Background: an optimization exercise with open tools, aiming at small area, a short achievable clock period and few clock cycles. Do not read the settings as production practice. In this exercise RTL edits were held to simulation tests only and were not proved equivalent to the original. Some runs may be left out. An edit can pass the tests and still lose a function that they never use.

==> run_1/final_routing.png <==
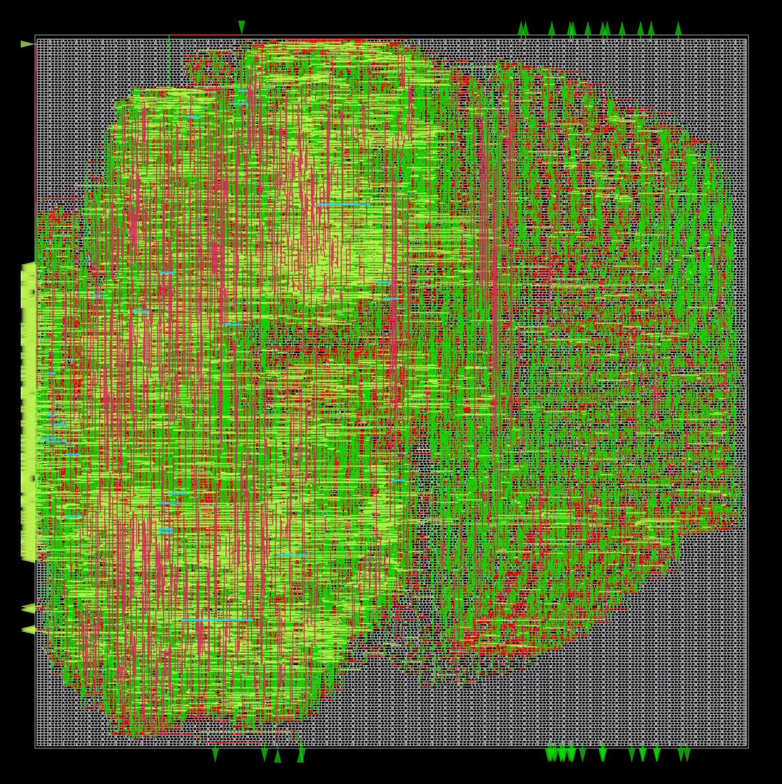
==> run_1/registers.png <==
Other sequential cells in the stronger gray, the rest of the logic in the fainter gray.
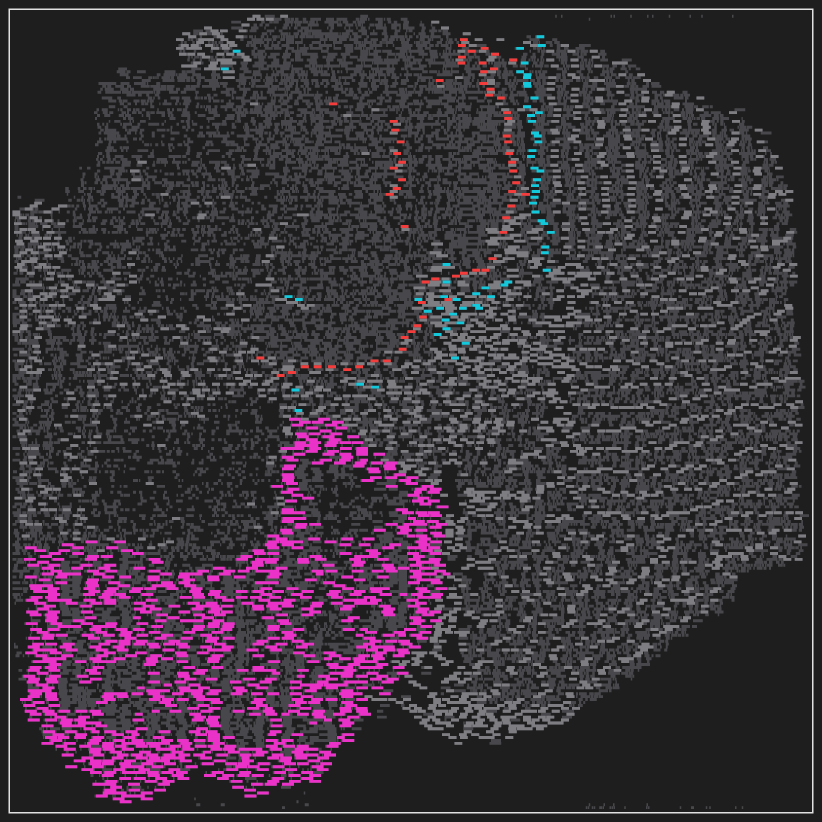
==> run_1/clock_map.png <==
Bar = 200 um.
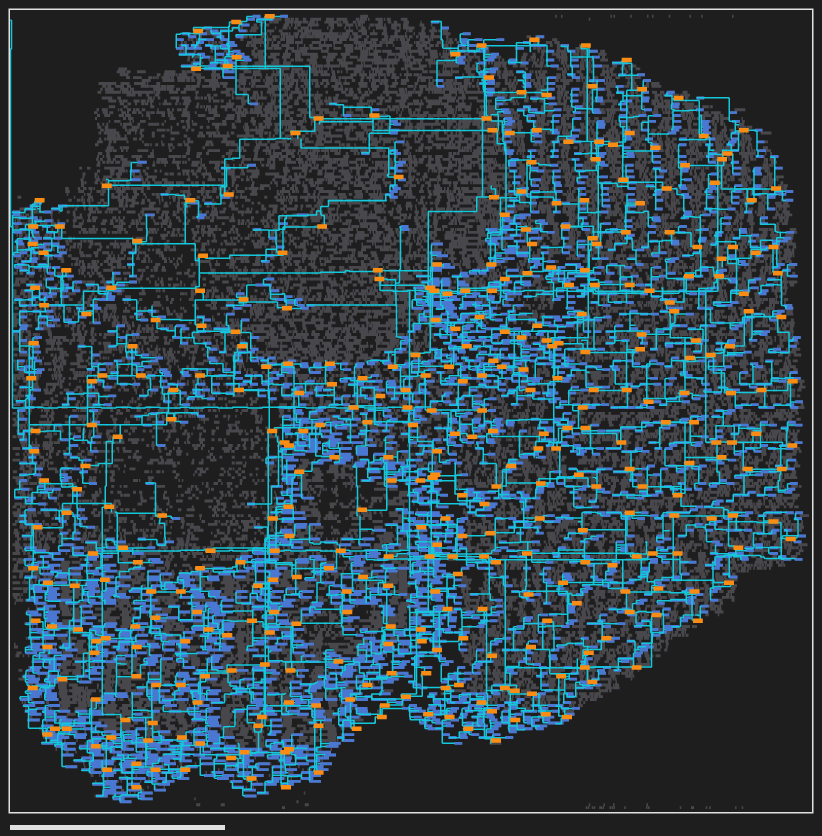
==> flow/design.v <==
module alu(
	input [31:0] A,
	input [31:0] B,
	input [3:0] ALUop,
	output reg Overflow,
	output reg CarryOut,
	output reg Zero,
	output reg [31:0] Result
);
reg [31:0] reswithsign;
reg sltres1;
reg sltres2;
reg Cout;
reg [31:0] negb;
reg [30:0] negbs;
reg signed [31:0] A_shift_signed;
reg signed [31:0] B_shift_signed;
always@(A or B or ALUop) 
begin
	case(ALUop)
	4'b0000:  
	begin
		Result = A & B; 
		Zero = 0;
		CarryOut = 0;
		Overflow = 0;
	end
	4'b0001:  
	begin
		Result = A | B; 
		Zero = 0;
		CarryOut = 0;
		Overflow = 0; 
	end
	4'b0010:  
	begin
		{CarryOut,Result} = A + B; 
		reswithsign = A[30:0] + B[30:0];
		Overflow = reswithsign[31] ^ CarryOut; 
		Zero = (Result == 0);
	end
	4'b0011:  
	begin
		Result = B << A[4:0];  
		Overflow = 0;  
		CarryOut = 0;  
		Zero = (Result == 0);  
    	end
	4'b0100:  
	begin
		Result = {B[15:0],16'b0};  
		Overflow = 0;  
		CarryOut = 0;  
		Zero = (Result == 0);  
	end
	4'b0101:  
	begin
		negb = ~B;
		negbs = ~B[30:0];
		{Cout,Result} = A + negb + 1;
		reswithsign = A[30:0] + negbs + 1;
		Overflow = reswithsign[31] ^ Cout;
		CarryOut = ~Cout; 
		sltres2 = CarryOut; 
		Result = {{(31){1'b0}},sltres2};
		Zero = 0;
	end
	4'b0110:  
	begin
		negb = ~B;
		negbs = ~B[30:0];
		{Cout,Result} = A + negb + 1;
		reswithsign = A[30:0] + negbs + 1;
		Overflow = reswithsign[31] ^ Cout;
		CarryOut = ~Cout; 
		Zero = (A == B);
	end
	4'b0111:  
	begin
		negb = ~B;
		negbs = ~B[30:0];
		{Cout,Result} = A + negb + 1;
		reswithsign = A[30:0] + negbs + 1;
		Overflow = reswithsign[31] ^ Cout;
		CarryOut = ~Cout; 
		sltres1 = Overflow ^ Result[31]; 
		Result = {{(31){1'b0}},sltres1};
		Zero = 0;
	end
    4'b1000:  
    begin
        Result = ~(A | B);
        Zero = 0;
        CarryOut = 0;
        Overflow = 0;
    end
    4'b1001:  
    begin
        Result = A ^ B;
        Zero = 0;
        CarryOut = 0;
        Overflow = 0;
    end
    4'b1010:  
    begin
        Result = B >> A[4:0]; 
        Overflow = 0;  
        CarryOut = 0;  
        Zero = (Result == 0);  
    end
    4'b1011:  
    begin
        B_shift_signed = B;
        Result = B_shift_signed >>> A[4:0];
        Overflow = 0;  
        CarryOut = 0;  
        Zero = (Result == 0);  
    end
    default:
	begin
		Overflow = 0;
		CarryOut = 0;
		Zero = 0;
		Result = 0;
	end
	endcase
end
endmodule
module regfile_2r1w(
    input         clk,
    input         resetn,
    input  [ 4:0] ra1,
    output [31:0] rd1,
    input  [ 4:0] ra2,
    output [31:0] rd2,
    input         we1,
    input  [ 4:0] wa1,
    input  [31:0] wd1
);
reg  [31:0] heap [31:0];
assign rd1 = heap[ra1];
assign rd2 = heap[ra2];
integer i;
always @(posedge clk)
begin
    if(~resetn) begin
    for (i=0;i<32;i=i+1) heap[i] <= 32'b0; 
    end
    heap[0] <= 32'b0;
    if (we1 && (|wa1)) begin
        heap[wa1] <= wd1;
    end
end
endmodule  
module mul(
    input  wire        mul_clk,
    input  wire        resetn,
    input  wire        mul_signed,
    input  wire [31:0] x,
    input  wire [31:0] y,    
    output wire [63:0] result
);
wire [63:0] exe_C;
wire [63:0] exe_S;
wire        exe_cout;
reg  [63:0] C;
reg  [63:0] S;
reg         cin;
always @(posedge mul_clk)
begin
    if (!resetn)
    begin
        C          <= 64'd0;
        S          <= 64'd0;
        cin        <= 1'b0;
    end
    else
    begin
        C          <= exe_C;
        S          <= exe_S;
        cin        <= exe_cout;
    end
end
mul_exe mul_exe(
    .x( {{34{ mul_signed&x[31]}},x}),
    .y({ {2{ mul_signed&y[31]}},y} ),
    .C(exe_C),
    .S(exe_S),
    .cout(exe_cout)
);
mul_mem mul_meml(
    .C     ( C    ),
    .S     ( S    ),
    .cin   (cin   ),
    .result(result)
);
endmodule
module mul_exe(
    input  wire [65:0] x,
    input  wire [33:0] y,
    output wire [63:0] C,
    output wire [63:0] S,
    output wire        cout
);
wire [1121:66]  booth_sum;                  
wire [1121:0]   part_sum;                   
wire [1121:0]   switch_sum;                 
wire [16:0]     c;                          
wire [989:0]    tree_c;                     
wire [66:0]     add_C;                     
wire [65:0]     add_S;
booth booth_0(
    .x    ( x             ),
    .y    ( {y[1:0],1'b0} ),
    .p    ( part_sum[65:0]),
    .c    ( c[0]          )
);
    generate
        genvar i;
        for (i = 1; i < 17; i = i + 1)
        begin:BOOTH
            booth booth_i(
                .x    ( x                   ),
                .y    ( y[i*2+1:i*2-1]      ),
                .p    ( booth_sum[66*i+:66] ),
                .c    ( c[i]                )
            );
            assign part_sum[66*i+:66] = {booth_sum[66*i+:66-2*i],{i*2{c[i]}}};
        end
    endgenerate
    generate
        genvar j,k;
        for (j = 0; j < 66; j = j + 1)
        begin:SWITCH
            for(k = 0; k < 17; k = k + 1)
            begin:SWITCH
                assign switch_sum[j*17+k] = part_sum[k*66+j];
            end
        end
    endgenerate
    Wallace tree_0(
        .x     (switch_sum[16:0]),
        .cin   (c[14:0]         ),
        .cout  (tree_c[14:0]    ),
        .C     (add_C[1]        ),
        .S     (add_S[0]        )
    );
    generate
        genvar l;
        for (l = 1; l < 66; l = l + 1)
        begin:plus64
            Wallace tree_i(
                .x     (switch_sum[17*l+:17]),
                .cin   (tree_c[15*(l-1)+:15]),
                .cout  (tree_c[15*l+:15]    ),
                .C     (add_C[l+1]          ),
                .S     (add_S[l]            )
            );
        end
    endgenerate
    assign add_C[0] = c[15];
    assign cout = c[16];
    assign C = add_C[63:0];
    assign S = add_S[63:0];
endmodule
module bit_plus(
    input  wire a,
    input  wire b,
    input  wire cin,
    output wire cout,
    output wire s
);
    assign s = a^b^cin;
    assign cout = a&b | a&cin | b&cin;
endmodule
module Wallace(
    input  wire [16:0] x,
    input  wire [14:0] cin,
    output wire [14:0] cout,
    output wire C,
    output wire S
);
    wire [14:0]s;
    bit_plus p00(x[0] ,x[1] ,x[2] ,cout[0],s[0]);
    bit_plus p01(x[3] ,x[4] ,x[5] ,cout[1],s[1]);
    bit_plus p02(x[6] ,x[7] ,x[8] ,cout[2],s[2]);
    bit_plus p03(x[9] ,x[10],x[11],cout[3],s[3]);
    bit_plus p04(x[12],x[13],x[14],cout[4],s[4]);
    bit_plus p05(x[15],x[16],1'b0 ,cout[5],s[5]);
    bit_plus p10(s[0]  ,s[1]  ,s[2]  ,cout[6],s[6]);
    bit_plus p11(s[3]  ,s[4]  ,s[5]  ,cout[7],s[7]);
    bit_plus p12(cin[0],cin[1],cin[2],cout[8],s[8]);
    bit_plus p13(cin[3],cin[4],cin[5],cout[9],s[9]);
    bit_plus p20(s[6],s[7]  ,s[8]  ,cout[10],s[10]);
    bit_plus p21(s[9],cin[6],cin[7],cout[11],s[11]);
    bit_plus p30(s[10] ,s[11]  ,cin[8] ,cout[12],s[12]);
    bit_plus p31(cin[9],cin[10],cin[11],cout[13],s[13]);
    bit_plus p40(s[12],s[13],cin[12],cout[14],s[14]);
    bit_plus p50(s[14],cin[13],cin[14],C,S);
endmodule
module booth(
    input  wire [65:0] x,
    input  wire [ 2:0] y,
    output wire [65:0] p,
    output wire        c
);
    wire [65:0] x_;
    wire [65:0] x2;
    wire [65:0] x_2;
    assign x_ = ~x;
    assign x2 = {x[64:0],1'b0};
    assign x_2 = ~x2;
    assign {c,p} = (y==3'b000) ? 67'b0:
                   (y==3'b001) ? {1'b0,x}:
                   (y==3'b010) ? {1'b0,x}:
                   (y==3'b011) ? {1'b0,x2}:
                   (y==3'b100) ? {1'b1,x_2}:
                   (y==3'b101) ? {1'b1,x_}:
                   (y==3'b110) ? {1'b1,x_}:
                   0;
endmodule 
module mul_mem(
    input  wire [63:0] C,
    input  wire [63:0] S,
    input  wire        cin,
    output wire [63:0] result
);
    assign result = C+S+cin;
endmodule
module divider
(	input wire clk,
	input wire resetn,
	input wire div_en,
	input wire sign_en,
	input wire [31:0] nume,  
	input wire [31:0] deno,  
	output wire [31:0] quot,  
	output wire [31:0] rema,  
	output wire 	   calc,  
	output wire 	   done
);
	wire nume_sign = nume[31] & sign_en;
	wire deno_sign = deno[31] & sign_en;
	wire [31:0] nume_0;  
	wire [31:0] deno_0;  
	assign nume_0 = (({32{nume_sign}}^nume) + nume_sign);
	assign deno_0 = (({32{deno_sign}}^deno) + deno_sign);
	wire quot_sign = (nume[31]^deno[31]) & sign_en;
	wire rema_sign = nume[31] & sign_en;
	reg [31:0] count;
	reg [63:0] nume_div;
	reg [31:0] deno_div;
	reg quot_sign_tmp;
	reg rema_sign_tmp;
	reg start;
	assign calc = |count;
	always @(posedge clk)
	begin
		if(!resetn) begin
			start    <= 0;
		end
		else
			if(div_en) begin		
				nume_div 	  <= {32'b0,nume_0};
				deno_div 	  <= deno_0;
				quot_sign_tmp <= quot_sign;
				rema_sign_tmp <= rema_sign;
				start	 	  <= ~calc & ~start;
			end
			else begin
				start 		  <= 0;
			end
	end
	wire [32:0] div_tmp0;
	wire [32:0] div_tmp1;
	wire [32:0] div_tmp2;
	wire [32:0] div_tmp3;
	wire [32:0] div_tmp4;
	wire [32:0] div_tmp5;
	wire [32:0] div_tmp6;
	wire [32:0] div_tmp7;
	wire [32:0] div_tmp8;
	wire [32:0] div_tmp9;
	wire [32:0] div_tmp10;
	wire [32:0] div_tmp11;
	wire [32:0] div_tmp12;
	wire [32:0] div_tmp13;
	wire [32:0] div_tmp14;
	wire [32:0] div_tmp15;
	wire [32:0] div_tmp16;
	wire [32:0] div_tmp17;
	wire [32:0] div_tmp18;
	wire [32:0] div_tmp19;
	wire [32:0] div_tmp20;
	wire [32:0] div_tmp21;
	wire [32:0] div_tmp22;
	wire [32:0] div_tmp23;
	wire [32:0] div_tmp24;
	wire [32:0] div_tmp25;
	wire [32:0] div_tmp26;
	wire [32:0] div_tmp27;
	wire [32:0] div_tmp28;
	wire [32:0] div_tmp29;
	wire [32:0] div_tmp30;
	wire [32:0] div_tmp31;
	wire [32:0] deno_expend;
	assign deno_expend = {1'b0,deno_div};
	assign div_tmp0  = nume_div  [63:31] - deno_expend;
	assign div_tmp1  = nume_tmp0 [62:30] - deno_expend;
	assign div_tmp2  = nume_tmp1 [61:29] - deno_expend;
	assign div_tmp3  = nume_tmp2 [60:28] - deno_expend;
	assign div_tmp4  = nume_tmp3 [59:27] - deno_expend;
	assign div_tmp5  = nume_tmp4 [58:26] - deno_expend;
	assign div_tmp6  = nume_tmp5 [57:25] - deno_expend;
	assign div_tmp7  = nume_tmp6 [56:24] - deno_expend;
	assign div_tmp8  = nume_tmp7 [55:23] - deno_expend;
	assign div_tmp9  = nume_tmp8 [54:22] - deno_expend;
	assign div_tmp10 = nume_tmp9 [53:21] - deno_expend;
	assign div_tmp11 = nume_tmp10[52:20] - deno_expend;
	assign div_tmp12 = nume_tmp11[51:19] - deno_expend;
	assign div_tmp13 = nume_tmp12[50:18] - deno_expend;
	assign div_tmp14 = nume_tmp13[49:17] - deno_expend;
	assign div_tmp15 = nume_tmp14[48:16] - deno_expend;
	assign div_tmp16 = nume_tmp15[47:15] - deno_expend;
	assign div_tmp17 = nume_tmp16[46:14] - deno_expend;
	assign div_tmp18 = nume_tmp17[45:13] - deno_expend;
	assign div_tmp19 = nume_tmp18[44:12] - deno_expend;
	assign div_tmp20 = nume_tmp19[43:11] - deno_expend;
	assign div_tmp21 = nume_tmp20[42:10] - deno_expend;
	assign div_tmp22 = nume_tmp21[41: 9] - deno_expend;
	assign div_tmp23 = nume_tmp22[40: 8] - deno_expend;
	assign div_tmp24 = nume_tmp23[39: 7] - deno_expend;
	assign div_tmp25 = nume_tmp24[38: 6] - deno_expend;
	assign div_tmp26 = nume_tmp25[37: 5] - deno_expend;
	assign div_tmp27 = nume_tmp26[36: 4] - deno_expend;
	assign div_tmp28 = nume_tmp27[35: 3] - deno_expend;
	assign div_tmp29 = nume_tmp28[34: 2] - deno_expend;
	assign div_tmp30 = nume_tmp29[33: 1] - deno_expend;
	assign div_tmp31 = nume_tmp30[32: 0] - deno_expend;
	reg [31:0] quot_0;
	reg [63:0] nume_tmp0;
	reg [63:0] nume_tmp1;
	reg [63:0] nume_tmp2;
	reg [63:0] nume_tmp3;
	reg [63:0] nume_tmp4;
	reg [63:0] nume_tmp5;
	reg [63:0] nume_tmp6;
	reg [63:0] nume_tmp7;
	reg [63:0] nume_tmp8;
	reg [63:0] nume_tmp9;
	reg [63:0] nume_tmp10;
	reg [63:0] nume_tmp11;
	reg [63:0] nume_tmp12;
	reg [63:0] nume_tmp13;
	reg [63:0] nume_tmp14;
	reg [63:0] nume_tmp15;
	reg [63:0] nume_tmp16;
	reg [63:0] nume_tmp17;
	reg [63:0] nume_tmp18;
	reg [63:0] nume_tmp19;
	reg [63:0] nume_tmp20;
	reg [63:0] nume_tmp21;
	reg [63:0] nume_tmp22;
	reg [63:0] nume_tmp23;
	reg [63:0] nume_tmp24;
	reg [63:0] nume_tmp25;
	reg [63:0] nume_tmp26;
	reg [63:0] nume_tmp27;
	reg [63:0] nume_tmp28;
	reg [63:0] nume_tmp29;
	reg [63:0] nume_tmp30;
	reg [63:0] nume_tmp31;
	always @(posedge clk)
	begin
		quot_0[31]			<= !div_tmp0[32];
		nume_tmp0[63:31]	<= div_tmp0[32] ? nume_div[63:31] : div_tmp0;
		nume_tmp0[30: 0]	<= nume_div[30: 0];
	end
	always @(posedge clk)
	begin
		quot_0[30]			<= !div_tmp1[32];
		nume_tmp1[62:30]	<= div_tmp1[32] ? nume_tmp0[62:30] : div_tmp1;
		nume_tmp1[29: 0]	<= nume_tmp0[29: 0];
	end
	always @(posedge clk)
	begin
		quot_0[29]			<= !div_tmp2[32];
		nume_tmp2[61:29]	<= div_tmp2[32] ? nume_tmp1[61:29] : div_tmp2;
		nume_tmp2[28: 0]	<= nume_tmp1[28: 0];
	end
	always @(posedge clk)
	begin
		quot_0[28]			<= !div_tmp3[32];
		nume_tmp3[60:28]	<= div_tmp3[32] ? nume_tmp2[60:28] : div_tmp3;
		nume_tmp3[27: 0]	<= nume_tmp2[27: 0];
	end
	always @(posedge clk)
	begin
		quot_0[27]			<= !div_tmp4[32];
		nume_tmp4[59:27]	<= div_tmp4[32] ? nume_tmp3[59:27] : div_tmp4;
		nume_tmp4[26: 0]	<= nume_tmp3[26: 0];
	end
	always @(posedge clk)
	begin
		quot_0[26]			<= !div_tmp5[32];
		nume_tmp5[58:26]	<= div_tmp5[32] ? nume_tmp4[58:26] : div_tmp5;
		nume_tmp5[25: 0]	<= nume_tmp4[25: 0];
	end
	always @(posedge clk)
	begin
		quot_0[25]			<= !div_tmp6[32];
		nume_tmp6[57:25]	<= div_tmp6[32] ? nume_tmp5[57:25] : div_tmp6;
		nume_tmp6[24: 0]	<= nume_tmp5[24: 0];
	end
	always @(posedge clk)
	begin
		quot_0[24]			<= !div_tmp7[32];
		nume_tmp7[56:24]	<= div_tmp7[32] ? nume_tmp6[56:24] : div_tmp7;
		nume_tmp7[23: 0]	<= nume_tmp6[23: 0];
	end
	always @(posedge clk)
	begin
		quot_0[23]			<= !div_tmp8[32];
		nume_tmp8[55:23]	<= div_tmp8[32] ? nume_tmp7[55:23] : div_tmp8;
		nume_tmp8[22: 0]	<= nume_tmp7[22: 0];
	end
	always @(posedge clk)
	begin
		quot_0[22]			<= !div_tmp9[32];
		nume_tmp9[54:22]	<= div_tmp9[32] ? nume_tmp8[54:22] : div_tmp9;
		nume_tmp9[21: 0]	<= nume_tmp8[21: 0];
	end
	always @(posedge clk)
	begin
		quot_0[21]			<= !div_tmp10[32];
		nume_tmp10[53:21]	<= div_tmp10[32] ? nume_tmp9[53:21] : div_tmp10;
		nume_tmp10[20: 0]	<= nume_tmp9[20: 0];
	end
	always @(posedge clk)
	begin
		quot_0[20]			<= !div_tmp11[32];
		nume_tmp11[52:20]	<= div_tmp11[32] ? nume_tmp10[52:20] : div_tmp11;
		nume_tmp11[19: 0]	<= nume_tmp10[19: 0];
	end
	always @(posedge clk)
	begin
		quot_0[19]			<= !div_tmp12[32];
		nume_tmp12[51:19]	<= div_tmp12[32] ? nume_tmp11[51:19] : div_tmp12;
		nume_tmp12[18: 0]	<= nume_tmp11[18: 0];
	end
	always @(posedge clk)
	begin
		quot_0[18]			<= !div_tmp13[32];
		nume_tmp13[50:18]	<= div_tmp13[32] ? nume_tmp12[50:18] : div_tmp13;
		nume_tmp13[17: 0]	<= nume_tmp12[17: 0];
	end
	always @(posedge clk)
	begin
		quot_0[17]			<= !div_tmp14[32];
		nume_tmp14[49:17]	<= div_tmp14[32] ? nume_tmp13[49:17] : div_tmp14;
		nume_tmp14[16: 0]	<= nume_tmp13[16: 0];
	end
	always @(posedge clk)
	begin
		quot_0[16]			<= !div_tmp15[32];
		nume_tmp15[48:16]	<= div_tmp15[32] ? nume_tmp14[48:16] : div_tmp15;
		nume_tmp15[15: 0]	<= nume_tmp14[15: 0];
	end
	always @(posedge clk)
	begin
		quot_0[15]			<= !div_tmp16[32];
		nume_tmp16[47:15]	<= div_tmp16[32] ? nume_tmp15[47:15] : div_tmp16;
		nume_tmp16[14: 0]	<= nume_tmp15[14: 0];
	end
	always @(posedge clk)
	begin
		quot_0[14]			<= !div_tmp17[32];
		nume_tmp17[46:14]	<= div_tmp17[32] ? nume_tmp16[46:14] : div_tmp17;
		nume_tmp17[13: 0]	<= nume_tmp16[13: 0];
	end
	always @(posedge clk)
	begin
		quot_0[13]			<= !div_tmp18[32];
		nume_tmp18[45:13]	<= div_tmp18[32] ? nume_tmp17[45:13] : div_tmp18;
		nume_tmp18[12: 0]	<= nume_tmp17[12: 0];
	end
	always @(posedge clk)
	begin
		quot_0[12]			<= !div_tmp19[32];
		nume_tmp19[44:12]	<= div_tmp19[32] ? nume_tmp18[44:12] : div_tmp19;
		nume_tmp19[11: 0]	<= nume_tmp18[11: 0];
	end
	always @(posedge clk)
	begin
		quot_0[11]			<= !div_tmp20[32];
		nume_tmp20[43:11]	<= div_tmp20[32] ? nume_tmp19[43:11] : div_tmp20;
		nume_tmp20[10: 0]	<= nume_tmp19[10: 0];
	end
	always @(posedge clk)
	begin
		quot_0[10]			<= !div_tmp21[32];
		nume_tmp21[42:10]	<= div_tmp21[32] ? nume_tmp20[42:10] : div_tmp21;
		nume_tmp21[ 9: 0]	<= nume_tmp20[ 9: 0];
	end
	always @(posedge clk)
	begin
		quot_0[ 9]			<= !div_tmp22[32];
		nume_tmp22[41: 9]	<= div_tmp22[32] ? nume_tmp21[41: 9] : div_tmp22;
		nume_tmp22[ 8: 0]	<= nume_tmp21[ 8: 0];
	end
	always @(posedge clk)
	begin
		quot_0[ 8]			<= !div_tmp23[32];
		nume_tmp23[40: 8]	<= div_tmp23[32] ? nume_tmp22[40: 8] : div_tmp23;
		nume_tmp23[ 7: 0]	<= nume_tmp22[ 7: 0];
	end
	always @(posedge clk)
	begin
		quot_0[ 7]			<= !div_tmp24[32];
		nume_tmp24[39: 7]	<= div_tmp24[32] ? nume_tmp23[39: 7] : div_tmp24;
		nume_tmp24[ 6: 0]	<= nume_tmp23[ 6: 0];
	end
	always @(posedge clk)
	begin
		quot_0[ 6]			<= !div_tmp25[32];
		nume_tmp25[38: 6]	<= div_tmp25[32] ? nume_tmp24[38: 6] : div_tmp25;
		nume_tmp25[ 5: 0]	<= nume_tmp24[ 5: 0];
	end
	always @(posedge clk)
	begin
		quot_0[ 5]			<= !div_tmp26[32];
		nume_tmp26[37: 5]	<= div_tmp26[32] ? nume_tmp25[37: 5] : div_tmp26;
		nume_tmp26[ 4: 0]	<= nume_tmp25[ 4: 0];
	end
	always @(posedge clk)
	begin
		quot_0[ 4]			<= !div_tmp27[32];
		nume_tmp27[36: 4]	<= div_tmp27[32] ? nume_tmp26[36: 4] : div_tmp27;
		nume_tmp27[ 3: 0]	<= nume_tmp26[ 3: 0];
	end
	always @(posedge clk)
	begin
		quot_0[ 3]			<= !div_tmp28[32];
		nume_tmp28[35: 3]	<= div_tmp28[32] ? nume_tmp27[35: 3] : div_tmp28;
		nume_tmp28[ 2: 0]	<= nume_tmp27[ 2: 0];
	end
	always @(posedge clk)
	begin
		quot_0[ 2]			<= !div_tmp29[32];
		nume_tmp29[34: 2]	<= div_tmp29[32] ? nume_tmp28[34: 2] : div_tmp29;
		nume_tmp29[ 1: 0]	<= nume_tmp28[ 1: 0];
	end
	always @(posedge clk)
	begin
		quot_0[ 1]			<= !div_tmp30[32];
		nume_tmp30[33: 1]	<= div_tmp30[32] ? nume_tmp29[33: 1] : div_tmp30;
		nume_tmp30[0]		<= nume_tmp29[0];
	end
	always @(posedge clk)
	begin
		quot_0[ 0]			<= !div_tmp31[32];
		nume_tmp31[32: 0]	<= div_tmp31[32] ? nume_tmp30[32: 0] : div_tmp31;
	end
	assign quot = ({32{quot_sign_tmp}}^quot_0) + {30'd0,quot_sign_tmp}; 
	assign rema = ({32{rema_sign_tmp}}^nume_tmp31[31:0]) + rema_sign_tmp;
	always @(posedge clk)
	begin
		if(!resetn)
			count <= 32'b0;
		else
			count <= {count[30:0], start};
	end
	assign done = count[31];
endmodule
module nextpc_gen(
    input  wire        resetn,
    input  wire [31:0] fe_pc,
    input  wire        fe_wen,
    input  wire        de_br_taken,      
    input  wire        de_br_is_br,      
    input  wire        de_br_is_j,       
    input  wire        de_br_is_jr,      
    input  wire [15:0] de_br_offset,     
    input  wire [25:0] de_br_index,      
    input  wire [31:0] de_br_target,     
    output wire        inst_sram_en,
    output wire [31:0] inst_sram_addr,
    output wire [31:0] nextpc
);
assign inst_sram_en   = fe_wen;
assign inst_sram_addr = fe_pc;
wire [31: 0] fe_pc_add      = de_br_is_br ? {{14{de_br_offset[15]}},de_br_offset,2'd0} : 32'd4;
wire [31: 0] fe_alu_result;
assign nextpc               = de_br_is_jr ? de_br_target :
                              de_br_is_j ? {fe_pc[31:28],de_br_index,2'b0}:
                              fe_alu_result;
alu alu_pc_cal
	(
	.A       (fe_pc          ),
	.B       (fe_pc_add      ),
	.ALUop   (2              ),
	.Result  (fe_alu_result  )
    );
endmodule  
module fetch_stage(
    input  wire        clk,
    input  wire        resetn,
    input  wire [31:0] nextpc,
    input  wire [31:0] inst_sram_rdata,
    output reg  [31:0] fe_pc,            
    output wire        fe_wen,
    output wire [31:0] fe_inst,           
    input  wire        next_allowin,
    output wire        now_allowin,
    input  wire        pre_to_now_valid,
    output wire        now_to_next_valid,
    output reg         now_valid,
    input  wire        now_ready_go        
);
assign now_allowin = !now_valid || now_ready_go && next_allowin;
assign now_to_next_valid = now_valid && now_ready_go;
assign fe_inst = inst_sram_rdata;
assign fe_wen  = pre_to_now_valid && now_allowin && resetn;
always @(posedge clk)
begin
    if (!resetn) begin
        fe_pc <= 32'hbfc0_0000;
    end
    else if (pre_to_now_valid && now_allowin) begin 
        fe_pc <= nextpc;	
    end
end
always @(posedge clk)
begin
    if (!resetn) begin
        now_valid <= 0;
    end
    else if (now_allowin) begin 
        now_valid <= pre_to_now_valid;
    end
end
endmodule  
module decode_stage(
    input  wire        clk,
    input  wire        resetn,
    input  wire [31:0] fe_inst,
    input  wire [31:0] fe_pc,
    output wire [ 4:0] de_rf_raddr1,
    input  wire [31:0] de_rf_rdata1,
    output wire [ 4:0] de_rf_raddr2,
    input  wire [31:0] de_rf_rdata2,
    output wire        de_br_taken,      
    output wire        de_br_is_br,      
    output wire        de_br_is_j,       
    output wire        de_br_is_jr,      
    output wire [15:0] de_br_offset,     
    output wire [25:0] de_br_index,      
    output wire [31:0] de_br_target,     
    output wire [39:0] de_out_op,        
    output wire [ 4:0] de_dest,          
    output wire [31:0] de_vsrc1,         
    output wire [31:0] de_vsrc2,         
    output wire [31:0] de_st_value,       
    input  wire [ 4:0] exe_dest,
    input  wire [ 4:0] mem_dest,
    input  wire [ 4:0] wb_dest,
    input  wire        exe_RegWrite,
    input  wire        mem_RegWrite,
    input  wire        wb_RegWrite,
    input  wire [31:0] exe_value,
    input  wire [31:0] mem_value,
    input  wire [31:0] wb_value,
    input  wire        exe_valid,
    input  wire        mem_valid,
    input  wire        wb_valid,
    output reg  [31:0] de_pc,
    output      [31:0] de_inst,          
    input  wire        next_allowin,
    output wire        now_allowin,
    input  wire        pre_to_now_valid,
    output wire        now_to_next_valid,
    output reg         now_valid,
    input  wire        now_ready_go        
);
assign now_allowin = !now_valid || now_ready_go && next_allowin;
assign now_to_next_valid = now_valid && now_ready_go;
wire [31:0] de_tempsrc1;
wire [31:0] de_tempsrc2;
wire [1 :0] de_forward_control1;
wire [1 :0] de_forward_control2;
wire [31:0 ] Instruction = fe_inst;
wire [5 :0 ] op_code = Instruction[31:26];
wire [4 :0 ] shamt = Instruction[10:6];
wire [5 :0 ] func = Instruction[5:0];  
wire [15:0 ] immediate = Instruction[15:0];
wire [31:0 ] sign_extend = {{16{immediate[15]}},immediate};
wire [31:0 ] zero_extend = {{16'b0},immediate};
wire [4 :0 ] regf = Instruction[20:16];
wire inst_addiu = (op_code==6'b001001                   );   
wire inst_addu  = (op_code==6'b000000 && func==6'b100001);   
wire inst_nop   = (op_code==6'b000000 && func==6'b000000);   
wire inst_lw    = (op_code==6'b100011                   );   
wire inst_sw    = (op_code==6'b101011                   );   
wire inst_bne   = (op_code==6'b000101                   );   
wire inst_beq   = (op_code==6'b000100                   );   
wire inst_j     = (op_code==6'b000010                   );   
wire inst_jal   = (op_code==6'b000011                   );   
wire inst_jr    = (op_code==6'b000000 && func==6'b001000);   
wire inst_lui   = (op_code==6'b001111                   );   
wire inst_or    = (op_code==6'b000000 && func==6'b100101);   
wire inst_sll   = (op_code==6'b000000 && func==6'b000000);   
wire inst_slt   = (op_code==6'b000000 && func==6'b101010);   
wire inst_sltu  = (op_code==6'b000000 && func==6'b101011);   
wire inst_slti  = (op_code==6'b001010                   );   
wire inst_sltiu = (op_code==6'b001011                   );   
wire inst_add   = (op_code==6'b000000 && func==6'b100000);   
wire inst_addi  = (op_code==6'b001000                   );   
wire inst_sub   = (op_code==6'd000000 && func==6'b100010);   
wire inst_subu  = (op_code==6'b000000 && func==6'b100011);   
wire inst_and   = (op_code==6'b000000 && func==6'b100100);   
wire inst_andi  = (op_code==6'b001100                   );   
wire inst_nor   = (op_code==6'b000000 && func==6'b100111);   
wire inst_ori   = (op_code==6'b001101                   );   
wire inst_xor   = (op_code==6'b000000 && func==6'b100110);   
wire inst_xori  = (op_code==6'b001110                   );   
wire inst_sllv  = (op_code==6'b000000 && func==6'b000100);   
wire inst_sra   = (op_code==6'b000000 && func==6'b000011);   
wire inst_srav  = (op_code==6'b000000 && func==6'b000111);   
wire inst_srl   = (op_code==6'b000000 && func==6'b000010);   
wire inst_srlv  = (op_code==6'b000000 && func==6'b000110);   
wire inst_div   = (op_code==6'b000000 && func==6'b011010);   
wire inst_divu  = (op_code==6'b000000 && func==6'b011011);   
wire inst_mult  = (op_code==6'b000000 && func==6'b011000);   
wire inst_multu = (op_code==6'b000000 && func==6'b011001);   
wire inst_mfhi  = (op_code==6'b000000 && func==6'b010000);   
wire inst_mflo  = (op_code==6'b000000 && func==6'b010010);   
wire inst_mthi  = (op_code==6'b000000 && func==6'b010001);   
wire inst_mtlo  = (op_code==6'b000000 && func==6'b010011);   
wire inst_bgez  = (op_code==6'b000001 && regf==5'b00001 );   
wire inst_bgtz  = (op_code==6'b000111 && regf==5'b00000 );   
wire inst_blez  = (op_code==6'b000110 && regf==5'b00000 );   
wire inst_bltz  = (op_code==6'b000001 && regf==5'b00000 );   
wire inst_bltzal= (op_code==6'b000001 && regf==5'b10000 );   
wire inst_bgezal= (op_code==6'b000001 && regf==5'b10001 );   
wire inst_jalr  = (op_code==6'b000000 && func==6'b001001);   
wire r_type     = (op_code==6'b000000 && !inst_jr       );
assign de_rf_raddr1 = Instruction[25:21];
assign de_rf_raddr2 = Instruction[20:16];
wire         de_pc_zero;
wire [31:0 ] de_pc_slt;
assign         de_br_is_br  = (inst_bne && !de_pc_zero) || 
                              (inst_beq && de_pc_zero) ||
                              (inst_bgez && !de_tempsrc1[31]) ||
                              (inst_bgtz && !de_tempsrc1[31] && |de_tempsrc1) ||
                              (inst_blez && !(!de_tempsrc1[31] && |de_tempsrc1)) ||
                              (inst_bltz && de_tempsrc1[31]) ||
                              (inst_bgezal && !de_tempsrc1[31]) ||
                              (inst_bltzal && de_tempsrc1[31]);
assign         de_br_is_j   = inst_j || inst_jal;
assign         de_br_is_jr  = inst_jr || inst_jalr;
assign         de_br_taken  = de_br_is_br || de_br_is_j || de_br_is_jr;
assign         de_br_offset = Instruction[15:0];
assign         de_br_index  = Instruction[25:0];
assign         de_br_target = de_tempsrc1;
wire RegDst = r_type;   
wire use_sign_extend_imme = inst_addiu|inst_addi|inst_lui|inst_lw|inst_sw|inst_beq|inst_bne|inst_slti|inst_sltiu;
wire use_zero_extend_imme = inst_andi|inst_ori|inst_xori;
wire use_shamt = inst_sll|inst_srl|inst_sra;
wire save_ra   = inst_jal|inst_bgezal|inst_bltzal;
assign de_dest = r_type ? Instruction[15:11] : 
                 save_ra ? 31 :
                 Instruction[20:16];
assign de_st_value = (save_ra||inst_jalr) ? fe_pc+4 : de_tempsrc2;
assign de_forward_control1 = (exe_valid && exe_RegWrite && (|exe_dest) && exe_dest==de_rf_raddr1) ? 2:
                             (mem_valid && mem_RegWrite && (|mem_dest) && mem_dest==de_rf_raddr1) ? 1:
                             (wb_valid  && wb_RegWrite  && (|wb_dest)  && wb_dest==de_rf_raddr1) ? 3:
                             0;
assign de_forward_control2 = (exe_valid && exe_RegWrite && (|exe_dest) && exe_dest==de_rf_raddr2) ? 2:
                             (mem_valid && mem_RegWrite && (|mem_dest) && mem_dest==de_rf_raddr2) ? 1:
                             (wb_valid  && wb_RegWrite  && (|wb_dest)  && wb_dest==de_rf_raddr2 ) ? 3:
                             0; 
assign de_vsrc1    = use_shamt? shamt : de_tempsrc1;
assign de_vsrc2    = use_sign_extend_imme ? sign_extend :
                     use_zero_extend_imme ? zero_extend :
                     de_tempsrc2;
assign de_tempsrc1 = (de_forward_control1==0) ?  de_rf_rdata1:    
                     (de_forward_control1==2) ?  exe_value   :
                     (de_forward_control1==3) ?  wb_value    :
                      mem_value;
assign de_tempsrc2 = (de_forward_control2==0) ?  de_rf_rdata2:    
                     (de_forward_control2==2) ?  exe_value   :
                     (de_forward_control2==3) ?  wb_value    :
                     mem_value;
wire [3 :0 ] exe_alu_op   = (inst_addiu|inst_addu|inst_lw|inst_sw|inst_add|inst_addi)   ? 2 :    
                            (inst_sub|inst_subu)                                        ? 6 :    
                            (inst_and|inst_andi)                                        ? 0 :    
                            (inst_nor)                                                  ? 8 :    
                            (inst_xor|inst_xori)                                        ? 9 :    
                            (inst_or|inst_ori|inst_mthi|inst_mtlo)                      ? 1 :    
                            (inst_slt|inst_slti)                                        ? 7 :    
                            (inst_sll|inst_sllv)                                        ? 3 :    
                            (inst_srl|inst_srlv)                                        ? 10:    
                            (inst_sra|inst_srav)                                        ? 11:    
                            (inst_sltiu|inst_sltu)                                      ? 5 :    
                            (inst_lui)                                                  ? 4 :    
                            (inst_div)                                                  ? 12:    
                            (inst_divu)                                                 ? 13:    
                            (inst_mult)                                                 ? 14:    
                            (inst_multu)                                                ? 15:    
                            16;                                                                  
wire  mem_MemRead  = inst_lw;
wire  mem_MemWrite = inst_sw;
wire  de_RegWrite  = inst_addiu|inst_addi|r_type|inst_lw|inst_lui|inst_sll|inst_slti|inst_sltiu|save_ra|
                     inst_ori|inst_andi|inst_xori|inst_mfhi|inst_mflo;
wire  wb_MemtoReg  = inst_lw;
assign de_out_op[23]   = inst_mult|inst_multu;                               
assign de_out_op[24]   = inst_mult;                                         
assign de_out_op[25]   = inst_mfhi;                                          
assign de_out_op[26]   = inst_mflo;                                          
assign de_out_op[27]   = inst_mthi;                                          
assign de_out_op[28]   = inst_mtlo;                                          
assign de_out_op[29]   = inst_mult|inst_multu|inst_div|inst_divu;            
assign de_out_op[22:19] = exe_alu_op;
assign de_out_op[10] = mem_MemRead;
assign de_out_op[11] = mem_MemWrite;
assign de_out_op[12] = save_ra || inst_jalr;
assign de_out_op[0] = de_RegWrite;
assign de_out_op[1] = wb_MemtoReg;
always @(posedge clk)
begin
    if (!resetn) begin
        now_valid <= 0;
    end
    else if (now_allowin) begin 
        now_valid <= pre_to_now_valid;
    end
end
alu alu_pc_judge
  (
  .A       (de_tempsrc1),
  .B       (de_tempsrc2),
  .ALUop   (6           ),
  .Zero    (de_pc_zero  ),
  .Result  (de_pc_slt   )
    );
assign de_inst = fe_inst;
always @(posedge clk)
begin
    if (!resetn) begin
        de_pc <= 0;
    end
    else if (pre_to_now_valid && now_allowin) begin 
      de_pc   <= fe_pc;
  end
end
endmodule  
module execute_stage(
    input  wire        clk,
    input  wire        resetn,
    input  wire [39:0] de_out_op,        
    input  wire [ 4:0] de_dest,          
    input  wire [31:0] de_vsrc1,         
    input  wire [31:0] de_vsrc2,         
    input  wire [31:0] de_st_value,      
    output wire [39:0] exe_out_op,       
    output reg  [ 4:0] exe_dest,         
    output wire [31:0] exe_value,        
    output wire        data_sram_en,
    output wire [ 3:0] data_sram_wen,
    output wire [31:0] data_sram_addr,
    output wire [31:0] data_sram_wdata, 
    output wire [31:0] exe_reg_hi,
    output wire [31:0] exe_reg_lo,
    input  wire [31:0] de_pc,            
    input  wire [31:0] de_inst,          
    output reg  [31:0] exe_pc,           
    output reg  [31:0] exe_inst,         
    output wire [31:0] exe_mul_x,
    output wire [31:0] exe_mul_y,
    output wire        exe_div_ing,
    output wire        exe_div_ok,
    input  wire        next_allowin,
    output wire        now_allowin,
    input  wire        pre_to_now_valid,
    output wire        now_to_next_valid,
    output reg         now_valid,
    input  wire        now_ready_go        
);
reg  [39:0] exe_op;
reg  [31:0] exe_vsrc1;
reg  [31:0] exe_vsrc2;
reg  [31:0] exe_st_value;
assign now_allowin = !now_valid || now_ready_go && next_allowin;
assign now_to_next_valid = now_valid && now_ready_go;
wire [31:0 ]  exe_alu_result;
wire [31:0 ]  exe_alu_res2;
wire [3 :0 ]  exe_alu_op = exe_op[22:19];
assign  data_sram_en  = exe_op[10] | data_sram_wen;
assign  data_sram_wen = {4{exe_op[11]}};
assign  data_sram_addr = exe_alu_result;
assign  data_sram_wdata = exe_st_value;
wire exe_div_en= (exe_alu_op[3:1] == 3'b110);
wire exe_div_sign = (exe_alu_op == 4'b1100);
assign exe_out_op = exe_op;
assign exe_value = exe_op[12]    ? exe_st_value   : 
                   exe_alu_result;
always @(posedge clk)
begin
    if (!resetn) begin
        exe_dest <= 0;
        exe_st_value <= 0;
        exe_vsrc1 <= 0;
        exe_vsrc2 <= 0;
        exe_op   <= 0;
    end
    else if (pre_to_now_valid && now_allowin) begin 
        exe_dest <= de_dest;
        exe_st_value <= de_st_value;
        exe_vsrc1 <= de_vsrc1;
        exe_vsrc2 <= de_vsrc2; 
        exe_op <= de_out_op;
    end
end
always @(posedge clk)
begin
    if (!resetn) begin
        now_valid <= 0;
    end
    else if (now_allowin) begin 
        now_valid <= pre_to_now_valid;
    end
end
assign exe_mul_x = exe_vsrc1;
assign exe_mul_y = exe_vsrc2;
alu alu4cpu
	(
	.A       (exe_vsrc1),
	.B       (exe_vsrc2),
	.ALUop   (exe_alu_op   ),
	.Result  (exe_alu_result)
    );
divider div4cpu
(
    .clk    (clk        ),
    .resetn (resetn     ),
    .div_en (exe_div_en ),
    .sign_en(exe_div_sign),
    .nume   (exe_vsrc1  ),
    .deno   (exe_vsrc2  ),
    .quot   (exe_reg_lo ),
    .rema   (exe_reg_hi ),
    .calc   (exe_div_ing),
    .done   (exe_div_ok )
    );
always @(posedge clk)
begin
    if (!resetn) begin
        exe_pc <= 0;
        exe_inst <= 0;
    end
    else if (pre_to_now_valid && now_allowin) begin 
	exe_pc <= de_pc;
	exe_inst <= de_inst;
	end
end
endmodule  
module memory_stage(
    input  wire        clk,
    input  wire        resetn,
    input  wire [39:0] exe_out_op,       
    input  wire [ 4:0] exe_dest,         
    input  wire [31:0] exe_value,        
    input  wire [31:0] data_sram_rdata,
    input  wire [63:0] mem_mul_result,
    input  wire [31:0] exe_reg_hi,
    input  wire [31:0] exe_reg_lo,
    output wire [31:0] mem_reg_hi,
    output wire [31:0] mem_reg_lo,
    output wire [39:0] mem_out_op,       
    output reg  [ 4:0] mem_dest,         
    output wire [31:0] mem_value,         
    input  wire [31:0] exe_pc,           
    input  wire [31:0] exe_inst,         
    output reg  [31:0] mem_pc,           
    output reg  [31:0] mem_inst,         
    input  wire        next_allowin,
    output wire        now_allowin,
    input  wire        pre_to_now_valid,
    output wire        now_to_next_valid,
    output reg         now_valid,
    input  wire        now_ready_go        
);
assign now_allowin = !now_valid || now_ready_go && next_allowin;
assign now_to_next_valid = now_valid && now_ready_go;
reg  [39:0] mem_op;
reg  [31:0] value;
reg  [31:0] mem_hi;
reg  [31:0] mem_lo;
assign mem_reg_hi = mem_op[23] ? mem_mul_result[63:32] : mem_hi;
assign mem_reg_lo = mem_op[23] ? mem_mul_result[31:0 ] : mem_lo;
assign mem_out_op = mem_op;
assign mem_value = mem_op[1] ? data_sram_rdata : value;
always @(posedge clk)
begin
    if (!resetn) begin
        mem_op <= 0;
        value <=0;
        mem_dest <=0;
        mem_hi <= 0;
        mem_lo <= 0;
    end
    else if (pre_to_now_valid && now_allowin) begin 
        mem_op <= exe_out_op;
        value <= exe_value;
        mem_dest <= exe_dest;
        mem_hi <= exe_reg_hi;
        mem_lo <= exe_reg_lo;
    end
end
always @(posedge clk)
begin
    if (!resetn) begin
        now_valid <= 0;
    end
    else if (now_allowin) begin 
        now_valid <= pre_to_now_valid;
    end
end
always @(posedge clk)
begin
    if (!resetn) begin
        mem_pc <= 0;
        mem_inst <= 0;
    end
    else if (pre_to_now_valid && now_allowin) begin 
	mem_pc <= exe_pc;
	mem_inst <= exe_inst;
	end
end
endmodule  
module writeback_stage(
    input  wire        clk,
    input  wire        resetn,
    input  wire [39:0] mem_out_op,       
    input  wire [ 4:0] mem_dest,         
    input  wire [31:0] mem_value,        
    input  wire [31:0] mem_reg_hi,
    input  wire [31:0] mem_reg_lo,
    output wire        wb_rf_wen,
    output wire [ 4:0] wb_rf_waddr,
    output wire [31:0] wb_rf_wdata, 
    input  wire [31:0] mem_pc,           
    input  wire [31:0] mem_inst,         
    output reg  [31:0] wb_pc,
    output wire [39:0] wb_out_op,
    input  wire        next_allowin,
    output wire        now_allowin,
    input  wire        pre_to_now_valid,
    output wire        now_to_next_valid,
    output reg         now_valid,
    input  wire        now_ready_go        
);
reg  [31:0] HI;
reg  [31:0] LO;
reg  [39:0] wb_op;
reg  [ 4:0] wb_dest;
reg  [31:0] wb_value;
reg  [31:0] wb_hi;
reg  [31:0] wb_lo;
assign now_allowin = !now_valid || now_ready_go && next_allowin;
assign now_to_next_valid = now_valid && now_ready_go;
assign wb_rf_wen = wb_op[0] && now_valid;
assign wb_rf_waddr = wb_dest; 
assign wb_rf_wdata = wb_op[25] ? HI:
                     wb_op[26] ? LO:
                     wb_value;
assign wb_out_op = wb_op;
always @(posedge clk)
begin
    if (!resetn) begin
        wb_op <= 0;
        wb_value <=0;
        wb_dest <=0;
        wb_lo <= 0;
        wb_hi <= 0;
        HI <= 0;
        LO <= 0;
    end
    else if (pre_to_now_valid && now_allowin) begin 
        wb_op <= mem_out_op;
        wb_value <= mem_value;
        wb_dest <= mem_dest;
        wb_hi <= mem_reg_hi;
        wb_lo  <= mem_reg_lo;
        HI <= wb_op[27] ? wb_value:
              wb_op[29] ? wb_hi:
              HI;
        LO <= wb_op[28] ? wb_value:
              wb_op[29] ? wb_lo:
              LO;        
    end
end
always @(posedge clk)
begin
    if (!resetn) begin
        now_valid <= 0;
    end
    else if (now_allowin) begin 
        now_valid <= pre_to_now_valid;
    end
end
reg  [31:0] wb_inst;      
always @(posedge clk)
begin
    if (!resetn) begin
        wb_pc <= 0;
        wb_inst <= 0;
    end
    else if (pre_to_now_valid && now_allowin) begin 
	wb_pc <= mem_pc;
	wb_inst <= mem_inst;
	end
end
endmodule  
module mycpu_top(
    input  wire        clk,
    input  wire        resetn,             
    output wire        inst_sram_en,
    output wire [ 3:0] inst_sram_wen,
    output wire [31:0] inst_sram_addr,
    output wire [31:0] inst_sram_wdata,
    input  wire [31:0] inst_sram_rdata,
    output wire        data_sram_en,
    output wire [ 3:0] data_sram_wen,
    output wire [31:0] data_sram_addr,
    output wire [31:0] data_sram_wdata,
    input  wire [31:0] data_sram_rdata 
   ,output wire [31:0] debug_wb_pc,
    output wire [ 3:0] debug_wb_rf_wen,
    output wire [ 4:0] debug_wb_rf_wnum,
    output wire [31:0] debug_wb_rf_wdata
);
wire [31:0] nextpc;
wire [31:0] fe_pc;
wire [31:0] fe_inst;
wire        fe_wen;
wire [ 4:0] de_rf_raddr1;
wire [ 4:0] de_rf_raddr2;
wire        de_br_taken;    
wire        de_br_is_br;    
wire        de_br_is_j;     
wire        de_br_is_jr;    
wire [15:0] de_br_offset;   
wire [25:0] de_br_index;    
wire [31:0] de_br_target;   
wire [39:0] de_out_op;      
wire [ 4:0] de_dest;         
wire [31:0] de_vsrc1;        
wire [31:0] de_vsrc2;        
wire [31:0] de_st_value;
wire [39:0] exe_out_op;
wire [ 4:0] exe_dest;
wire [31:0] exe_value;
wire [39:0] mem_out_op;
wire [ 4:0] mem_dest;
wire [31:0] mem_value;
wire        wb_rf_wen;
wire [ 4:0] wb_rf_waddr;
wire [31:0] wb_rf_wdata;
wire [31:0] de_rf_rdata1;
wire [31:0] de_rf_rdata2;
wire [63:0] mul_result;
wire [31:0] mul_x;
wire [31:0] mul_y;
wire [31:0] exe_reg_hi;
wire [31:0] exe_reg_lo;
wire [31:0] mem_reg_hi;
wire [31:0] mem_reg_lo;
wire [39:0] wb_out_op;
wire [31:0] de_pc;
wire [31:0] de_inst;
wire [31:0] exe_pc;
wire [31:0] exe_inst;
wire [31:0] mem_pc;
wire [31:0] mem_inst;
wire [31:0] wb_pc;
wire        fe_allowin;
wire        de_allowin;
wire        exe_allowin;
wire        mem_allowin;
wire        wb_allowin;
wire        fe_to_de_valid;
wire        de_to_exe_valid;
wire        exe_to_mem_valid;
wire        mem_to_wb_valid;
wire        fe_valid;
wire        de_valid;
wire        mem_valid;
wire        exe_valid;
wire        wb_valid;
wire        fe_ready_go;
wire        de_ready_go;
wire        exe_ready_go;
wire        mem_ready_go;
wire        wb_ready_go;
wire        exe_div_ing;
wire        exe_div_ok;
assign      fe_ready_go = 1;
assign      de_ready_go = !(exe_valid&&exe_out_op[10]&&exe_out_op[0]&&(|exe_dest)&&(de_rf_raddr2==exe_dest||de_rf_raddr1==exe_dest)
                           || (exe_valid&&(|exe_out_op[28:25])) || (mem_valid&&(|mem_out_op[28:25])) || (wb_valid&&(|wb_out_op[28:25]))
                           );  
assign      exe_ready_go = !(exe_div_ing || exe_out_op[22:20] == 3'b110) || exe_div_ok;
assign      mem_ready_go = 1;
assign      wb_ready_go = 1;
assign inst_sram_wen   = 4'b0;
assign inst_sram_wdata = 32'b0;
nextpc_gen nextpc_gen
    (
    .resetn         (resetn         ),  
    .fe_pc          (fe_pc          ),  
    .fe_wen         (fe_wen         ),  
    .de_br_taken    (de_br_taken    ),  
    .de_br_is_br    (de_br_is_br    ),  
    .de_br_is_j     (de_br_is_j     ),  
    .de_br_is_jr    (de_br_is_jr    ),  
    .de_br_offset   (de_br_offset   ),  
    .de_br_index    (de_br_index    ),  
    .de_br_target   (de_br_target   ),  
    .inst_sram_en   (inst_sram_en   ),  
    .inst_sram_addr (inst_sram_addr ),  
    .nextpc         (nextpc         )   
    );
fetch_stage fe_stage
    (
    .clk            (clk            ),  
    .resetn         (resetn         ),  
    .nextpc         (nextpc         ),  
    .inst_sram_rdata(inst_sram_rdata),  
    .fe_pc          (fe_pc          ),  
    .fe_inst        (fe_inst        ),  
    .fe_wen         (fe_wen         ),  
    .now_allowin    (fe_allowin     ),  
    .next_allowin   (de_allowin     ),   
    .pre_to_now_valid (1             ),  
    .now_to_next_valid(fe_to_de_valid),   
    .now_valid        (fe_valid),        
    .now_ready_go      (fe_ready_go)        
    );
decode_stage de_stage
    (
    .clk            (clk            ),  
    .resetn         (resetn         ),  
    .fe_inst        (fe_inst        ),  
    .fe_pc          (fe_pc          ),  
    .de_rf_raddr1   (de_rf_raddr1   ),  
    .de_rf_rdata1   (de_rf_rdata1   ),  
    .de_rf_raddr2   (de_rf_raddr2   ),  
    .de_rf_rdata2   (de_rf_rdata2   ),  
    .de_br_taken    (de_br_taken    ),  
    .de_br_is_br    (de_br_is_br    ),  
    .de_br_is_j     (de_br_is_j     ),  
    .de_br_is_jr    (de_br_is_jr    ),  
    .de_br_offset   (de_br_offset   ),  
    .de_br_index    (de_br_index    ),  
    .de_br_target   (de_br_target   ),  
    .de_out_op      (de_out_op      ),  
    .de_dest        (de_dest        ),  
    .de_vsrc1       (de_vsrc1       ),  
    .de_vsrc2       (de_vsrc2       ),  
    .de_st_value    (de_st_value    ),   
    .exe_dest       (exe_dest       ), 
    .mem_dest       (mem_dest       ), 
    .wb_dest        (wb_rf_waddr    ), 
    .exe_RegWrite   (exe_out_op[0]  ), 
    .mem_RegWrite   (mem_out_op[0]  ), 
    .wb_RegWrite    (wb_rf_wen      ), 
    .exe_value      (exe_value      ), 
    .mem_value      (mem_value      ), 
    .wb_value       (wb_rf_wdata    ), 
    .exe_valid      (exe_valid      ), 
    .mem_valid      (mem_valid      ), 
    .wb_valid       (wb_valid       ), 
    .de_pc          (de_pc          ),  
    .de_inst        (de_inst        ),   
    .now_allowin    (de_allowin     ),  
    .next_allowin   (exe_allowin    ),   
    .pre_to_now_valid (fe_to_de_valid),  
    .now_to_next_valid(de_to_exe_valid),   
    .now_valid        (de_valid),        
    .now_ready_go      (de_ready_go)        
    );
execute_stage exe_stage
    (
    .clk            (clk            ),  
    .resetn         (resetn         ),  
    .de_out_op      (de_out_op      ),  
    .de_dest        (de_dest        ),  
    .de_vsrc1       (de_vsrc1       ),  
    .de_vsrc2       (de_vsrc2       ),  
    .de_st_value    (de_st_value    ),  
    .exe_out_op     (exe_out_op     ),  
    .exe_dest       (exe_dest       ),  
    .exe_value      (exe_value      ),  
    .exe_mul_x      (mul_x          ),
    .exe_mul_y      (mul_y          ),
    .exe_div_ing    (exe_div_ing    ),  
    .exe_div_ok     (exe_div_ok     ),  
    .data_sram_en   (data_sram_en   ),  
    .data_sram_wen  (data_sram_wen  ),  
    .data_sram_addr (data_sram_addr),  
    .data_sram_wdata(data_sram_wdata),   
    .exe_reg_hi     (exe_reg_hi     ), 
    .exe_reg_lo     (exe_reg_lo     ), 
    .de_pc          (de_pc          ),  
    .de_inst        (de_inst        ),  
    .exe_pc         (exe_pc         ),  
    .exe_inst       (exe_inst       ),   
    .now_allowin    (exe_allowin    ),  
    .next_allowin   (mem_allowin    ),   
    .pre_to_now_valid (de_to_exe_valid),  
    .now_to_next_valid(exe_to_mem_valid),   
    .now_valid        (exe_valid),        
    .now_ready_go      (exe_ready_go)        
    );
memory_stage mem_stage
    (
    .clk            (clk            ),  
    .resetn         (resetn         ),  
    .exe_out_op     (exe_out_op     ),  
    .exe_dest       (exe_dest       ),  
    .exe_value      (exe_value      ),  
    .data_sram_rdata(data_sram_rdata),  
    .mem_mul_result (mul_result     ),  
    .exe_reg_hi     (exe_reg_hi     ), 
    .exe_reg_lo     (exe_reg_lo     ), 
    .mem_reg_hi     (mem_reg_hi     ), 
    .mem_reg_lo     (mem_reg_lo     ), 
    .mem_out_op     (mem_out_op     ),  
    .mem_dest       (mem_dest       ),  
    .mem_value      (mem_value      ),   
    .exe_pc         (exe_pc         ),  
    .exe_inst       (exe_inst       ),  
    .mem_pc         (mem_pc         ),  
    .mem_inst       (mem_inst       ),   
    .next_allowin   (wb_allowin     ),   
    .now_allowin    (mem_allowin    ),  
    .pre_to_now_valid (exe_to_mem_valid),  
    .now_to_next_valid(mem_to_wb_valid),   
    .now_valid        (mem_valid),        
    .now_ready_go     (mem_ready_go)      
    );
writeback_stage wb_stage
    (
    .clk            (clk            ),  
    .resetn         (resetn         ),  
    .mem_out_op     (mem_out_op     ),  
    .mem_dest       (mem_dest       ),  
    .mem_value      (mem_value      ),  
    .mem_reg_hi     (mem_reg_hi     ), 
    .mem_reg_lo     (mem_reg_lo     ), 
    .wb_rf_wen      (wb_rf_wen      ),  
    .wb_rf_waddr    (wb_rf_waddr    ),  
    .wb_rf_wdata    (wb_rf_wdata    ),   
    .mem_pc         (mem_pc         ),  
    .mem_inst       (mem_inst       ),  
    .wb_pc          (wb_pc          ),   
    .wb_out_op      (wb_out_op      ),  
    .now_allowin    (wb_allowin     ),  
    .next_allowin   (1'b1           ),  
    .pre_to_now_valid (mem_to_wb_valid),   
    .now_valid        (wb_valid),        
    .now_ready_go      (fe_ready_go)        
    );
mul uut (
    .mul_clk         (clk), 
    .resetn          (resetn), 
    .mul_signed      (exe_out_op[24]), 
    .x               (mul_x), 
    .y               (mul_y), 
    .result          (mul_result)
);
regfile_2r1w regfile
    (
    .clk    (clk            ),  
    .resetn (resetn        ),  
    .ra1    (de_rf_raddr1   ),  
    .rd1    (de_rf_rdata1   ),  
    .ra2    (de_rf_raddr2   ),  
    .rd2    (de_rf_rdata2   ),  
    .we1    (wb_rf_wen      ),  
    .wa1    (wb_rf_waddr    ),  
    .wd1    (wb_rf_wdata    )   
    );
assign debug_wb_pc       = wb_pc;
assign debug_wb_rf_wen   = {4{wb_rf_wen}};
assign debug_wb_rf_wnum  = wb_rf_waddr;
assign debug_wb_rf_wdata = wb_rf_wdata;
endmodule  
==> flow/run.sh <==
#!/bin/bash
# synth_recipe.tcl (not shown) runs the flow's synth.tcl, then flattens the netlist and writes it again
# the make line also repeats each setting of config.mk as NAME=value (left out here)
make -C /OpenROAD-flow-scripts/flow DESIGN_CONFIG=/design/flow/config.mk WORK_HOME=/design/flow/orfs CLKGATE_MAP_FILE= SYNTH_SCRIPT=/design/flow/synth_recipe.tcl finish
==> flow/config.mk <==
export PLATFORM = sky130hd
export DESIGN_NAME = mycpu_top
export DESIGN_NICKNAME = mycpu_top
export VERILOG_FILES = /design/flow/design.v
export SDC_FILE = /design/flow/constraint.sdc
export NUM_CORES = 4
export LEC_CHECK = 0
export CAP_MARGIN = 20
export CORE_MARGIN = 2
export CORE_UTILIZATION = 40
export SLEW_MARGIN = 20
==> flow/constraint.sdc <==
create_clock -name core_clock -period 11.0 [get_ports {clk}]
set_input_delay 2.2000 -clock core_clock [delete_from_list [all_inputs] [get_ports {clk}]]
set_output_delay 2.2000 -clock core_clock [all_outputs]
set_load 0.01 [all_outputs]
==> run notes, run 1 <==
status=timing/DRC/antenna clean; CP Max Fanout=17; number of global-route vias before repair=177000; post-synth top area cell=dfxtp_1; Post-Layout Cell Count=30300; max cap viols=0; Synth area leaders=dfxtp_1 (21%), edfxtp_1 (14%), fa_1 (7.2%); Cells after Synth=22300; Most used DFF post-synth=dfxtp_1; placed cells=29600; setup ws final=0.478 ns; main combinational cell family by area after synthesis=compound AO/OA/AOI/OAI gates; die area=558000 um^2; Initial Util=40.2%; Critical Path RT=11.93 ns; kind of critical path=input pin to flip-flop; Slew @ Worst Pin=1.27 ns; setup_tns=0 ns; share of layout cells above drive strength 1=15.8%; CTS root buffer=clkbuf_16; chip height=747 um; CP max stage cell=a211oi_1; I/O Pins=277; TritonCTS buffer count=382; Synth Cell Area=221000 um^2; GRT overflow=0; CP arrival=11.45 ns; post-synthesis cell type count=115; FP Rows=272; TritonRoute pass-1 iters=10; most common cell in the synthesized netlist=nor2_1; CTS H-tree depth=5; DRT iter0 DRCs=21600; ys async rst share=0%; Max Freq=0.0950 GHz; first-pass GRT wire length=1230000 um; CP endpoint kind=flip-flop; min cycle time layout=10.52 ns; EDFF count, synth=1058; final net count=24800; synthesis-stage register bit count=3365; unrepaired setup endpoints after global routing=false; most used cell, CP=buf_4; GP Congestion=1.02; Post-Synth Adder-Cell Area=14.2%; Reg clk slew, reported paths=0.06 ns; post-synthesis xor/xnor area fraction=6.55%; critical path launch point type=input pin; drt total wl=861000 um; clock tree from TritonCTS=done; count of pins over their slew limit=0; Buffers on Ports=240; post-route cell area=251000 um^2; final setup fails=0; simple-gate share of the synthesized area=12.1%; Post-DP Area=237000 um^2; Synth top area share=20.9%; final critical-path share of the clock period=95.7%; post-synthesis mux area share=12.8%; initial antenna violation count=81; Die X-Extent=747 um; pre-CTS setup slack=-0.600 ns; most instantiated cells after synthesis=nor2_1 (2730), dfxtp_1 (2307), a21oi_1 (1508); Antenna Nets Post-Route=0; All-Layer GR Usage=29.7%; max incr delay on CP=0.60 ns; Avg Vias per Cell=6.02; Slew Limit Headroom=14.6%; Layout area overhead=13.5%; Fin Hold WS=0.297 ns; compound-cell area share of the yosys netlist=14.3%; largest net degree at the start of global routing=199; number of hold violations in the final report=0; # DRC=0; Final HPWL DP=612000 um; Synth Area per Inst=9.90 um^2; Worst Hold Class=flip-flop to flip-flop; most frequent cells in the layout=nor2_1 (2718), dfxtp_1 (2248), a21oi_1 (1476); Seq/Total Area, Yosys=35.3%; Clock Path Buffers=4; CTS sink cnt=3365
Testbench counts for the RTL of run 1, summed over its fixed seeds: cycles 51,352.
## Picture notes: final_routing.png
routed wl met2: 374000 um
routed len/inst: 28.4 um

## Picture notes: registers.png
Key: uut.C = red [flops 64]; regfile.heap = magenta [flops 1024]; exe_stage.div4cpu.nume_tmp0 = cyan [flops 63]
Another 2214 sequential cells are not colored.
fraction of area in registers: 31.1%
Seq. cell area: 78100 um^2
utilization after layout: 45.6%

## Picture notes: clock_map.png
Key: clock wires = cyan [length 48.2 mm]; flip-flops = blue [count 3365]; cells driving clock nets = orange [count 382]
Position of the flops: all over the die.
Setup Skew: 0.126 ns
Worst-Skew Late Latency: 1.08 ns

[run 1: worst max-delay path, delay by kind of cell]
family	cells	cell delay (ns)
AND/OR/NAND/NOR	9	2.06
AO/OA/AOI/OAI	19	4.47
buffers and inverters	6	1.25
XOR/XNOR	1	0.17
adder cells (fa/ha/maj)	2	0.66
multiplexers	1	0.53
[run 1: state kept, by name, indices dropped and copies added (netlist names), 53 cells and up]
register                      flops
exe_stage.div4cpu.nume_tmp6      57
exe_stage.div4cpu.nume_tmp5      58
exe_stage.div4cpu.nume_tmp3      60
exe_stage.div4cpu.nume_tmp1      62
uut.C                            64
exe_stage.div4cpu.nume_tmp4      59
exe_stage.div4cpu.nume_tmp9      54
exe_stage.div4cpu.nume_tmp10     53
exe_stage.div4cpu.nume_tmp8      55
regfile.heap                   1024
uut.S                            64
exe_stage.div4cpu.nume_tmp7      56
exe_stage.div4cpu.nume_tmp2      61
exe_stage.div4cpu.nume_tmp0      63
[run 1: metal layers]
layer  share of wire, %  routed length (um)  vias up  GRT usage [%]
met5              0.048                 417        -         0.0857
met4                6.7               57400       50           16.3
met3                 11               93900     2282           8.17
met2                 43              374000    10100           45.8
met1                 39              335000    89400           37.8
li1                   -                   -    80700              -
[run 1: path summary, 6_finish.rpt]
path | end | startpoint | slack [ns] | cells after the start
hold reg to reg | exe_stage.div4cpu.nume_tmp6[12] | exe_stage.div4cpu.nume_tmp5[12] | 0.30 | 0
setup reg to reg | fe_stage.fe_pc[30] | exe_stage.exe_vsrc1[9] | 0.61 | 41
hold / removal | exe_stage.div4cpu.nume_tmp6[12] | exe_stage.div4cpu.nume_tmp5[12] | 0.30 | 0
setup / recovery | fe_stage.fe_pc[30] | inst_sram_rdata[16] | 0.48 | 38
[run 1: timing repair]
item | 4_1_cts | 5_1_grt
gates resized for setup | 0 | 2
hold buffers | 0 | 0
setup endpoints to repair | 0 | 2
buffers inserted | 0 | 0
[run 1: area by class of cell]
type | count | area [um^2]
tap | 7261 | 9080
antenna | 44 | 110
fill | 51600 | 299000
sequential | 3365 | 78100
timing repair buffer | 1393 | 11800
clock inverter | 177 | 2330
multi-input combinational | 16400 | 134000
inverter | 1123 | 4230
clock buffer | 525 | 10900
==> run_1/final_worst_path.png <==
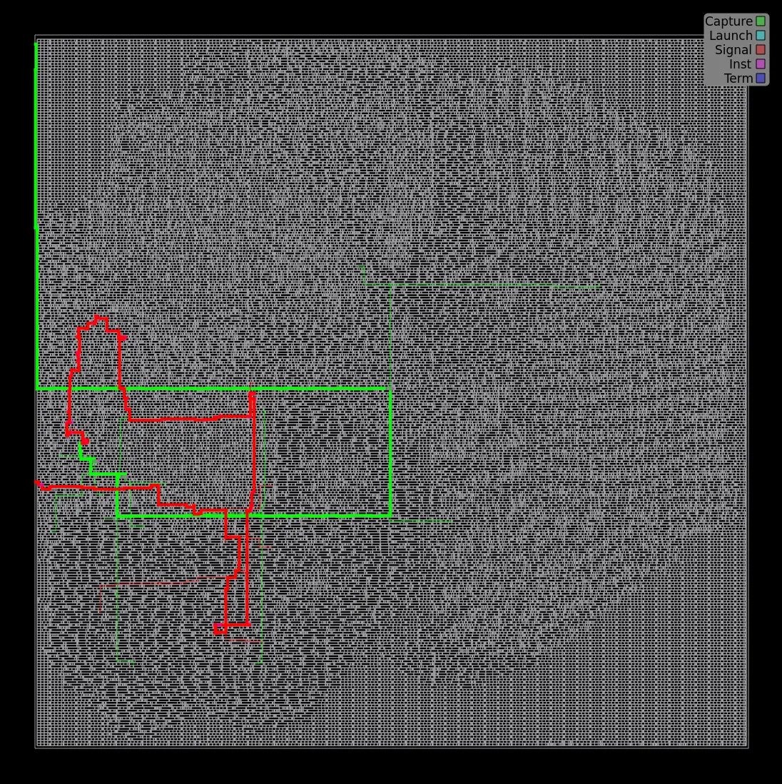

## Run 2: files that changed since run 1, shown whole
==> flow/design.v <==
module alu(
    input  wire [31:0] a,
    input  wire [31:0] b,
    input  wire        sub,
    input  wire [ 4:0] sa,
    input  wire        sh_left,
    input  wire        sh_arith,
    input  wire [15:0] imm,
    input  wire [31:0] hi,
    input  wire [31:0] lo,
    input  wire [31:0] link,
    input  wire [11:0] sel,    
    output wire [31:0] sum,
    output wire [31:0] result
);
wire [32:0] s33 = {1'b0, a} + {1'b0, b ^ {32{sub}}} + {32'd0, sub};
assign sum = s33[31:0];
wire slt  = (a[31] ^ b[31]) ? a[31] : s33[31];
wire sltu = ~s33[32];
function [31:0] rev(input [31:0] x);
    integer i;
    for (i = 0; i < 32; i = i + 1) rev[i] = x[31 - i];
endfunction
wire [31:0] shin  = sh_left ? rev(b) : b;
wire        fill  = sh_arith & b[31];
wire [31:0] shr   = (shin >> sa) | ({32{fill}} & ~(32'hffffffff >> sa));
wire [31:0] sft   = sh_left ? rev(shr) : shr;
assign result = ({32{sel[0]}}  & sum)
              | ({32{sel[1]}}  & {31'd0, slt})
              | ({32{sel[2]}}  & {31'd0, sltu})
              | ({32{sel[3]}}  & (a & b))
              | ({32{sel[4]}}  & (a | b))
              | ({32{sel[5]}}  & (a ^ b))
              | ({32{sel[6]}}  & ~(a | b))
              | ({32{sel[7]}}  & sft)
              | ({32{sel[8]}}  & {imm, 16'd0})
              | ({32{sel[9]}}  & hi)
              | ({32{sel[10]}} & lo)
              | ({32{sel[11]}} & link);
endmodule
module regfile_2r1w(
    input         clk,
    input         resetn,
    input  [ 4:0] ra1,
    output [31:0] rd1,
    input  [ 4:0] ra2,
    output [31:0] rd2,
    input         we1,
    input  [ 4:0] wa1,
    input  [31:0] wd1
);
reg  [31:0] vld;
wire [31:0] q [31:0];
assign q[0] = 32'b0;
genvar g;
generate
    for (g = 1; g < 32; g = g + 1) begin : R
        reg [31:0] r;
        always @(posedge clk)
            if (we1 && wa1 == g) r <= wd1;
        assign q[g] = r;
    end
endgenerate
always @(posedge clk) begin
    if (!resetn) vld <= 32'b0;
    else if (we1) vld[wa1] <= (wa1 != 5'd0);
end
wire [31:0] a1 [15:0], a2 [7:0], a3 [3:0], a4 [1:0];
wire [31:0] b1 [15:0], b2 [7:0], b3 [3:0], b4 [1:0];
generate
    for (g = 0; g < 16; g = g + 1) begin : L1
        assign a1[g] = ra1[0] ? q[2*g+1] : q[2*g];
        assign b1[g] = ra2[0] ? q[2*g+1] : q[2*g];
    end
    for (g = 0; g < 8; g = g + 1) begin : L2
        assign a2[g] = ra1[1] ? a1[2*g+1] : a1[2*g];
        assign b2[g] = ra2[1] ? b1[2*g+1] : b1[2*g];
    end
    for (g = 0; g < 4; g = g + 1) begin : L3
        assign a3[g] = ra1[2] ? a2[2*g+1] : a2[2*g];
        assign b3[g] = ra2[2] ? b2[2*g+1] : b2[2*g];
    end
    for (g = 0; g < 2; g = g + 1) begin : L4
        assign a4[g] = ra1[3] ? a3[2*g+1] : a3[2*g];
        assign b4[g] = ra2[3] ? b3[2*g+1] : b3[2*g];
    end
endgenerate
assign rd1 = (ra1[4] ? a4[1] : a4[0]) & {32{vld[ra1]}};
assign rd2 = (ra2[4] ? b4[1] : b4[0]) & {32{vld[ra2]}};
endmodule
module muldiv(
    input  wire        clk,
    input  wire        resetn,
    input  wire        start_mul,
    input  wire        start_div,
    input  wire        sgn,
    input  wire [31:0] a,
    input  wire [31:0] b,
    input  wire        wr_hi,
    input  wire        wr_lo,
    input  wire [31:0] wdata,
    output reg  [31:0] hi,
    output reg  [31:0] lo,
    output wire        busy
);
localparam IDLE = 3'd0, MUL = 3'd1, DALN = 3'd2, DIT = 3'd3, DFIX = 3'd4;
reg  [ 2:0] st;
reg  [ 4:0] cnt;
reg  [31:0] m;
reg         msgn;
reg         qneg;
reg         rneg;
assign busy = (st != IDLE);
wire        last  = (cnt == 5'd0);
wire        neg3  = msgn & last;
wire [36:0] aext  = {{5{msgn & m[31]}}, m};
wire [36:0] accx  = {{5{msgn & hi[31]}}, hi};
wire [36:0] pp0   = lo[0] ? aext : 37'd0;
wire [36:0] pp1   = lo[1] ? {aext[35:0], 1'b0} : 37'd0;
wire [36:0] pp2   = lo[2] ? {aext[34:0], 2'b0} : 37'd0;
wire [36:0] pp3   = lo[3] ? ({aext[33:0], 3'b0} ^ {37{neg3}}) : 37'd0;
wire [36:0] msum  = accx + pp0 + pp1 + pp2 + pp3 + {36'd0, lo[3] & neg3};
wire [31:0] a_abs = (sgn & a[31]) ? (~a + 32'd1) : a;
wire [31:0] b_abs = (sgn & b[31]) ? (~b + 32'd1) : b;
wire [32:0] rsh   = {hi, lo[31]};
wire [32:0] diff  = rsh - {1'b0, m};
wire [31:0] aa    = {hi[30:0], lo[31]};    
wire        m_zero = (m == 32'd0);
wire [1:0]  ba = aa[31:24] != 0 ? 2'd3 : aa[23:16] != 0 ? 2'd2 : aa[15:8] != 0 ? 2'd1 : 2'd0;
wire [1:0]  bb = m[31:24]  != 0 ? 2'd3 : m[23:16]  != 0 ? 2'd2 : m[15:8]  != 0 ? 2'd1 : 2'd0;
wire [1:0]  bd = ba - bb;                  
wire [1:0]  k  = 2'd3 - bd;                
wire [63:0] aln = {32'd0, aa} << {k, 3'b000};
always @(posedge clk) begin
    if (!resetn) begin
        st <= IDLE;
        hi <= 32'd0;
        lo <= 32'd0;
    end else begin
        case (st)
        IDLE: begin
            if (start_mul) begin
                m    <= a;
                msgn <= sgn;
                hi   <= 32'd0;
                lo   <= b;
                cnt  <= 5'd7;
                st   <= MUL;
            end else if (start_div) begin
                m    <= b_abs;
                hi   <= {1'b0, a_abs[31:1]};
                lo   <= {a_abs[0], 31'd0};
                qneg <= sgn & (a[31] ^ b[31]);
                rneg <= sgn & a[31];
                st   <= DALN;
            end else begin
                if (wr_hi) hi <= wdata;
                if (wr_lo) lo <= wdata;
            end
        end
        MUL: begin
            hi  <= msum[35:4];
            lo  <= {msum[3:0], lo[31:4]};
            cnt <= cnt - 5'd1;
            if (last) st <= IDLE;
        end
        DALN: begin
            if (m_zero) begin
                hi <= aa;
                lo <= 32'hffffffff;
                st <= DFIX;
            end else if (diff[32]) begin
                hi <= aa;
                lo <= 32'd0;
                st <= DFIX;
            end else begin
                hi  <= aln[63:32];
                lo  <= aln[31:0];
                cnt <= {bd, 3'b111};
                st  <= DIT;
            end
        end
        DIT: begin
            hi  <= diff[32] ? rsh[31:0] : diff[31:0];
            lo  <= {lo[30:0], ~diff[32]};
            cnt <= cnt - 5'd1;
            if (cnt == 5'd0) st <= DFIX;
        end
        DFIX: begin
            if (rneg) hi <= ~hi + 32'd1;
            if (qneg) lo <= ~lo + 32'd1;
            st <= IDLE;
        end
        default: st <= IDLE;
        endcase
    end
end
endmodule
module mycpu_top(
    input  wire        clk,
    input  wire        resetn,
    output wire        inst_sram_en,
    output wire [ 3:0] inst_sram_wen,
    output wire [31:0] inst_sram_addr,
    output wire [31:0] inst_sram_wdata,
    input  wire [31:0] inst_sram_rdata,
    output wire        data_sram_en,
    output wire [ 3:0] data_sram_wen,
    output wire [31:0] data_sram_addr,
    output wire [31:0] data_sram_wdata,
    input  wire [31:0] data_sram_rdata,
    output wire [31:0] debug_wb_pc,
    output wire [ 3:0] debug_wb_rf_wen,
    output wire [ 4:0] debug_wb_rf_wnum,
    output wire [31:0] debug_wb_rf_wdata
);
reg  [13:0] fe_pc;       
reg         id_valid;
reg  [13:0] id_pc;
reg         ex_valid;
reg  [13:0] ex_pc;
reg  [31:0] ex_a, ex_b;
reg  [15:0] ex_imm;
reg         ex_late_a, ex_late_b;
reg         ex_wr;
reg  [ 4:0] ex_dest;
reg         ex_load, ex_store;
reg         ex_sub, ex_useimm, ex_zext;
reg  [11:0] ex_sel;
reg         ex_sh_left, ex_sh_arith, ex_sh_var;
reg         ex_br, ex_jr, ex_pred;
reg  [ 5:0] ex_brt;      
reg         ex_mul, ex_div, ex_msgn, ex_mthi, ex_mtlo, ex_hilo;
reg         mem_valid;
reg  [13:0] mem_pc;
reg  [31:0] mem_res;
reg         mem_wr;
reg  [ 4:0] mem_dest;
reg         mem_load;
reg         wb_wen;
reg  [13:0] wb_pc;
reg  [ 4:0] wb_wnum;
reg  [31:0] wb_wdata;
wire        md_busy;
wire [31:0] hi, lo;
wire stall = ex_valid & (ex_late_a | ex_late_b | (ex_hilo & md_busy));
wire        redirect;
wire [13:0] redirect_pc;
assign inst_sram_en    = ~stall;
assign inst_sram_wen   = 4'b0;
assign inst_sram_wdata = 32'b0;
assign inst_sram_addr  = {16'hbfc0, fe_pc, 2'b00};
wire [31:0] ir = inst_sram_rdata;
wire [ 5:0] op = ir[31:26];
wire [ 5:0] fn = ir[5:0];
wire [ 4:0] rs = ir[25:21];
wire [ 4:0] rt = ir[20:16];
wire [ 4:0] rd = ir[15:11];
wire op_sp    = (op == 6'b000000);
wire op_ri    = (op == 6'b000001);
wire i_j      = (op == 6'b000010);
wire i_jal    = (op == 6'b000011);
wire i_beq    = (op == 6'b000100);
wire i_bne    = (op == 6'b000101);
wire i_blez   = (op == 6'b000110);
wire i_bgtz   = (op == 6'b000111);
wire i_addi   = (op == 6'b001000) | (op == 6'b001001);
wire i_slti   = (op == 6'b001010);
wire i_sltiu  = (op == 6'b001011);
wire i_andi   = (op == 6'b001100);
wire i_ori    = (op == 6'b001101);
wire i_xori   = (op == 6'b001110);
wire i_lui    = (op == 6'b001111);
wire i_lw     = (op == 6'b100011);
wire i_sw     = (op == 6'b101011);
wire f_add    = op_sp & ((fn == 6'b100000) | (fn == 6'b100001));
wire f_sub    = op_sp & ((fn == 6'b100010) | (fn == 6'b100011));
wire f_and    = op_sp & (fn == 6'b100100);
wire f_or     = op_sp & (fn == 6'b100101);
wire f_xor    = op_sp & (fn == 6'b100110);
wire f_nor    = op_sp & (fn == 6'b100111);
wire f_slt    = op_sp & (fn == 6'b101010);
wire f_sltu   = op_sp & (fn == 6'b101011);
wire f_sll    = op_sp & (fn == 6'b000000);
wire f_srl    = op_sp & (fn == 6'b000010);
wire f_sra    = op_sp & (fn == 6'b000011);
wire f_sllv   = op_sp & (fn == 6'b000100);
wire f_srlv   = op_sp & (fn == 6'b000110);
wire f_srav   = op_sp & (fn == 6'b000111);
wire f_jr     = op_sp & (fn == 6'b001000);
wire f_jalr   = op_sp & (fn == 6'b001001);
wire f_mfhi   = op_sp & (fn == 6'b010000);
wire f_mthi   = op_sp & (fn == 6'b010001);
wire f_mflo   = op_sp & (fn == 6'b010010);
wire f_mtlo   = op_sp & (fn == 6'b010011);
wire f_mult   = op_sp & ((fn == 6'b011000) | (fn == 6'b011001));
wire f_div    = op_sp & ((fn == 6'b011010) | (fn == 6'b011011));
wire ri_link  = op_ri & rt[4];
wire cond_br  = i_beq | i_bne | i_blez | i_bgtz | op_ri;
wire f_shift  = f_sll | f_srl | f_sra | f_sllv | f_srlv | f_srav;
wire d_wr_rd  = f_add | f_sub | f_and | f_or | f_xor | f_nor | f_slt | f_sltu |
                f_shift | f_mfhi | f_mflo | f_jalr;
wire d_wr_rt  = i_addi | i_slti | i_sltiu | i_andi | i_ori | i_xori | i_lui | i_lw;
wire d_wr_31  = i_jal | ri_link;
wire [4:0] d_dest = d_wr_rd ? rd : d_wr_rt ? rt : d_wr_31 ? 5'd31 : 5'd0;
wire       d_wr   = d_wr_rd | d_wr_rt | d_wr_31;
wire uses_rs = ~(i_j | i_jal);
wire uses_rt = op_sp | i_beq | i_bne | i_sw;
wire [31:0] rf_rd1, rf_rd2;
wire [31:0] ex_result;
wire [31:0] mem_value = mem_load ? data_sram_rdata : mem_res;
wire ex_hit_a  = ex_valid & ex_wr & (ex_dest == rs) & (rs != 5'd0);
wire ex_hit_b  = ex_valid & ex_wr & (ex_dest == rt) & (rt != 5'd0);
wire mem_hit_a = mem_valid & mem_wr & (mem_dest == rs) & (rs != 5'd0);
wire mem_hit_b = mem_valid & mem_wr & (mem_dest == rt) & (rt != 5'd0);
wire [31:0] d_a = ex_hit_a ? ex_result : mem_hit_a ? mem_value : rf_rd1;
wire [31:0] d_b = ex_hit_b ? ex_result : mem_hit_b ? mem_value : rf_rd2;
wire d_late_a = ex_hit_a & ex_load & uses_rs;
wire d_late_b = ex_hit_b & ex_load & uses_rt;
wire [13:0] br_tgt  = id_pc + 14'd1 + ir[13:0];
wire        pred_br = cond_br & ir[15];
wire        id_take = id_valid & (i_j | i_jal | pred_br);
wire [13:0] id_tgt  = (i_j | i_jal) ? ir[13:0] : br_tgt;
regfile_2r1w regfile(
    .clk    (clk),
    .resetn (resetn),
    .ra1    (rs),
    .rd1    (rf_rd1),
    .ra2    (rt),
    .rd2    (rf_rd2),
    .we1    (mem_valid & mem_wr),
    .wa1    (mem_dest),
    .wd1    (mem_value)
);
always @(posedge clk) begin
    if (!resetn) begin
        fe_pc    <= 14'd1;           
        id_valid <= 1'b0;
    end else if (!stall) begin
        fe_pc    <= redirect ? redirect_pc : id_take ? id_tgt : fe_pc + 14'd1;
        id_valid <= ~redirect;
    end
end
always @(posedge clk) begin
    if (!stall) id_pc <= fe_pc;
end
always @(posedge clk) begin
    if (!resetn) begin
        ex_valid <= 1'b0;
    end else if (!stall) begin
        ex_valid <= id_valid;
    end
end
always @(posedge clk) begin
    if (!stall) begin
        ex_pc       <= id_pc;
        ex_a        <= d_a;
        ex_b        <= d_b;
        ex_imm      <= ir[15:0];
        ex_late_a   <= d_late_a;
        ex_late_b   <= d_late_b;
        ex_wr       <= d_wr;
        ex_dest     <= d_dest;
        ex_load     <= i_lw;
        ex_store    <= i_sw;
        ex_sub      <= f_sub | f_slt | f_sltu | i_slti | i_sltiu;
        ex_useimm   <= i_addi | i_slti | i_sltiu | i_andi | i_ori | i_xori | i_lw | i_sw;
        ex_zext     <= i_andi | i_ori | i_xori;
        ex_sel      <= {f_jalr | d_wr_31,                     
                        f_mflo, f_mfhi, i_lui, f_shift,
                        f_nor, f_xor | i_xori, f_or | i_ori, f_and | i_andi,
                        f_sltu | i_sltiu, f_slt | i_slti,
                        f_add | f_sub | i_addi | i_lw | i_sw};
        ex_sh_left  <= f_sll | f_sllv;
        ex_sh_arith <= f_sra | f_srav;
        ex_sh_var   <= f_sllv | f_srlv | f_srav;
        ex_br       <= cond_br;
        ex_jr       <= f_jr | f_jalr;
        ex_pred     <= pred_br;
        ex_brt      <= {op_ri & rt[0], op_ri & ~rt[0], i_bgtz, i_blez, i_bne, i_beq};
        ex_mul      <= f_mult;
        ex_div      <= f_div;
        ex_msgn     <= ~fn[0];
        ex_mthi     <= f_mthi;
        ex_mtlo     <= f_mtlo;
        ex_hilo     <= f_mult | f_div | f_mthi | f_mtlo | f_mfhi | f_mflo;
    end else begin
        if (ex_late_a) ex_a <= mem_value;
        if (ex_late_b) ex_b <= mem_value;
        ex_late_a <= 1'b0;
        ex_late_b <= 1'b0;
    end
end
wire [31:0] ex_immx = ex_zext ? {16'd0, ex_imm} : {{16{ex_imm[15]}}, ex_imm};
wire [31:0] alu_b   = ex_useimm ? ex_immx : ex_b;
wire [13:0] ex_seq  = ex_pc + 14'd2;
wire [31:0] ex_link = {16'hbfc0, ex_pc, 2'b00} + 32'd8;
wire [31:0] ex_sum;
alu alu(
    .a        (ex_a),
    .b        (alu_b),
    .sub      (ex_sub),
    .sa       (ex_sh_var ? ex_a[4:0] : ex_imm[10:6]),
    .sh_left  (ex_sh_left),
    .sh_arith (ex_sh_arith),
    .imm      (ex_imm),
    .hi       (hi),
    .lo       (lo),
    .link     (ex_link),
    .sel      (ex_sel),
    .sum      (ex_sum),
    .result   (ex_result)
);
wire a_eq   = (ex_a == ex_b);
wire a_zero = (ex_a == 32'd0);
wire a_neg  = ex_a[31];
wire taken  = (ex_brt[0] & a_eq) | (ex_brt[1] & ~a_eq) |
              (ex_brt[2] & (a_neg | a_zero)) | (ex_brt[3] & ~(a_neg | a_zero)) |
              (ex_brt[4] & a_neg) | (ex_brt[5] & ~a_neg);
wire [13:0] ex_tgt = ex_pc + 14'd1 + ex_imm[13:0];
assign redirect    = ex_valid & ~stall &
                     ((ex_br & (taken ^ ex_pred)) | (ex_jr & (ex_a[15:2] != ex_seq)));
assign redirect_pc = ex_jr ? ex_a[15:2] : taken ? ex_tgt : ex_seq;
wire ex_go = ex_valid & ~ex_late_a & ~ex_late_b;
assign data_sram_en    = ex_go & (ex_load | ex_store);
assign data_sram_wen   = {4{ex_go & ex_store}};
assign data_sram_addr  = ex_sum;
assign data_sram_wdata = ex_b;
muldiv md(
    .clk       (clk),
    .resetn    (resetn),
    .start_mul (ex_valid & ~stall & ex_mul),
    .start_div (ex_valid & ~stall & ex_div),
    .sgn       (ex_msgn),
    .a         (ex_a),
    .b         (ex_b),
    .wr_hi     (ex_valid & ~stall & ex_mthi),
    .wr_lo     (ex_valid & ~stall & ex_mtlo),
    .wdata     (ex_a),
    .hi        (hi),
    .lo        (lo),
    .busy      (md_busy)
);
always @(posedge clk) begin
    if (!resetn) mem_valid <= 1'b0;
    else         mem_valid <= ex_valid & ~stall;
end
always @(posedge clk) begin
    mem_pc   <= ex_pc;
    mem_res  <= ex_result;
    mem_wr   <= ex_wr;
    mem_dest <= ex_dest;
    mem_load <= ex_load;
end
always @(posedge clk) begin
    if (!resetn) wb_wen <= 1'b0;
    else         wb_wen <= mem_valid & mem_wr & (mem_dest != 5'd0);
end
always @(posedge clk) begin
    wb_pc    <= mem_pc;
    wb_wnum  <= mem_dest;
    wb_wdata <= mem_value;
end
assign debug_wb_pc       = {16'hbfc0, wb_pc, 2'b00};
assign debug_wb_rf_wen   = {4{wb_wen}};
assign debug_wb_rf_wnum  = wb_wnum;
assign debug_wb_rf_wdata = wb_wdata;
endmodule
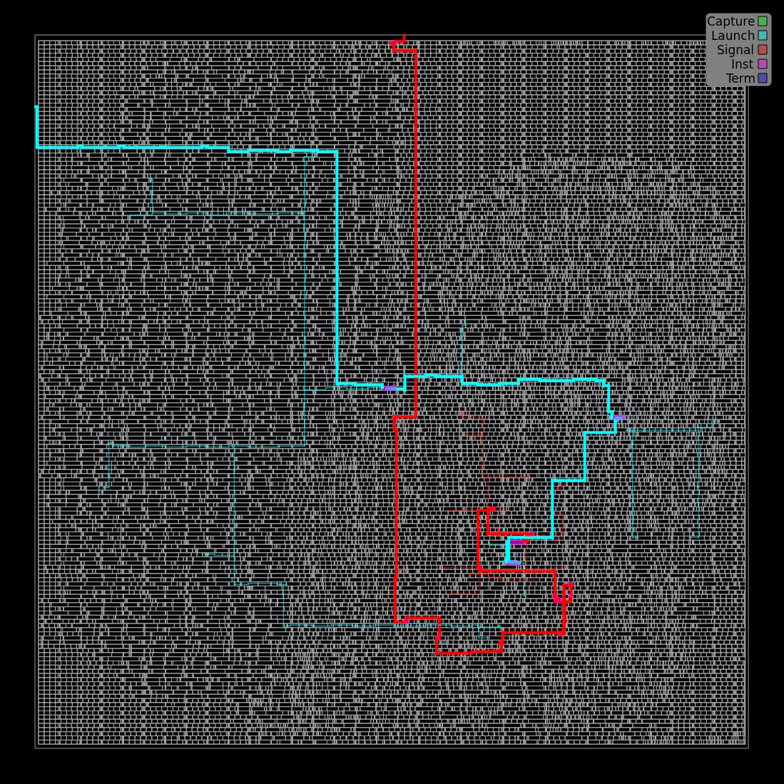
(run_2/final_worst_path.png)
utilization after layout: 45.3%
setup ws final: 1.74 ns
Post-Layout Cell Count: 9784
setup_tns: 0 ns
min cycle time layout: 9.26 ns

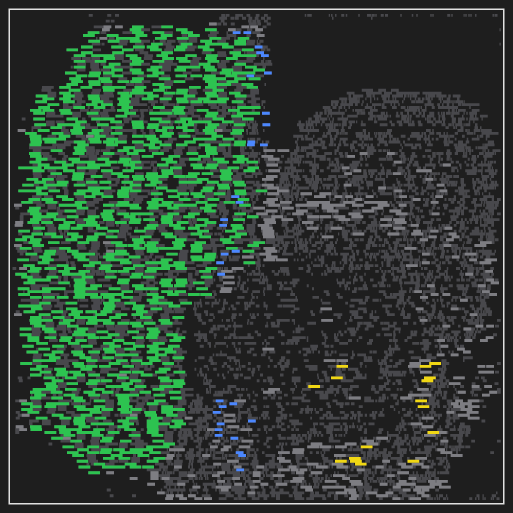
(run_2/registers.png)
Other sequential cells in the stronger gray, the rest of the logic in the fainter gray.
Key: ex_imm = yellow [flops 16, where lower right]; mem_res = blue [flops 32, where a vertical strip down the middle]; regfile.R.r = green [flops 992]
Another 364 sequential cells are not colored.

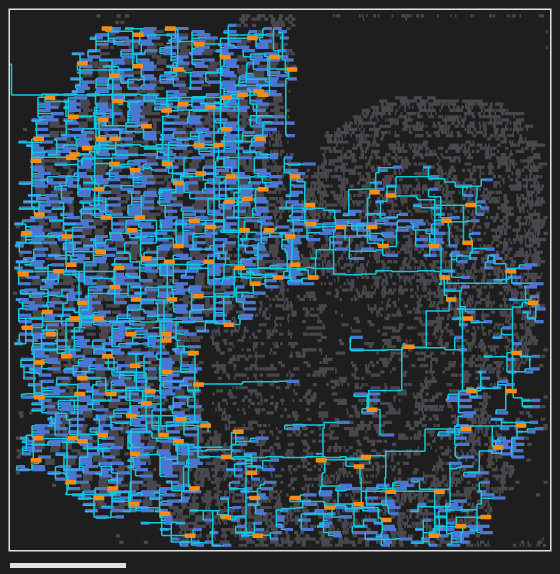
(run_2/clock_map.png)
Bar = 100 um.
Key: cells driving clock nets = orange [count 158]; flip-flops = blue [count 1404]; clock wires = cyan [length 19000 um]
There are 159 routed clock nets.

==> run notes, run 2 <==
post-synth top area cell=edfxtp_1; chip height=466 um; Layout area overhead=12.5%; FP Rows=169; Synth area leaders=edfxtp_1 (42%), mux4_2 (17%), dfxtp_1 (5.2%); GRT overflow=0; pre-CTS setup slack=2.89 ns; most instantiated cells after synthesis=edfxtp_1 (1181), mux4_2 (628), nor2_1 (430); Seq/Total Area, Yosys=46.7%; GP Congestion=1.03; critical path cell sequence=buf_4, nand2_1, o21ai_1, inv_1, xnor2_1, ha_1, and3_1, o211ai_1, a211oi_1, o21ai_0, nor4_1, o22a_1, xor2_1, clkdlybuf4s50_1; Cells after Synth=6770; first-pass GRT wire length=479000 um; Setup Skew=0.0651 ns; kind of critical path=flip-flop to output pin; max cap viols=0; drt total wl=344000 um; Worst Hold Class=flip-flop to flip-flop; Buffers on Ports=204; CTS H-tree depth=4; post-cts repair resize count=0; Fill cells=19200; CTS sink cnt=1404; Clock Path Buffers=3; CP endpoint kind=output pin; TritonCTS buffer count=158; number of hold buffers added after cts=0; final setup fails=0; I/O Pins=277; die area=217000 um^2; Fin Hold WS=0.326 ns; Core ar.=212000 um^2; number of hold violations in the final report=0; Synth Cell Area=85400 um^2; routed len/inst=35.2 um; share of layout cells above drive strength 1=18.9%; Post-CTS Setup Bufs=0; Largest register FFs=992; Max Freq=0.108 GHz; CTS root buffer=clkbuf_16; Slew @ Worst Pin=1.20 ns; # DRC=0; Seq. cell area=39900 um^2; number of global-route vias before repair=61400; CP max stage cell=xor2_1; largest net degree at the start of global routing=102; Most flops, register=regfile.R.r; clock tree from TritonCTS=done; Most used DFF post-synth=edfxtp_1; Avg Vias per Cell=6.51; via count=63700; Slew Limit Headroom=20.0%; status=timing/DRC/antenna clean; Synth top area share=41.5%; most common cell after layout, fill and taps aside=edfxtp_1; Critical Path RT=8.80 ns; critical path launch point type=flip-flop; post-synthesis cell type count=103; Worst-Skew Late Latency=0.85 ns; final net count=7203; count of pins over their slew limit=0; crit-path leading delay family=compound AO/OA/AOI/OAI gates; final critical-path share of the clock period=84.2%; initial antenna violation count=11; DRT iter0 DRCs=8706; most frequent cells in the layout=edfxtp_1 (1181), mux4_2 (628), nor2_1 (394); EDFF count, synth=1181; TritonRoute pass-1 iters=8; synthesis-stage register bit count=1404; Synth Area per Inst=12.6 um^2; Syn. warnings=4; WP buf/inv=3; max incr delay on CP=0.82 ns; Antenna Nets Post-Route=0; CP arrival=7.06 ns; unrepaired setup endpoints after global routing=false; Die X-Extent=466 um; All-Layer GR Usage=31.0%; most common cell in the synthesized netlist=edfxtp_1; Final HPWL DP=235000 um; ys async rst share=0%; CP Max Fanout=19; Multi-input gate area=42200 um^2; Reg clk slew, reported paths=0.06 ns; Initial Util=40.2%
Testbench counts for the RTL of run 2, summed over its fixed seeds: cycles 40,110.
-- run 2: cell types whose count changed in the layout (fill, tap and decap cells not counted), moves of 716 or more --
cell / change
a21oi_1: -1133
nor2_1: -2324
buf_4: -899
ha_1: -1025
nand2_1: -870
dfxtp_1: -2029
mux2_2: -730
inv_1: -716
-- run 2: kinds of logic (layout without fill, tap and decap cells) --
group / Yosys count / in the layout / share of synthesized area (%)
and+or+nand+nor: 1340 / 1340 / 7.39
adders and majority gates: 309 / 309 / 5.43
buffers and inverters: 965 / 1087 / 4.66
DFF: 1404 / 1404 / 46.7
AOI/OAI and AO/OA: 1439 / 1439 / 11.5
xor gates and xnor gates: 369 / 369 / 3.83
muxes: 942 / 942 / 20.5
other: 2 / 73 / 0.00879
-- run 2: worst paths after layout --
kind | start | end | depth (start not counted) | slack (ns)
hold reg to reg | mem_pc[1] | wb_pc[1] | 0 | 0.33
setup / recovery | ex_useimm | data_sram_addr[28] | 14 | 1.74
hold / removal | mem_pc[1] | wb_pc[1] | 0 | 0.33
setup reg to reg | md.cnt[0] | md.hi[29] | 23 | 4.02
-- run 2: cell type report --
type                            count  share of cell area (%)
Timing Repair Buffer              410                    3.93
Antenna cell                        1                 0.00260
Clock inverter                     80                    1.00
Multi-Input combinational cell   4471                    43.9
Inverter                          383                    1.50
Clock buffer                      214                    4.50
Tap cell                         2821                    3.67
Sequential cell                  1404                    41.5
-- run 2: metal layers --
layer  GRT usage (%)  share of wire, %  up-vias
met5               0             0.017        -
met4            16.1               6.2        8
met3            6.49               9.5      833
met2            48.8                46     3857
met1            40.4                38    32800
li1                -                 -    26200
-- run 2: stage by stage --
step / instances / instance area, um^2
after floorplan: 6840 / 85700
after global placement: 9480 / 90600
after detailed placement: 9482 / 90700
after CTS: 9776 / 96000
after global routing: 9783 / 96100
final: 9784 / 96100
==> run_2/final_routing.png <==
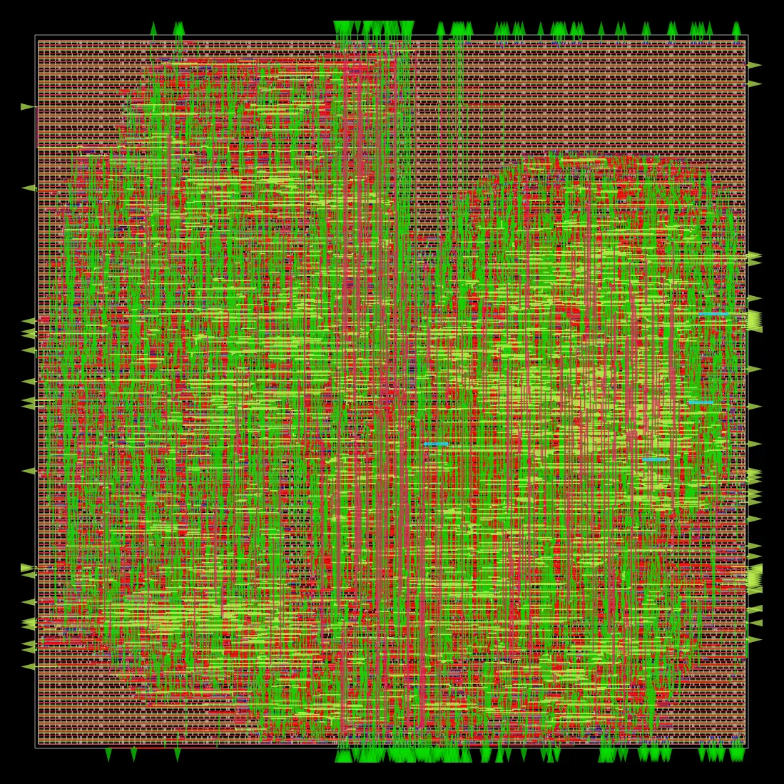

## Run 3: files that changed since run 2, shown whole
removed: flow/run.sh
==> flow/design.v <==
module alu(
    input  wire [31:0] a,
    input  wire [31:0] b,
    input  wire        sub,
    input  wire [ 4:0] sa,
    input  wire        sh_left,
    input  wire        sh_arith,
    input  wire [15:0] imm,
    input  wire [31:0] hi,
    input  wire [31:0] lo,
    input  wire [31:0] link,
    input  wire [11:0] sel,    
    output wire [31:0] sum,
    output wire [31:0] result
);
wire        cout;
ksadd #(32) add(.a(a), .b(b ^ {32{sub}}), .cin(sub), .s(sum), .cout(cout));
wire slt  = (a[31] ^ b[31]) ? a[31] : sum[31];
wire sltu = ~cout;
function [31:0] rev(input [31:0] x);
    integer i;
    for (i = 0; i < 32; i = i + 1) rev[i] = x[31 - i];
endfunction
wire [31:0] shin  = sh_left ? rev(b) : b;
wire        fill  = sh_arith & b[31];
wire [31:0] shr   = (shin >> sa) | ({32{fill}} & ~(32'hffffffff >> sa));
wire [31:0] sft   = sh_left ? rev(shr) : shr;
assign result = ({32{sel[0]}}  & sum)
              | ({32{sel[1]}}  & {31'd0, slt})
              | ({32{sel[2]}}  & {31'd0, sltu})
              | ({32{sel[3]}}  & (a & b))
              | ({32{sel[4]}}  & (a | b))
              | ({32{sel[5]}}  & (a ^ b))
              | ({32{sel[6]}}  & ~(a | b))
              | ({32{sel[7]}}  & sft)
              | ({32{sel[8]}}  & {imm, 16'd0})
              | ({32{sel[9]}}  & hi)
              | ({32{sel[10]}} & lo)
              | ({32{sel[11]}} & link);
endmodule
module ksadd #(parameter W = 32) (
    input  wire [W-1:0] a,
    input  wire [W-1:0] b,
    input  wire         cin,
    output wire [W-1:0] s,
    output wire         cout
);
localparam L = (W <= 2) ? 1 : (W <= 4) ? 2 : (W <= 8) ? 3 : (W <= 16) ? 4 : (W <= 32) ? 5 : 6;
wire [W*(L+1)-1:0] G, P;
wire [W-1:0] p0 = a ^ b;
wire [W-1:0] g0 = a & b;
assign G[W-1:0] = {g0[W-1:1], g0[0] | (p0[0] & cin)};
assign P[W-1:0] = p0;
genvar l, i;
generate
    for (l = 0; l < L; l = l + 1) begin : LV
        for (i = 0; i < W; i = i + 1) begin : B
            if (i >= (1 << l)) begin : C
                assign G[(l+1)*W + i] = G[l*W + i] | (P[l*W + i] & G[l*W + i - (1 << l)]);
                assign P[(l+1)*W + i] = P[l*W + i] & P[l*W + i - (1 << l)];
            end else begin : T
                assign G[(l+1)*W + i] = G[l*W + i];
                assign P[(l+1)*W + i] = P[l*W + i];
            end
        end
    end
endgenerate
assign s    = p0 ^ {G[L*W +: W-1], cin};
assign cout = G[L*W + W-1];
endmodule
module regfile_2r1w(
    input         clk,
    input         resetn,
    input  [ 4:0] ra1,
    output [31:0] rd1,
    input  [ 4:0] ra2,
    output [31:0] rd2,
    input         we1,
    input  [ 4:0] wa1,
    input  [31:0] wd1
);
reg  [31:0]   vld;
wire [1023:0] q;
wire [31:0]   s1, s2;
assign q[31:0] = 32'b0;
genvar g;
generate
    for (g = 1; g < 32; g = g + 1) begin : R
        reg [31:0] r;
        always @(posedge clk)
            if (we1 && wa1 == g) r <= wd1;
        assign q[32*g +: 32] = r;
    end
    for (g = 0; g < 32; g = g + 1) begin : SEL
        assign s1[g] = (ra1 == g) & vld[g];
        assign s2[g] = (ra2 == g) & vld[g];
    end
endgenerate
always @(posedge clk) begin
    if (!resetn) vld <= 32'b0;
    else if (we1) vld[wa1] <= (wa1 != 5'd0);
end
function [31:0] aor(input [31:0] s, input [1023:0] d);
    integer k;
    begin
        aor = 32'b0;
        for (k = 1; k < 32; k = k + 1) aor = aor | ({32{s[k]}} & d[32*k +: 32]);
    end
endfunction
assign rd1 = aor(s1, q);
assign rd2 = aor(s2, q);
endmodule
module muldiv(
    input  wire        clk,
    input  wire        resetn,
    input  wire        start_mul,
    input  wire        start_div,
    input  wire        sgn,
    input  wire [31:0] a,
    input  wire [31:0] b,
    input  wire        wr_hi,
    input  wire        wr_lo,
    input  wire [31:0] wdata,
    output reg  [31:0] hi,
    output reg  [31:0] lo,
    output wire        busy,
    output wire        busy_next
);
localparam IDLE = 3'd0, MUL = 3'd1, MFIN = 3'd2, DALN = 3'd3, DIT = 3'd4, FIX = 3'd5, DSH = 3'd6;
reg  [ 2:0] st;
reg  [ 4:0] cnt;
reg  [31:0] m;
reg  [31:0] mc;          
reg         cbit;        
reg         last;        
reg         qneg;        
reg         rneg;        
reg         fixmul;      
reg         lozero;      
reg         d_zero;      
reg         d_less;      
reg  [1:0]  d_k;         
assign busy = (st != IDLE);
assign busy_next = (st == IDLE) ? (start_mul | start_div) :
                   (st == MUL)  ? 1'b1 :
                   (st == MFIN) ? qneg :
                   (st != FIX);
wire [31:0] a_abs = (sgn & a[31]) ? (~a + 32'd1) : a;
wire [31:0] b_abs = (sgn & b[31]) ? (~b + 32'd1) : b;
wire [35:0] pp0 = lo[0] ? {4'd0, m}        : 36'd0;
wire [35:0] pp1 = lo[1] ? {3'd0, m, 1'b0}  : 36'd0;
wire [35:0] pp2 = lo[2] ? {2'd0, m, 2'b0}  : 36'd0;
wire [35:0] pp3 = lo[3] ? {1'd0, m, 3'b0}  : 36'd0;
wire [35:0] x0  = {4'd0, hi};
wire [35:0] x1  = {4'd0, mc};
wire [35:0] s1  = x0 ^ x1 ^ pp0;
wire [35:0] c1  = {((x0 & x1) | (x0 & pp0) | (x1 & pp0)), 1'b0};
wire [35:0] s2  = pp1 ^ pp2 ^ pp3;
wire [35:0] c2  = {((pp1 & pp2) | (pp1 & pp3) | (pp2 & pp3)), 1'b0};
wire [35:0] s3  = s1 ^ c1 ^ s2;
wire [35:0] c3  = {((s1 & c1) | (s1 & s2) | (c1 & s2)), 1'b0};
wire [35:0] s4  = s3 ^ c3 ^ c2;
wire [35:0] c4  = {((s3 & c3) | (s3 & c2) | (c3 & c2)), 1'b0};
wire [ 4:0] low = {1'b0, s4[3:0]} + {1'b0, c4[3:0]} + {4'd0, cbit};
wire [31:0] mfin = hi + mc + {31'd0, cbit};
wire [32:0] rsh   = {hi, lo[31]};
wire [32:0] diff  = rsh - {1'b0, m};
wire [31:0] aa    = {hi[30:0], lo[31]};    
wire        m_zero = (m == 32'd0);
wire [1:0]  ba = aa[31:24] != 0 ? 2'd3 : aa[23:16] != 0 ? 2'd2 : aa[15:8] != 0 ? 2'd1 : 2'd0;
wire [1:0]  bb = m[31:24]  != 0 ? 2'd3 : m[23:16]  != 0 ? 2'd2 : m[15:8]  != 0 ? 2'd1 : 2'd0;
wire [1:0]  bd = ba - bb;                  
wire [1:0]  k  = 2'd3 - bd;                
wire [63:0] aln = {32'd0, aa} << {d_k, 3'b000};
wire        hcin = ~fixmul | lozero;
always @(posedge clk) begin
    if (!resetn) begin
        st <= IDLE;
        hi <= 32'd0;
        lo <= 32'd0;
    end else begin
        case (st)
        IDLE: begin
            if (start_mul) begin
                m      <= a_abs;
                hi     <= 32'd0;
                mc     <= 32'd0;
                cbit   <= 1'b0;
                lo     <= b_abs;
                qneg   <= sgn & (a[31] ^ b[31]);
                rneg   <= sgn & (a[31] ^ b[31]);
                fixmul <= 1'b1;
                cnt    <= 5'd7;
                last   <= 1'b0;
                st     <= MUL;
            end else if (start_div) begin
                m      <= b_abs;
                hi     <= {1'b0, a_abs[31:1]};
                lo     <= {a_abs[0], 31'd0};
                qneg   <= sgn & (a[31] ^ b[31]);
                rneg   <= sgn & a[31];
                fixmul <= 1'b0;
                st     <= DALN;
            end else begin
                if (wr_hi) hi <= wdata;
                if (wr_lo) lo <= wdata;
            end
        end
        MUL: begin
            hi   <= s4[35:4];
            mc   <= c4[35:4];
            lo   <= {low[3:0], lo[31:4]};
            cbit <= low[4];
            cnt  <= cnt - 5'd1;
            last <= (cnt == 5'd1);
            if (last) st <= MFIN;
        end
        MFIN: begin
            hi <= mfin;
            lozero <= (lo == 32'd0);
            st <= qneg ? FIX : IDLE;
        end
        DALN: begin
            d_zero <= m_zero;
            d_less <= diff[32];
            d_k    <= k;
            cnt    <= {bd, 3'b111};
            st     <= DSH;
        end
        DSH: begin
            if (d_zero) begin
                hi <= aa;
                lo <= 32'hffffffff;
                st <= FIX;
            end else if (d_less) begin
                hi <= aa;
                lo <= 32'd0;
                st <= FIX;
            end else begin
                hi  <= aln[63:32];
                lo  <= aln[31:0];
                st  <= DIT;
            end
        end
        DIT: begin
            hi  <= diff[32] ? rsh[31:0] : diff[31:0];
            lo  <= {lo[30:0], ~diff[32]};
            cnt <= cnt - 5'd1;
            if (cnt == 5'd0) st <= FIX;
        end
        FIX: begin
            if (rneg) hi <= ~hi + {31'd0, hcin};
            if (qneg) lo <= ~lo + 32'd1;
            st <= IDLE;
        end
        default: st <= IDLE;
        endcase
    end
end
endmodule
module mycpu_top(
    input  wire        clk,
    input  wire        resetn,
    output wire        inst_sram_en,
    output wire [ 3:0] inst_sram_wen,
    output wire [31:0] inst_sram_addr,
    output wire [31:0] inst_sram_wdata,
    input  wire [31:0] inst_sram_rdata,
    output wire        data_sram_en,
    output wire [ 3:0] data_sram_wen,
    output wire [31:0] data_sram_addr,
    output wire [31:0] data_sram_wdata,
    input  wire [31:0] data_sram_rdata,
    output wire [31:0] debug_wb_pc,
    output wire [ 3:0] debug_wb_rf_wen,
    output wire [ 4:0] debug_wb_rf_wnum,
    output wire [31:0] debug_wb_rf_wdata
);
reg  [13:0] fe_pc;       
reg         id_valid;
reg  [13:0] id_pc;
reg         ex_valid;
reg  [13:0] ex_pc;
reg  [31:0] ex_a, ex_b;    
reg  [31:0] ex_sd;         
reg  [15:0] ex_imm;
reg         ex_la2, ex_la1, ex_lb2, ex_lb1;    
reg         ex_wr;
reg  [ 4:0] ex_dest;
reg         ex_load, ex_store;
reg         ex_sub, ex_useimm;
reg  [11:0] ex_sel;
reg         ex_sh_left, ex_sh_arith, ex_sh_var;
reg         ex_br, ex_jr, ex_pred;
reg  [ 5:0] ex_brt;      
reg         ex_mul, ex_div, ex_msgn, ex_mthi, ex_mtlo, ex_hilo;
reg         ex_addsub;   
reg         mem_valid;
reg  [13:0] mem_pc;
reg  [31:0] mem_res;     
reg  [31:0] mem_sd;      
reg         mem_wr;
reg  [ 4:0] mem_dest;
reg         mem_load;
reg         mem_en;      
reg         mem_st;      
reg         wb_valid;
reg  [13:0] wb_pc;
reg  [31:0] wb_res;
reg         wb_wr;
reg  [ 4:0] wb_dest;
reg         wb_load;
reg         dbg_wen;
reg  [13:0] dbg_pc;
reg  [ 4:0] dbg_wnum;
reg  [31:0] dbg_wdata;
wire        md_busy, md_busy_next;
reg         stall_q;     
reg         fetch_en_q;  
wire [31:0] hi, lo;
wire stall = stall_q;
wire        redirect;
wire [13:0] redirect_pc;
assign inst_sram_en    = fetch_en_q;
assign inst_sram_wen   = 4'b0;
assign inst_sram_wdata = 32'b0;
assign inst_sram_addr  = {16'hbfc0, fe_pc, 2'b00};
wire [31:0] ir = inst_sram_rdata;
wire [ 5:0] op = ir[31:26];
wire [ 5:0] fn = ir[5:0];
wire [ 4:0] rs = ir[25:21];
wire [ 4:0] rt = ir[20:16];
wire [ 4:0] rd = ir[15:11];
wire op_sp    = (op == 6'b000000);
wire op_ri    = (op == 6'b000001);
wire i_j      = (op == 6'b000010);
wire i_jal    = (op == 6'b000011);
wire i_beq    = (op == 6'b000100);
wire i_bne    = (op == 6'b000101);
wire i_blez   = (op == 6'b000110);
wire i_bgtz   = (op == 6'b000111);
wire i_addi   = (op == 6'b001000) | (op == 6'b001001);
wire i_slti   = (op == 6'b001010);
wire i_sltiu  = (op == 6'b001011);
wire i_andi   = (op == 6'b001100);
wire i_ori    = (op == 6'b001101);
wire i_xori   = (op == 6'b001110);
wire i_lui    = (op == 6'b001111);
wire i_lw     = (op == 6'b100011);
wire i_sw     = (op == 6'b101011);
wire f_add    = op_sp & ((fn == 6'b100000) | (fn == 6'b100001));
wire f_sub    = op_sp & ((fn == 6'b100010) | (fn == 6'b100011));
wire f_and    = op_sp & (fn == 6'b100100);
wire f_or     = op_sp & (fn == 6'b100101);
wire f_xor    = op_sp & (fn == 6'b100110);
wire f_nor    = op_sp & (fn == 6'b100111);
wire f_slt    = op_sp & (fn == 6'b101010);
wire f_sltu   = op_sp & (fn == 6'b101011);
wire f_sll    = op_sp & (fn == 6'b000000);
wire f_srl    = op_sp & (fn == 6'b000010);
wire f_sra    = op_sp & (fn == 6'b000011);
wire f_sllv   = op_sp & (fn == 6'b000100);
wire f_srlv   = op_sp & (fn == 6'b000110);
wire f_srav   = op_sp & (fn == 6'b000111);
wire f_jr     = op_sp & (fn == 6'b001000);
wire f_jalr   = op_sp & (fn == 6'b001001);
wire f_mfhi   = op_sp & (fn == 6'b010000);
wire f_mthi   = op_sp & (fn == 6'b010001);
wire f_mflo   = op_sp & (fn == 6'b010010);
wire f_mtlo   = op_sp & (fn == 6'b010011);
wire f_mult   = op_sp & ((fn == 6'b011000) | (fn == 6'b011001));
wire f_div    = op_sp & ((fn == 6'b011010) | (fn == 6'b011011));
wire ri_link  = op_ri & rt[4];
wire cond_br  = i_beq | i_bne | i_blez | i_bgtz | op_ri;
wire f_shift  = f_sll | f_srl | f_sra | f_sllv | f_srlv | f_srav;
wire d_wr_rd  = f_add | f_sub | f_and | f_or | f_xor | f_nor | f_slt | f_sltu |
                f_shift | f_mfhi | f_mflo | f_jalr;
wire d_wr_rt  = i_addi | i_slti | i_sltiu | i_andi | i_ori | i_xori | i_lui | i_lw;
wire d_wr_31  = i_jal | ri_link;
wire [4:0] d_dest = d_wr_rd ? rd : d_wr_rt ? rt : d_wr_31 ? 5'd31 : 5'd0;
wire       d_wr   = d_wr_rd | d_wr_rt | d_wr_31;
wire uses_rs = ~(i_j | i_jal);
wire uses_rt = op_sp | i_beq | i_bne | i_sw;
wire [31:0] rf_rd1, rf_rd2;
wire [31:0] ex_result;
wire [31:0] wb_value = wb_load ? data_sram_rdata : wb_res;
wire ex_hit_a  = ex_valid & ex_wr & (ex_dest == rs) & (rs != 5'd0);
wire ex_hit_b  = ex_valid & ex_wr & (ex_dest == rt) & (rt != 5'd0);
wire mem_hit_a = mem_valid & mem_wr & (mem_dest == rs) & (rs != 5'd0);
wire mem_hit_b = mem_valid & mem_wr & (mem_dest == rt) & (rt != 5'd0);
wire wb_hit_a  = wb_valid & wb_wr & (wb_dest == rs) & (rs != 5'd0);
wire wb_hit_b  = wb_valid & wb_wr & (wb_dest == rt) & (rt != 5'd0);
wire [31:0] d_a = ex_hit_a ? ex_result : mem_hit_a ? mem_res : wb_hit_a ? wb_value : rf_rd1;
wire [31:0] d_b = ex_hit_b ? ex_result : mem_hit_b ? mem_res : wb_hit_b ? wb_value : rf_rd2;
wire        d_useimm = i_addi | i_slti | i_sltiu | i_andi | i_ori | i_xori | i_lw | i_sw;
wire        d_zext   = i_andi | i_ori | i_xori;
wire [31:0] d_immx   = {{16{ir[15] & ~d_zext}}, ir[15:0]};
wire [31:0] d_bop    = d_useimm ? d_immx : d_b;
wire d_la2 = ex_hit_a & ex_load & uses_rs;
wire d_lb2 = ex_hit_b & ex_load & uses_rt;
wire d_la1 = ~ex_hit_a & mem_hit_a & mem_load & uses_rs;
wire d_lb1 = ~ex_hit_b & mem_hit_b & mem_load & uses_rt;
wire        ex_zero;     
wire id_jr     = f_jr | f_jalr;
wire jr_fast   = id_jr & ((ex_hit_a & ~ex_load) | (~ex_hit_a & mem_hit_a & ~mem_load));
wire [13:0] jr_tgt = ex_hit_a ? ex_result[15:2] : mem_res[15:2];
wire br_fast   = (i_beq | i_bne) &
                 (((rt == 5'd0) & ex_hit_a & ex_addsub) | ((rs == 5'd0) & ex_hit_b & ex_addsub));
wire br_fast_t = i_beq ? ex_zero : ~ex_zero;
wire [13:0] br_tgt;
wire        br_tgt_co;
ksadd #(14) tgt_add(.a(fe_pc), .b(ir[13:0]), .cin(1'b0), .s(br_tgt), .cout(br_tgt_co));
wire        pred_br = cond_br & ir[15];
wire        id_pred = br_fast ? br_fast_t : pred_br;
wire        id_take = id_valid & (i_j | i_jal | id_pred);
wire [13:0] id_tgt  = (i_j | i_jal) ? ir[13:0] : br_tgt;
regfile_2r1w regfile(
    .clk    (clk),
    .resetn (resetn),
    .ra1    (rs),
    .rd1    (rf_rd1),
    .ra2    (rt),
    .rd2    (rf_rd2),
    .we1    (wb_valid & wb_wr),
    .wa1    (wb_dest),
    .wd1    (wb_value)
);
always @(posedge clk) begin
    if (!resetn) begin
        fe_pc    <= 14'd1;           
        id_valid <= 1'b0;
    end else if (!stall) begin
        fe_pc    <= redirect ? redirect_pc :
                    (id_valid & jr_fast) ? jr_tgt :
                    id_take ? id_tgt : fe_pc + 14'd1;
        id_valid <= ~redirect;
    end
end
always @(posedge clk) begin
    if (!stall) id_pc <= fe_pc;
end
always @(posedge clk) begin
    if (!resetn) begin
        ex_valid <= 1'b0;
    end else if (!stall) begin
        ex_valid <= id_valid;
    end
end
always @(posedge clk) begin
    if (!stall) begin
        ex_pc       <= id_pc;
        ex_a        <= d_a;
        ex_b        <= d_bop;
        ex_sd       <= d_b;
        ex_imm      <= cond_br ? {2'b00, br_tgt} : ir[15:0];    
        ex_la2      <= d_la2;
        ex_la1      <= d_la1;
        ex_lb2      <= d_lb2;
        ex_lb1      <= d_lb1;
        ex_wr       <= d_wr;
        ex_dest     <= d_dest;
        ex_load     <= i_lw;
        ex_store    <= i_sw;
        ex_sub      <= f_sub | f_slt | f_sltu | i_slti | i_sltiu;
        ex_useimm   <= d_useimm;
        ex_sel      <= {f_jalr | d_wr_31,                     
                        f_mflo, f_mfhi, i_lui, f_shift,
                        f_nor, f_xor | i_xori, f_or | i_ori, f_and | i_andi,
                        f_sltu | i_sltiu, f_slt | i_slti,
                        f_add | f_sub | i_addi | i_lw | i_sw};
        ex_sh_left  <= f_sll | f_sllv;
        ex_sh_arith <= f_sra | f_srav;
        ex_sh_var   <= f_sllv | f_srlv | f_srav;
        ex_br       <= cond_br;
        ex_jr       <= f_jr | f_jalr;
        ex_pred     <= id_jr ? jr_fast : id_pred;
        ex_addsub   <= (f_add | f_sub | i_addi) & ~(i_lw);
        ex_brt      <= {op_ri & rt[0], op_ri & ~rt[0], i_bgtz, i_blez, i_bne, i_beq};
        ex_mul      <= f_mult;
        ex_div      <= f_div;
        ex_msgn     <= ~fn[0];
        ex_mthi     <= f_mthi;
        ex_mtlo     <= f_mtlo;
        ex_hilo     <= f_mult | f_div | f_mthi | f_mtlo | f_mfhi | f_mflo;
    end else begin
        if (ex_la1) ex_a <= wb_value;
        if (ex_lb1) begin
            ex_sd <= wb_value;
            if (!ex_useimm) ex_b <= wb_value;
        end
        ex_la1 <= ex_la2;
        ex_lb1 <= ex_lb2;
        ex_la2 <= 1'b0;
        ex_lb2 <= 1'b0;
    end
end
wire [31:0] alu_b   = ex_b;
wire [13:0] ex_seq  = ex_pc + 14'd2;
wire [13:0] ex_tgt  = ex_imm[13:0];
wire [31:0] ex_link = {16'hbfc0, ex_pc, 2'b00} + 32'd8;
wire [31:0] ex_sum;
alu alu(
    .a        (ex_a),
    .b        (alu_b),
    .sub      (ex_sub),
    .sa       (ex_sh_var ? ex_a[4:0] : ex_imm[10:6]),
    .sh_left  (ex_sh_left),
    .sh_arith (ex_sh_arith),
    .imm      (ex_imm),
    .hi       (hi),
    .lo       (lo),
    .link     (ex_link),
    .sel      (ex_sel),
    .sum      (ex_sum),
    .result   (ex_result)
);
wire [31:0] zb = alu_b ^ {32{ex_sub}};
assign ex_zero = &(~(ex_a ^ zb ^ {ex_a[30:0] | zb[30:0], ex_sub}));
wire a_eq   = (ex_a == ex_b);
wire a_zero = (ex_a == 32'd0);
wire a_neg  = ex_a[31];
wire taken  = (ex_brt[0] & a_eq) | (ex_brt[1] & ~a_eq) |
              (ex_brt[2] & (a_neg | a_zero)) | (ex_brt[3] & ~(a_neg | a_zero)) |
              (ex_brt[4] & a_neg) | (ex_brt[5] & ~a_neg);
assign redirect    = ex_valid & ~stall &
                     ((ex_br & (taken ^ ex_pred)) | (ex_jr & ~ex_pred & (ex_a[15:2] != ex_seq)));
assign redirect_pc = ex_jr ? ex_a[15:2] : taken ? ex_tgt : ex_seq;
muldiv md(
    .clk       (clk),
    .resetn    (resetn),
    .start_mul (ex_valid & ~stall & ex_mul),
    .start_div (ex_valid & ~stall & ex_div),
    .sgn       (ex_msgn),
    .a         (ex_a),
    .b         (ex_b),
    .wr_hi     (ex_valid & ~stall & ex_mthi),
    .wr_lo     (ex_valid & ~stall & ex_mtlo),
    .wdata     (ex_a),
    .hi        (hi),
    .lo        (lo),
    .busy      (md_busy),
    .busy_next (md_busy_next)
);
wire n_ex_valid = stall ? ex_valid : id_valid;
wire n_late     = stall ? (ex_la2 | ex_lb2) : (d_la2 | d_la1 | d_lb2 | d_lb1);
wire n_hilo     = stall ? ex_hilo : (f_mult | f_div | f_mthi | f_mtlo | f_mfhi | f_mflo);
wire n_stall    = n_ex_valid & (n_late | (n_hilo & md_busy_next));
always @(posedge clk) begin
    if (!resetn) begin
        stall_q    <= 1'b0;
        fetch_en_q <= 1'b1;
    end else begin
        stall_q    <= n_stall;
        fetch_en_q <= ~n_stall;
    end
end
wire ex_go = ex_valid & ~stall;
always @(posedge clk) begin
    if (!resetn) begin
        mem_valid <= 1'b0;
        mem_en    <= 1'b0;
        mem_st    <= 1'b0;
    end else begin
        mem_valid <= ex_go;
        mem_en    <= ex_go & (ex_load | ex_store);
        mem_st    <= ex_go & ex_store;
    end
end
always @(posedge clk) begin
    mem_pc   <= ex_pc;
    mem_res  <= ex_result;
    mem_sd   <= ex_sd;
    mem_wr   <= ex_wr;
    mem_dest <= ex_dest;
    mem_load <= ex_load;
end
assign data_sram_en    = mem_en;
assign data_sram_wen   = {4{mem_st}};
assign data_sram_addr  = mem_res;
assign data_sram_wdata = mem_sd;
always @(posedge clk) begin
    if (!resetn) wb_valid <= 1'b0;
    else         wb_valid <= mem_valid;
end
always @(posedge clk) begin
    wb_pc   <= mem_pc;
    wb_res  <= mem_res;
    wb_wr   <= mem_wr;
    wb_dest <= mem_dest;
    wb_load <= mem_load;
end
always @(posedge clk) begin
    if (!resetn) dbg_wen <= 1'b0;
    else         dbg_wen <= wb_valid & wb_wr & (wb_dest != 5'd0);
end
always @(posedge clk) begin
    dbg_pc    <= wb_pc;
    dbg_wnum  <= wb_dest;
    dbg_wdata <= wb_value;
end
assign debug_wb_pc       = {16'hbfc0, dbg_pc, 2'b00};
assign debug_wb_rf_wen   = {4{dbg_wen}};
assign debug_wb_rf_wnum  = dbg_wnum;
assign debug_wb_rf_wdata = dbg_wdata;
endmodule
==> flow/flow/run.sh <==
#!/bin/bash
# The standard layout (standard.sh), with two knobs changed:
#  - port buffers are buf_8 cells instead of the default delay-cell buffers
set -euo pipefail
bash standard.sh "BUFFER_PORTS_ARGS=-buffer_cell sky130_fd_sc_hd__buf_8" \
    SETUP_SLACK_MARGIN=6.5 finish > make_finish.log 2>&1
==> flow/standard.sh <==
#!/bin/bash
# synth_recipe.tcl (not shown) runs the flow's synth.tcl, then flattens the netlist and writes it again
# the make line also repeats each setting of config.mk as NAME=value (left out here)
make -C /OpenROAD-flow-scripts/flow DESIGN_CONFIG=/design/flow/config.mk WORK_HOME=/design/flow/orfs CLKGATE_MAP_FILE= SYNTH_SCRIPT=/design/flow/synth_recipe.tcl "${@:-finish}"
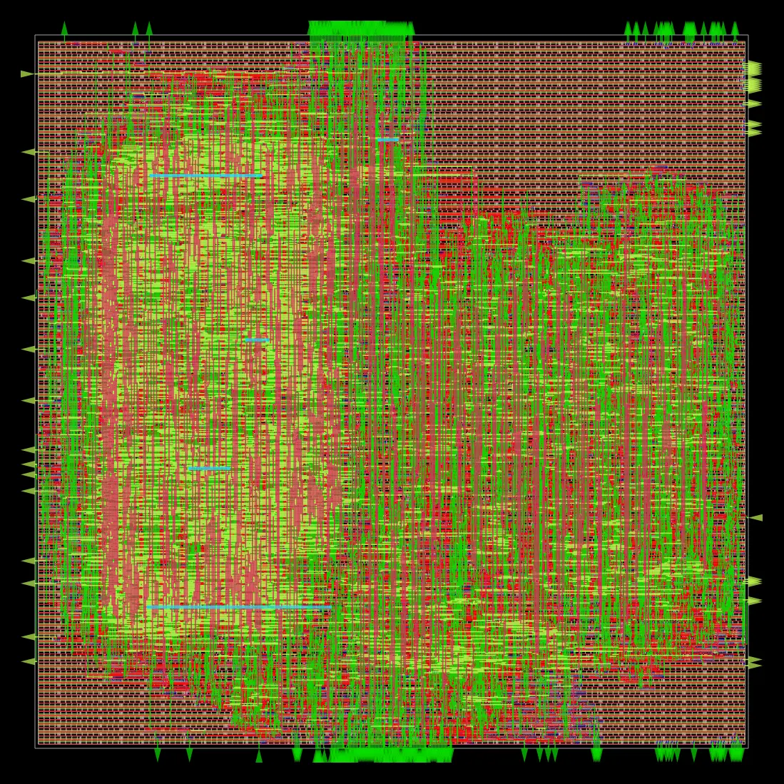
(run_3/final_routing.png)
M1 WL: 144000 um
met3 wire len: 56700 um
All-Layer GR Usage: 38.0%
Highest Signal Layer: met5

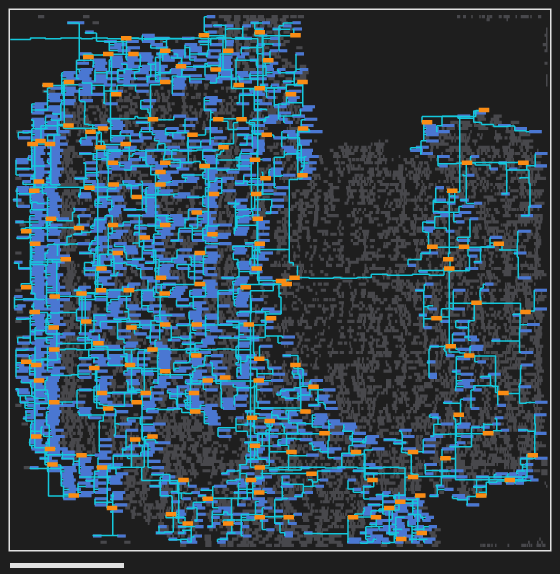
(run_3/clock_map.png)
Bar = 100 um.
Key: clock wires = cyan [length 20.1 mm]; flip-flops = blue [count 1566]; cells driving clock nets = orange [count 168]
There are 169 routed clock nets.

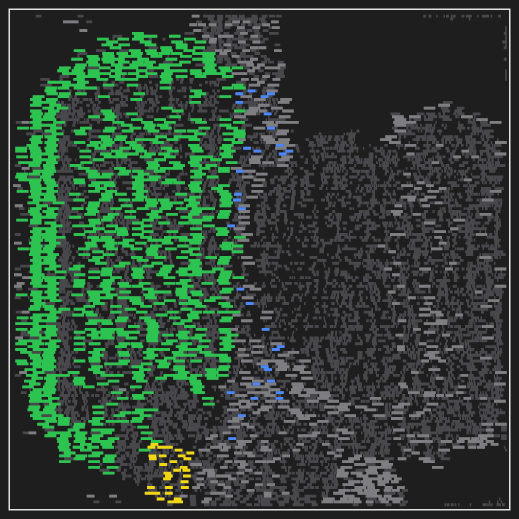
(run_3/registers.png)
Other sequential cells in the stronger gray, the rest of the logic in the fainter gray.
Key: regfile.vld = yellow [flops 31]; regfile.R.r = green [flops 992]; mem_res = blue [flops 32, where a vertical strip down the middle]
Another 511 sequential cells are not colored.

==> run notes, run 3 <==
Setup Skew=0.0924 ns; TritonRoute pass-1 iters=17; clock tree from TritonCTS=done; utilization after layout=46.7%; Avg Vias per Cell=7.12; hold worst-path end=dbg_pc[8]; Final HPWL DP=281000 um; status=timing/DRC/antenna clean; die area=223000 um^2; # DRC=0; Reg clk slew, reported paths=0.07 ns; critical path launch point type=input pin; Post-DP Area=93800 um^2; Initial Util=40.3%; initial antenna violation count=13; I/O Pins=277; via count=80100; DRT iter0 DRCs=17400; unrepaired setup endpoints after global routing=true; chip height=472 um; Worst Hold Class=flip-flop to flip-flop; CTS root buffer=clkbuf_16; kind of critical path=input pin to flip-flop; Most used DFF post-synth=edfxtp_1; CTS H-tree depth=4; largest net degree at the start of global routing=71; Antenna Nets Post-Route=0; Largest register FFs=992; Cells after Synth=8216; most instantiated cells after synthesis=edfxtp_1 (1251), a22oi_1 (807), nand2_1 (580); most common cell after layout, fill and taps aside=edfxtp_1; Buffers on Ports=204; first-pass GRT wire length=601000 um; most common cell in the synthesized netlist=edfxtp_1; met2 Track Usage GR=58.4%; Fill cells=19800; Critical Path RT=11.67 ns; Post-Layout Cell Count=11200; Clock Path Buffers=3; max incr delay on CP=0.56 ns; CP max stage cell=and4b_4; CP endpoint kind=flip-flop; Multi-input gate area=41000 um^2; Synth Area per Inst=10.7 um^2; setup ws final=6.23 ns; Reg-to-Reg End=md.lo[31]; Synth Cell Area=87700 um^2; Slew Limit Headroom=24.8%; Slew @ Worst Pin=1.13 ns; pre-CTS setup slack=5.05 ns; Fin Hold WS=0.321 ns; CTS sink cnt=1566; Most flops, register=regfile.R.r; critical path cell sequence=buf_8, and3b_2, and4b_4, buf_6, a222oi_1, nand3_1, nor4_2, a211oi_1, a211oi_2, nor3_1, a21oi_1, o21ai_0; min cycle time layout=4.77 ns; Max Freq=0.210 GHz; met3 Resource Use GR=12.2%; R2R Path Start=md.lo[0]; routed len/inst=39.4 um; HP Start=wb_pc[8]; final critical-path share of the clock period=43.4%; count of pins over their slew limit=0; ys async rst share=0%; drt total wl=442000 um; Core ar.=218000 um^2; post-synth top area cell=edfxtp_1; R2R cell count=13; share of layout cells above drive strength 1=13.6%; layer with the highest usage=met2; FP Rows=171; Die X-Extent=472 um; Worst-Skew Late Latency=0.87 ns; GP Congestion=1.02; CP arrival=5.44 ns; post-synthesis cell type count=88; post-route cell area=102000 um^2; Layout area overhead=15.8%; TritonCTS buffer count=168; Seq. cell area=43900 um^2; WHS Path Cells=0; Syn. warnings=4; Synth top area share=42.8%; EDFF count, synth=1251; Seq/Total Area, Yosys=50.0%; final net count=8652; number of hold violations in the final report=0; R2R setup slack=6.46 ns; number of global-route vias before repair=76400; most frequent cells in the layout=edfxtp_1 (1251), a22oi_1 (803), nand2_1 (575); synthesis-stage register bit count=1566; number of hold buffers added after cts=0; met1 Usage GRT=42.9%; final setup fails=0
Testbench counts for the RTL of run 3, summed over its fixed seeds: cycles 39,777.
==> run 3: cell count changes in the layout (fill, tap and decap cells not counted), sizes merged, moves of 92 or more <==
cell / previous run / this run
a22oi: 87 / 807
mux4: 628 / 9
buf: 216 / 504
nand2: 360 / 580
clkdlybuf4s50: 194 / 0
nand3: 104 / 246
and3: 32 / 130
dfxtp: 223 / 315
==> run 3: routing by layer <==
metal,part of all wire [%],vias up
li1,-,31600
met1,33,38400
met2,43,7495
met3,13,2555
met4,11,10
met5,0.055,-
==> run 3: cells by family (layout without fill, tap and decap cells) <==
kind of cell | after synthesis | in the layout | share of synthesized area, %
flip-flops | 1566 | 1566 | 50.0
XOR/XNOR | 310 | 310 | 3.10
buffers and inverters | 1060 | 1147 | 4.89
adder cells (fa/ha/maj) | 355 | 355 | 6.17
AND/OR/NAND/NOR | 2081 | 2084 | 11.7
multiplexers | 277 | 277 | 3.41
AO/OA/AOI/OAI | 2565 | 2565 | 20.7
other | 2 | 83 | 0.00856
==> run 3: worst max-delay path by stage <==
stage                      endpoint           startpoint  cells after the start
after CTS                  ex_a[30]  inst_sram_rdata[25]                     10
after global placement      ex_b[3]  inst_sram_rdata[20]                     12
final                      ex_b[11]  inst_sram_rdata[19]                     12
after floorplan           fe_pc[12]  inst_sram_rdata[29]                     13
after detailed placement   ex_b[17]  inst_sram_rdata[18]                     12
after global routing       ex_b[18]  inst_sram_rdata[19]                     13
==> run 3: layout make-up <==
type                       count  area share (%)
tap                         2854            3.52
sequential                  1566            43.2
clock inverter                98            1.34
antenna                       11          0.0271
inverter                     326            1.22
clock buffer                 217            4.60
multi-input combinational   5663            40.4
timing repair buffer         506            5.69
==> run 3: worst max-delay path: cells and delay by family <==
kind	cells	cell delay, ns
AOI/OAI and AO/OA	5	1.06
and+or+nand+nor	5	1.49
buffers and inverters	2	0.64
==> run 3: what timing repair did <==
action | 4_1_cts | 5_1_grt
cloned | 0 | 4
gates resized for setup | 97 | 155
endpoints found under the setup margin | 117 | 112
pin swaps | 4 | 19
setup buffers | 47 | 28
==> run_3/density.png <==
Bar = 100 um. 24 x 24 tiles, from dark blue (low) to red (high), 0 to 100% covered.
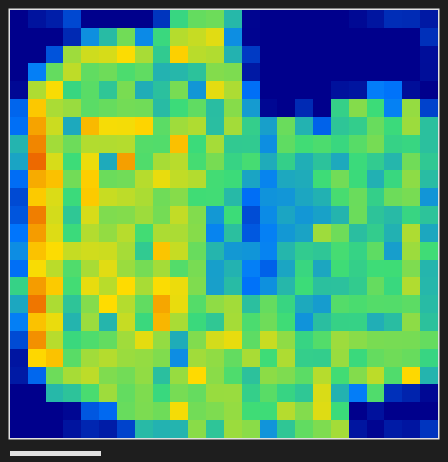

==> run 4, diff against run 3 <==
--- a/flow/design.v
+++ b/flow/design.v
@@ -73,6 +73,12 @@
     input         resetn,
+    input  [31:0] fmask,
     input  [ 4:0] ra1,
+    input  [31:0] byp1,
     output [31:0] rd1,
     input  [ 4:0] ra2,
+    input  [31:0] byp2,
     output [31:0] rd2,
+    input         kill2x,
+    input  [31:0] byp2x,
+    output [31:0] rd2x,
     input         we1,
@@ -83,3 +89,2 @@
 wire [1023:0] q;
-wire [31:0]   s1, s2;
 assign q[31:0] = 32'b0;
@@ -93,6 +98,2 @@
     end
-    for (g = 0; g < 32; g = g + 1) begin : SEL
-        assign s1[g] = (ra1 == g) & vld[g];
-        assign s2[g] = (ra2 == g) & vld[g];
-    end
 endgenerate
@@ -102,11 +103,29 @@
 end
-function [31:0] aor(input [31:0] s, input [1023:0] d);
-    integer k;
+wire [7:0] lo1 = 8'b1 << ra1[2:0];
+wire [3:0] hi1 = 4'b1 << ra1[4:3];
+wire [7:0] lo2 = 8'b1 << ra2[2:0];
+wire [3:0] hi2 = 4'b1 << ra2[4:3];
+function [31:0] grp(input [7:0] lo, input [7:0] v, input [255:0] d);
+    integer j;
     begin
-        aor = 32'b0;
-        for (k = 1; k < 32; k = k + 1) aor = aor | ({32{s[k]}} & d[32*k +: 32]);
+        grp = 32'b0;
+        for (j = 0; j < 8; j = j + 1) grp = grp | ({32{lo[j] & v[j]}} & d[32*j +: 32]);
     end
 endfunction
-assign rd1 = aor(s1, q);
-assign rd2 = aor(s2, q);
+wire [31:0] g1 [3:0];
+wire [31:0] g2 [3:0];
+generate
+    for (g = 0; g < 4; g = g + 1) begin : G
+        assign g1[g] = grp(lo1, vld[8*g +: 8] & ~fmask[8*g +: 8], q[256*g +: 256]);
+        assign g2[g] = grp(lo2, vld[8*g +: 8] & ~fmask[8*g +: 8], q[256*g +: 256]);
+    end
+endgenerate
+function [31:0] top(input [3:0] hi, input [31:0] byp,
+                    input [31:0] a0, input [31:0] a1, input [31:0] a2, input [31:0] a3);
+    top = ({32{hi[0]}} & a0) | ({32{hi[1]}} & a1) |
+          ({32{hi[2]}} & a2) | ({32{hi[3]}} & a3) | byp;
+endfunction
+assign rd1  = top(hi1,                byp1,  g1[0], g1[1], g1[2], g1[3]);
+assign rd2  = top(hi2,                byp2,  g2[0], g2[1], g2[2], g2[3]);
+assign rd2x = top(hi2 & {4{~kill2x}}, byp2x, g2[0], g2[1], g2[2], g2[3]);
 endmodule
@@ -383,3 +402,3 @@
 wire uses_rt = op_sp | i_beq | i_bne | i_sw;
-wire [31:0] rf_rd1, rf_rd2;
+wire [31:0] rf_rd1, rf_rd2, rf_rd2x;
 wire [31:0] ex_result;
@@ -392,4 +411,11 @@
 wire wb_hit_b  = wb_valid & wb_wr & (wb_dest == rt) & (rt != 5'd0);
-wire [31:0] d_a = ex_hit_a ? ex_result : mem_hit_a ? mem_res : wb_hit_a ? wb_value : rf_rd1;
-wire [31:0] d_b = ex_hit_b ? ex_result : mem_hit_b ? mem_res : wb_hit_b ? wb_value : rf_rd2;
+wire [31:0] fmask   = (({31'd0, ex_valid  & ex_wr } << ex_dest)  |
+                       ({31'd0, mem_valid & mem_wr} << mem_dest) |
+                       ({31'd0, wb_valid  & wb_wr } << wb_dest)) & 32'hfffffffe;
+wire        hit_a   = ex_hit_a | mem_hit_a | wb_hit_a;
+wire        hit_b   = ex_hit_b | mem_hit_b | wb_hit_b;
+wire [31:0] fwd_a   = ex_hit_a ? ex_result : mem_hit_a ? mem_res : wb_value;
+wire [31:0] fwd_b   = ex_hit_b ? ex_result : mem_hit_b ? mem_res : wb_value;
+wire [31:0] d_a     = rf_rd1;
+wire [31:0] d_b     = rf_rd2;
 wire        d_useimm = i_addi | i_slti | i_sltiu | i_andi | i_ori | i_xori | i_lw | i_sw;
@@ -397,3 +423,3 @@
 wire [31:0] d_immx   = {{16{ir[15] & ~d_zext}}, ir[15:0]};
-wire [31:0] d_bop    = d_useimm ? d_immx : d_b;
+wire [31:0] d_bop    = rf_rd2x;
 wire d_la2 = ex_hit_a & ex_load & uses_rs;
@@ -419,6 +445,12 @@
     .resetn (resetn),
-    .ra1    (rs),
-    .rd1    (rf_rd1),
-    .ra2    (rt),
-    .rd2    (rf_rd2),
+    .ra1      (rs),
+    .fmask    (fmask),
+    .byp1     (fwd_a & {32{hit_a}}),
+    .rd1      (rf_rd1),
+    .ra2      (rt),
+    .byp2     (fwd_b & {32{hit_b}}),
+    .rd2      (rf_rd2),
+    .kill2x   (d_useimm),
+    .byp2x    (d_useimm ? d_immx : (fwd_b & {32{hit_b}})),
+    .rd2x     (rf_rd2x),
     .we1    (wb_valid & wb_wr),
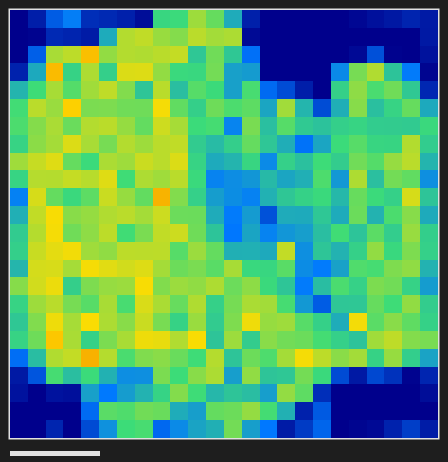
(run_4/density.png)
Bar = 100 um. 24 x 24 tiles, from dark blue (low) to red (high), 0 to 100% covered.
1.0% of the tiles are over 75% full. The mean over all tiles is 44%. The densest ninth of the die: middle left. The emptiest ninth of the die: upper right.

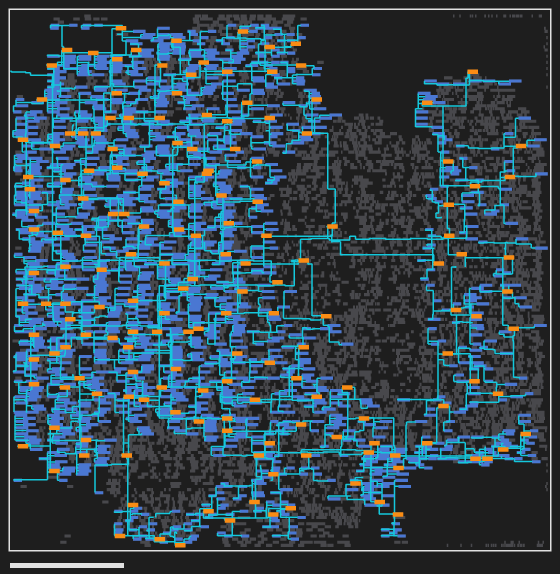
(run_4/clock_map.png)
Bar = 100 um.
Key: flip-flops = blue [count 1566]; cells driving clock nets = orange [count 171]; clock wires = cyan [length 20.6 mm]
Position of the flops: all over the die.
Worst-Skew Late Latency: 0.88 ns
Setup Skew: 0.0876 ns

==> run notes, run 4 <==
CP arrival=5.24 ns; post-synth top area cell=edfxtp_1; chip height=474 um; CTS sink cnt=1566; WHS Path Cells=0; number of global-route vias before repair=74300; share of layout cells above drive strength 1=14.0%; R2R Path Start=ex_a[15]; Synth area leaders=edfxtp_1 (42%), dfxtp_1 (7.1%), ha_1 (3.2%); number of hold violations in the final report=0; final setup fails=0; WP buf/inv=4; Critical Path RT=11.68 ns; final critical-path share of the clock period=41.4%; die area=225000 um^2; Clock Path Buffers=3; most common cell in the synthesized netlist=edfxtp_1; CP Max Fanout=19; first-pass GRT wire length=562000 um; Synth Area per Inst=10.7 um^2; # DRC=0; Synth Cell Area=88500 um^2; most instantiated cells after synthesis=edfxtp_1 (1251), clkbuf_1 (561), nand2_1 (544); All-Layer GR Usage=34.5%; Worst Hold Class=flip-flop to flip-flop; kind of critical path=flip-flop to flip-flop; Reg-to-Reg End=fe_pc[12]; synthesis-stage register bit count=1566; HP Start=ex_sd[17]; final net count=8786; count of pins over their slew limit=0; max incr delay on CP=0.42 ns; Most used DFF post-synth=edfxtp_1; largest net degree at the start of global routing=76; GRT overflow=0; CTS H-tree depth=4; EDFF count, synth=1251; critical path cell sequence=buf_4, clkinvlp_4, ha_1, nor4_1, nand4_1, nor2_2, mux2_2, nor4_4, buf_6, mux2i_1, a41o_4, inv_2, a211oi_2, o31ai_1; Largest register FFs=992; ys async rst share=0%; unrepaired setup endpoints after global routing=true; post-synthesis cell type count=97; max cap viols=0; most frequent cells in the layout=edfxtp_1 (1251), nand2_1 (536), a21oi_1 (528); crit-path leading delay family=simple AND/OR/NAND/NOR gates; Final HPWL DP=281000 um; via count=78100; R2R setup slack=6.44 ns; Buffers on Ports=204; Layout area overhead=16.6%; Post-DP Area=95400 um^2; most common cell after layout, fill and taps aside=edfxtp_1; CP max stage cell=ha_1; TritonRoute pass-1 iters=12; CTS root buffer=clkbuf_16; status=timing/DRC/antenna clean; Fin Hold WS=0.287 ns; number of hold buffers added after cts=0; post-route cell area=103000 um^2; I/O Pins=277; drt total wl=402000 um; Most flops, register=regfile.R.r; Synth top area share=42.4%; setup_tns=0 ns; Antenna Nets Post-Route=0; critical path launch point type=flip-flop; Avg Vias per Cell=6.81; Cells after Synth=8284; pre-CTS setup slack=5.04 ns; TritonCTS buffer count=171; initial antenna violation count=19; FP Rows=172; Initial Util=40.2%; Core ar.=220000 um^2; placed cells=11100; Seq/Total Area, Yosys=49.6%; hold worst-path end=mem_sd[17]; Slew Limit Headroom=17.0%; routed len/inst=35.1 um; Slew @ Worst Pin=1.21 ns; Reg clk slew, reported paths=0.07 ns; CP endpoint kind=flip-flop; GP Congestion=1.03; Max Freq=0.219 GHz; R2R cell count=14; Syn. warnings=4; clock tree from TritonCTS=done; Die X-Extent=474 um; DRT iter0 DRCs=12800
Testbench counts for the RTL of run 4, summed over its fixed seeds: cycles 39,777.
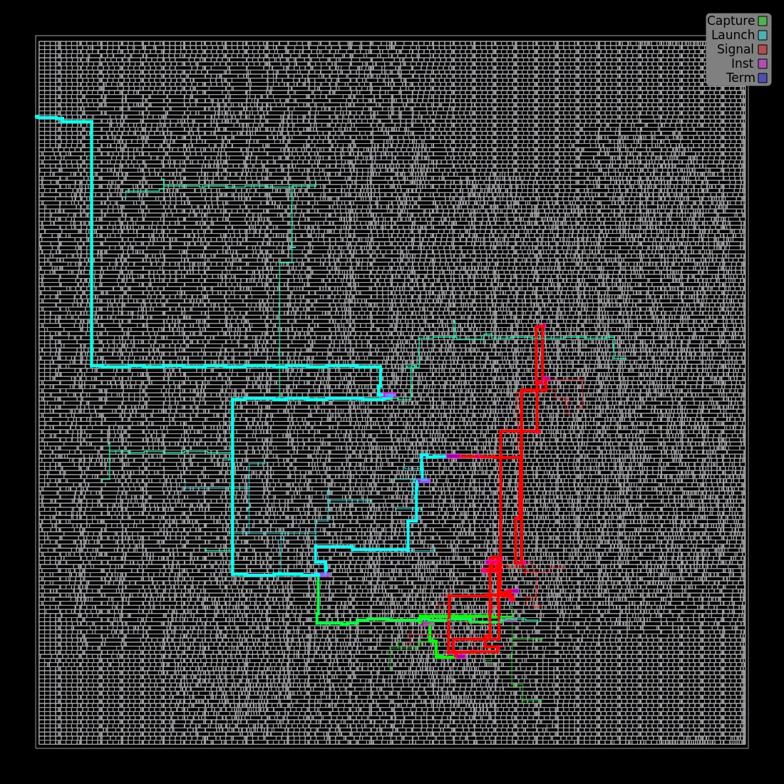
(run_4/final_worst_path.png)
min cycle time layout: 4.56 ns
setup ws final: 6.44 ns
Post-Layout Cell Count: 11500
utilization after layout: 46.9%

[run 4: kinds of logic (layout without fill, tap and decap cells)]
kind of cell               count (synthesis)  in the layout  synth area share (%)
AOI/OAI and AO/OA                       2651           2652                  21.7
xor gates and xnor gates                 303            303                  3.00
and+or+nand+nor                         2062           2062                  11.3
DFF                                     1566           1566                  49.6
muxes                                    268            268                  3.29
buffers and inverters                   1075           1233                  4.97
adders and majority gates                357            357                  6.14
other                                      2             76               0.00848
[run 4: layout make-up]
type	instances	area [um^2]
inverter	360	1380
multi-input combinational	5714	42300
antenna	4	10.0
clock inverter	104	1300
tap	2958	3700
clock buffer	219	4650
sequential	1566	43900
timing repair buffer	550	5970
fill	20000	117000
[run 4: per-layer routing]
layer,vias up,track usage (%),wire length (um)
met1,38500,41.5,142000
met5,-,0,74
li1,32300,-,-
met2,5894,55.5,185000
met4,12,24.9,35000
met3,1396,6.68,40900
[run 4: worst max-delay path by stage]
stage	start	cells past startpoint	slack, ns	to
4_1_cts	ex_a[31]	14	6.46	fe_pc[12]
2_1_floorplan	inst_sram_rdata[22]	12	6.45	fe_pc[6]
6_report	ex_a[15]	14	6.44	fe_pc[12]
5_1_grt	inst_sram_rdata[16]	12	6.42	ex_b[21]
3_3_place_gp	inst_sram_rdata[20]	12	4.93	ex_b[25]
3_5_place_dp	inst_sram_rdata[20]	12	5.04	ex_b[16]
[run 4: what timing repair did]
item                       CTS  global route
pin swaps                    7            18
gates cloned                 1             1
buffers inserted            32            50
setup endpoints to repair  130            97
gates resized for setup     82           139
[run 4: worst reg2reg max path, cell delays in order, from the launching register on]
cell and delay (ns):
edfxtp_1 0.33, buf_4 0.23, clkinvlp_4 0.32, ha_1 0.42, nor4_1 0.38, nand4_1 0.23, nor2_2 0.31, mux2_2 0.41
nor4_4 0.23, buf_6 0.25, mux2i_1 0.25, a41o_4 0.27, inv_2 0.19, a211oi_2 0.40, o31ai_1 0.12
==> run_4/final_routing.png <==
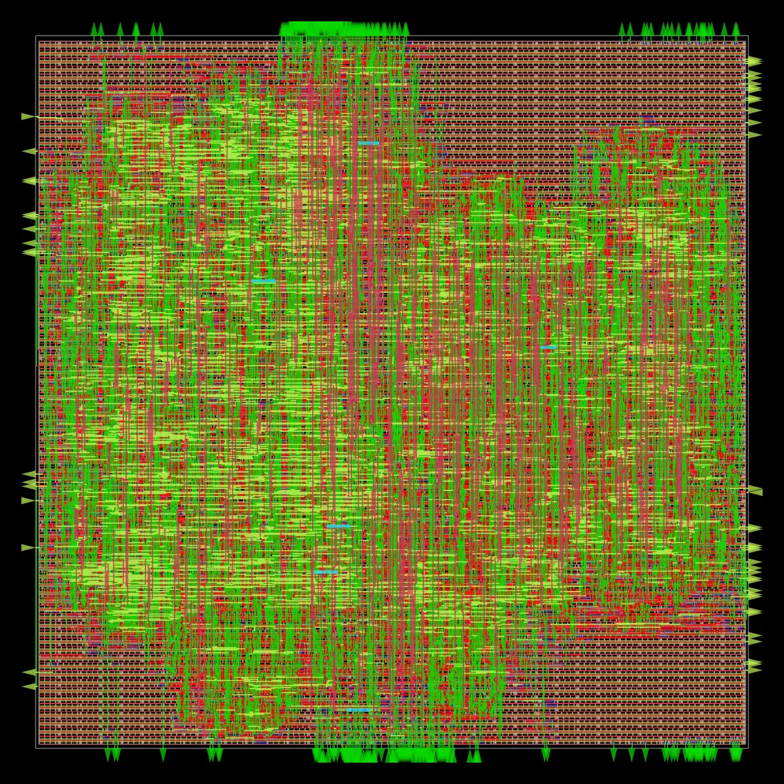

==> run 5, diff against run 4 <==
--- a/flow/flow/run.sh
+++ b/flow/flow/run.sh
@@ -5,2 +5,2 @@
 bash standard.sh "BUFFER_PORTS_ARGS=-buffer_cell sky130_fd_sc_hd__buf_8" \
-    SETUP_SLACK_MARGIN=6.5 finish > make_finish.log 2>&1
+    SETUP_SLACK_MARGIN=6.8 finish > make_finish.log 2>&1
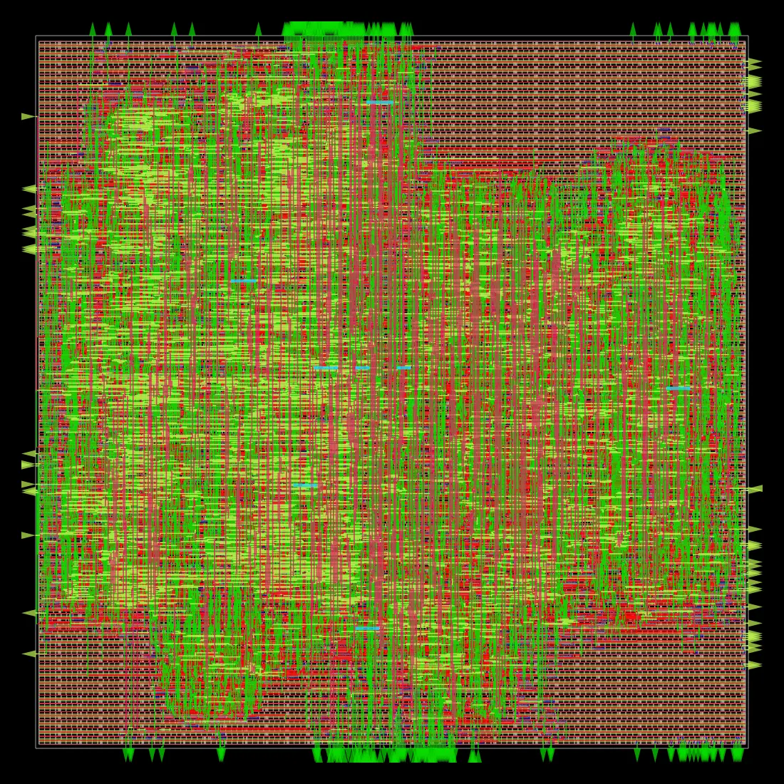
(run_5/final_routing.png)
met3 wire len: 46500 um
via count: 79900

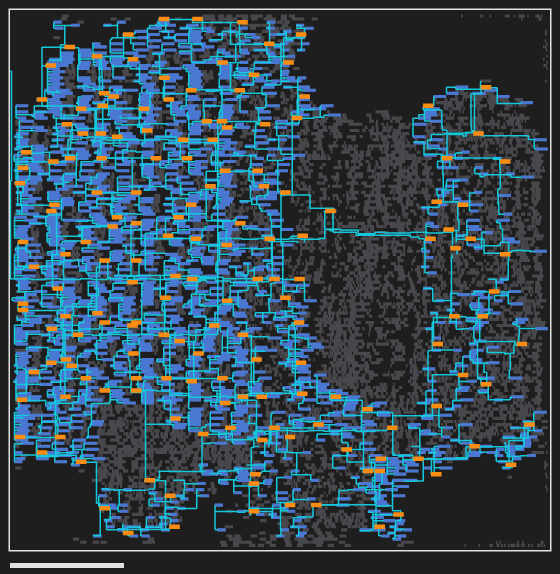
(run_5/clock_map.png)
Bar = 100 um.
Key: flip-flops = blue [count 1566]; cells driving clock nets = orange [count 171]; clock wires = cyan [length 20.5 mm]
There are 172 routed clock nets. Position of the flops: all over the die.
Worst-Skew Late Latency: 0.89 ns
Setup Skew: 0.0821 ns

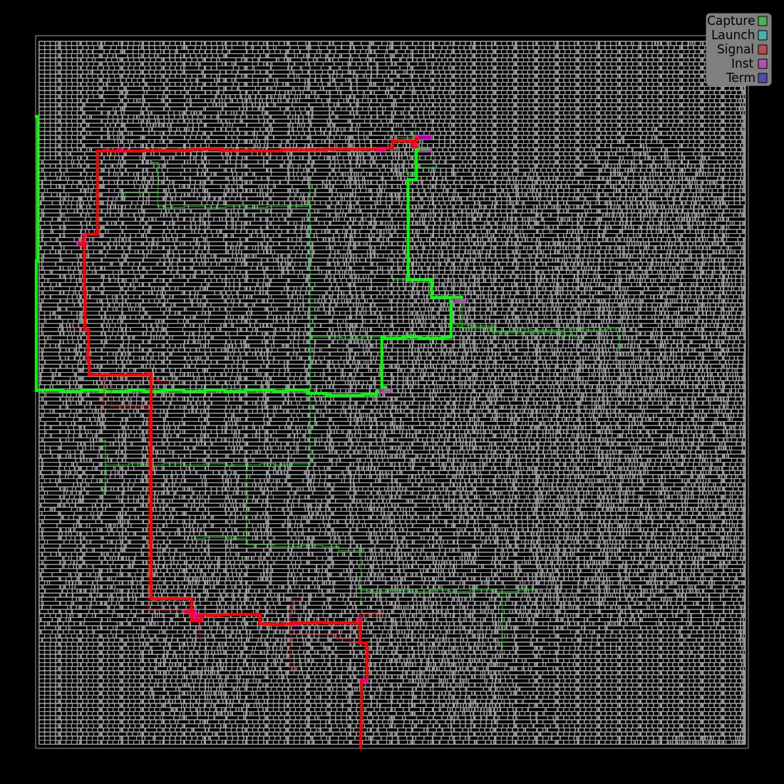
(run_5/final_worst_path.png)
Post-Layout Cell Count: 11600
setup ws final: 6.63 ns
utilization after layout: 48.5%
min cycle time layout: 4.37 ns

==> run notes, run 5 <==
status=timing/DRC/antenna clean; Initial Util=40.2%; Buffers on Ports=204; final net count=8919; post-route cell area=107000 um^2; unrepaired setup endpoints after global routing=true; TritonRoute pass-1 iters=12; Fill cells=19700; die area=225000 um^2; Post-DP Area=95600 um^2; I/O Pins=277; All-Layer GR Usage=35.8%; CP arrival=4.90 ns; Core ar.=220000 um^2; post-synth top area cell=edfxtp_1; clock tree from TritonCTS=done; CP Max Fanout=12; setup_tns=0 ns; final critical-path share of the clock period=39.7%; Largest register FFs=992; max incr delay on CP=0.71 ns; Critical Path RT=11.53 ns; GP Congestion=1.05; R2R setup slack=6.66 ns; Syn. warnings=4; share of layout cells above drive strength 1=17.8%; Synth area leaders=edfxtp_1 (42%), dfxtp_1 (7.1%), ha_1 (3.2%); Cells after Synth=8284; Most flops, register=regfile.R.r; number of hold buffers added after cts=0; Layout area overhead=20.6%; most common cell after layout, fill and taps aside=edfxtp_1; R2R cell count=18; pre-CTS setup slack=4.96 ns; CTS root buffer=clkbuf_16; CP endpoint kind=flip-flop; Clock Path Buffers=3; most frequent cells in the layout=edfxtp_1 (1251), nand2_1 (530), a21oi_1 (517); Die X-Extent=474 um; TritonCTS buffer count=171; Slew @ Worst Pin=1.30 ns; Slew Limit Headroom=11.2%; drt total wl=421000 um; Seq/Total Area, Yosys=49.6%; WHS Path Cells=0; Max Freq=0.229 GHz; EDFF count, synth=1251; Reg clk slew, reported paths=0.06 ns; count of pins over their slew limit=0; Fin Hold WS=0.316 ns; CP max stage cell=o211ai_1; synthesis-stage register bit count=1566; CTS sink cnt=1566; most instantiated cells after synthesis=edfxtp_1 (1251), clkbuf_1 (561), nand2_1 (544); Antenna Nets Post-Route=0; GRT overflow=0; chip height=474 um; FP Rows=172; number of hold violations in the final report=0; max cap viols=0; kind of critical path=input pin to flip-flop; first-pass GRT wire length=578000 um; most common cell in the synthesized netlist=edfxtp_1; Most used DFF post-synth=edfxtp_1; Worst Hold Class=flip-flop to flip-flop; critical path cell sequence=buf_8, inv_6, or3_4, nor3_4, buf_12, buf_12, a22o_1, a221oi_1, nand3_1, o211ai_1, o221ai_2, a21oi_1, a21oi_1; Synth Cell Area=88500 um^2; placed cells=11000; final setup fails=0; routed len/inst=36.2 um; Synth Area per Inst=10.7 um^2; DRT iter0 DRCs=14000; CTS H-tree depth=4; Final HPWL DP=280000 um; Avg Vias per Cell=6.88; ys async rst share=0%; number of global-route vias before repair=74900; post-synthesis cell type count=97; initial antenna violation count=21; largest net degree at the start of global routing=88; # DRC=0; critical path launch point type=input pin; Synth top area share=42.4%
[run 5: cell counts after synthesis]
No cell type changed its count.
[run 5: area by class of cell]
class | count | area [um^2] | area share, %
repair inverters | 1 | 5.00 | 0.00469
multi-input cells | 5718 | 44100 | 41.3
flip-flops and latches | 1566 | 43900 | 41.1
diodes | 8 | 20.0 | 0.0188
clock inverters | 108 | 1360 | 1.27
repair buffers | 678 | 7560 | 7.08
inverters | 360 | 1400 | 1.31
well taps | 2958 | 3700 | 3.47
clock buffers | 215 | 4660 | 4.37
[run 5: critical path: cells and delay by family]
family                 cells  cell delay (ns)
AO/OA/AOI/OAI              6             1.67
buffers and inverters      4             0.53
AND/OR/NAND/NOR            3             0.45
[run 5: cell families after synthesis]
kind of cell | Yosys count | share of synthesized area, %
AO/OA/AOI/OAI | 2651 | 21.7
XOR/XNOR | 303 | 3.00
adder cells (fa/ha/maj) | 357 | 6.14
buffers and inverters | 1075 | 4.97
flip-flops | 1566 | 49.6
multiplexers | 268 | 3.29
other | 2 | 0.00848
AND/OR/NAND/NOR | 2062 | 11.3
[run 5: worst paths after layout]
check | from | endpoint
max | inst_sram_rdata[16] | ex_sd[21]
max reg2reg | ex_sub | fe_pc[12]
min | ex_sd[21] | mem_sd[21]
min reg2reg | ex_sd[21] | mem_sd[21]
[run 5: what timing repair did]
action / 4_1_cts / 5_1_grt
endpoints found under the hold margin: 0 / 0
gates cloned: 9 / 8
setup buffers: 128 / 94
setup endpoints to repair: 164 / 131
gates resized for setup: 284 / 296
pin swaps: 49 / 81
[run 5: through the flow]
step                util [%]
finish                  48.5
global route            48.5
CTS                     47.4
detailed placement      43.5
global placement        43.5
floorplan                  -
[run 5: layer usage]
layer / wire, um / track usage (%) / part of all wire, %
met2: 188000 / 56.3 / 45
met3: 46500 / 8.37 / 11
met1: 143000 / 42.2 / 34
met5: 100 / 0 / 0.024
met4: 42800 / 28.2 / 10
==> run_5/registers.png <==
Other sequential cells in the stronger gray, the rest of the logic in the fainter gray.
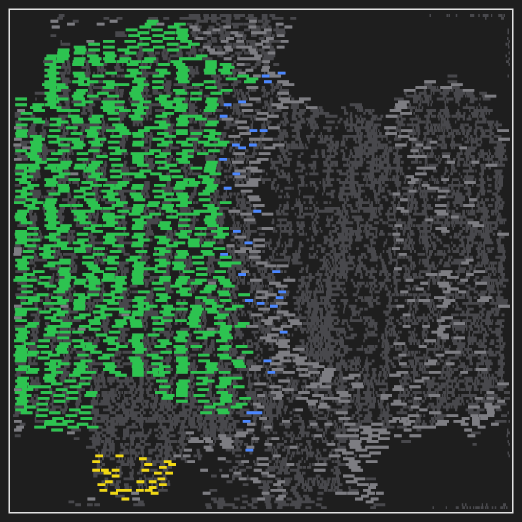

==> run 6, diff against run 5 <==
--- a/flow/flow/run.sh
+++ b/flow/flow/run.sh
@@ -5,2 +5,2 @@
 bash standard.sh "BUFFER_PORTS_ARGS=-buffer_cell sky130_fd_sc_hd__buf_8" \
-    SETUP_SLACK_MARGIN=6.8 finish > make_finish.log 2>&1
+    SETUP_SLACK_MARGIN=7.0 finish > make_finish.log 2>&1
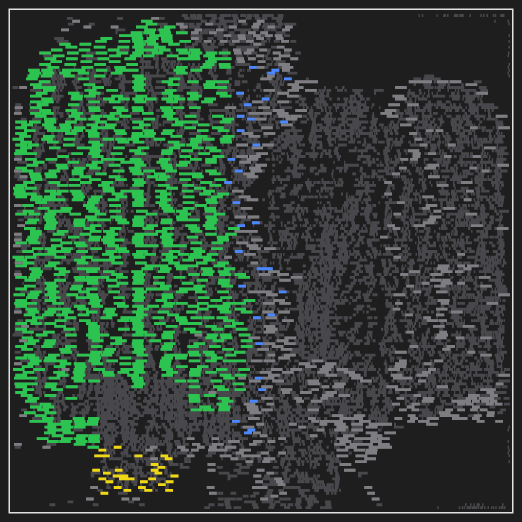
(run_6/registers.png)
Other sequential cells in the stronger gray, the rest of the logic in the fainter gray.
Key: regfile.R.r = green [flops 992]; mem_res = blue [flops 32, where a vertical strip down the middle]; regfile.vld = yellow [flops 31, where lower left]
Seq. cell area: 43900 um^2

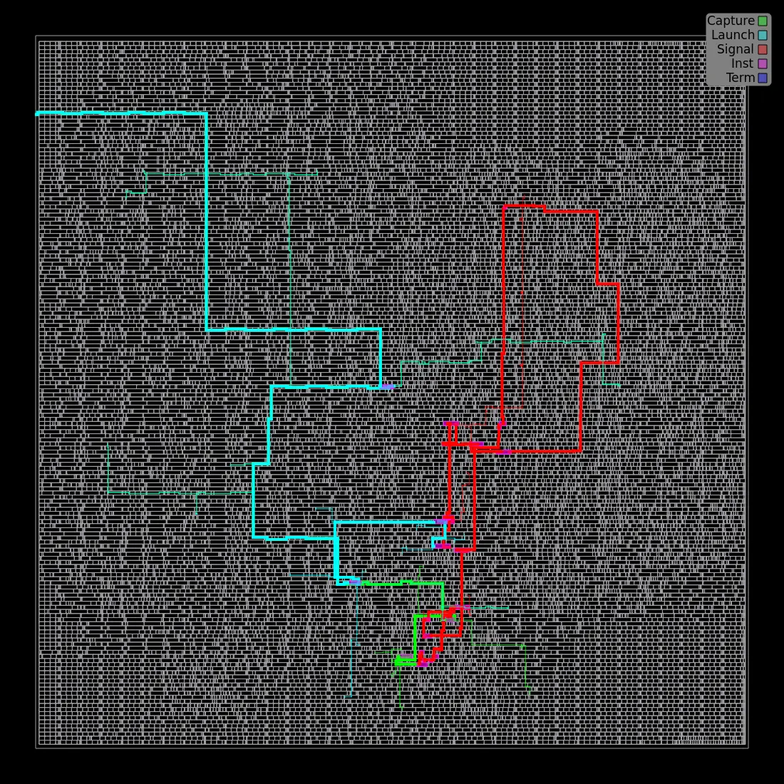
(run_6/final_worst_path.png)
min cycle time layout: 4.31 ns
Post-Layout Cell Count: 11700
setup ws final: 6.69 ns
utilization after layout: 49.9%

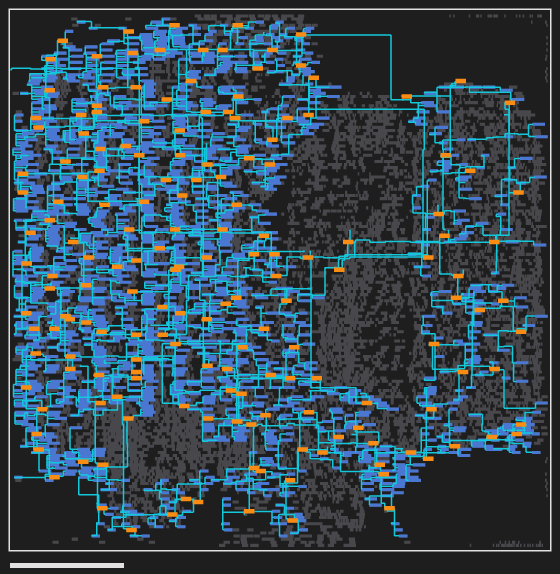
(run_6/clock_map.png)
Bar = 100 um.
Key: cells driving clock nets = orange [count 173]; flip-flops = blue [count 1566]; clock wires = cyan [length 21.4 mm]
There are 174 routed clock nets. Position of the flops: all over the die.

==> run notes, run 6 <==
Seq/Total Area, Yosys=49.6%; Avg Vias per Cell=6.89; CP arrival=5.02 ns; Worst-Skew Late Latency=0.89 ns; Synth top area share=42.4%; initial antenna violation count=21; Slew @ Worst Pin=1.26 ns; Core ar.=220000 um^2; Worst Hold Class=flip-flop to flip-flop; Synth Area per Inst=10.7 um^2; via count=80700; max incr delay on CP=0.43 ns; Layout area overhead=23.9%; kind of critical path=flip-flop to flip-flop; # DRC=0; Critical Path RT=11.71 ns; Reg clk slew, reported paths=0.06 ns; chip height=474 um; status=timing/DRC/antenna clean; TritonCTS buffer count=173; clock tree from TritonCTS=done; final net count=9015; EDFF count, synth=1251; share of layout cells above drive strength 1=20.7%; Final HPWL DP=281000 um; DRT iter0 DRCs=14400; max cap viols=0; pre-CTS setup slack=5.30 ns; Clock Path Buffers=3; post-synthesis cell type count=97; FP Rows=172; most common cell in the synthesized netlist=edfxtp_1; Setup Skew=0.0810 ns; critical path launch point type=flip-flop; die area=225000 um^2; GP Congestion=1.05; Buffers on Ports=204; CTS root buffer=clkbuf_16; Reg-to-Reg End=fe_pc[5]; CP max stage cell=edfxtp_1; R2R cell count=17; R2R Path Start=ex_sub; Most used DFF post-synth=edfxtp_1; most common cell after layout, fill and taps aside=edfxtp_1; Largest register FFs=992; Slew Limit Headroom=15.6%; CTS sink cnt=1566; unrepaired setup endpoints after global routing=true; Die X-Extent=474 um; number of global-route vias before repair=76600; most instantiated cells after synthesis=edfxtp_1 (1251), clkbuf_1 (561), nand2_1 (544); number of hold violations in the final report=0; ys async rst share=0%; largest net degree at the start of global routing=83; HP Start=ex_sd[21]; Synth area leaders=edfxtp_1 (42%), dfxtp_1 (7.1%), ha_1 (3.2%); WHS Path Cells=0; Synth Cell Area=88500 um^2; All-Layer GR Usage=36.4%; synthesis-stage register bit count=1566; CP endpoint kind=flip-flop; placed cells=11000; critical path cell sequence=buf_6, buf_12, xor2_4, inv_2, ha_4, xor2_4, nand4_1, nor4_2, nand4_1, xnor2_4, a21oi_4, buf_6, buf_16, nand3_2, o211ai_1, nand3_1, a211o_1; first-pass GRT wire length=587000 um; hold worst-path end=mem_sd[21]; post-synth top area cell=edfxtp_1; setup_tns=0 ns; number of hold buffers added after cts=0; Most flops, register=regfile.R.r; Initial Util=40.2%; routed len/inst=36.6 um; drt total wl=428000 um; count of pins over their slew limit=0; TritonRoute pass-1 iters=13; R2R setup slack=6.69 ns; CP Max Fanout=6; Critical Path Start=ex_sub; Antenna Nets Post-Route=0; final setup fails=0; Max Freq=0.232 GHz; CTS H-tree depth=4; Syn. warnings=4; I/O Pins=277; GRT overflow=0; Fill cells=19300; most frequent cells in the layout=edfxtp_1 (1251), nand2_1 (522), a21oi_1 (492); Cells after Synth=8284; final critical-path share of the clock period=39.1%
## run 6: cell counts after synthesis
No cell type changed its count.
## run 6: logic make-up (layout without fill, tap and decap cells)
group	after synthesis	after routing	synth area share, %
AOI/OAI and AO/OA	2651	2652	21.7
and+or+nand+nor	2062	2063	11.3
xor gates and xnor gates	303	303	3.00
DFF	1566	1566	49.6
buffers and inverters	1075	1460	4.97
adders and majority gates	357	357	6.14
other	2	80	0.00848
muxes	268	268	3.29
## run 6: how the worst max path moves through the flow
stage | end | slack (ns)
2_1_floorplan | fe_pc[4] | 6.51
3_3_place_gp | ex_b[25] | 5.32
3_5_place_dp | ex_b[25] | 5.30
4_1_cts | ex_a[22] | 6.84
5_1_grt | fe_pc[5] | 6.70
6_report | fe_pc[5] | 6.69
## run 6: stage by stage
stage	hold slack, ns	cell area, um^2	util (%)
floorplan	0.310	90300	-
global placement	0.316	95800	43.6
detailed placement	0.312	95800	43.6
CTS	0.286	107000	48.6
global route	0.314	110000	49.9
finish	0.304	110000	49.9
## run 6: timing repair
action | CTS | global route
setup endpoints to repair | 182 | 146
resized for setup | 567 | 353
cloned | 22 | 12
pin swaps | 126 | 186
hold endpoints to repair | 0 | 0
setup buffers | 192 | 99
## run 6: cell type report
| class | count | area [um^2] | share of cell area [%] |
|---|---|---|---|
| multi-input combinational | 5715 | 45400 | 41.4 |
| sequential | 1566 | 43900 | 40.0 |
| timing repair buffer | 774 | 9150 | 8.34 |
| clock buffer | 232 | 4950 | 4.51 |
| tap | 2958 | 3700 | 3.37 |
| inverter | 360 | 1420 | 1.30 |
| clock inverter | 92 | 1090 | 0.994 |
| antenna | 8 | 20.0 | 0.0183 |
| timing repair inverter | 2 | 10.0 | 0.00913 |
## run 6: critical path: cells and delay by family, from the launching register on
family | cells | cell delay [ns]
AND/OR/NAND/NOR | 5 | 1.31
XOR/XNOR | 3 | 0.85
buffers and inverters | 5 | 0.65
AO/OA/AOI/OAI | 3 | 0.59
flip-flops | 1 | 0.43
adder cells (fa/ha/maj) | 1 | 0.31
## run 6: per-layer routing
metal | vias to the layer above | wire length, um | GRT usage, %
met5 | - | 172 | 0
met4 | 26 | 43600 | 28.1
met3 | 1780 | 48500 | 9.11
met2 | 6510 | 192000 | 57.4
met1 | 39500 | 144000 | 42.5
li1 | 32800 | - | -
==> run_6/final_routing.png <==
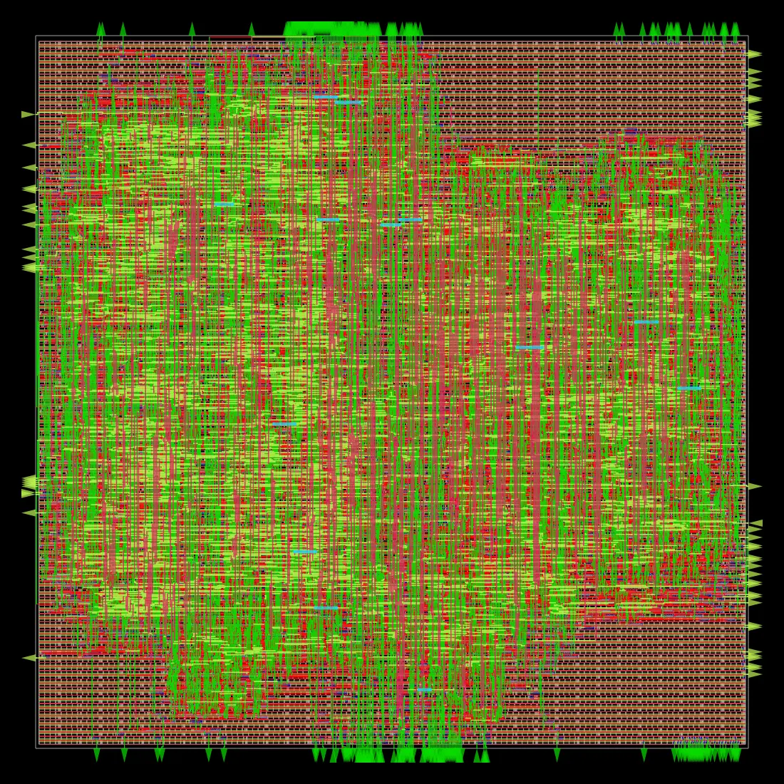

==> run 7, diff against run 6 <==
--- a/flow/flow/run.sh
+++ b/flow/flow/run.sh
@@ -5,2 +5,2 @@
 bash standard.sh "BUFFER_PORTS_ARGS=-buffer_cell sky130_fd_sc_hd__buf_8" \
-    SETUP_SLACK_MARGIN=7.0 finish > make_finish.log 2>&1
+    SETUP_SLACK_MARGIN=6.9 finish > make_finish.log 2>&1
--- a/flow/config.mk
+++ b/flow/config.mk
@@ -9,3 +9,3 @@
 export CORE_MARGIN = 2
-export CORE_UTILIZATION = 40
+export CORE_UTILIZATION = 50
 export SLEW_MARGIN = 20
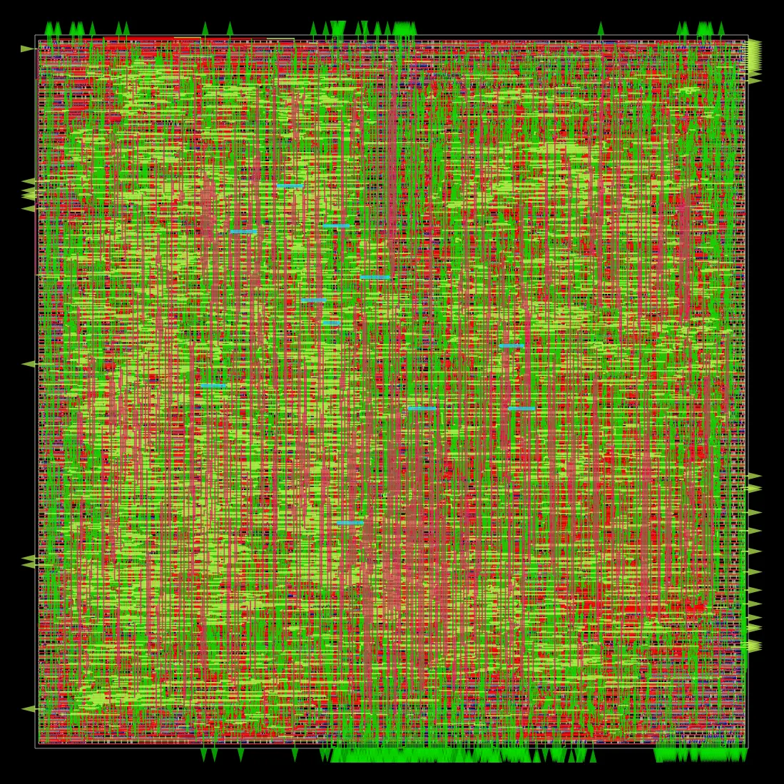
(run_7/final_routing.png)
M1 WL: 146000 um
routed wl met2: 185000 um
drt total wl: 425000 um

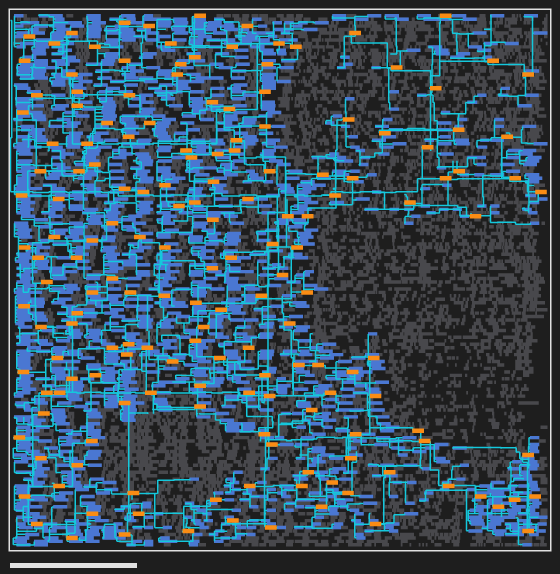
(run_7/clock_map.png)
Bar = 100 um.
Key: clock wires = cyan [length 19500 um]; flip-flops = blue [count 1566]; cells driving clock nets = orange [count 168]
Position of the flops: all over the die. There are 169 routed clock nets.

==> run notes, run 7 <==
DRT iter0 DRCs=15200; post-synthesis cell type count=97; Seq/Total Area, Yosys=49.6%; final critical-path share of the clock period=39.6%; count of pins over their slew limit=0; most common cell after layout, fill and taps aside=edfxtp_1; # DRC=0; max cap viols=0; met1 Usage GRT=56.0%; Antenna Nets Post-Route=0; Buffers on Ports=204; Fill cells=14300; final net count=8954; CP Max Fanout=20; GP Congestion=1.06; routed len/inst=38.5 um; CTS sink cnt=1566; Synth top area share=42.4%; max incr delay on CP=0.83 ns; chip height=425 um; met3 Resource Use GR=11.7%; CTS root buffer=clkbuf_16; via count=80900; share of layout cells above drive strength 1=19.2%; pre-CTS setup slack=4.92 ns; Setup Skew=0.0981 ns; ys async rst share=0%; setup_tns=0 ns; most frequent cells in the layout=edfxtp_1 (1251), nand2_1 (523), a21oi_1 (505); Avg Vias per Cell=7.34; first-pass GRT wire length=579000 um; Final HPWL DP=284000 um; Reg clk slew, reported paths=0.06 ns; Worst Hold Class=flip-flop to flip-flop; CP arrival=4.98 ns; TritonCTS buffer count=168; Slew Limit Headroom=17.9%; number of hold violations in the final report=0; Largest register FFs=992; Worst-Skew Late Latency=0.87 ns; Initial Util=50.3%; Slew @ Worst Pin=1.23 ns; Most used DFF post-synth=edfxtp_1; Syn. warnings=4; CP max stage cell=xor2_1; critical path cell sequence=clkbuf_16, buf_4, xor2_1, or4_4, nand2_1, o211ai_1, o211ai_1, a311oi_2, o21ai_0, and2_1; synthesis-stage register bit count=1566; min cycle time layout=4.36 ns; Synth Cell Area=88500 um^2; CTS H-tree depth=4; status=timing/DRC/antenna clean; layer with the highest usage=met2; Synth area leaders=edfxtp_1 (42%), dfxtp_1 (7.1%), ha_1 (3.2%); number of global-route vias before repair=74600; most common cell in the synthesized netlist=edfxtp_1; die area=180000 um^2; EDFF count, synth=1251; clock tree from TritonCTS=done; WP buf/inv=2; Die X-Extent=425 um; Layout area overhead=21.0%; Core ar.=176000 um^2; most used cell, CP=o211ai_1; crit-path leading delay family=XOR/XNOR gates; Synth Area per Inst=10.7 um^2; GRT overflow=0; TritonRoute pass-1 iters=13; I/O Pins=277; initial antenna violation count=21; unrepaired setup endpoints after global routing=true; Most flops, register=regfile.R.r; final setup fails=0; most instantiated cells after synthesis=edfxtp_1 (1251), clkbuf_1 (561), nand2_1 (544); Clock Path Buffers=3; All-Layer GR Usage=44.9%; Cells after Synth=8284; Max Freq=0.230 GHz; Critical Path RT=11.62 ns; CP endpoint kind=flip-flop; met3 wire len=54100 um; met2 Track Usage GR=68.3%; Highest Signal Layer=met5; placed cells=10400; critical path launch point type=input pin; post-synth top area cell=edfxtp_1; FP Rows=154; kind of critical path=input pin to flip-flop; largest net degree at the start of global routing=77
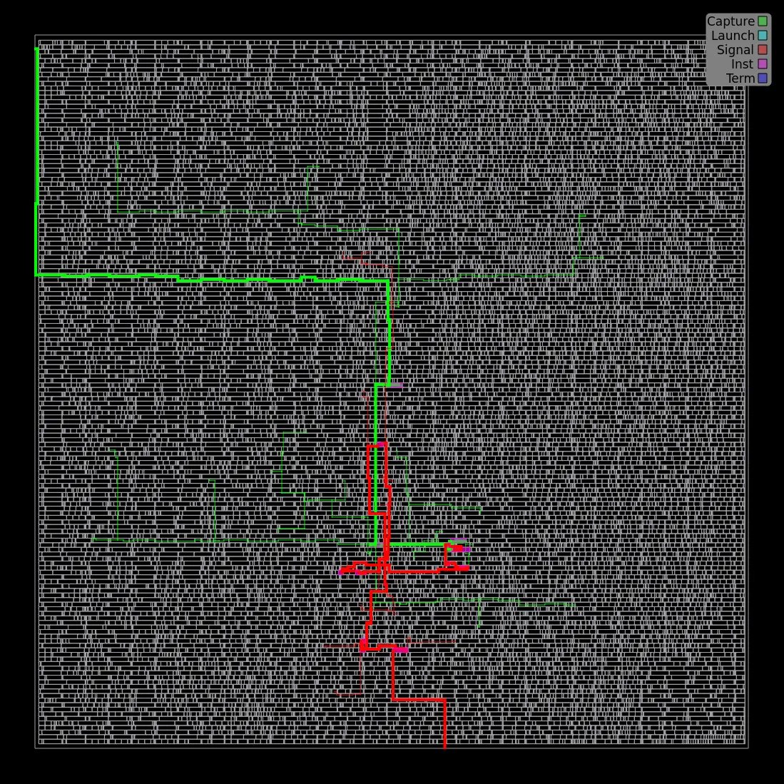
(run_7/final_worst_path.png)
setup ws final: 6.64 ns
utilization after layout: 60.8%
Post-Layout Cell Count: 11000

## run 7: worst register-to-register path: stages, from the launching register on
cell,delay [ns]
edfxtp_1,0.99
clkinv_1,0.84
nor2_1,0.66
o2111ai_1,0.20
o21ai_0,0.29
or2_2,0.41
nor2_4,0.15
o311a_1,0.40
o31ai_2,0.20
## run 7: kinds of logic (layout without fill, tap and decap cells)
family | after synthesis | count (layout) | synth area share, %
multiplexers | 268 | 269 | 3.29
adder cells (fa/ha/maj) | 357 | 357 | 6.14
AO/OA/AOI/OAI | 2651 | 2653 | 21.7
buffers and inverters | 1075 | 1393 | 4.97
other | 2 | 79 | 0.00848
flip-flops | 1566 | 1566 | 49.6
XOR/XNOR | 303 | 303 | 3.00
AND/OR/NAND/NOR | 2062 | 2065 | 11.3
## run 7: path summary, 6_finish.rpt
kind	from	end	slack [ns]	cells after the start
hold / removal	mem_pc[13]	wb_pc[13]	0.32	0
hold reg to reg	mem_pc[13]	wb_pc[13]	0.32	0
setup / recovery	inst_sram_rdata[16]	ex_b[25]	6.64	10
setup reg to reg	ex_sel[7]	fe_pc[8]	6.80	8
## run 7: layout make-up
type                            count  area [um^2]  share of cell area [%]
Multi-Input combinational cell   5719        44700                    41.8
Sequential cell                  1566        43900                    41.0
Timing Repair Buffer              716         8220                    7.67
Clock buffer                      230         4810                    4.50
Tap cell                         2340         2930                    2.73
Inverter                          360         1410                    1.31
Clock inverter                     87         1090                    1.02
Antenna cell                        7         17.5                  0.0164
## run 7: through the flow
step,cell area (um^2),hold slack (ns),util (%)
after floorplan,90200,0.310,-
after global placement,95100,0.310,54.0
after detailed placement,95200,0.312,54.0
after CTS,104000,0.326,59.0
after global routing,107000,0.329,60.8
final,107000,0.325,60.8
## run 7: timing repair
action	in CTS	in global routing
setup buffers	121	101
cloned	6	20
resized for setup	364	362
pin swaps	49	98
setup endpoints to repair	175	131
hold buffers	0	0
endpoints found under the hold margin	0	0
==> run_7/density.png <==
Bar = 100 um. 21 x 21 tiles, from dark blue (low) to red (high), 0 to 100% covered.
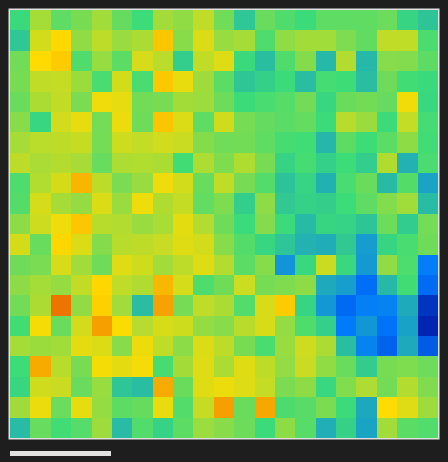

==> run 8, diff against run 7 <==
--- a/flow/design.v
+++ b/flow/design.v
@@ -432,4 +432,3 @@
 wire [13:0] jr_tgt = ex_hit_a ? ex_result[15:2] : mem_res[15:2];
-wire br_fast   = (i_beq | i_bne) &
-                 (((rt == 5'd0) & ex_hit_a & ex_addsub) | ((rs == 5'd0) & ex_hit_b & ex_addsub));
+wire br_fast   = (i_beq | i_bne) & (rt == 5'd0) & ex_hit_a & ex_addsub;
 wire br_fast_t = i_beq ? ex_zero : ~ex_zero;
@@ -531,3 +530,3 @@
 wire [13:0] ex_tgt  = ex_imm[13:0];
-wire [31:0] ex_link = {16'hbfc0, ex_pc, 2'b00} + 32'd8;
+wire [31:0] ex_link = {(ex_pc > 14'h3ffd) ? 16'hbfc1 : 16'hbfc0, ex_seq, 2'b00};
 wire [31:0] ex_sum;
--- a/flow/flow/run.sh
+++ b/flow/flow/run.sh
@@ -5,2 +5,2 @@
 bash standard.sh "BUFFER_PORTS_ARGS=-buffer_cell sky130_fd_sc_hd__buf_8" \
-    SETUP_SLACK_MARGIN=6.9 finish > make_finish.log 2>&1
+    SETUP_SLACK_MARGIN=6.8 finish > make_finish.log 2>&1
--- a/flow/config.mk
+++ b/flow/config.mk
@@ -7,5 +7,5 @@
 export LEC_CHECK = 0
-export CAP_MARGIN = 20
+export CAP_MARGIN = 10
 export CORE_MARGIN = 2
-export CORE_UTILIZATION = 50
-export SLEW_MARGIN = 20
+export CORE_UTILIZATION = 40
+export SLEW_MARGIN = 10
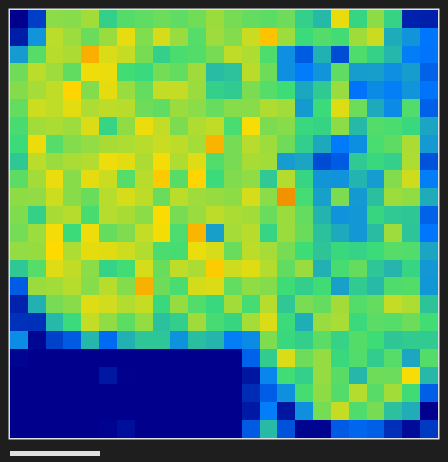
(run_8/density.png)
Bar = 100 um. 24 x 24 tiles, from dark blue (low) to red (high), 0 to 100% covered.
The fullest tile reaches 83%. The mean over all tiles is 46%. The emptiest ninth of the die: lower left. 12% of the tiles are nearly empty. 1.9% of the tiles are over 75% full.

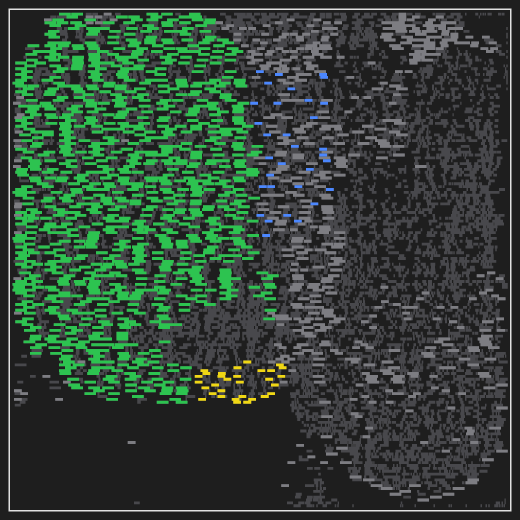
(run_8/registers.png)
Other sequential cells in the stronger gray, the rest of the logic in the fainter gray.
Key: mem_res = blue [flops 32]; regfile.R.r = green [flops 992]; regfile.vld = yellow [flops 31, where bottom center]
Another 511 sequential cells are not colored.
Seq. cell area: 43900 um^2
utilization after layout: 48.4%
fraction of area in registers: 41.4%

==> run notes, run 8 <==
final net count=9002; Worst Setup EP=ex_b[6]; post-synth top area cell=edfxtp_1; GP Congestion=1.02; kind of critical path=input pin to flip-flop; Post-Layout Cell Count=11600; Core ar.=219000 um^2; Slew Limit Headroom=2.49%; CP endpoint kind=flip-flop; CTS root buffer=clkbuf_16; most used cell, CP=buf_12; Buffers on Ports=204; Syn. warnings=4; R2R cell count=18; Final HPWL DP=278000 um; setup ws final=6.64 ns; # DRC=0; most common cell after layout, fill and taps aside=edfxtp_1; Synth top area share=42.7%; share of layout cells above drive strength 1=17.0%; placed cells=11000; number of hold violations in the final report=0; CP max stage cell=or3_4; count of pins over their slew limit=0; CTS sink cnt=1566; Max Freq=0.230 GHz; Setup Skew=0.0966 ns; EDFF count, synth=1251; final setup fails=0; I/O Pins=277; GRT overflow=0; Slew @ Worst Pin=1.42 ns; Reg clk slew, reported paths=0.05 ns; synthesis-stage register bit count=1566; Synth area leaders=edfxtp_1 (43%), dfxtp_1 (7.2%), ha_1 (3.2%); Most flops, register=regfile.R.r; final critical-path share of the clock period=39.6%; ys async rst share=0%; DRT iter0 DRCs=14500; post-synthesis cell type count=103; CP Max Fanout=6; Synth Area per Inst=10.5 um^2; TritonCTS buffer count=174; FP Rows=172; pre-CTS setup slack=4.63 ns; CTS H-tree depth=4; post-route cell area=106000 um^2; critical path launch point type=input pin; R2R setup slack=6.75 ns; unrepaired setup endpoints after global routing=true; most frequent cells in the layout=edfxtp_1 (1251), nand2_1 (689), a21oi_1 (523); Worst Hold Class=flip-flop to flip-flop; max cap viols=0; Initial Util=40.1%; CP arrival=4.94 ns; Die X-Extent=473 um; clock tree from TritonCTS=done; Most used DFF post-synth=edfxtp_1; Layout area overhead=20.6%; R2R Path Start=ex_a[0]; initial antenna violation count=25; Fin Hold WS=0.317 ns; Reg-to-Reg End=fe_pc[0]; Post-DP Area=95000 um^2; most instantiated cells after synthesis=edfxtp_1 (1251), nand2_1 (699), a21oi_1 (562); die area=224000 um^2; TritonRoute pass-1 iters=13; largest net degree at the start of global routing=77; Largest register FFs=992; number of global-route vias before repair=74500; Antenna Nets Post-Route=0; most common cell in the synthesized netlist=edfxtp_1; Synth Cell Area=88000 um^2; Critical Path RT=11.59 ns; Worst-Skew Late Latency=0.88 ns; All-Layer GR Usage=35.9%; Clock Path Buffers=3; max incr delay on CP=0.46 ns; Critical Path Start=inst_sram_rdata[17]; min cycle time layout=4.36 ns; Cells after Synth=8371; setup_tns=0 ns; critical path cell sequence=buf_12, or3_4, nor4bb_4, buf_4, buf_12, a22oi_2, nand3_1, a221oi_1, nand2_1, nand4_1, o211ai_1, nor3_1, nor2_1; Avg Vias per Cell=6.84; chip height=473 um; Seq/Total Area, Yosys=49.8%; status=timing/DRC/antenna clean; first-pass GRT wire length=574000 um
Testbench counts for the RTL of run 8, summed over its fixed seeds: cycles 39,777.
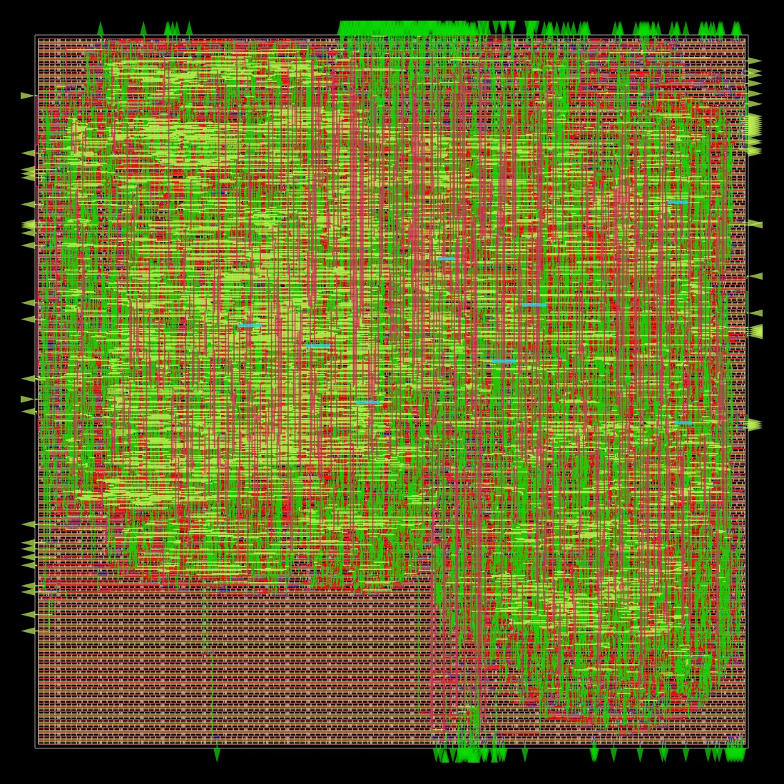
(run_8/final_routing.png)
routed len/inst: 36.1 um
via count: 79500
drt total wl: 419000 um
routed wl met2: 183000 um

run 8: cell types whose count changed after synthesis, moves of 50 or more:
| cell | change |
|---|---|
| nand4_1 | -57 |
| nand2_1 | +155 |
| a22oi_1 | +51 |
| a22o_1 | -151 |
| and2_1 | -74 |
| o21ai_0 | +50 |
run 8: cell type report:
type                       count  area [um^2]
timing repair buffer         673         7710
antenna                       12         30.0
timing repair inverter         1         5.00
inverter                     376         1470
sequential                  1566        43900
fill                       19600       113000
tap                         2871         3590
clock inverter                99         1380
multi-input combinational   5787        43300
clock buffer                 228         4770
run 8: what timing repair did:
action | CTS | global route
buffers inserted | 104 | 106
pin swaps | 42 | 83
hold buffers | 0 | 0
gates cloned | 14 | 5
setup endpoints to repair | 173 | 135
hold endpoints to repair | 0 | 0
gates resized for setup | 321 | 299
run 8: worst min path at each step:
| stage | from | end | slack [ns] | depth (start not counted) |
|---|---|---|---|---|
| after floorplan | wb_pc[0] | dbg_pc[0] | 0.31 | 0 |
| after CTS | mem_pc[9] | wb_pc[9] | 0.31 | 0 |
| after global placement | wb_pc[1] | dbg_pc[1] | 0.31 | 0 |
| final | mem_pc[9] | wb_pc[9] | 0.32 | 0 |
| after detailed placement | mem_pc[10] | wb_pc[10] | 0.31 | 0 |
| after global routing | mem_pc[9] | wb_pc[9] | 0.32 | 0 |
run 8: per-layer routing:
layer  global-route usage (%)  share of wire (%)
met5                        0              0.023
met1                     44.1                 35
met3                     9.80                 13
met4                     25.6                8.6
met2                     54.4                 44
run 8: cell families (layout without fill, tap and decap cells):
kind of cell / count (synthesis) / count (layout) / synth area share, %
DFF: 1566 / 1566 / 49.8
and+or+nand+nor: 2204 / 2207 / 11.8
buffers and inverters: 1094 / 1377 / 5.09
xor gates and xnor gates: 316 / 316 / 3.14
AOI/OAI and AO/OA: 2566 / 2568 / 20.7
adders and majority gates: 357 / 357 / 6.17
muxes: 266 / 267 / 3.23
other: 2 / 84 / 0.00853
run 8: critical path: cells and delay by family:
kind,cells,cell delay [ns]
simple gates,7,1.86
buf+inv,3,0.43
compound gates,3,0.40
==> run_8/clock_map.png <==
Bar = 100 um.
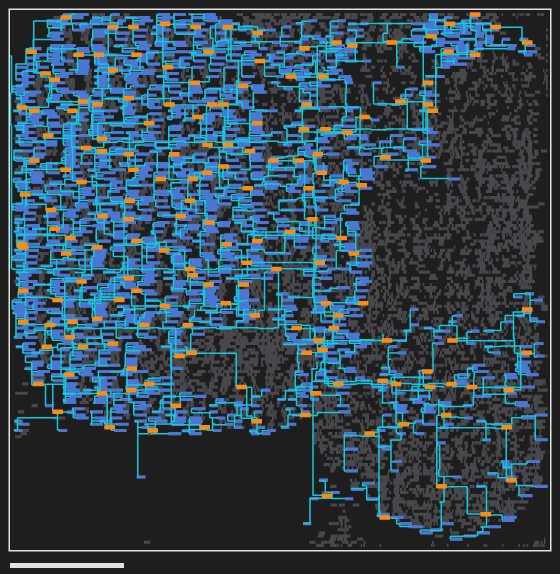

==> run 9, diff against run 8 <==
--- a/flow/config.mk
+++ b/flow/config.mk
@@ -11 +11,2 @@
 export SLEW_MARGIN = 10
+export TNS_END_PERCENT = 20
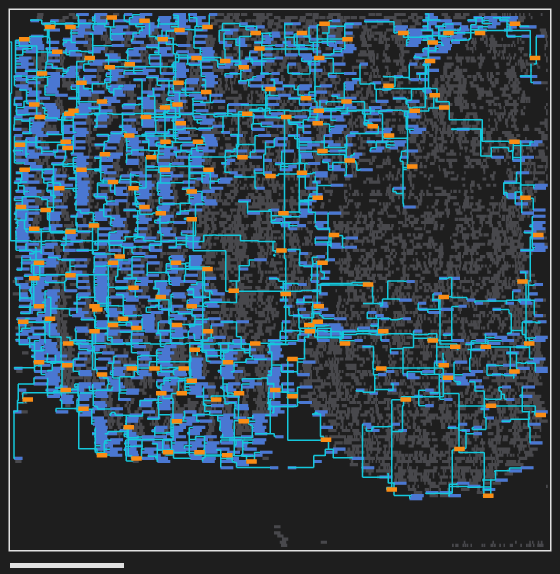
(run_9/clock_map.png)
Bar = 100 um.
Key: clock wires = cyan [length 20.8 mm]; flip-flops = blue [count 1566]; cells driving clock nets = orange [count 169]
Position of the flops: all over the die. There are 170 routed clock nets.

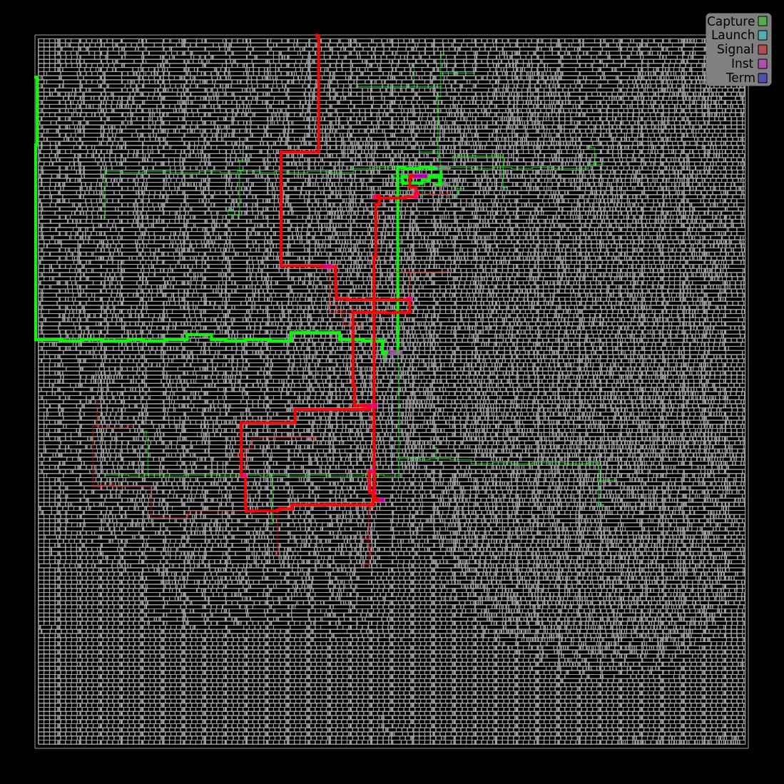
(run_9/final_worst_path.png)
Post-Layout Cell Count: 11700
utilization after layout: 48.0%
setup ws final: 6.50 ns
min cycle time layout: 4.50 ns

==> run notes, run 9 <==
post-synthesis cell type count=103; Clock Path Buffers=3; CP arrival=5.16 ns; max cap viols=0; Antenna Nets Post-Route=0; setup_tns=0 ns; clock tree from TritonCTS=done; most frequent cells in the layout=edfxtp_1 (1251), nand2_1 (682), a21oi_1 (533); Core ar.=219000 um^2; CTS H-tree depth=4; Reg clk slew, reported paths=0.06 ns; Setup Skew=0.0894 ns; Synth area leaders=edfxtp_1 (43%), dfxtp_1 (7.2%), ha_1 (3.2%); Critical Path Start=inst_sram_rdata[17]; EDFF count, synth=1251; unrepaired setup endpoints after global routing=true; Syn. warnings=4; largest net degree at the start of global routing=72; Most used DFF post-synth=edfxtp_1; FP Rows=172; most instantiated cells after synthesis=edfxtp_1 (1251), nand2_1 (699), a21oi_1 (562); All-Layer GR Usage=37.0%; Fill cells=19800; Layout area overhead=19.6%; initial antenna violation count=30; number of hold violations in the final report=0; ys async rst share=0%; chip height=473 um; Seq/Total Area, Yosys=49.8%; TritonRoute pass-1 iters=13; Synth Cell Area=88000 um^2; kind of critical path=input pin to flip-flop; routed len/inst=37.2 um; final net count=9038; most used cell, CP=a221oi_1; CP Max Fanout=16; CP max stage cell=a22oi_2; critical path cell sequence=buf_12, or3_4, nor4_4, buf_4, buf_6, a22oi_1, nand2_1, a221oi_1, a22oi_2, a221oi_1, a21boi_1, a21boi_0; compound-cell area share of the yosys netlist=20.7%; CTS sink cnt=1566; placed cells=11100; DRT iter0 DRCs=16000; R2R Path Start=wb_dest[3]; status=timing/DRC/antenna clean; die area=224000 um^2; Synth Area per Inst=10.5 um^2; critical path launch point type=input pin; I/O Pins=277; Avg Vias per Cell=6.93; Fin Hold WS=0.322 ns; Critical Path RT=11.66 ns; R2R cell count=11; Synth top area share=42.7%; crit-path leading delay family=compound AO/OA/AOI/OAI gates; Slew @ Worst Pin=1.37 ns; via count=80700; count of pins over their slew limit=0; first-pass GRT wire length=589000 um; final setup fails=0; number of global-route vias before repair=74700; most common cell after layout, fill and taps aside=edfxtp_1; Max Freq=0.222 GHz; Slew Limit Headroom=8.68%; WP buf/inv=3; GP Congestion=1.04; Final HPWL DP=286000 um; # DRC=0; Seq. cell area=43900 um^2; Post-Synth Adder-Cell Area=6.17%; post-synthesis xor/xnor area fraction=3.14%; post-route cell area=105000 um^2; WP depth=12; Largest register FFs=992; Die X-Extent=473 um; most common cell in the synthesized netlist=edfxtp_1; Post-DP Area=94800 um^2; main combinational cell family by area after synthesis=compound AO/OA/AOI/OAI gates; post-synth top area cell=edfxtp_1; final critical-path share of the clock period=40.9%; GRT overflow=0; max incr delay on CP=0.50 ns; Buffers on Ports=204; post-synthesis mux area share=3.23%; share of layout cells above drive strength 1=16.6%; TritonCTS buffer count=169; CP endpoint kind=flip-flop; Cells after Synth=8371; Worst-Skew Late Latency=0.88 ns; Multi-input gate area=42400 um^2; CTS root buffer=clkbuf_16; Worst Hold Class=flip-flop to flip-flop; synthesis-stage register bit count=1566; HP Start=mem_pc[13]; Initial Util=40.1%; simple-gate share of the synthesized area=11.8%; Most flops, register=regfile.R.r; drt total wl=434000 um; WHS Path Cells=0
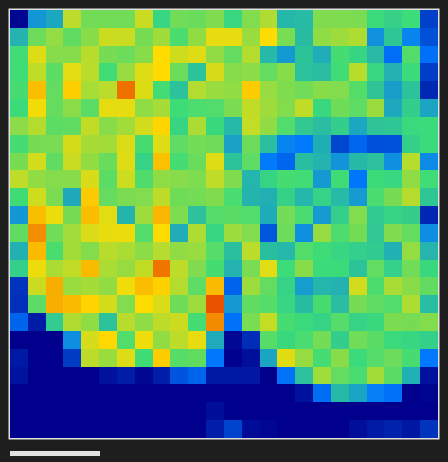
(run_9/density.png)
Bar = 100 um. 24 x 24 tiles, from dark blue (low) to red (high), 0 to 100% covered.
12% of the tiles are nearly empty. 4.5% of the tiles are over 75% full. The fullest tile reaches 91%. The emptiest ninth of the die: lower left. The mean over all tiles is 45%.

==> run 9: layout make-up <==
type | count | area share, %
Timing Repair inverter | 1 | 0.00476
Timing Repair Buffer | 716 | 7.72
Sequential cell | 1566 | 41.7
Antenna cell | 21 | 0.0499
Multi-Input combinational cell | 5785 | 40.3
Tap cell | 2871 | 3.41
Clock inverter | 77 | 0.792
Inverter | 376 | 1.38
Clock buffer | 243 | 4.66
==> run 9: worst paths after layout <==
kind / end / slack (ns)
setup / recovery: ex_sd[0] / 6.50
hold / removal: wb_pc[13] / 0.32
setup reg to reg: ex_b[31] / 6.55
hold reg to reg: wb_pc[13] / 0.32
==> run 9: stage by stage <==
step                      setup WS [ns]
final                              6.50
after global placement             4.77
after global routing               6.60
after CTS                          6.62
after detailed placement           4.86
after floorplan                    6.25
==> run 9: logic make-up after synthesis <==
| logic type | Yosys count |
|---|---|
| flops | 1566 |
| mux | 266 |
| xor+xnor | 316 |
| compound gates | 2566 |
| buf+inv | 1094 |
| other cells | 2 |
| simple gates | 2204 |
| fa+ha+maj | 357 |
==> run 9: timing repair <==
item | 4_1_cts | 5_1_grt
endpoints found under the setup margin | 170 | 178
setup buffers | 101 | 113
pin swaps | 29 | 103
resized for setup | 246 | 268
hold buffers | 0 | 0
gates cloned | 8 | 15
==> run 9: layer usage <==
layer | vias up | wire, um | track usage [%]
met3 | 1655 | 60200 | 12.2
met5 | - | 84 | 0
met1 | 39200 | 151000 | 45.5
met4 | 14 | 39200 | 26.4
met2 | 7185 | 183000 | 54.6
li1 | 32700 | - | -
==> run_9/final_routing.png <==
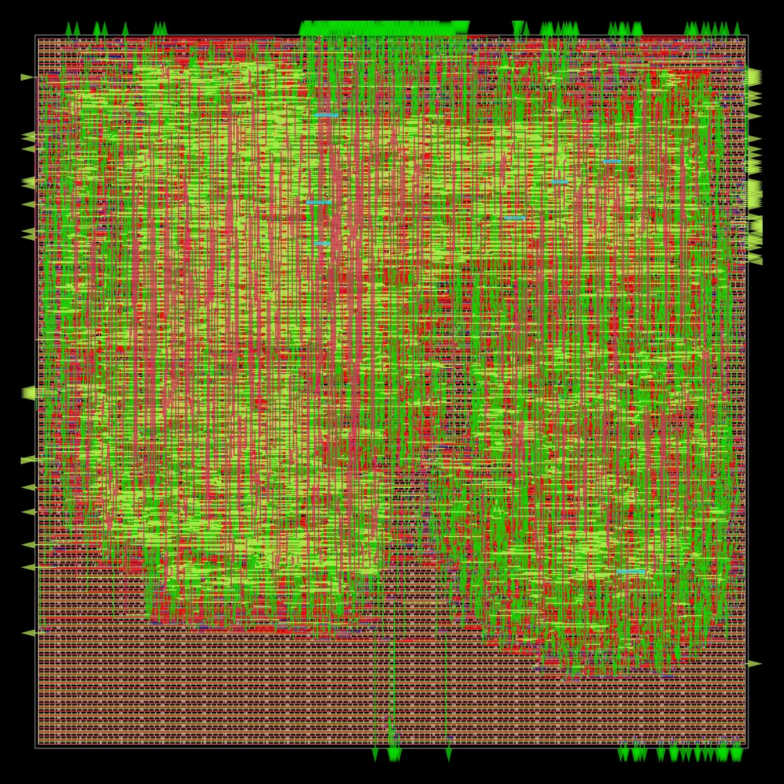

==> run 10, diff against run 9 <==
--- a/flow/config.mk
+++ b/flow/config.mk
@@ -10,3 +10,4 @@
 export CORE_UTILIZATION = 40
+export CTS_CLUSTER_DIAMETER = 80
+export CTS_CLUSTER_SIZE = 22
 export SLEW_MARGIN = 10
-export TNS_END_PERCENT = 20
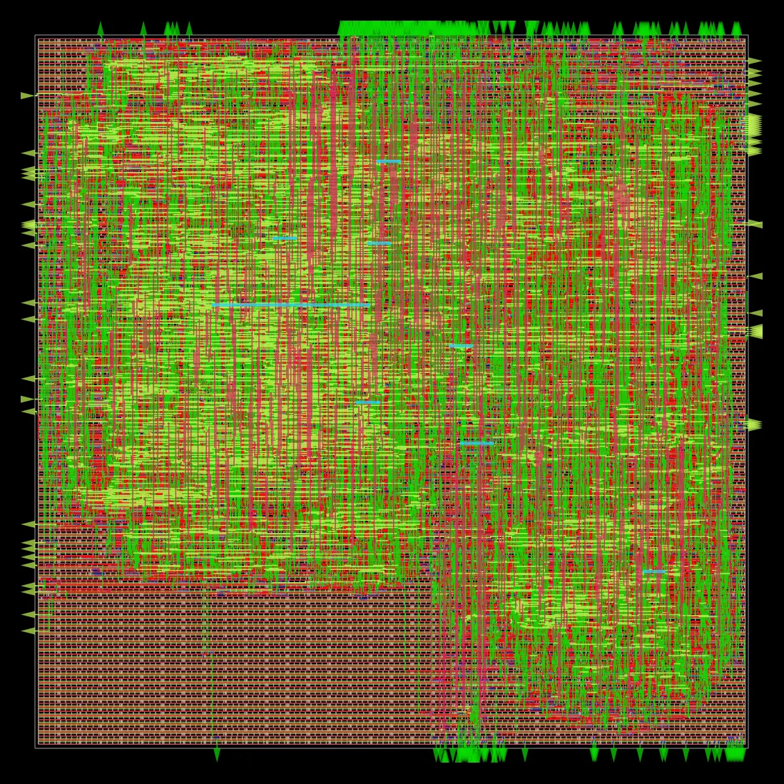
(run_10/final_routing.png)
routed len/inst: 36.5 um
M1 WL: 147000 um
drt total wl: 419000 um
met3 wire len: 51400 um
All-Layer GR Usage: 35.7%

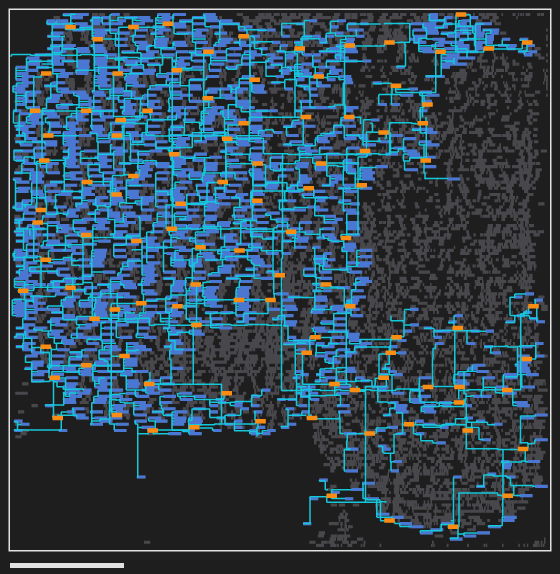
(run_10/clock_map.png)
Bar = 100 um.
Key: flip-flops = blue [count 1566]; clock wires = cyan [length 19200 um]; cells driving clock nets = orange [count 104]
Position of the flops: all over the die. There are 105 routed clock nets.
Worst-Skew Late Latency: 0.88 ns

==> run notes, run 10 <==
die area=224000 um^2; CP endpoint kind=flip-flop; CP arrival=4.88 ns; final critical-path share of the clock period=40.3%; Seq/Total Area, Yosys=49.8%; Critical Path Start=inst_sram_rdata[22]; post-synth top area cell=edfxtp_1; Core ar.=219000 um^2; DRT iter0 DRCs=14400; Worst Hold Class=flip-flop to flip-flop; initial antenna violation count=21; Most flops, register=regfile.R.r; Cells after Synth=8371; TritonCTS buffer count=104; HP Start=wb_pc[13]; Post-DP Area=95000 um^2; Max Freq=0.226 GHz; clock tree from TritonCTS=done; Synth Cell Area=88000 um^2; R2R Path Start=wb_dest[2]; most common cell in the synthesized netlist=edfxtp_1; Synth top area share=42.7%; Slew Limit Headroom=11.3%; final net count=8949; post-synthesis cell type count=103; Clock Path Buffers=3; GRT overflow=0; Buffers on Ports=204; CP Max Fanout=32; final setup fails=0; number of hold violations in the final report=0; Critical Path RT=11.45 ns; most instantiated cells after synthesis=edfxtp_1 (1251), nand2_1 (699), a21oi_1 (562); Synth Area per Inst=10.5 um^2; R2R setup slack=6.68 ns; Antenna Nets Post-Route=0; share of layout cells above drive strength 1=16.1%; Most used DFF post-synth=edfxtp_1; unrepaired setup endpoints after global routing=true; WHS Path Cells=0; Initial Util=40.1%; TritonRoute pass-1 iters=12; kind of critical path=input pin to flip-flop; Die X-Extent=473 um; max cap viols=0; setup_tns=0 ns; I/O Pins=277; hold worst-path end=dbg_pc[13]; largest net degree at the start of global routing=77; Setup Skew=0.147 ns; Largest register FFs=992; most frequent cells in the layout=edfxtp_1 (1251), nand2_1 (688), a21oi_1 (521); # DRC=0; most common cell after layout, fill and taps aside=edfxtp_1; FP Rows=172; via count=79100; synthesis-stage register bit count=1566; Reg clk slew, reported paths=0.09 ns; ys async rst share=0%; Synth area leaders=edfxtp_1 (43%), dfxtp_1 (7.2%), ha_1 (3.2%); CTS root buffer=clkbuf_16; R2R cell count=11; CTS sink cnt=1566; number of hold buffers added after cts=0; chip height=473 um; status=timing/DRC/antenna clean; Reg-to-Reg End=ex_a[2]; critical path launch point type=input pin; Syn. warnings=4; first-pass GRT wire length=571000 um; Fin Hold WS=0.329 ns; number of global-route vias before repair=73700; Avg Vias per Cell=6.88; Final HPWL DP=278000 um; GP Congestion=1.02; post-route cell area=104000 um^2; count of pins over their slew limit=0; Layout area overhead=17.9%; EDFF count, synth=1251; Slew @ Worst Pin=1.32 ns; CTS H-tree depth=3
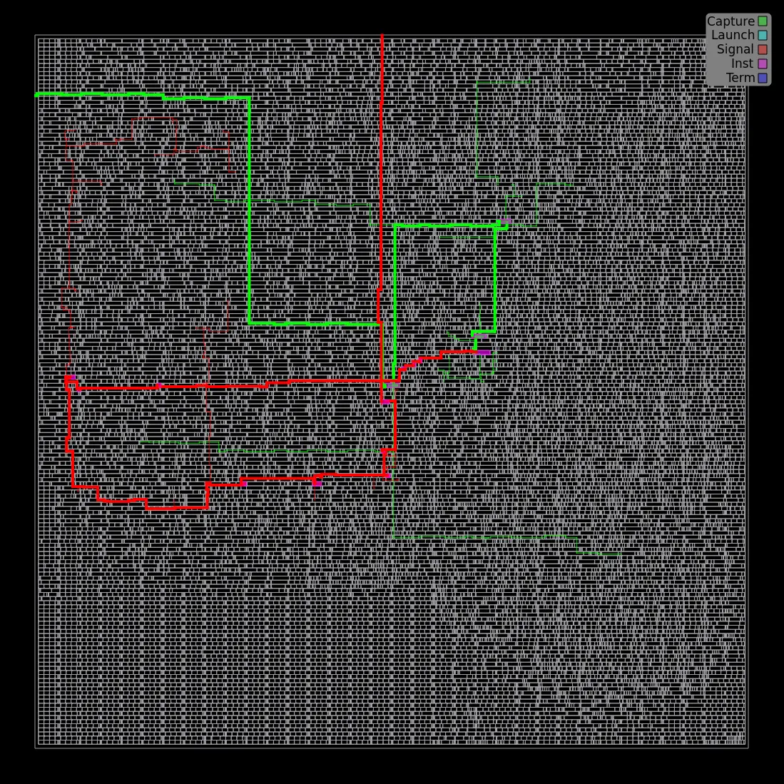
(run_10/final_worst_path.png)
setup ws final: 6.57 ns
min cycle time layout: 4.43 ns
utilization after layout: 47.3%
Post-Layout Cell Count: 11500

run 10: cell counts after synthesis:
No cell type changed its count.
run 10: how the worst max path moves through the flow:
stage,endpoint,cells after the start
3_3_place_gp,fe_pc[4],13
5_1_grt,ex_b[7],11
3_5_place_dp,fe_pc[1],12
2_1_floorplan,fe_pc[12],12
4_1_cts,ex_b[8],12
6_report,ex_a[2],11
run 10: critical path, stage by stage:
cell and delay [ns]:
buf_8 0.13, nand3b_1 0.14, buf_4 0.19, nor3_4 0.07, buf_6 0.23, a222oi_1 0.34, nand4_1 0.24, o211ai_1 0.74
o211ai_1 0.19, a21oi_1 0.18, o22ai_1 0.14
run 10: per-layer routing:
| layer | track usage [%] | wire length, um | vias to the layer above | share of wire [%] |
|---|---|---|---|---|
| met5 | 0 | 205 | - | 0.049 |
| met3 | 8.97 | 51400 | 1529 | 12 |
| met1 | 44.1 | 147000 | 38700 | 35 |
| met2 | 54.3 | 183000 | 6439 | 44 |
| met4 | 25.5 | 37100 | 16 | 8.8 |
| li1 | - | - | 32400 | - |
run 10: area by class of cell:
cell class,instances,area [um^2]
Inverter,376,1470
Timing Repair inverter,1,5.00
Fill cell,19900,116000
Antenna cell,9,22.5
Sequential cell,1566,43900
Tap cell,2871,3590
Clock buffer,148,2800
Multi-Input combinational cell,5784,43200
Timing Repair Buffer,693,8080
Clock inverter,46,692
run 10: logic make-up (layout without fill, tap and decap cells):
group / after synthesis / in the layout / synth area share [%]
other: 2 / 81 / 0.00853
DFF: 1566 / 1566 / 49.8
xor gates and xnor gates: 316 / 316 / 3.14
muxes: 266 / 266 / 3.23
buffers and inverters: 1094 / 1264 / 5.09
and+or+nand+nor: 2204 / 2206 / 11.8
AOI/OAI and AO/OA: 2566 / 2567 / 20.7
adders and majority gates: 357 / 357 / 6.17
run 10: per-stage QoR:
step,setup slack [ns],instances
floorplan,6.25,8441
global placement,4.50,11000
detailed placement,4.63,11000
CTS,6.71,11400
global route,6.63,11500
finish,6.57,11500
run 10: timing repair:
item,in CTS,in global routing
setup buffers,111,115
endpoints found under the setup margin,171,141
pin swaps,37,109
cloned,11,10
resized for setup,326,311
==> run_10/registers.png <==
Other sequential cells in the stronger gray, the rest of the logic in the fainter gray.
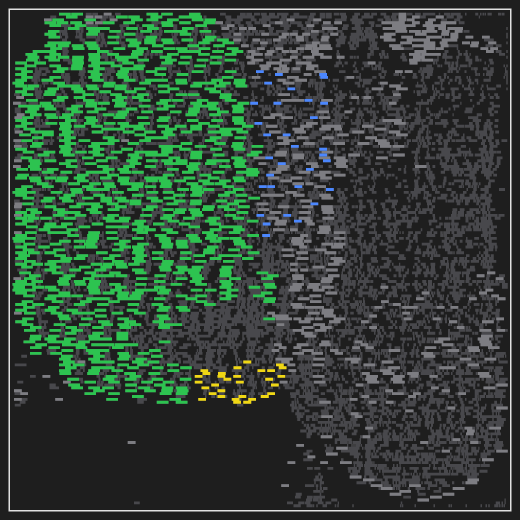

==> run 11, diff against run 10 <==
--- a/flow/config.mk
+++ b/flow/config.mk
@@ -10,4 +10,4 @@
 export CORE_UTILIZATION = 40
-export CTS_CLUSTER_DIAMETER = 80
-export CTS_CLUSTER_SIZE = 22
+export CTS_CLUSTER_DIAMETER = 100
+export CTS_CLUSTER_SIZE = 18
 export SLEW_MARGIN = 10
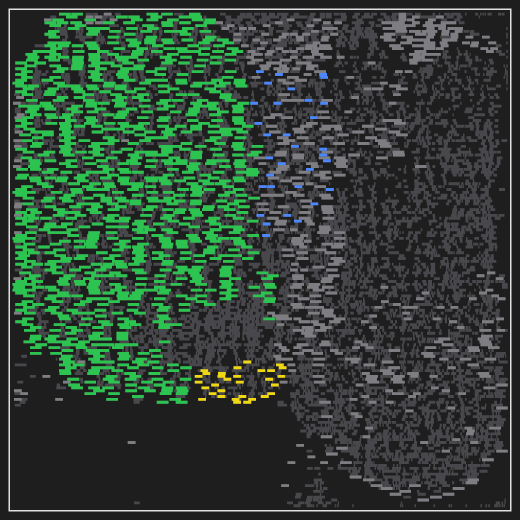
(run_11/registers.png)
Other sequential cells in the stronger gray, the rest of the logic in the fainter gray.
Key: regfile.vld = yellow [flops 31, where bottom center]; regfile.R.r = green [flops 992]; mem_res = blue [flops 32]
Another 511 sequential cells are not colored.

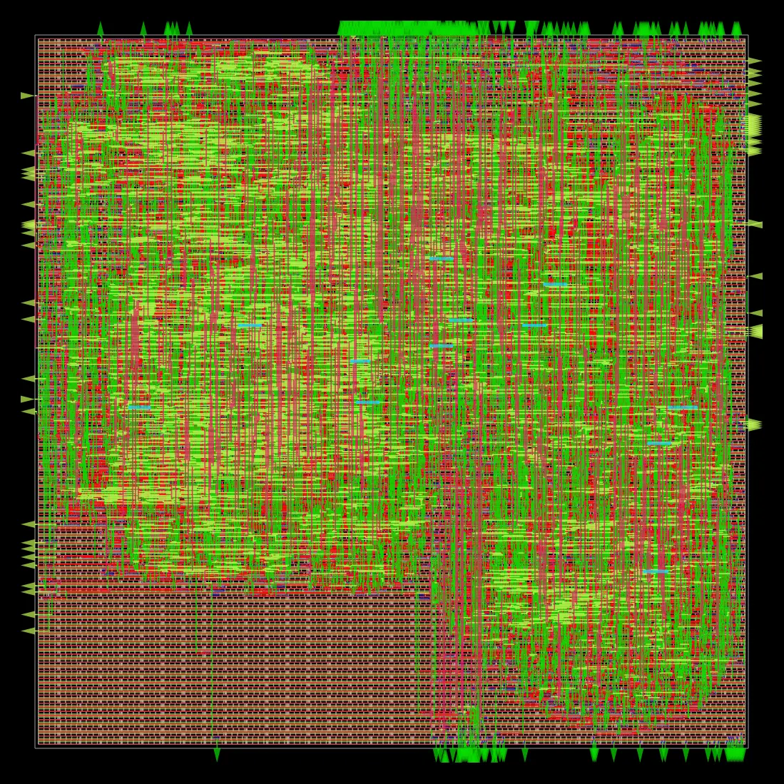
(run_11/final_routing.png)
met3 wire len: 50800 um
M1 WL: 148000 um
via count: 79200
routed len/inst: 36.4 um
drt total wl: 419000 um

==> run notes, run 11 <==
ys async rst share=0%; largest class=flip-flops and latches; Max Freq=0.224 GHz; Multi-input gate area=43100 um^2; Final clock-cell share=3.19%; chip height=473 um; WHS Path Cells=0; CTS H-tree depth=3; setup_tns=0 ns; Core ar.=219000 um^2; synthesis-stage register bit count=1566; Most used DFF post-synth=edfxtp_1; Synth area leaders=edfxtp_1 (43%), dfxtp_1 (7.2%), ha_1 (3.2%); Synth top area share=42.7%; Initial Util=40.1%; EDFF count, synth=1251; # DRC=0; max cap viols=0; Worst-Skew Late Latency=0.86 ns; final critical-path share of the clock period=40.7%; most frequent cells in the layout=edfxtp_1 (1251), nand2_1 (690), a21oi_1 (524); seq_cells=1566; unrepaired setup endpoints after global routing=true; largest net degree at the start of global routing=77; status=timing/DRC/antenna clean; R2R Path Start=ex_b[3]; Highest Signal Layer=met5; Post-Synth Adder-Cell Area=6.17%; Layout non-clock buf frac=7.44%; compound-cell area share of the yosys netlist=20.7%; initial antenna violation count=28; R2R cell count=13; Most flops, register=regfile.R.r; CP Max Fanout=5; fraction of area in registers=42.6%; CP arrival=5.06 ns; Reg-to-Reg End=ex_a[5]; R2R setup slack=6.71 ns; Clock Path Buffers=3; critical path launch point type=input pin; GP Congestion=1.02; CP max stage cell=or3_4; Avg Vias per Cell=6.89; final net count=8935; post-synth top area cell=edfxtp_1; CTS sink cnt=1566; diodes inserted=17; number of hold violations in the final report=0; post-synthesis cell type count=103; HP Start=wb_pc[13]; post-synthesis xor/xnor area fraction=3.14%; Fill cells=20000; Final HPWL DP=278000 um; first-pass GRT wire length=571000 um; crit-path leading delay family=simple AND/OR/NAND/NOR gates; non-clock buffer total of the final layout=674; Slew @ Worst Pin=1.33 ns; All-Layer GR Usage=35.6%; I/O Pins=277; Cells after Synth=8371; FP Rows=172; number of hold buffers added after cts=0; Largest register FFs=992; Critical Path RT=11.59 ns; Worst Hold Class=flip-flop to flip-flop; Synth Cell Area=88000 um^2; TritonCTS buffer count=105; Layout area overhead=17.1%; max incr delay on CP=0.45 ns
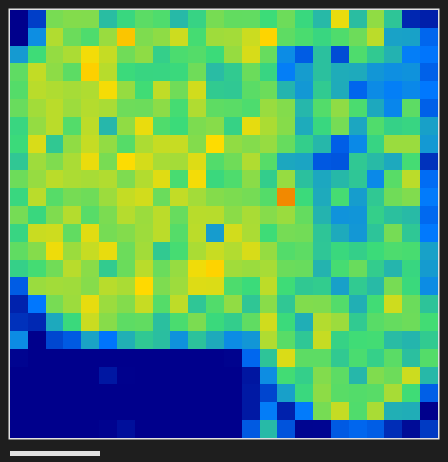
(run_11/density.png)
Bar = 100 um. 24 x 24 tiles, from dark blue (low) to red (high), 0 to 100% covered.
The fullest tile reaches 85%. The mean over all tiles is 44%. 12% of the tiles are nearly empty. The emptiest ninth of the die: lower left. 1.0% of the tiles are over 75% full.

==> run 11: cells by family (layout without fill, tap and decap cells) <==
logic type,after synthesis,count (layout)
AOI/OAI and AO/OA,2566,2569
and+or+nand+nor,2204,2207
DFF,1566,1566
buffers and inverters,1094,1251
adders and majority gates,357,357
xor gates and xnor gates,316,316
muxes,266,267
other,2,89
==> run 11: worst reg2reg max path: cells and delay by family (launching register included) <==
family | cells | cell delay, ns
AND/OR/NAND/NOR | 4 | 0.79
AO/OA/AOI/OAI | 5 | 1.39
adder cells (fa/ha/maj) | 1 | 0.36
flip-flops | 1 | 0.75
XOR/XNOR | 2 | 0.64
buffers and inverters | 1 | 0.07
==> run 11: per-stage QoR <==
step	util (%)	instances	cell area [um^2]	setup slack (ns)	hold slack [ns]
floorplan	-	8441	89300	6.25	0.310
global placement	43.3	11000	95000	4.50	0.312
detailed placement	43.3	11000	95000	4.63	0.312
CTS	45.9	11400	101000	6.74	0.329
global route	47.0	11500	103000	6.57	0.336
finish	47.0	11500	103000	6.53	0.328
==> run 11: worst max path at each step <==
stage,from,slack (ns),depth (start not counted),end
floorplan,inst_sram_rdata[24],6.25,12,fe_pc[12]
global placement,inst_sram_rdata[24],4.50,13,fe_pc[4]
detailed placement,inst_sram_rdata[28],4.63,12,fe_pc[1]
CTS,ex_sub,6.74,16,ex_sd[26]
global route,ex_sub,6.57,15,ex_a[5]
finish,inst_sram_rdata[17],6.53,14,ex_b[6]
==> run 11: timing repair <==
item / CTS / global route
gates cloned: 12 / 13
resized for setup: 320 / 258
endpoints found under the setup margin: 174 / 139
pin swaps: 43 / 91
hold endpoints to repair: 0 / 0
setup buffers: 103 / 103
==> run 11: layer usage <==
| layer | up-vias | global-route usage [%] |
|---|---|---|
| met1 | 38800 | 44.5 |
| met5 | - | 0 |
| met3 | 1484 | 8.46 |
| met4 | 24 | 25.1 |
| met2 | 6437 | 54.4 |
| li1 | 32400 | - |
==> run_11/clock_map.png <==
Bar = 100 um.
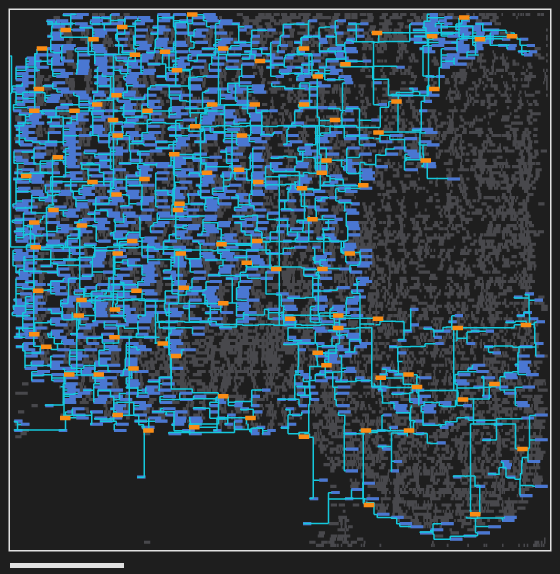

==> run 12, diff against run 11 <==
==> flow/flow/run.sh (replaced) <==
#!/bin/bash
# The standard layout (standard.sh), with two knobs changed:
#  - port buffers are buf_4 cells instead of the default delay-cell buffers
set -euo pipefail
bash standard.sh "BUFFER_PORTS_ARGS=-buffer_cell sky130_fd_sc_hd__buf_4" \
    SETUP_SLACK_MARGIN=6.8 finish > make_finish.log 2>&1
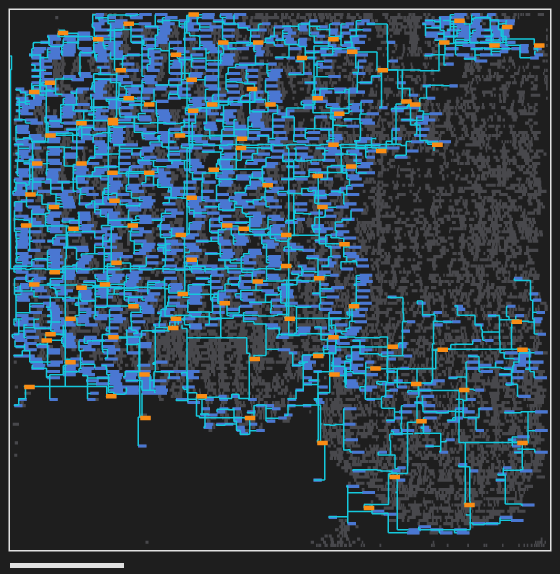
(run_12/clock_map.png)
Bar = 100 um.
Key: flip-flops = blue [count 1566]; clock wires = cyan [length 19100 um]; cells driving clock nets = orange [count 105]
Position of the flops: all over the die.
Setup Skew: 0.109 ns
Worst-Skew Late Latency: 0.85 ns

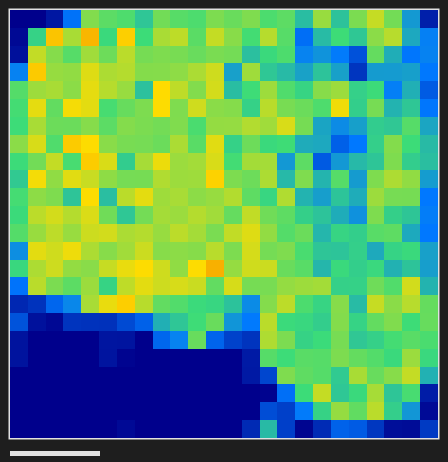
(run_12/density.png)
Bar = 100 um. 24 x 24 tiles, from dark blue (low) to red (high), 0 to 100% covered.
The mean over all tiles is 44%. 13% of the tiles are nearly empty. The fullest tile reaches 80%. The emptiest ninth of the die: lower left. 1.7% of the tiles are over 75% full.
Initial Util: 40.1%
utilization after layout: 46.7%
Core ar.: 219000 um^2

==> run notes, run 12 <==
compound-cell area share of the yosys netlist=20.7%; drt total wl=420000 um; first-pass GRT wire length=569000 um; Reg clk slew, reported paths=0.08 ns; max incr delay on CP=0.60 ns; final setup fails=0; GRT overflow=0; clock tree from TritonCTS=done; TritonCTS buffer count=105; CP arrival=4.96 ns; CP max stage cell=a211oi_1; Multi-input gate area=43300 um^2; most frequent cells in the layout=edfxtp_1 (1251), nand2_1 (688), buf_4 (590); Slew Limit Headroom=9.57%; routed len/inst=36.4 um; number of hold violations in the final report=0; Cells after Synth=8371; main combinational cell family by area after synthesis=compound AO/OA/AOI/OAI gates; Max Freq=0.224 GHz; ys async rst share=0%; R2R Path Start=mem_dest[4]; FP Rows=172; Layout area overhead=16.3%; TritonRoute pass-1 iters=13; largest net degree at the start of global routing=91; Most flops, register=regfile.R.r; die area=224000 um^2; Post-Synth Adder-Cell Area=6.17%; WHS Path Cells=0; post-synthesis mux area share=3.23%; Synth top area share=42.7%; CTS H-tree depth=3; CTS sink cnt=1566; via count=79500; R2R setup slack=6.69 ns; CP endpoint kind=flip-flop; count of pins over their slew limit=0; Seq/Total Area, Yosys=49.8%; max cap viols=0; Synth Cell Area=88000 um^2; chip height=473 um; synthesis-stage register bit count=1566; Slew @ Worst Pin=1.36 ns; kind of critical path=input pin to flip-flop; # DRC=0; most used cell, CP=a211oi_1; Avg Vias per Cell=6.89; Seq. cell area=43900 um^2; post-synth top area cell=edfxtp_1; unrepaired setup endpoints after global routing=true; setup_tns=0 ns; critical path launch point type=input pin; Critical Path RT=11.48 ns; hold worst-path end=dbg_pc[7]; DRT iter0 DRCs=15100; number of global-route vias before repair=73800; Buffers on Ports=204; Synth area leaders=edfxtp_1 (43%), dfxtp_1 (7.2%), ha_1 (3.2%); initial antenna violation count=25; critical path cell sequence=buf_8, nor2_1, nand2_2, nor2_4, buf_4, a221oi_1, nand3_1, a21oi_2, a211oi_1, a211oi_1, a21boi_0; share of layout cells above drive strength 1=16.2%; Antenna Nets Post-Route=0; Die X-Extent=473 um; final critical-path share of the clock period=40.7%; post-synthesis xor/xnor area fraction=3.14%; most instantiated cells after synthesis=edfxtp_1 (1251), nand2_1 (699), a21oi_1 (562); final net count=8985; R2R cell count=12; EDFF count, synth=1251; Syn. warnings=4; All-Layer GR Usage=35.5%; Reg-to-Reg End=ex_sd[7]; CP Max Fanout=32; Largest register FFs=992; CTS root buffer=clkbuf_16; simple-gate share of the synthesized area=11.8%; status=timing/DRC/antenna clean; Fill cells=20100; Clock Path Buffers=3; Most used DFF post-synth=edfxtp_1; HP Start=wb_pc[7]; Synth Area per Inst=10.5 um^2; most common cell after layout, fill and taps aside=edfxtp_1; pre-CTS setup slack=4.59 ns; Final HPWL DP=277000 um; post-synthesis cell type count=103; Worst Hold Class=flip-flop to flip-flop; GP Congestion=1.02; I/O Pins=277; most common cell in the synthesized netlist=edfxtp_1
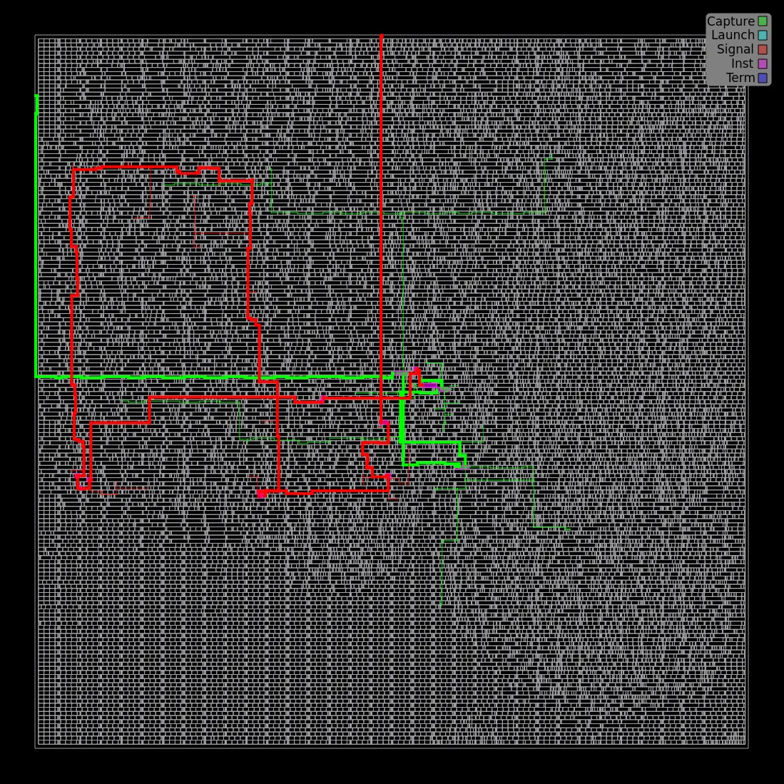
(run_12/final_worst_path.png)
setup ws final: 6.53 ns
min cycle time layout: 4.47 ns
Post-Layout Cell Count: 11500

==> run 12: cell families (layout without fill, tap and decap cells) <==
family / after synthesis / in the layout
AO/OA/AOI/OAI: 2566 / 2567
multiplexers: 266 / 266
other: 2 / 84
AND/OR/NAND/NOR: 2204 / 2208
XOR/XNOR: 316 / 316
flip-flops: 1566 / 1566
buffers and inverters: 1094 / 1300
adder cells (fa/ha/maj): 357 / 357
==> run 12: worst max-delay path, delay by kind of cell <==
kind | cells | cell delay (ns)
AOI/OAI and AO/OA | 5 | 1.70
and+or+nand+nor | 4 | 0.52
buffers and inverters | 2 | 0.42
==> run 12: worst max-delay path by stage <==
stage | start | to | slack [ns]
after floorplan | inst_sram_rdata[24] | fe_pc[12] | 6.25
after global placement | inst_sram_rdata[28] | fe_pc[1] | 4.59
final | inst_sram_rdata[22] | ex_a[31] | 6.53
after CTS | ex_dest[0] | ex_b[8] | 6.71
after global routing | inst_sram_rdata[21] | ex_a[31] | 6.48
after detailed placement | inst_sram_rdata[28] | fe_pc[13] | 4.59
==> run 12: layout make-up <==
| cell class | count | area share (%) |
|---|---|---|
| clock inverters | 25 | 0.408 |
| repair buffers | 727 | 6.61 |
| inverters | 376 | 1.43 |
| flip-flops and latches | 1566 | 42.9 |
| clock buffers | 172 | 2.81 |
| well taps | 2871 | 3.51 |
| multi-input cells | 5786 | 42.3 |
| diodes | 12 | 0.0293 |
==> run 12: timing repair <==
item | CTS | global route
setup endpoints to repair | 202 | 147
resized for setup | 298 | 339
hold buffers | 0 | 0
cloned | 8 | 15
pin swaps | 39 | 107
buffers inserted | 117 | 151
==> run 12: through the flow <==
stage                     instances  utilization (%)  area, um^2  hold WS (ns)
after global placement        11000             42.6       93400         0.311
after global routing          11500             46.7      102000         0.334
after floorplan                8441                -       89300         0.310
after detailed placement      11000             42.6       93400         0.312
after CTS                     11400             45.3       99300         0.328
final                         11500             46.7      102000         0.329
==> run 12: metal layers <==
metal	share of wire [%]	up-vias	global-route usage, %	wire length (um)
met1	35	38900	43.6	146000
met5	0.014	-	0	60
met3	12	1644	9.23	52400
met2	44	6507	54.6	185000
li1	-	32500	-	-
met4	8.7	10	24.2	36600
==> run_12/final_routing.png <==
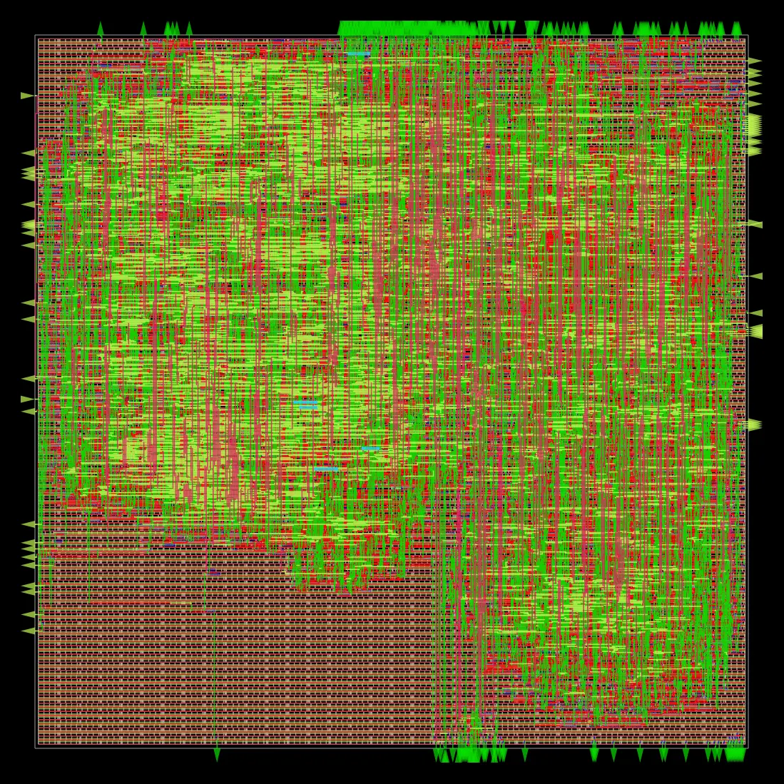

==> run 13, diff against run 12 <==
--- a/flow/config.mk
+++ b/flow/config.mk
@@ -9,3 +9,3 @@
 export CORE_MARGIN = 2
-export CORE_UTILIZATION = 40
+export CORE_UTILIZATION = 45
 export CTS_CLUSTER_DIAMETER = 100
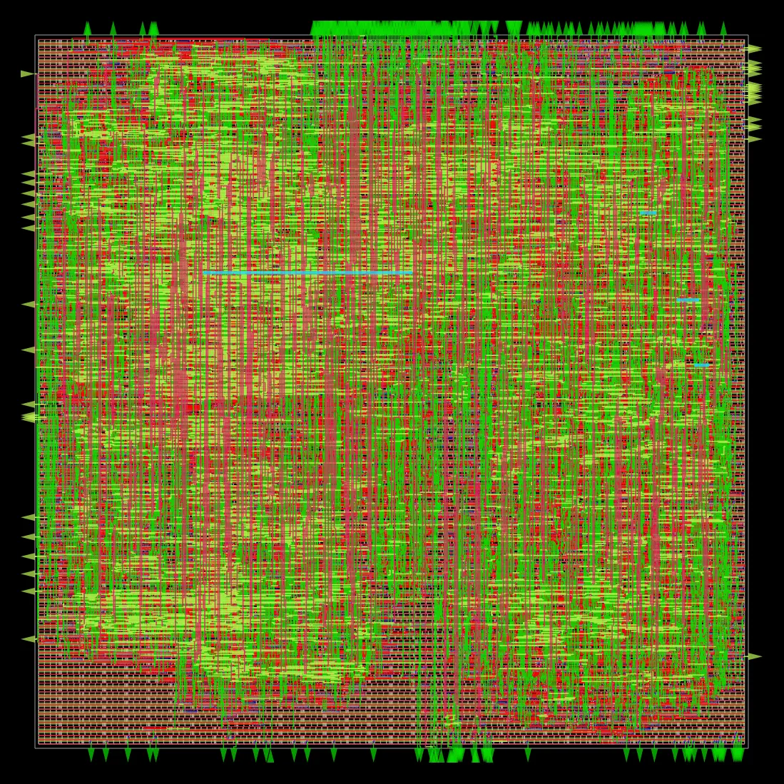
(run_13/final_routing.png)
M1 WL: 149000 um
via count: 80000
routed len/inst: 38.8 um
drt total wl: 437000 um

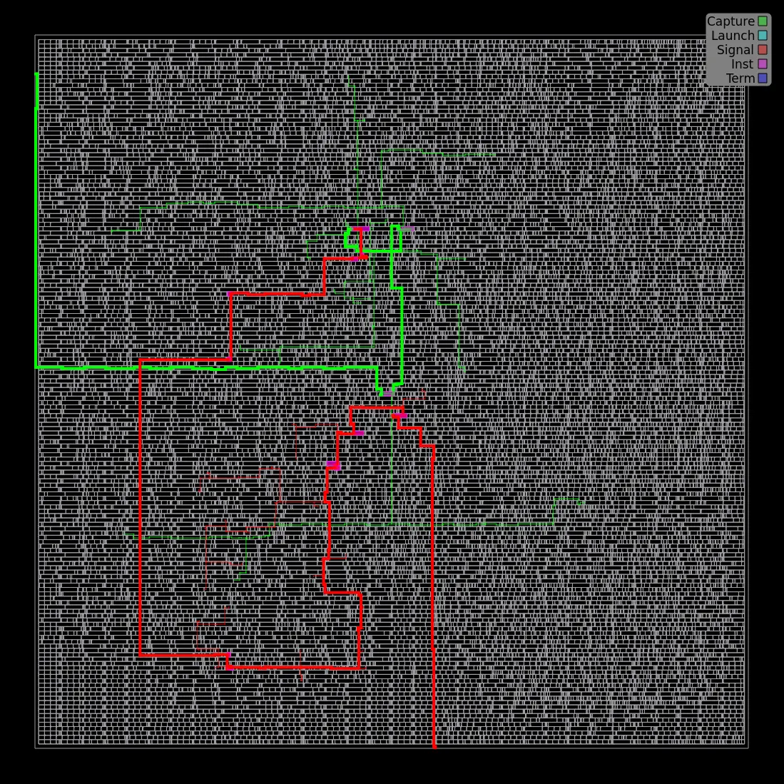
(run_13/final_worst_path.png)
min cycle time layout: 4.42 ns
Post-Layout Cell Count: 11300
utilization after layout: 52.6%

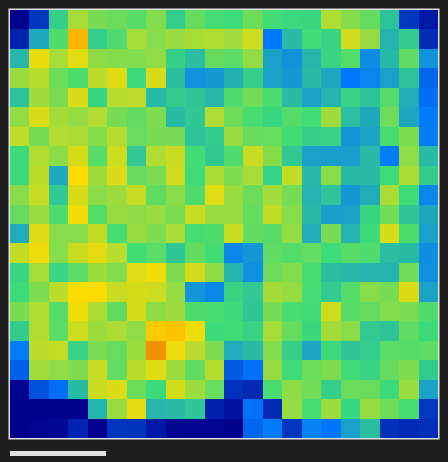
(run_13/density.png)
Bar = 100 um. 22 x 22 tiles, from dark blue (low) to red (high), 0 to 100% covered.
2.9% of the tiles are nearly empty. The mean over all tiles is 50%. 0.80% of the tiles are over 75% full.

==> run notes, run 13 <==
# DRC=0; EDFF count, synth=1251; ys async rst share=0%; number of global-route vias before repair=73400; Worst Hold Class=flip-flop to flip-flop; share of layout cells above drive strength 1=16.9%; compound-cell area share of the yosys netlist=20.7%; Synth Cell Area=88000 um^2; CTS sink cnt=1566; main combinational cell family by area after synthesis=compound AO/OA/AOI/OAI gates; Final HPWL DP=287000 um; CTS H-tree depth=3; All-Layer GR Usage=42.0%; Cells after Synth=8371; DRT iter0 DRCs=14800; Fin Hold WS=0.327 ns; Largest register FFs=992; Seq/Total Area, Yosys=49.8%; TritonCTS buffer count=101; post-route cell area=102000 um^2; GP Congestion=1.04; Setup Skew=0.0707 ns; placed cells=10700; most common cell after layout, fill and taps aside=edfxtp_1; post-synthesis xor/xnor area fraction=3.14%; unrepaired setup endpoints after global routing=true; Post-DP Area=93300 um^2; simple-gate share of the synthesized area=11.8%; CP arrival=4.97 ns; Fill cells=17200; FP Rows=162; Slew Limit Headroom=14.8%; critical path launch point type=input pin; WHS Path Cells=0; Syn. warnings=4; Critical Path RT=11.55 ns; Most flops, register=regfile.R.r; final net count=9029; CP Max Fanout=32; final setup fails=0; status=timing/DRC/antenna clean; Layout area overhead=16.2%; Antenna Nets Post-Route=0; Buffers on Ports=204; post-synthesis mux area share=3.23%; setup ws final=6.58 ns; Slew @ Worst Pin=1.28 ns; CTS root buffer=clkbuf_16; CP endpoint kind=flip-flop; clock tree from TritonCTS=done; die area=199000 um^2; R2R cell count=11; hold worst-path end=dbg_pc[7]; Clock Path Buffers=3; first-pass GRT wire length=589000 um; Critical Path Start=inst_sram_rdata[18]; most frequent cells in the layout=edfxtp_1 (1251), nand2_1 (681), buf_4 (628); TritonRoute pass-1 iters=13; Core ar.=195000 um^2; pre-CTS setup slack=4.73 ns; Synth Area per Inst=10.5 um^2; max cap viols=0; Max Freq=0.226 GHz; Reg-to-Reg End=ex_sd[22]; count of pins over their slew limit=0; Die X-Extent=446 um; post-synth top area cell=edfxtp_1; Reg clk slew, reported paths=0.09 ns; setup_tns=0 ns; I/O Pins=277; final critical-path share of the clock period=40.2%; largest net degree at the start of global routing=133; Synth area leaders=edfxtp_1 (43%), dfxtp_1 (7.2%), ha_1 (3.2%); R2R Path Start=ex_dest[1]; post-synthesis cell type count=103; initial antenna violation count=19; Worst-Skew Late Latency=0.83 ns; GRT overflow=0; R2R setup slack=6.65 ns; number of hold buffers added after cts=0; kind of critical path=input pin to flip-flop; Most used DFF post-synth=edfxtp_1; most instantiated cells after synthesis=edfxtp_1 (1251), nand2_1 (699), a21oi_1 (562); Multi-input gate area=43400 um^2; synthesis-stage register bit count=1566; Synth top area share=42.7%; Initial Util=45.2%; HP Start=wb_pc[7]; Avg Vias per Cell=7.11; chip height=446 um; most common cell in the synthesized netlist=edfxtp_1; Post-Synth Adder-Cell Area=6.17%
-- run 13: cell count changes in the layout (fill, tap and decap cells not counted), moves of 9 or more --
cell      before  now
a221oi_1     282  270
a221oi_2      20   30
o21ai_1       32   41
inv_1        355  345
buf_4        590  628
nor2_2         7   16
nor2_4        58   48
a211oi_4      10   20
-- run 13: worst max-delay path by stage --
stage / slack, ns / endpoint
2_1_floorplan: 6.25 / fe_pc[12]
3_3_place_gp: 4.77 / fe_pc[13]
3_5_place_dp: 4.73 / fe_pc[13]
4_1_cts: 6.69 / ex_sd[22]
5_1_grt: 6.66 / ex_sd[27]
6_report: 6.58 / ex_sd[27]
-- run 13: area by class of cell --
class / count / area share (%)
timing repair buffer: 772 / 7.07
clock inverter: 18 / 0.230
sequential: 1566 / 42.9
antenna: 20 / 0.0489
inverter: 376 / 1.44
tap: 2542 / 3.11
timing repair inverter: 1 / 0.00489
multi-input combinational: 5788 / 42.4
clock buffer: 173 / 2.78
-- run 13: metal layers --
layer / vias up / routed length [um] / track usage [%]
li1: 32600 / - / -
met1: 39100 / 149000 / 51.0
met2: 6788 / 189000 / 63.7
met3: 1594 / 53300 / 10.7
met4: 8 / 45000 / 32.9
met5: - / 156 / 0
-- run 13: kinds of logic (layout without fill, tap and decap cells) --
| kind of cell | after synthesis | count (layout) |
|---|---|---|
| xor gates and xnor gates | 316 | 316 |
| DFF | 1566 | 1566 |
| and+or+nand+nor | 2204 | 2209 |
| AOI/OAI and AO/OA | 2566 | 2568 |
| buffers and inverters | 1094 | 1340 |
| other | 2 | 92 |
| muxes | 266 | 266 |
| adders and majority gates | 357 | 357 |
-- run 13: worst max-delay path, stage by stage --
cell and delay, ns:
clkbuf_16 0.15, nand3_4 0.17, nor4_4 0.05, buf_6 0.24, a222oi_1 0.34, nand4_1 0.64
o211ai_1 0.55, o21ai_2 0.18, a211oi_2 0.28, a21oi_1 0.11
-- run 13: repair_timing --
action                                  in CTS  in global routing
endpoints found under the setup margin     180                135
gates resized for setup                    392                291
setup buffers                              142                122
pin swaps                                   66                103
gates cloned                                13                 22
==> run_13/clock_map.png <==
Bar = 100 um.
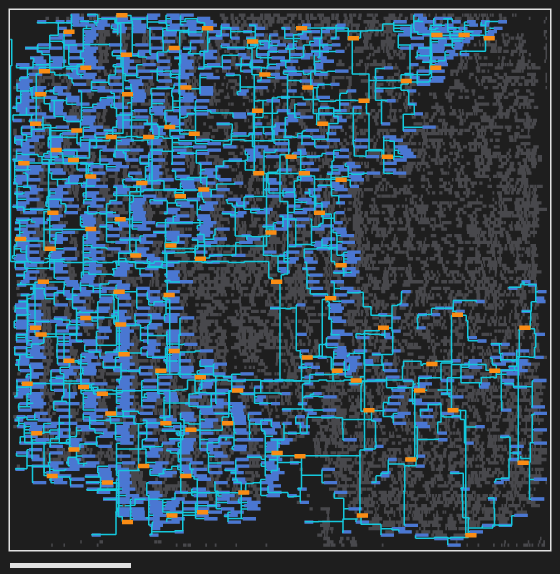

==> run 14, diff against run 13 <==
--- a/flow/config.mk
+++ b/flow/config.mk
@@ -9,3 +9,3 @@
 export CORE_MARGIN = 2
-export CORE_UTILIZATION = 45
+export CORE_UTILIZATION = 50
 export CTS_CLUSTER_DIAMETER = 100
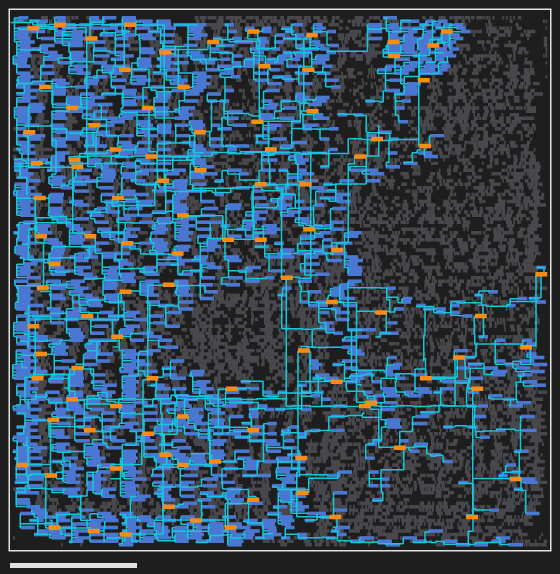
(run_14/clock_map.png)
Bar = 100 um.
Key: flip-flops = blue [count 1566]; clock wires = cyan [length 18600 um]; cells driving clock nets = orange [count 100]
Position of the flops: all over the die.
Setup Skew: 0.0836 ns
Worst-Skew Late Latency: 0.82 ns

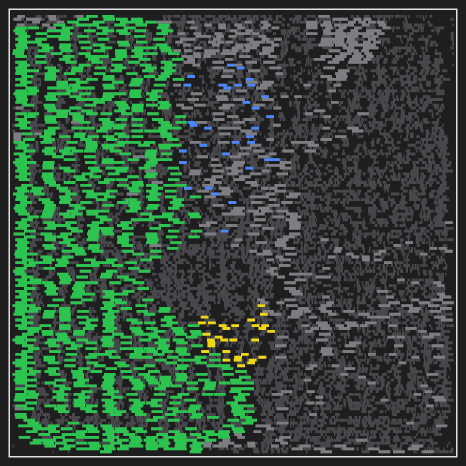
(run_14/registers.png)
Other sequential cells in the stronger gray, the rest of the logic in the fainter gray.
Key: regfile.R.r = green [flops 992]; mem_res = blue [flops 32, where top center]; regfile.vld = yellow [flops 31, where bottom center]

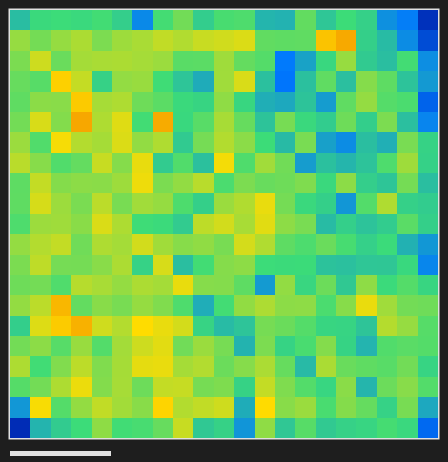
(run_14/density.png)
Bar = 100 um. 21 x 21 tiles, from dark blue (low) to red (high), 0 to 100% covered.
The mean over all tiles is 55%. 2.5% of the tiles are over 75% full. The fullest tile reaches 81%.

==> run notes, run 14 <==
status=timing/DRC/antenna clean; Reg clk slew, reported paths=0.09 ns; CP Max Fanout=8; CP max stage cell=nand4_1; setup ws final=6.55 ns; chip height=424 um; Critical Path RT=11.57 ns; unrepaired setup endpoints after global routing=true; Buffers on Ports=204; min cycle time layout=4.45 ns; Antenna Nets Post-Route=0; Die X-Extent=424 um; number of hold buffers added after cts=0; Initial Util=50.5%; Max Freq=0.225 GHz; Syn. warnings=4; TritonCTS buffer count=100; # DRC=0; Most flops, register=regfile.R.r; Post-Synth Adder-Cell Area=6.17%; critical path cell sequence=buf_12, or3b_4, nor4_4, buf_12, a222oi_1, nand4_1, o211ai_1, o21ai_2, o31a_1; max incr delay on CP=0.87 ns; post-synthesis cell type count=103; utilization after layout=58.4%; Worst Hold Class=flip-flop to flip-flop; DRT iter0 DRCs=15400; Clock Path Buffers=3; die area=179000 um^2; compound-cell area share of the yosys netlist=20.7%; CTS H-tree depth=3; setup_tns=0 ns; Core ar.=174000 um^2; GRT overflow=0; initial antenna violation count=32; most frequent cells in the layout=edfxtp_1 (1251), nand2_1 (683), buf_4 (630); TritonRoute pass-1 iters=12; Layout area overhead=15.7%; clock tree from TritonCTS=done; Synth Area per Inst=10.5 um^2; number of global-route vias before repair=72800; drt total wl=429000 um; critical path launch point type=input pin; final setup fails=0; CP arrival=5.02 ns; crit-path leading delay family=simple AND/OR/NAND/NOR gates; Seq/Total Area, Yosys=49.8%; final critical-path share of the clock period=40.4%; Synth top area share=42.7%; All-Layer GR Usage=45.7%; number of hold violations in the final report=0; Synth Cell Area=88000 um^2; share of layout cells above drive strength 1=16.6%; final net count=9030; Cells after Synth=8371; FP Rows=153; kind of critical path=input pin to flip-flop; Largest register FFs=992; most instantiated cells after synthesis=edfxtp_1 (1251), nand2_1 (699), a21oi_1 (562); synthesis-stage register bit count=1566; post-synthesis xor/xnor area fraction=3.14%; GP Congestion=1.05; post-synth top area cell=edfxtp_1; CP endpoint kind=flip-flop; Fin Hold WS=0.323 ns; main combinational cell family by area after synthesis=compound AO/OA/AOI/OAI gates; via count=79900; Slew Limit Headroom=12.0%; ys async rst share=0%; most used cell, CP=buf_12; WP buf/inv=2; first-pass GRT wire length=580000 um; most common cell in the synthesized netlist=edfxtp_1; CTS root buffer=clkbuf_16; pre-CTS setup slack=4.83 ns; Most used DFF post-synth=edfxtp_1; post-synthesis mux area share=3.23%; EDFF count, synth=1251; Final HPWL DP=282000 um; simple-gate share of the synthesized area=11.8%; count of pins over their slew limit=0; largest net degree at the start of global routing=75; max cap viols=0; most common cell after layout, fill and taps aside=edfxtp_1; I/O Pins=277
-- run 14: cell count changes in the layout (fill, tap and decap cells not counted), moves of 4 or more --
cell,change
a21oi_1,+4
nand3_2,+4
diode_2,-10
o21ai_0,+4
inv_6,-6
dfxtp_1,+5
buf_12,+4
a311oi_2,-4
mux2i_2,-4
mux2i_4,-5
mux2i_1,+9
nor2_4,-4
dfxtp_2,-5
-- run 14: logic make-up (layout without fill, tap and decap cells) --
| logic type | Yosys count | after routing |
|---|---|---|
| simple gates | 2204 | 2208 |
| mux | 266 | 266 |
| other cells | 2 | 82 |
| fa+ha+maj | 357 | 357 |
| flops | 1566 | 1566 |
| buf+inv | 1094 | 1341 |
| compound gates | 2566 | 2568 |
| xor+xnor | 316 | 316 |
-- run 14: timing repair --
action                     4_1_cts  5_1_grt
gates resized for setup        346      332
pin swaps                       49      141
setup endpoints to repair      177      138
setup buffers                  110      164
cloned                          12       19
-- run 14: stage by stage --
stage / instances / instance area [um^2]
after floorplan: 8441 / 89300
after CTS: 10800 / 98700
after global placement: 10500 / 92900
final: 11000 / 102000
after detailed placement: 10500 / 92900
after global routing: 11000 / 102000
-- run 14: worst paths after layout --
path / start / end / slack (ns) / cells after the start
max reg2reg: ex_dest[3] / ex_a[3] / 6.61 / 9
max: inst_sram_rdata[23] / ex_a[3] / 6.55 / 9
min: mem_pc[7] / wb_pc[7] / 0.32 / 0
min reg2reg: mem_pc[7] / wb_pc[7] / 0.32 / 0
-- run 14: layout make-up --
class	instances	area (um^2)
Fill cell	14800	72600
Timing Repair Buffer	776	7270
Inverter	376	1480
Sequential cell	1566	43900
Clock inverter	13	209
Antenna cell	10	25.0
Tap cell	2325	2910
Multi-Input combinational cell	5787	43200
Clock buffer	176	2840
-- run 14: metal layers --
metal	wire length (um)	vias up	track usage (%)
li1	-	32500	-
met1	144000	39000	55.8
met2	185000	6826	67.5
met3	55700	1607	12.4
met4	44800	16	38.0
met5	105	-	0
==> run_14/final_worst_path.png <==
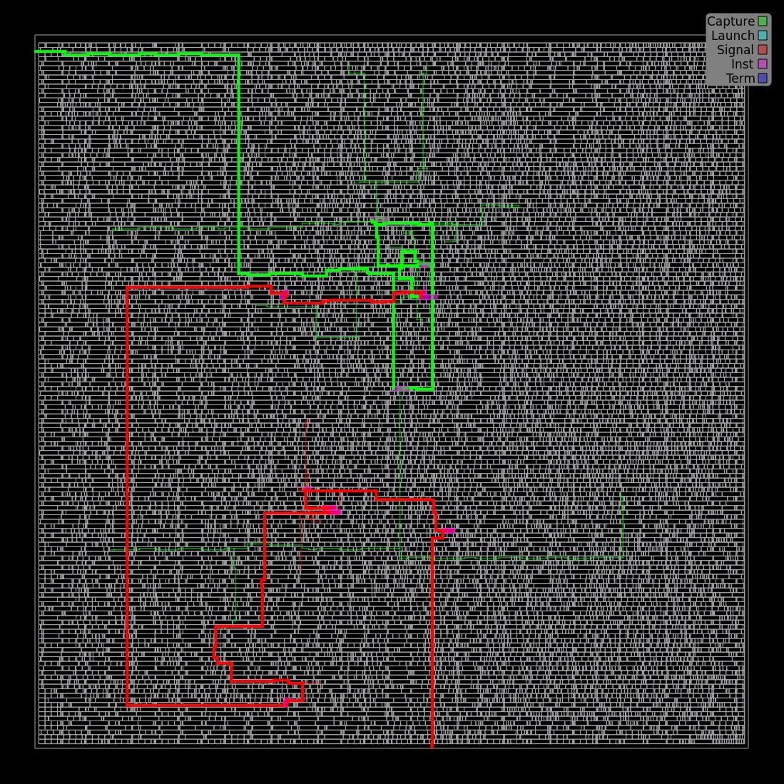

==> run 15, diff against run 14 <==
--- a/flow/flow/run.sh
+++ b/flow/flow/run.sh
@@ -5,2 +5,2 @@
 bash standard.sh "BUFFER_PORTS_ARGS=-buffer_cell sky130_fd_sc_hd__buf_4" \
-    SETUP_SLACK_MARGIN=6.8 finish > make_finish.log 2>&1
+    SETUP_SLACK_MARGIN=6.9 finish > make_finish.log 2>&1
--- a/flow/config.mk
+++ b/flow/config.mk
@@ -9,3 +9,3 @@
 export CORE_MARGIN = 2
-export CORE_UTILIZATION = 50
+export CORE_UTILIZATION = 45
 export CTS_CLUSTER_DIAMETER = 100
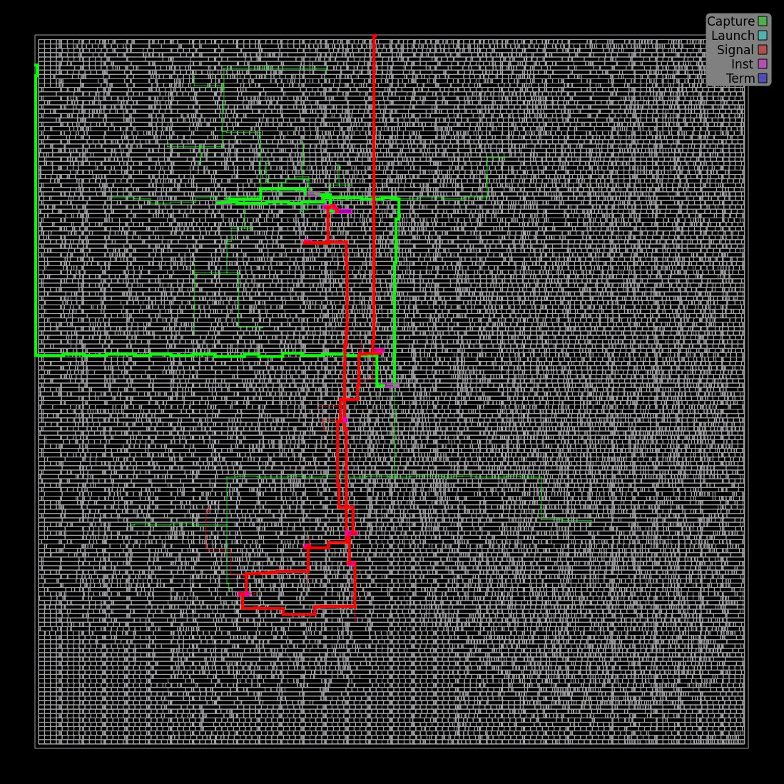
(run_15/final_worst_path.png)
Post-Layout Cell Count: 11400
min cycle time layout: 4.41 ns

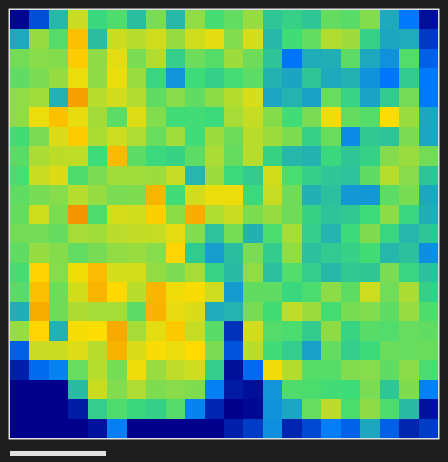
(run_15/density.png)
Bar = 100 um. 22 x 22 tiles, from dark blue (low) to red (high), 0 to 100% covered.
The mean over all tiles is 51%. 5.0% of the tiles are over 75% full. The fullest tile reaches 83%.
Core ar.: 195000 um^2
utilization after layout: 54.1%

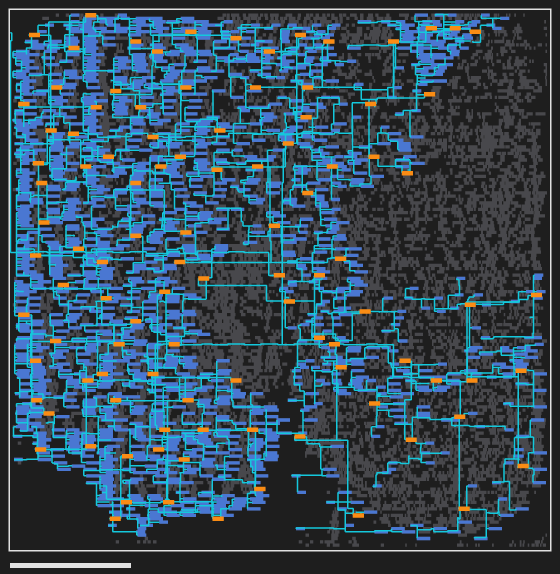
(run_15/clock_map.png)
Bar = 100 um.
Key: cells driving clock nets = orange [count 103]; clock wires = cyan [length 19100 um]; flip-flops = blue [count 1566]
There are 104 routed clock nets.
Worst-Skew Late Latency: 0.85 ns
Setup Skew: 0.0854 ns

==> run notes, run 15 <==
Most used DFF post-synth=edfxtp_1; Max Freq=0.227 GHz; clock tree from TritonCTS=done; final critical-path share of the clock period=40.1%; chip height=446 um; Layout area overhead=19.6%; GP Congestion=1.02; Worst Hold Class=flip-flop to flip-flop; Synth top area share=42.7%; R2R Path Start=ex_a[4]; count of pins over their slew limit=1; status=failed layout checks; GRT overflow=0; simple-gate share of the synthesized area=11.8%; routed len/inst=38.5 um; share of layout cells above drive strength 1=19.7%; R2R cell count=14; TritonRoute pass-1 iters=14; first-pass GRT wire length=586000 um; synthesis-stage register bit count=1566; EDFF count, synth=1251; critical path cell sequence=buf_12, or3b_4, nor4_4, buf_6, buf_12, a222oi_1, a22oi_2, a2111oi_2, a21oi_1; setup ws final=6.59 ns; DRT iter0 DRCs=15900; Seq/Total Area, Yosys=49.8%; CP arrival=4.97 ns; Most flops, register=regfile.R.r; ys async rst share=0%; CTS sink cnt=1566; pre-CTS setup slack=4.68 ns; via count=81300; Largest register FFs=992; violated checks=slew limit; max incr delay on CP=1.37 ns; CP max stage cell=a222oi_1; Syn. warnings=4
run 15: cell counts after synthesis:
No cell type changed its count.
run 15: timing repair:
action	CTS	global route
resized for setup	454	504
hold buffers	0	0
setup endpoints to repair	189	180
buffers inserted	177	230
gates cloned	17	30
pin swaps	97	206
run 15: final cells by class:
class	instances	area, um^2	area share [%]
Antenna cell	12	30.0	0.0285
Clock buffer	172	2870	2.73
Clock inverter	22	325	0.309
Inverter	376	1500	1.42
Multi-Input combinational cell	5788	44300	42.1
Sequential cell	1566	43900	41.7
Tap cell	2542	3180	3.02
Timing Repair Buffer	927	9180	8.72
run 15: layer usage:
layer / global-route usage (%) / vias to the layer above / wire length [um]
met5: 0 / - / 91
met4: 32.2 / 16 / 45000
met3: 11.2 / 1708 / 53900
met2: 64.0 / 6936 / 191000
met1: 49.9 / 39800 / 150000
li1: - / 32900 / -

## Gallery

Placement density heat map.
image #1
Bar = 100 um. 24 x 24 tiles, from dark blue (low) to red (high), 0 to 100% covered.
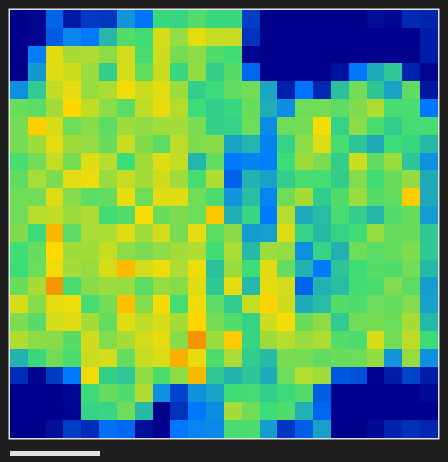
image #2
Bar = 200 um. 37 x 37 tiles, from dark blue (low) to red (high), 0 to 100% covered.
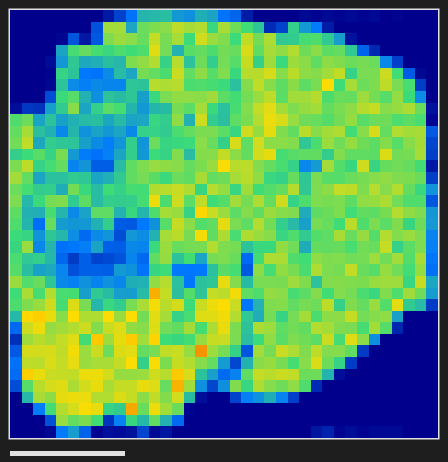
image #3
Bar = 100 um. 23 x 23 tiles, from dark blue (low) to red (high), 0 to 100% covered.
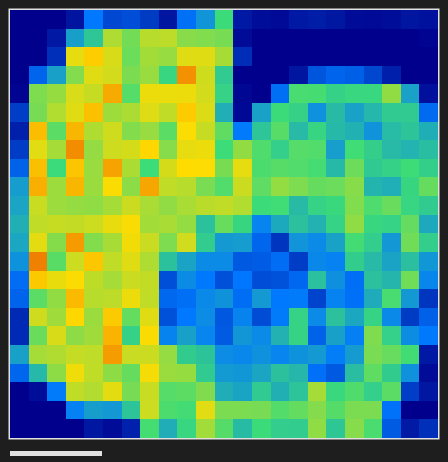
image #4
Bar = 100 um. 24 x 24 tiles, from dark blue (low) to red (high), 0 to 100% covered.
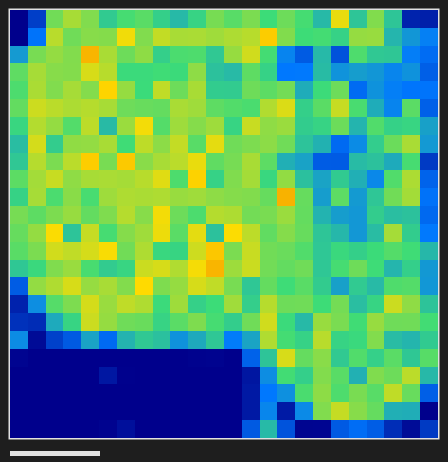
- largest die: image #2
image #3: run 2
image #1: run 5
image #2: run 1
image #4: run 10

Key to image #4:
The fullest tile reaches 80%. 12% of the tiles are nearly empty. The mean over all tiles is 45%.


==> gallery <==
Register map, names as in the netlist.
Other sequential cells in the stronger gray, the rest of the logic in the fainter gray.
panel A
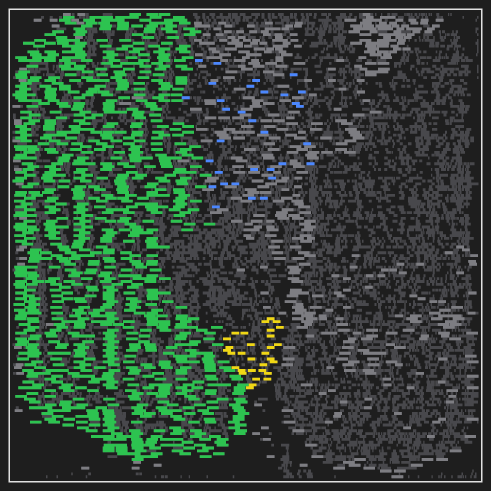
panel B
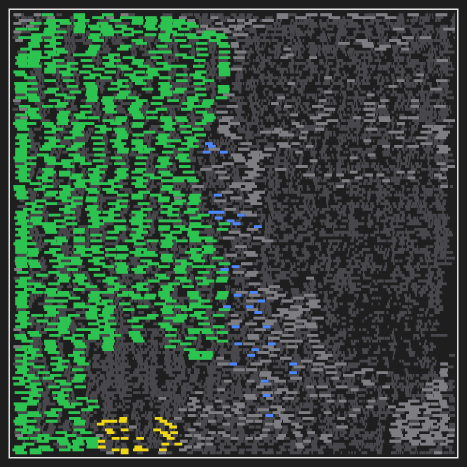
panel C
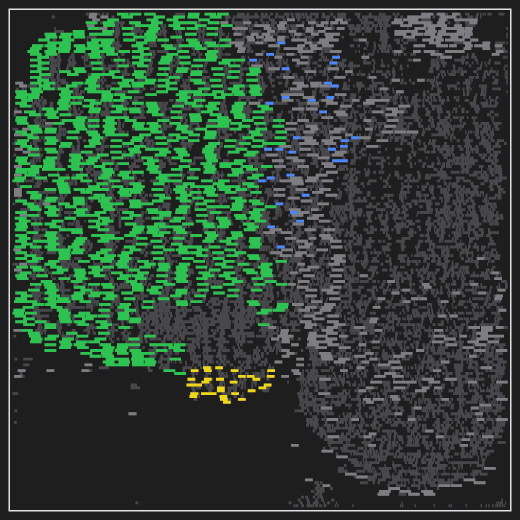
panel D
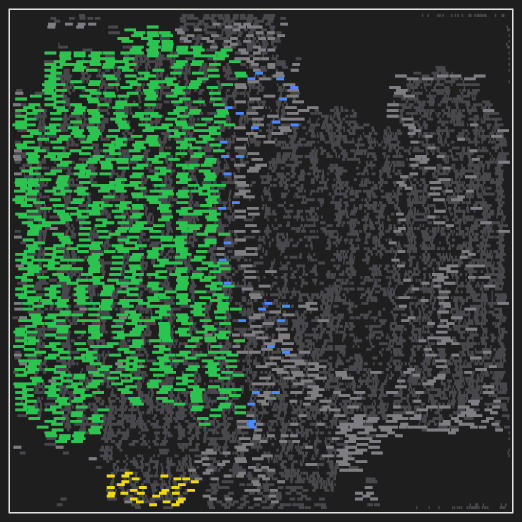
panel E
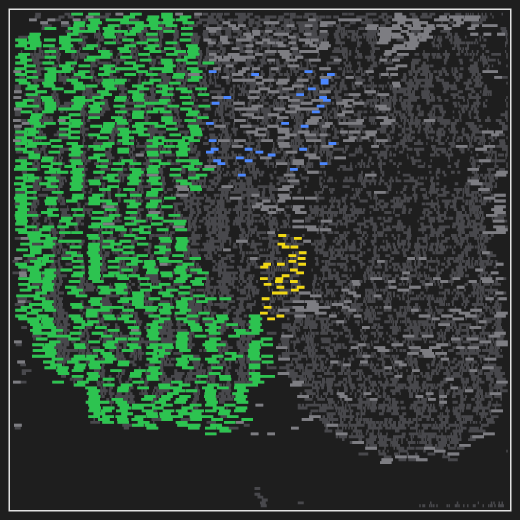
run 12: panel C
run 7: panel B
run 9: panel E
run 4: panel D
run 13: panel A

## re-timing with driven ports
No port has a modelled driver above. Below, the same layouts with a new extraction and two added sets of constraints.
Step 1 assumes that a clkbuf_16 drives the clock port and a buf_2 every other input.
Step 2 also shifts input and output timing later by t, the mid clock arrival at the registers, as if the neighbouring blocks saw the same clock.
Three values: ideal ports, drivers, drivers and shift; two values: the first two.
| run | t, ns | slack for setup (ns) | worst setup path at the end |
|---|---|---|---|
| run 1 | 1.155 | 0.478 / 0.549 / -0.607 | input to register |
| run 2 | 0.908 | 1.736 / 1.643 / 2.551 | register to output |
| run 3 | 0.918 | 6.227 / 6.263 / 5.345 | input to register |
| run 4 | 0.939 | 6.441 / 6.441 / 5.584 | input to register |
| run 5 | 0.939 | 6.633 / 6.657 / 5.727 | input to register |
| run 6 | 0.953 | 6.694 / 6.583 / 5.630 | input to register |
| run 7 | 0.911 | 6.643 / 6.562 / 5.651 | input to register |
| run 8 | 0.919 | 6.644 / 6.472 / 5.552 | input to register |
| run 9 | 0.931 | 6.503 / 6.330 / 5.399 | input to register |
| run 10 | 0.907 | 6.571 / 6.420 / 5.513 | input to register |
| run 11 | 0.897 | 6.528 / 6.264 / 5.367 | input to register |
| run 12 | 0.888 | 6.527 / 6.363 / 5.474 | input to register |
| run 13 | 0.893 | 6.583 / 6.457 / 5.564 | input to register |
| run 14 | 0.883 | 6.552 / 6.499 / 5.616 | input to register |
| run 15 | 0.899 | 6.594 / 6.439 / 5.540 | input to register |
With both steps, setup timing fails in run 1, where it was met with ideal ports. For run 11, which loses most, drivers alone change the setup slack by -0.264 ns; drivers and shift together by -1.161 ns.
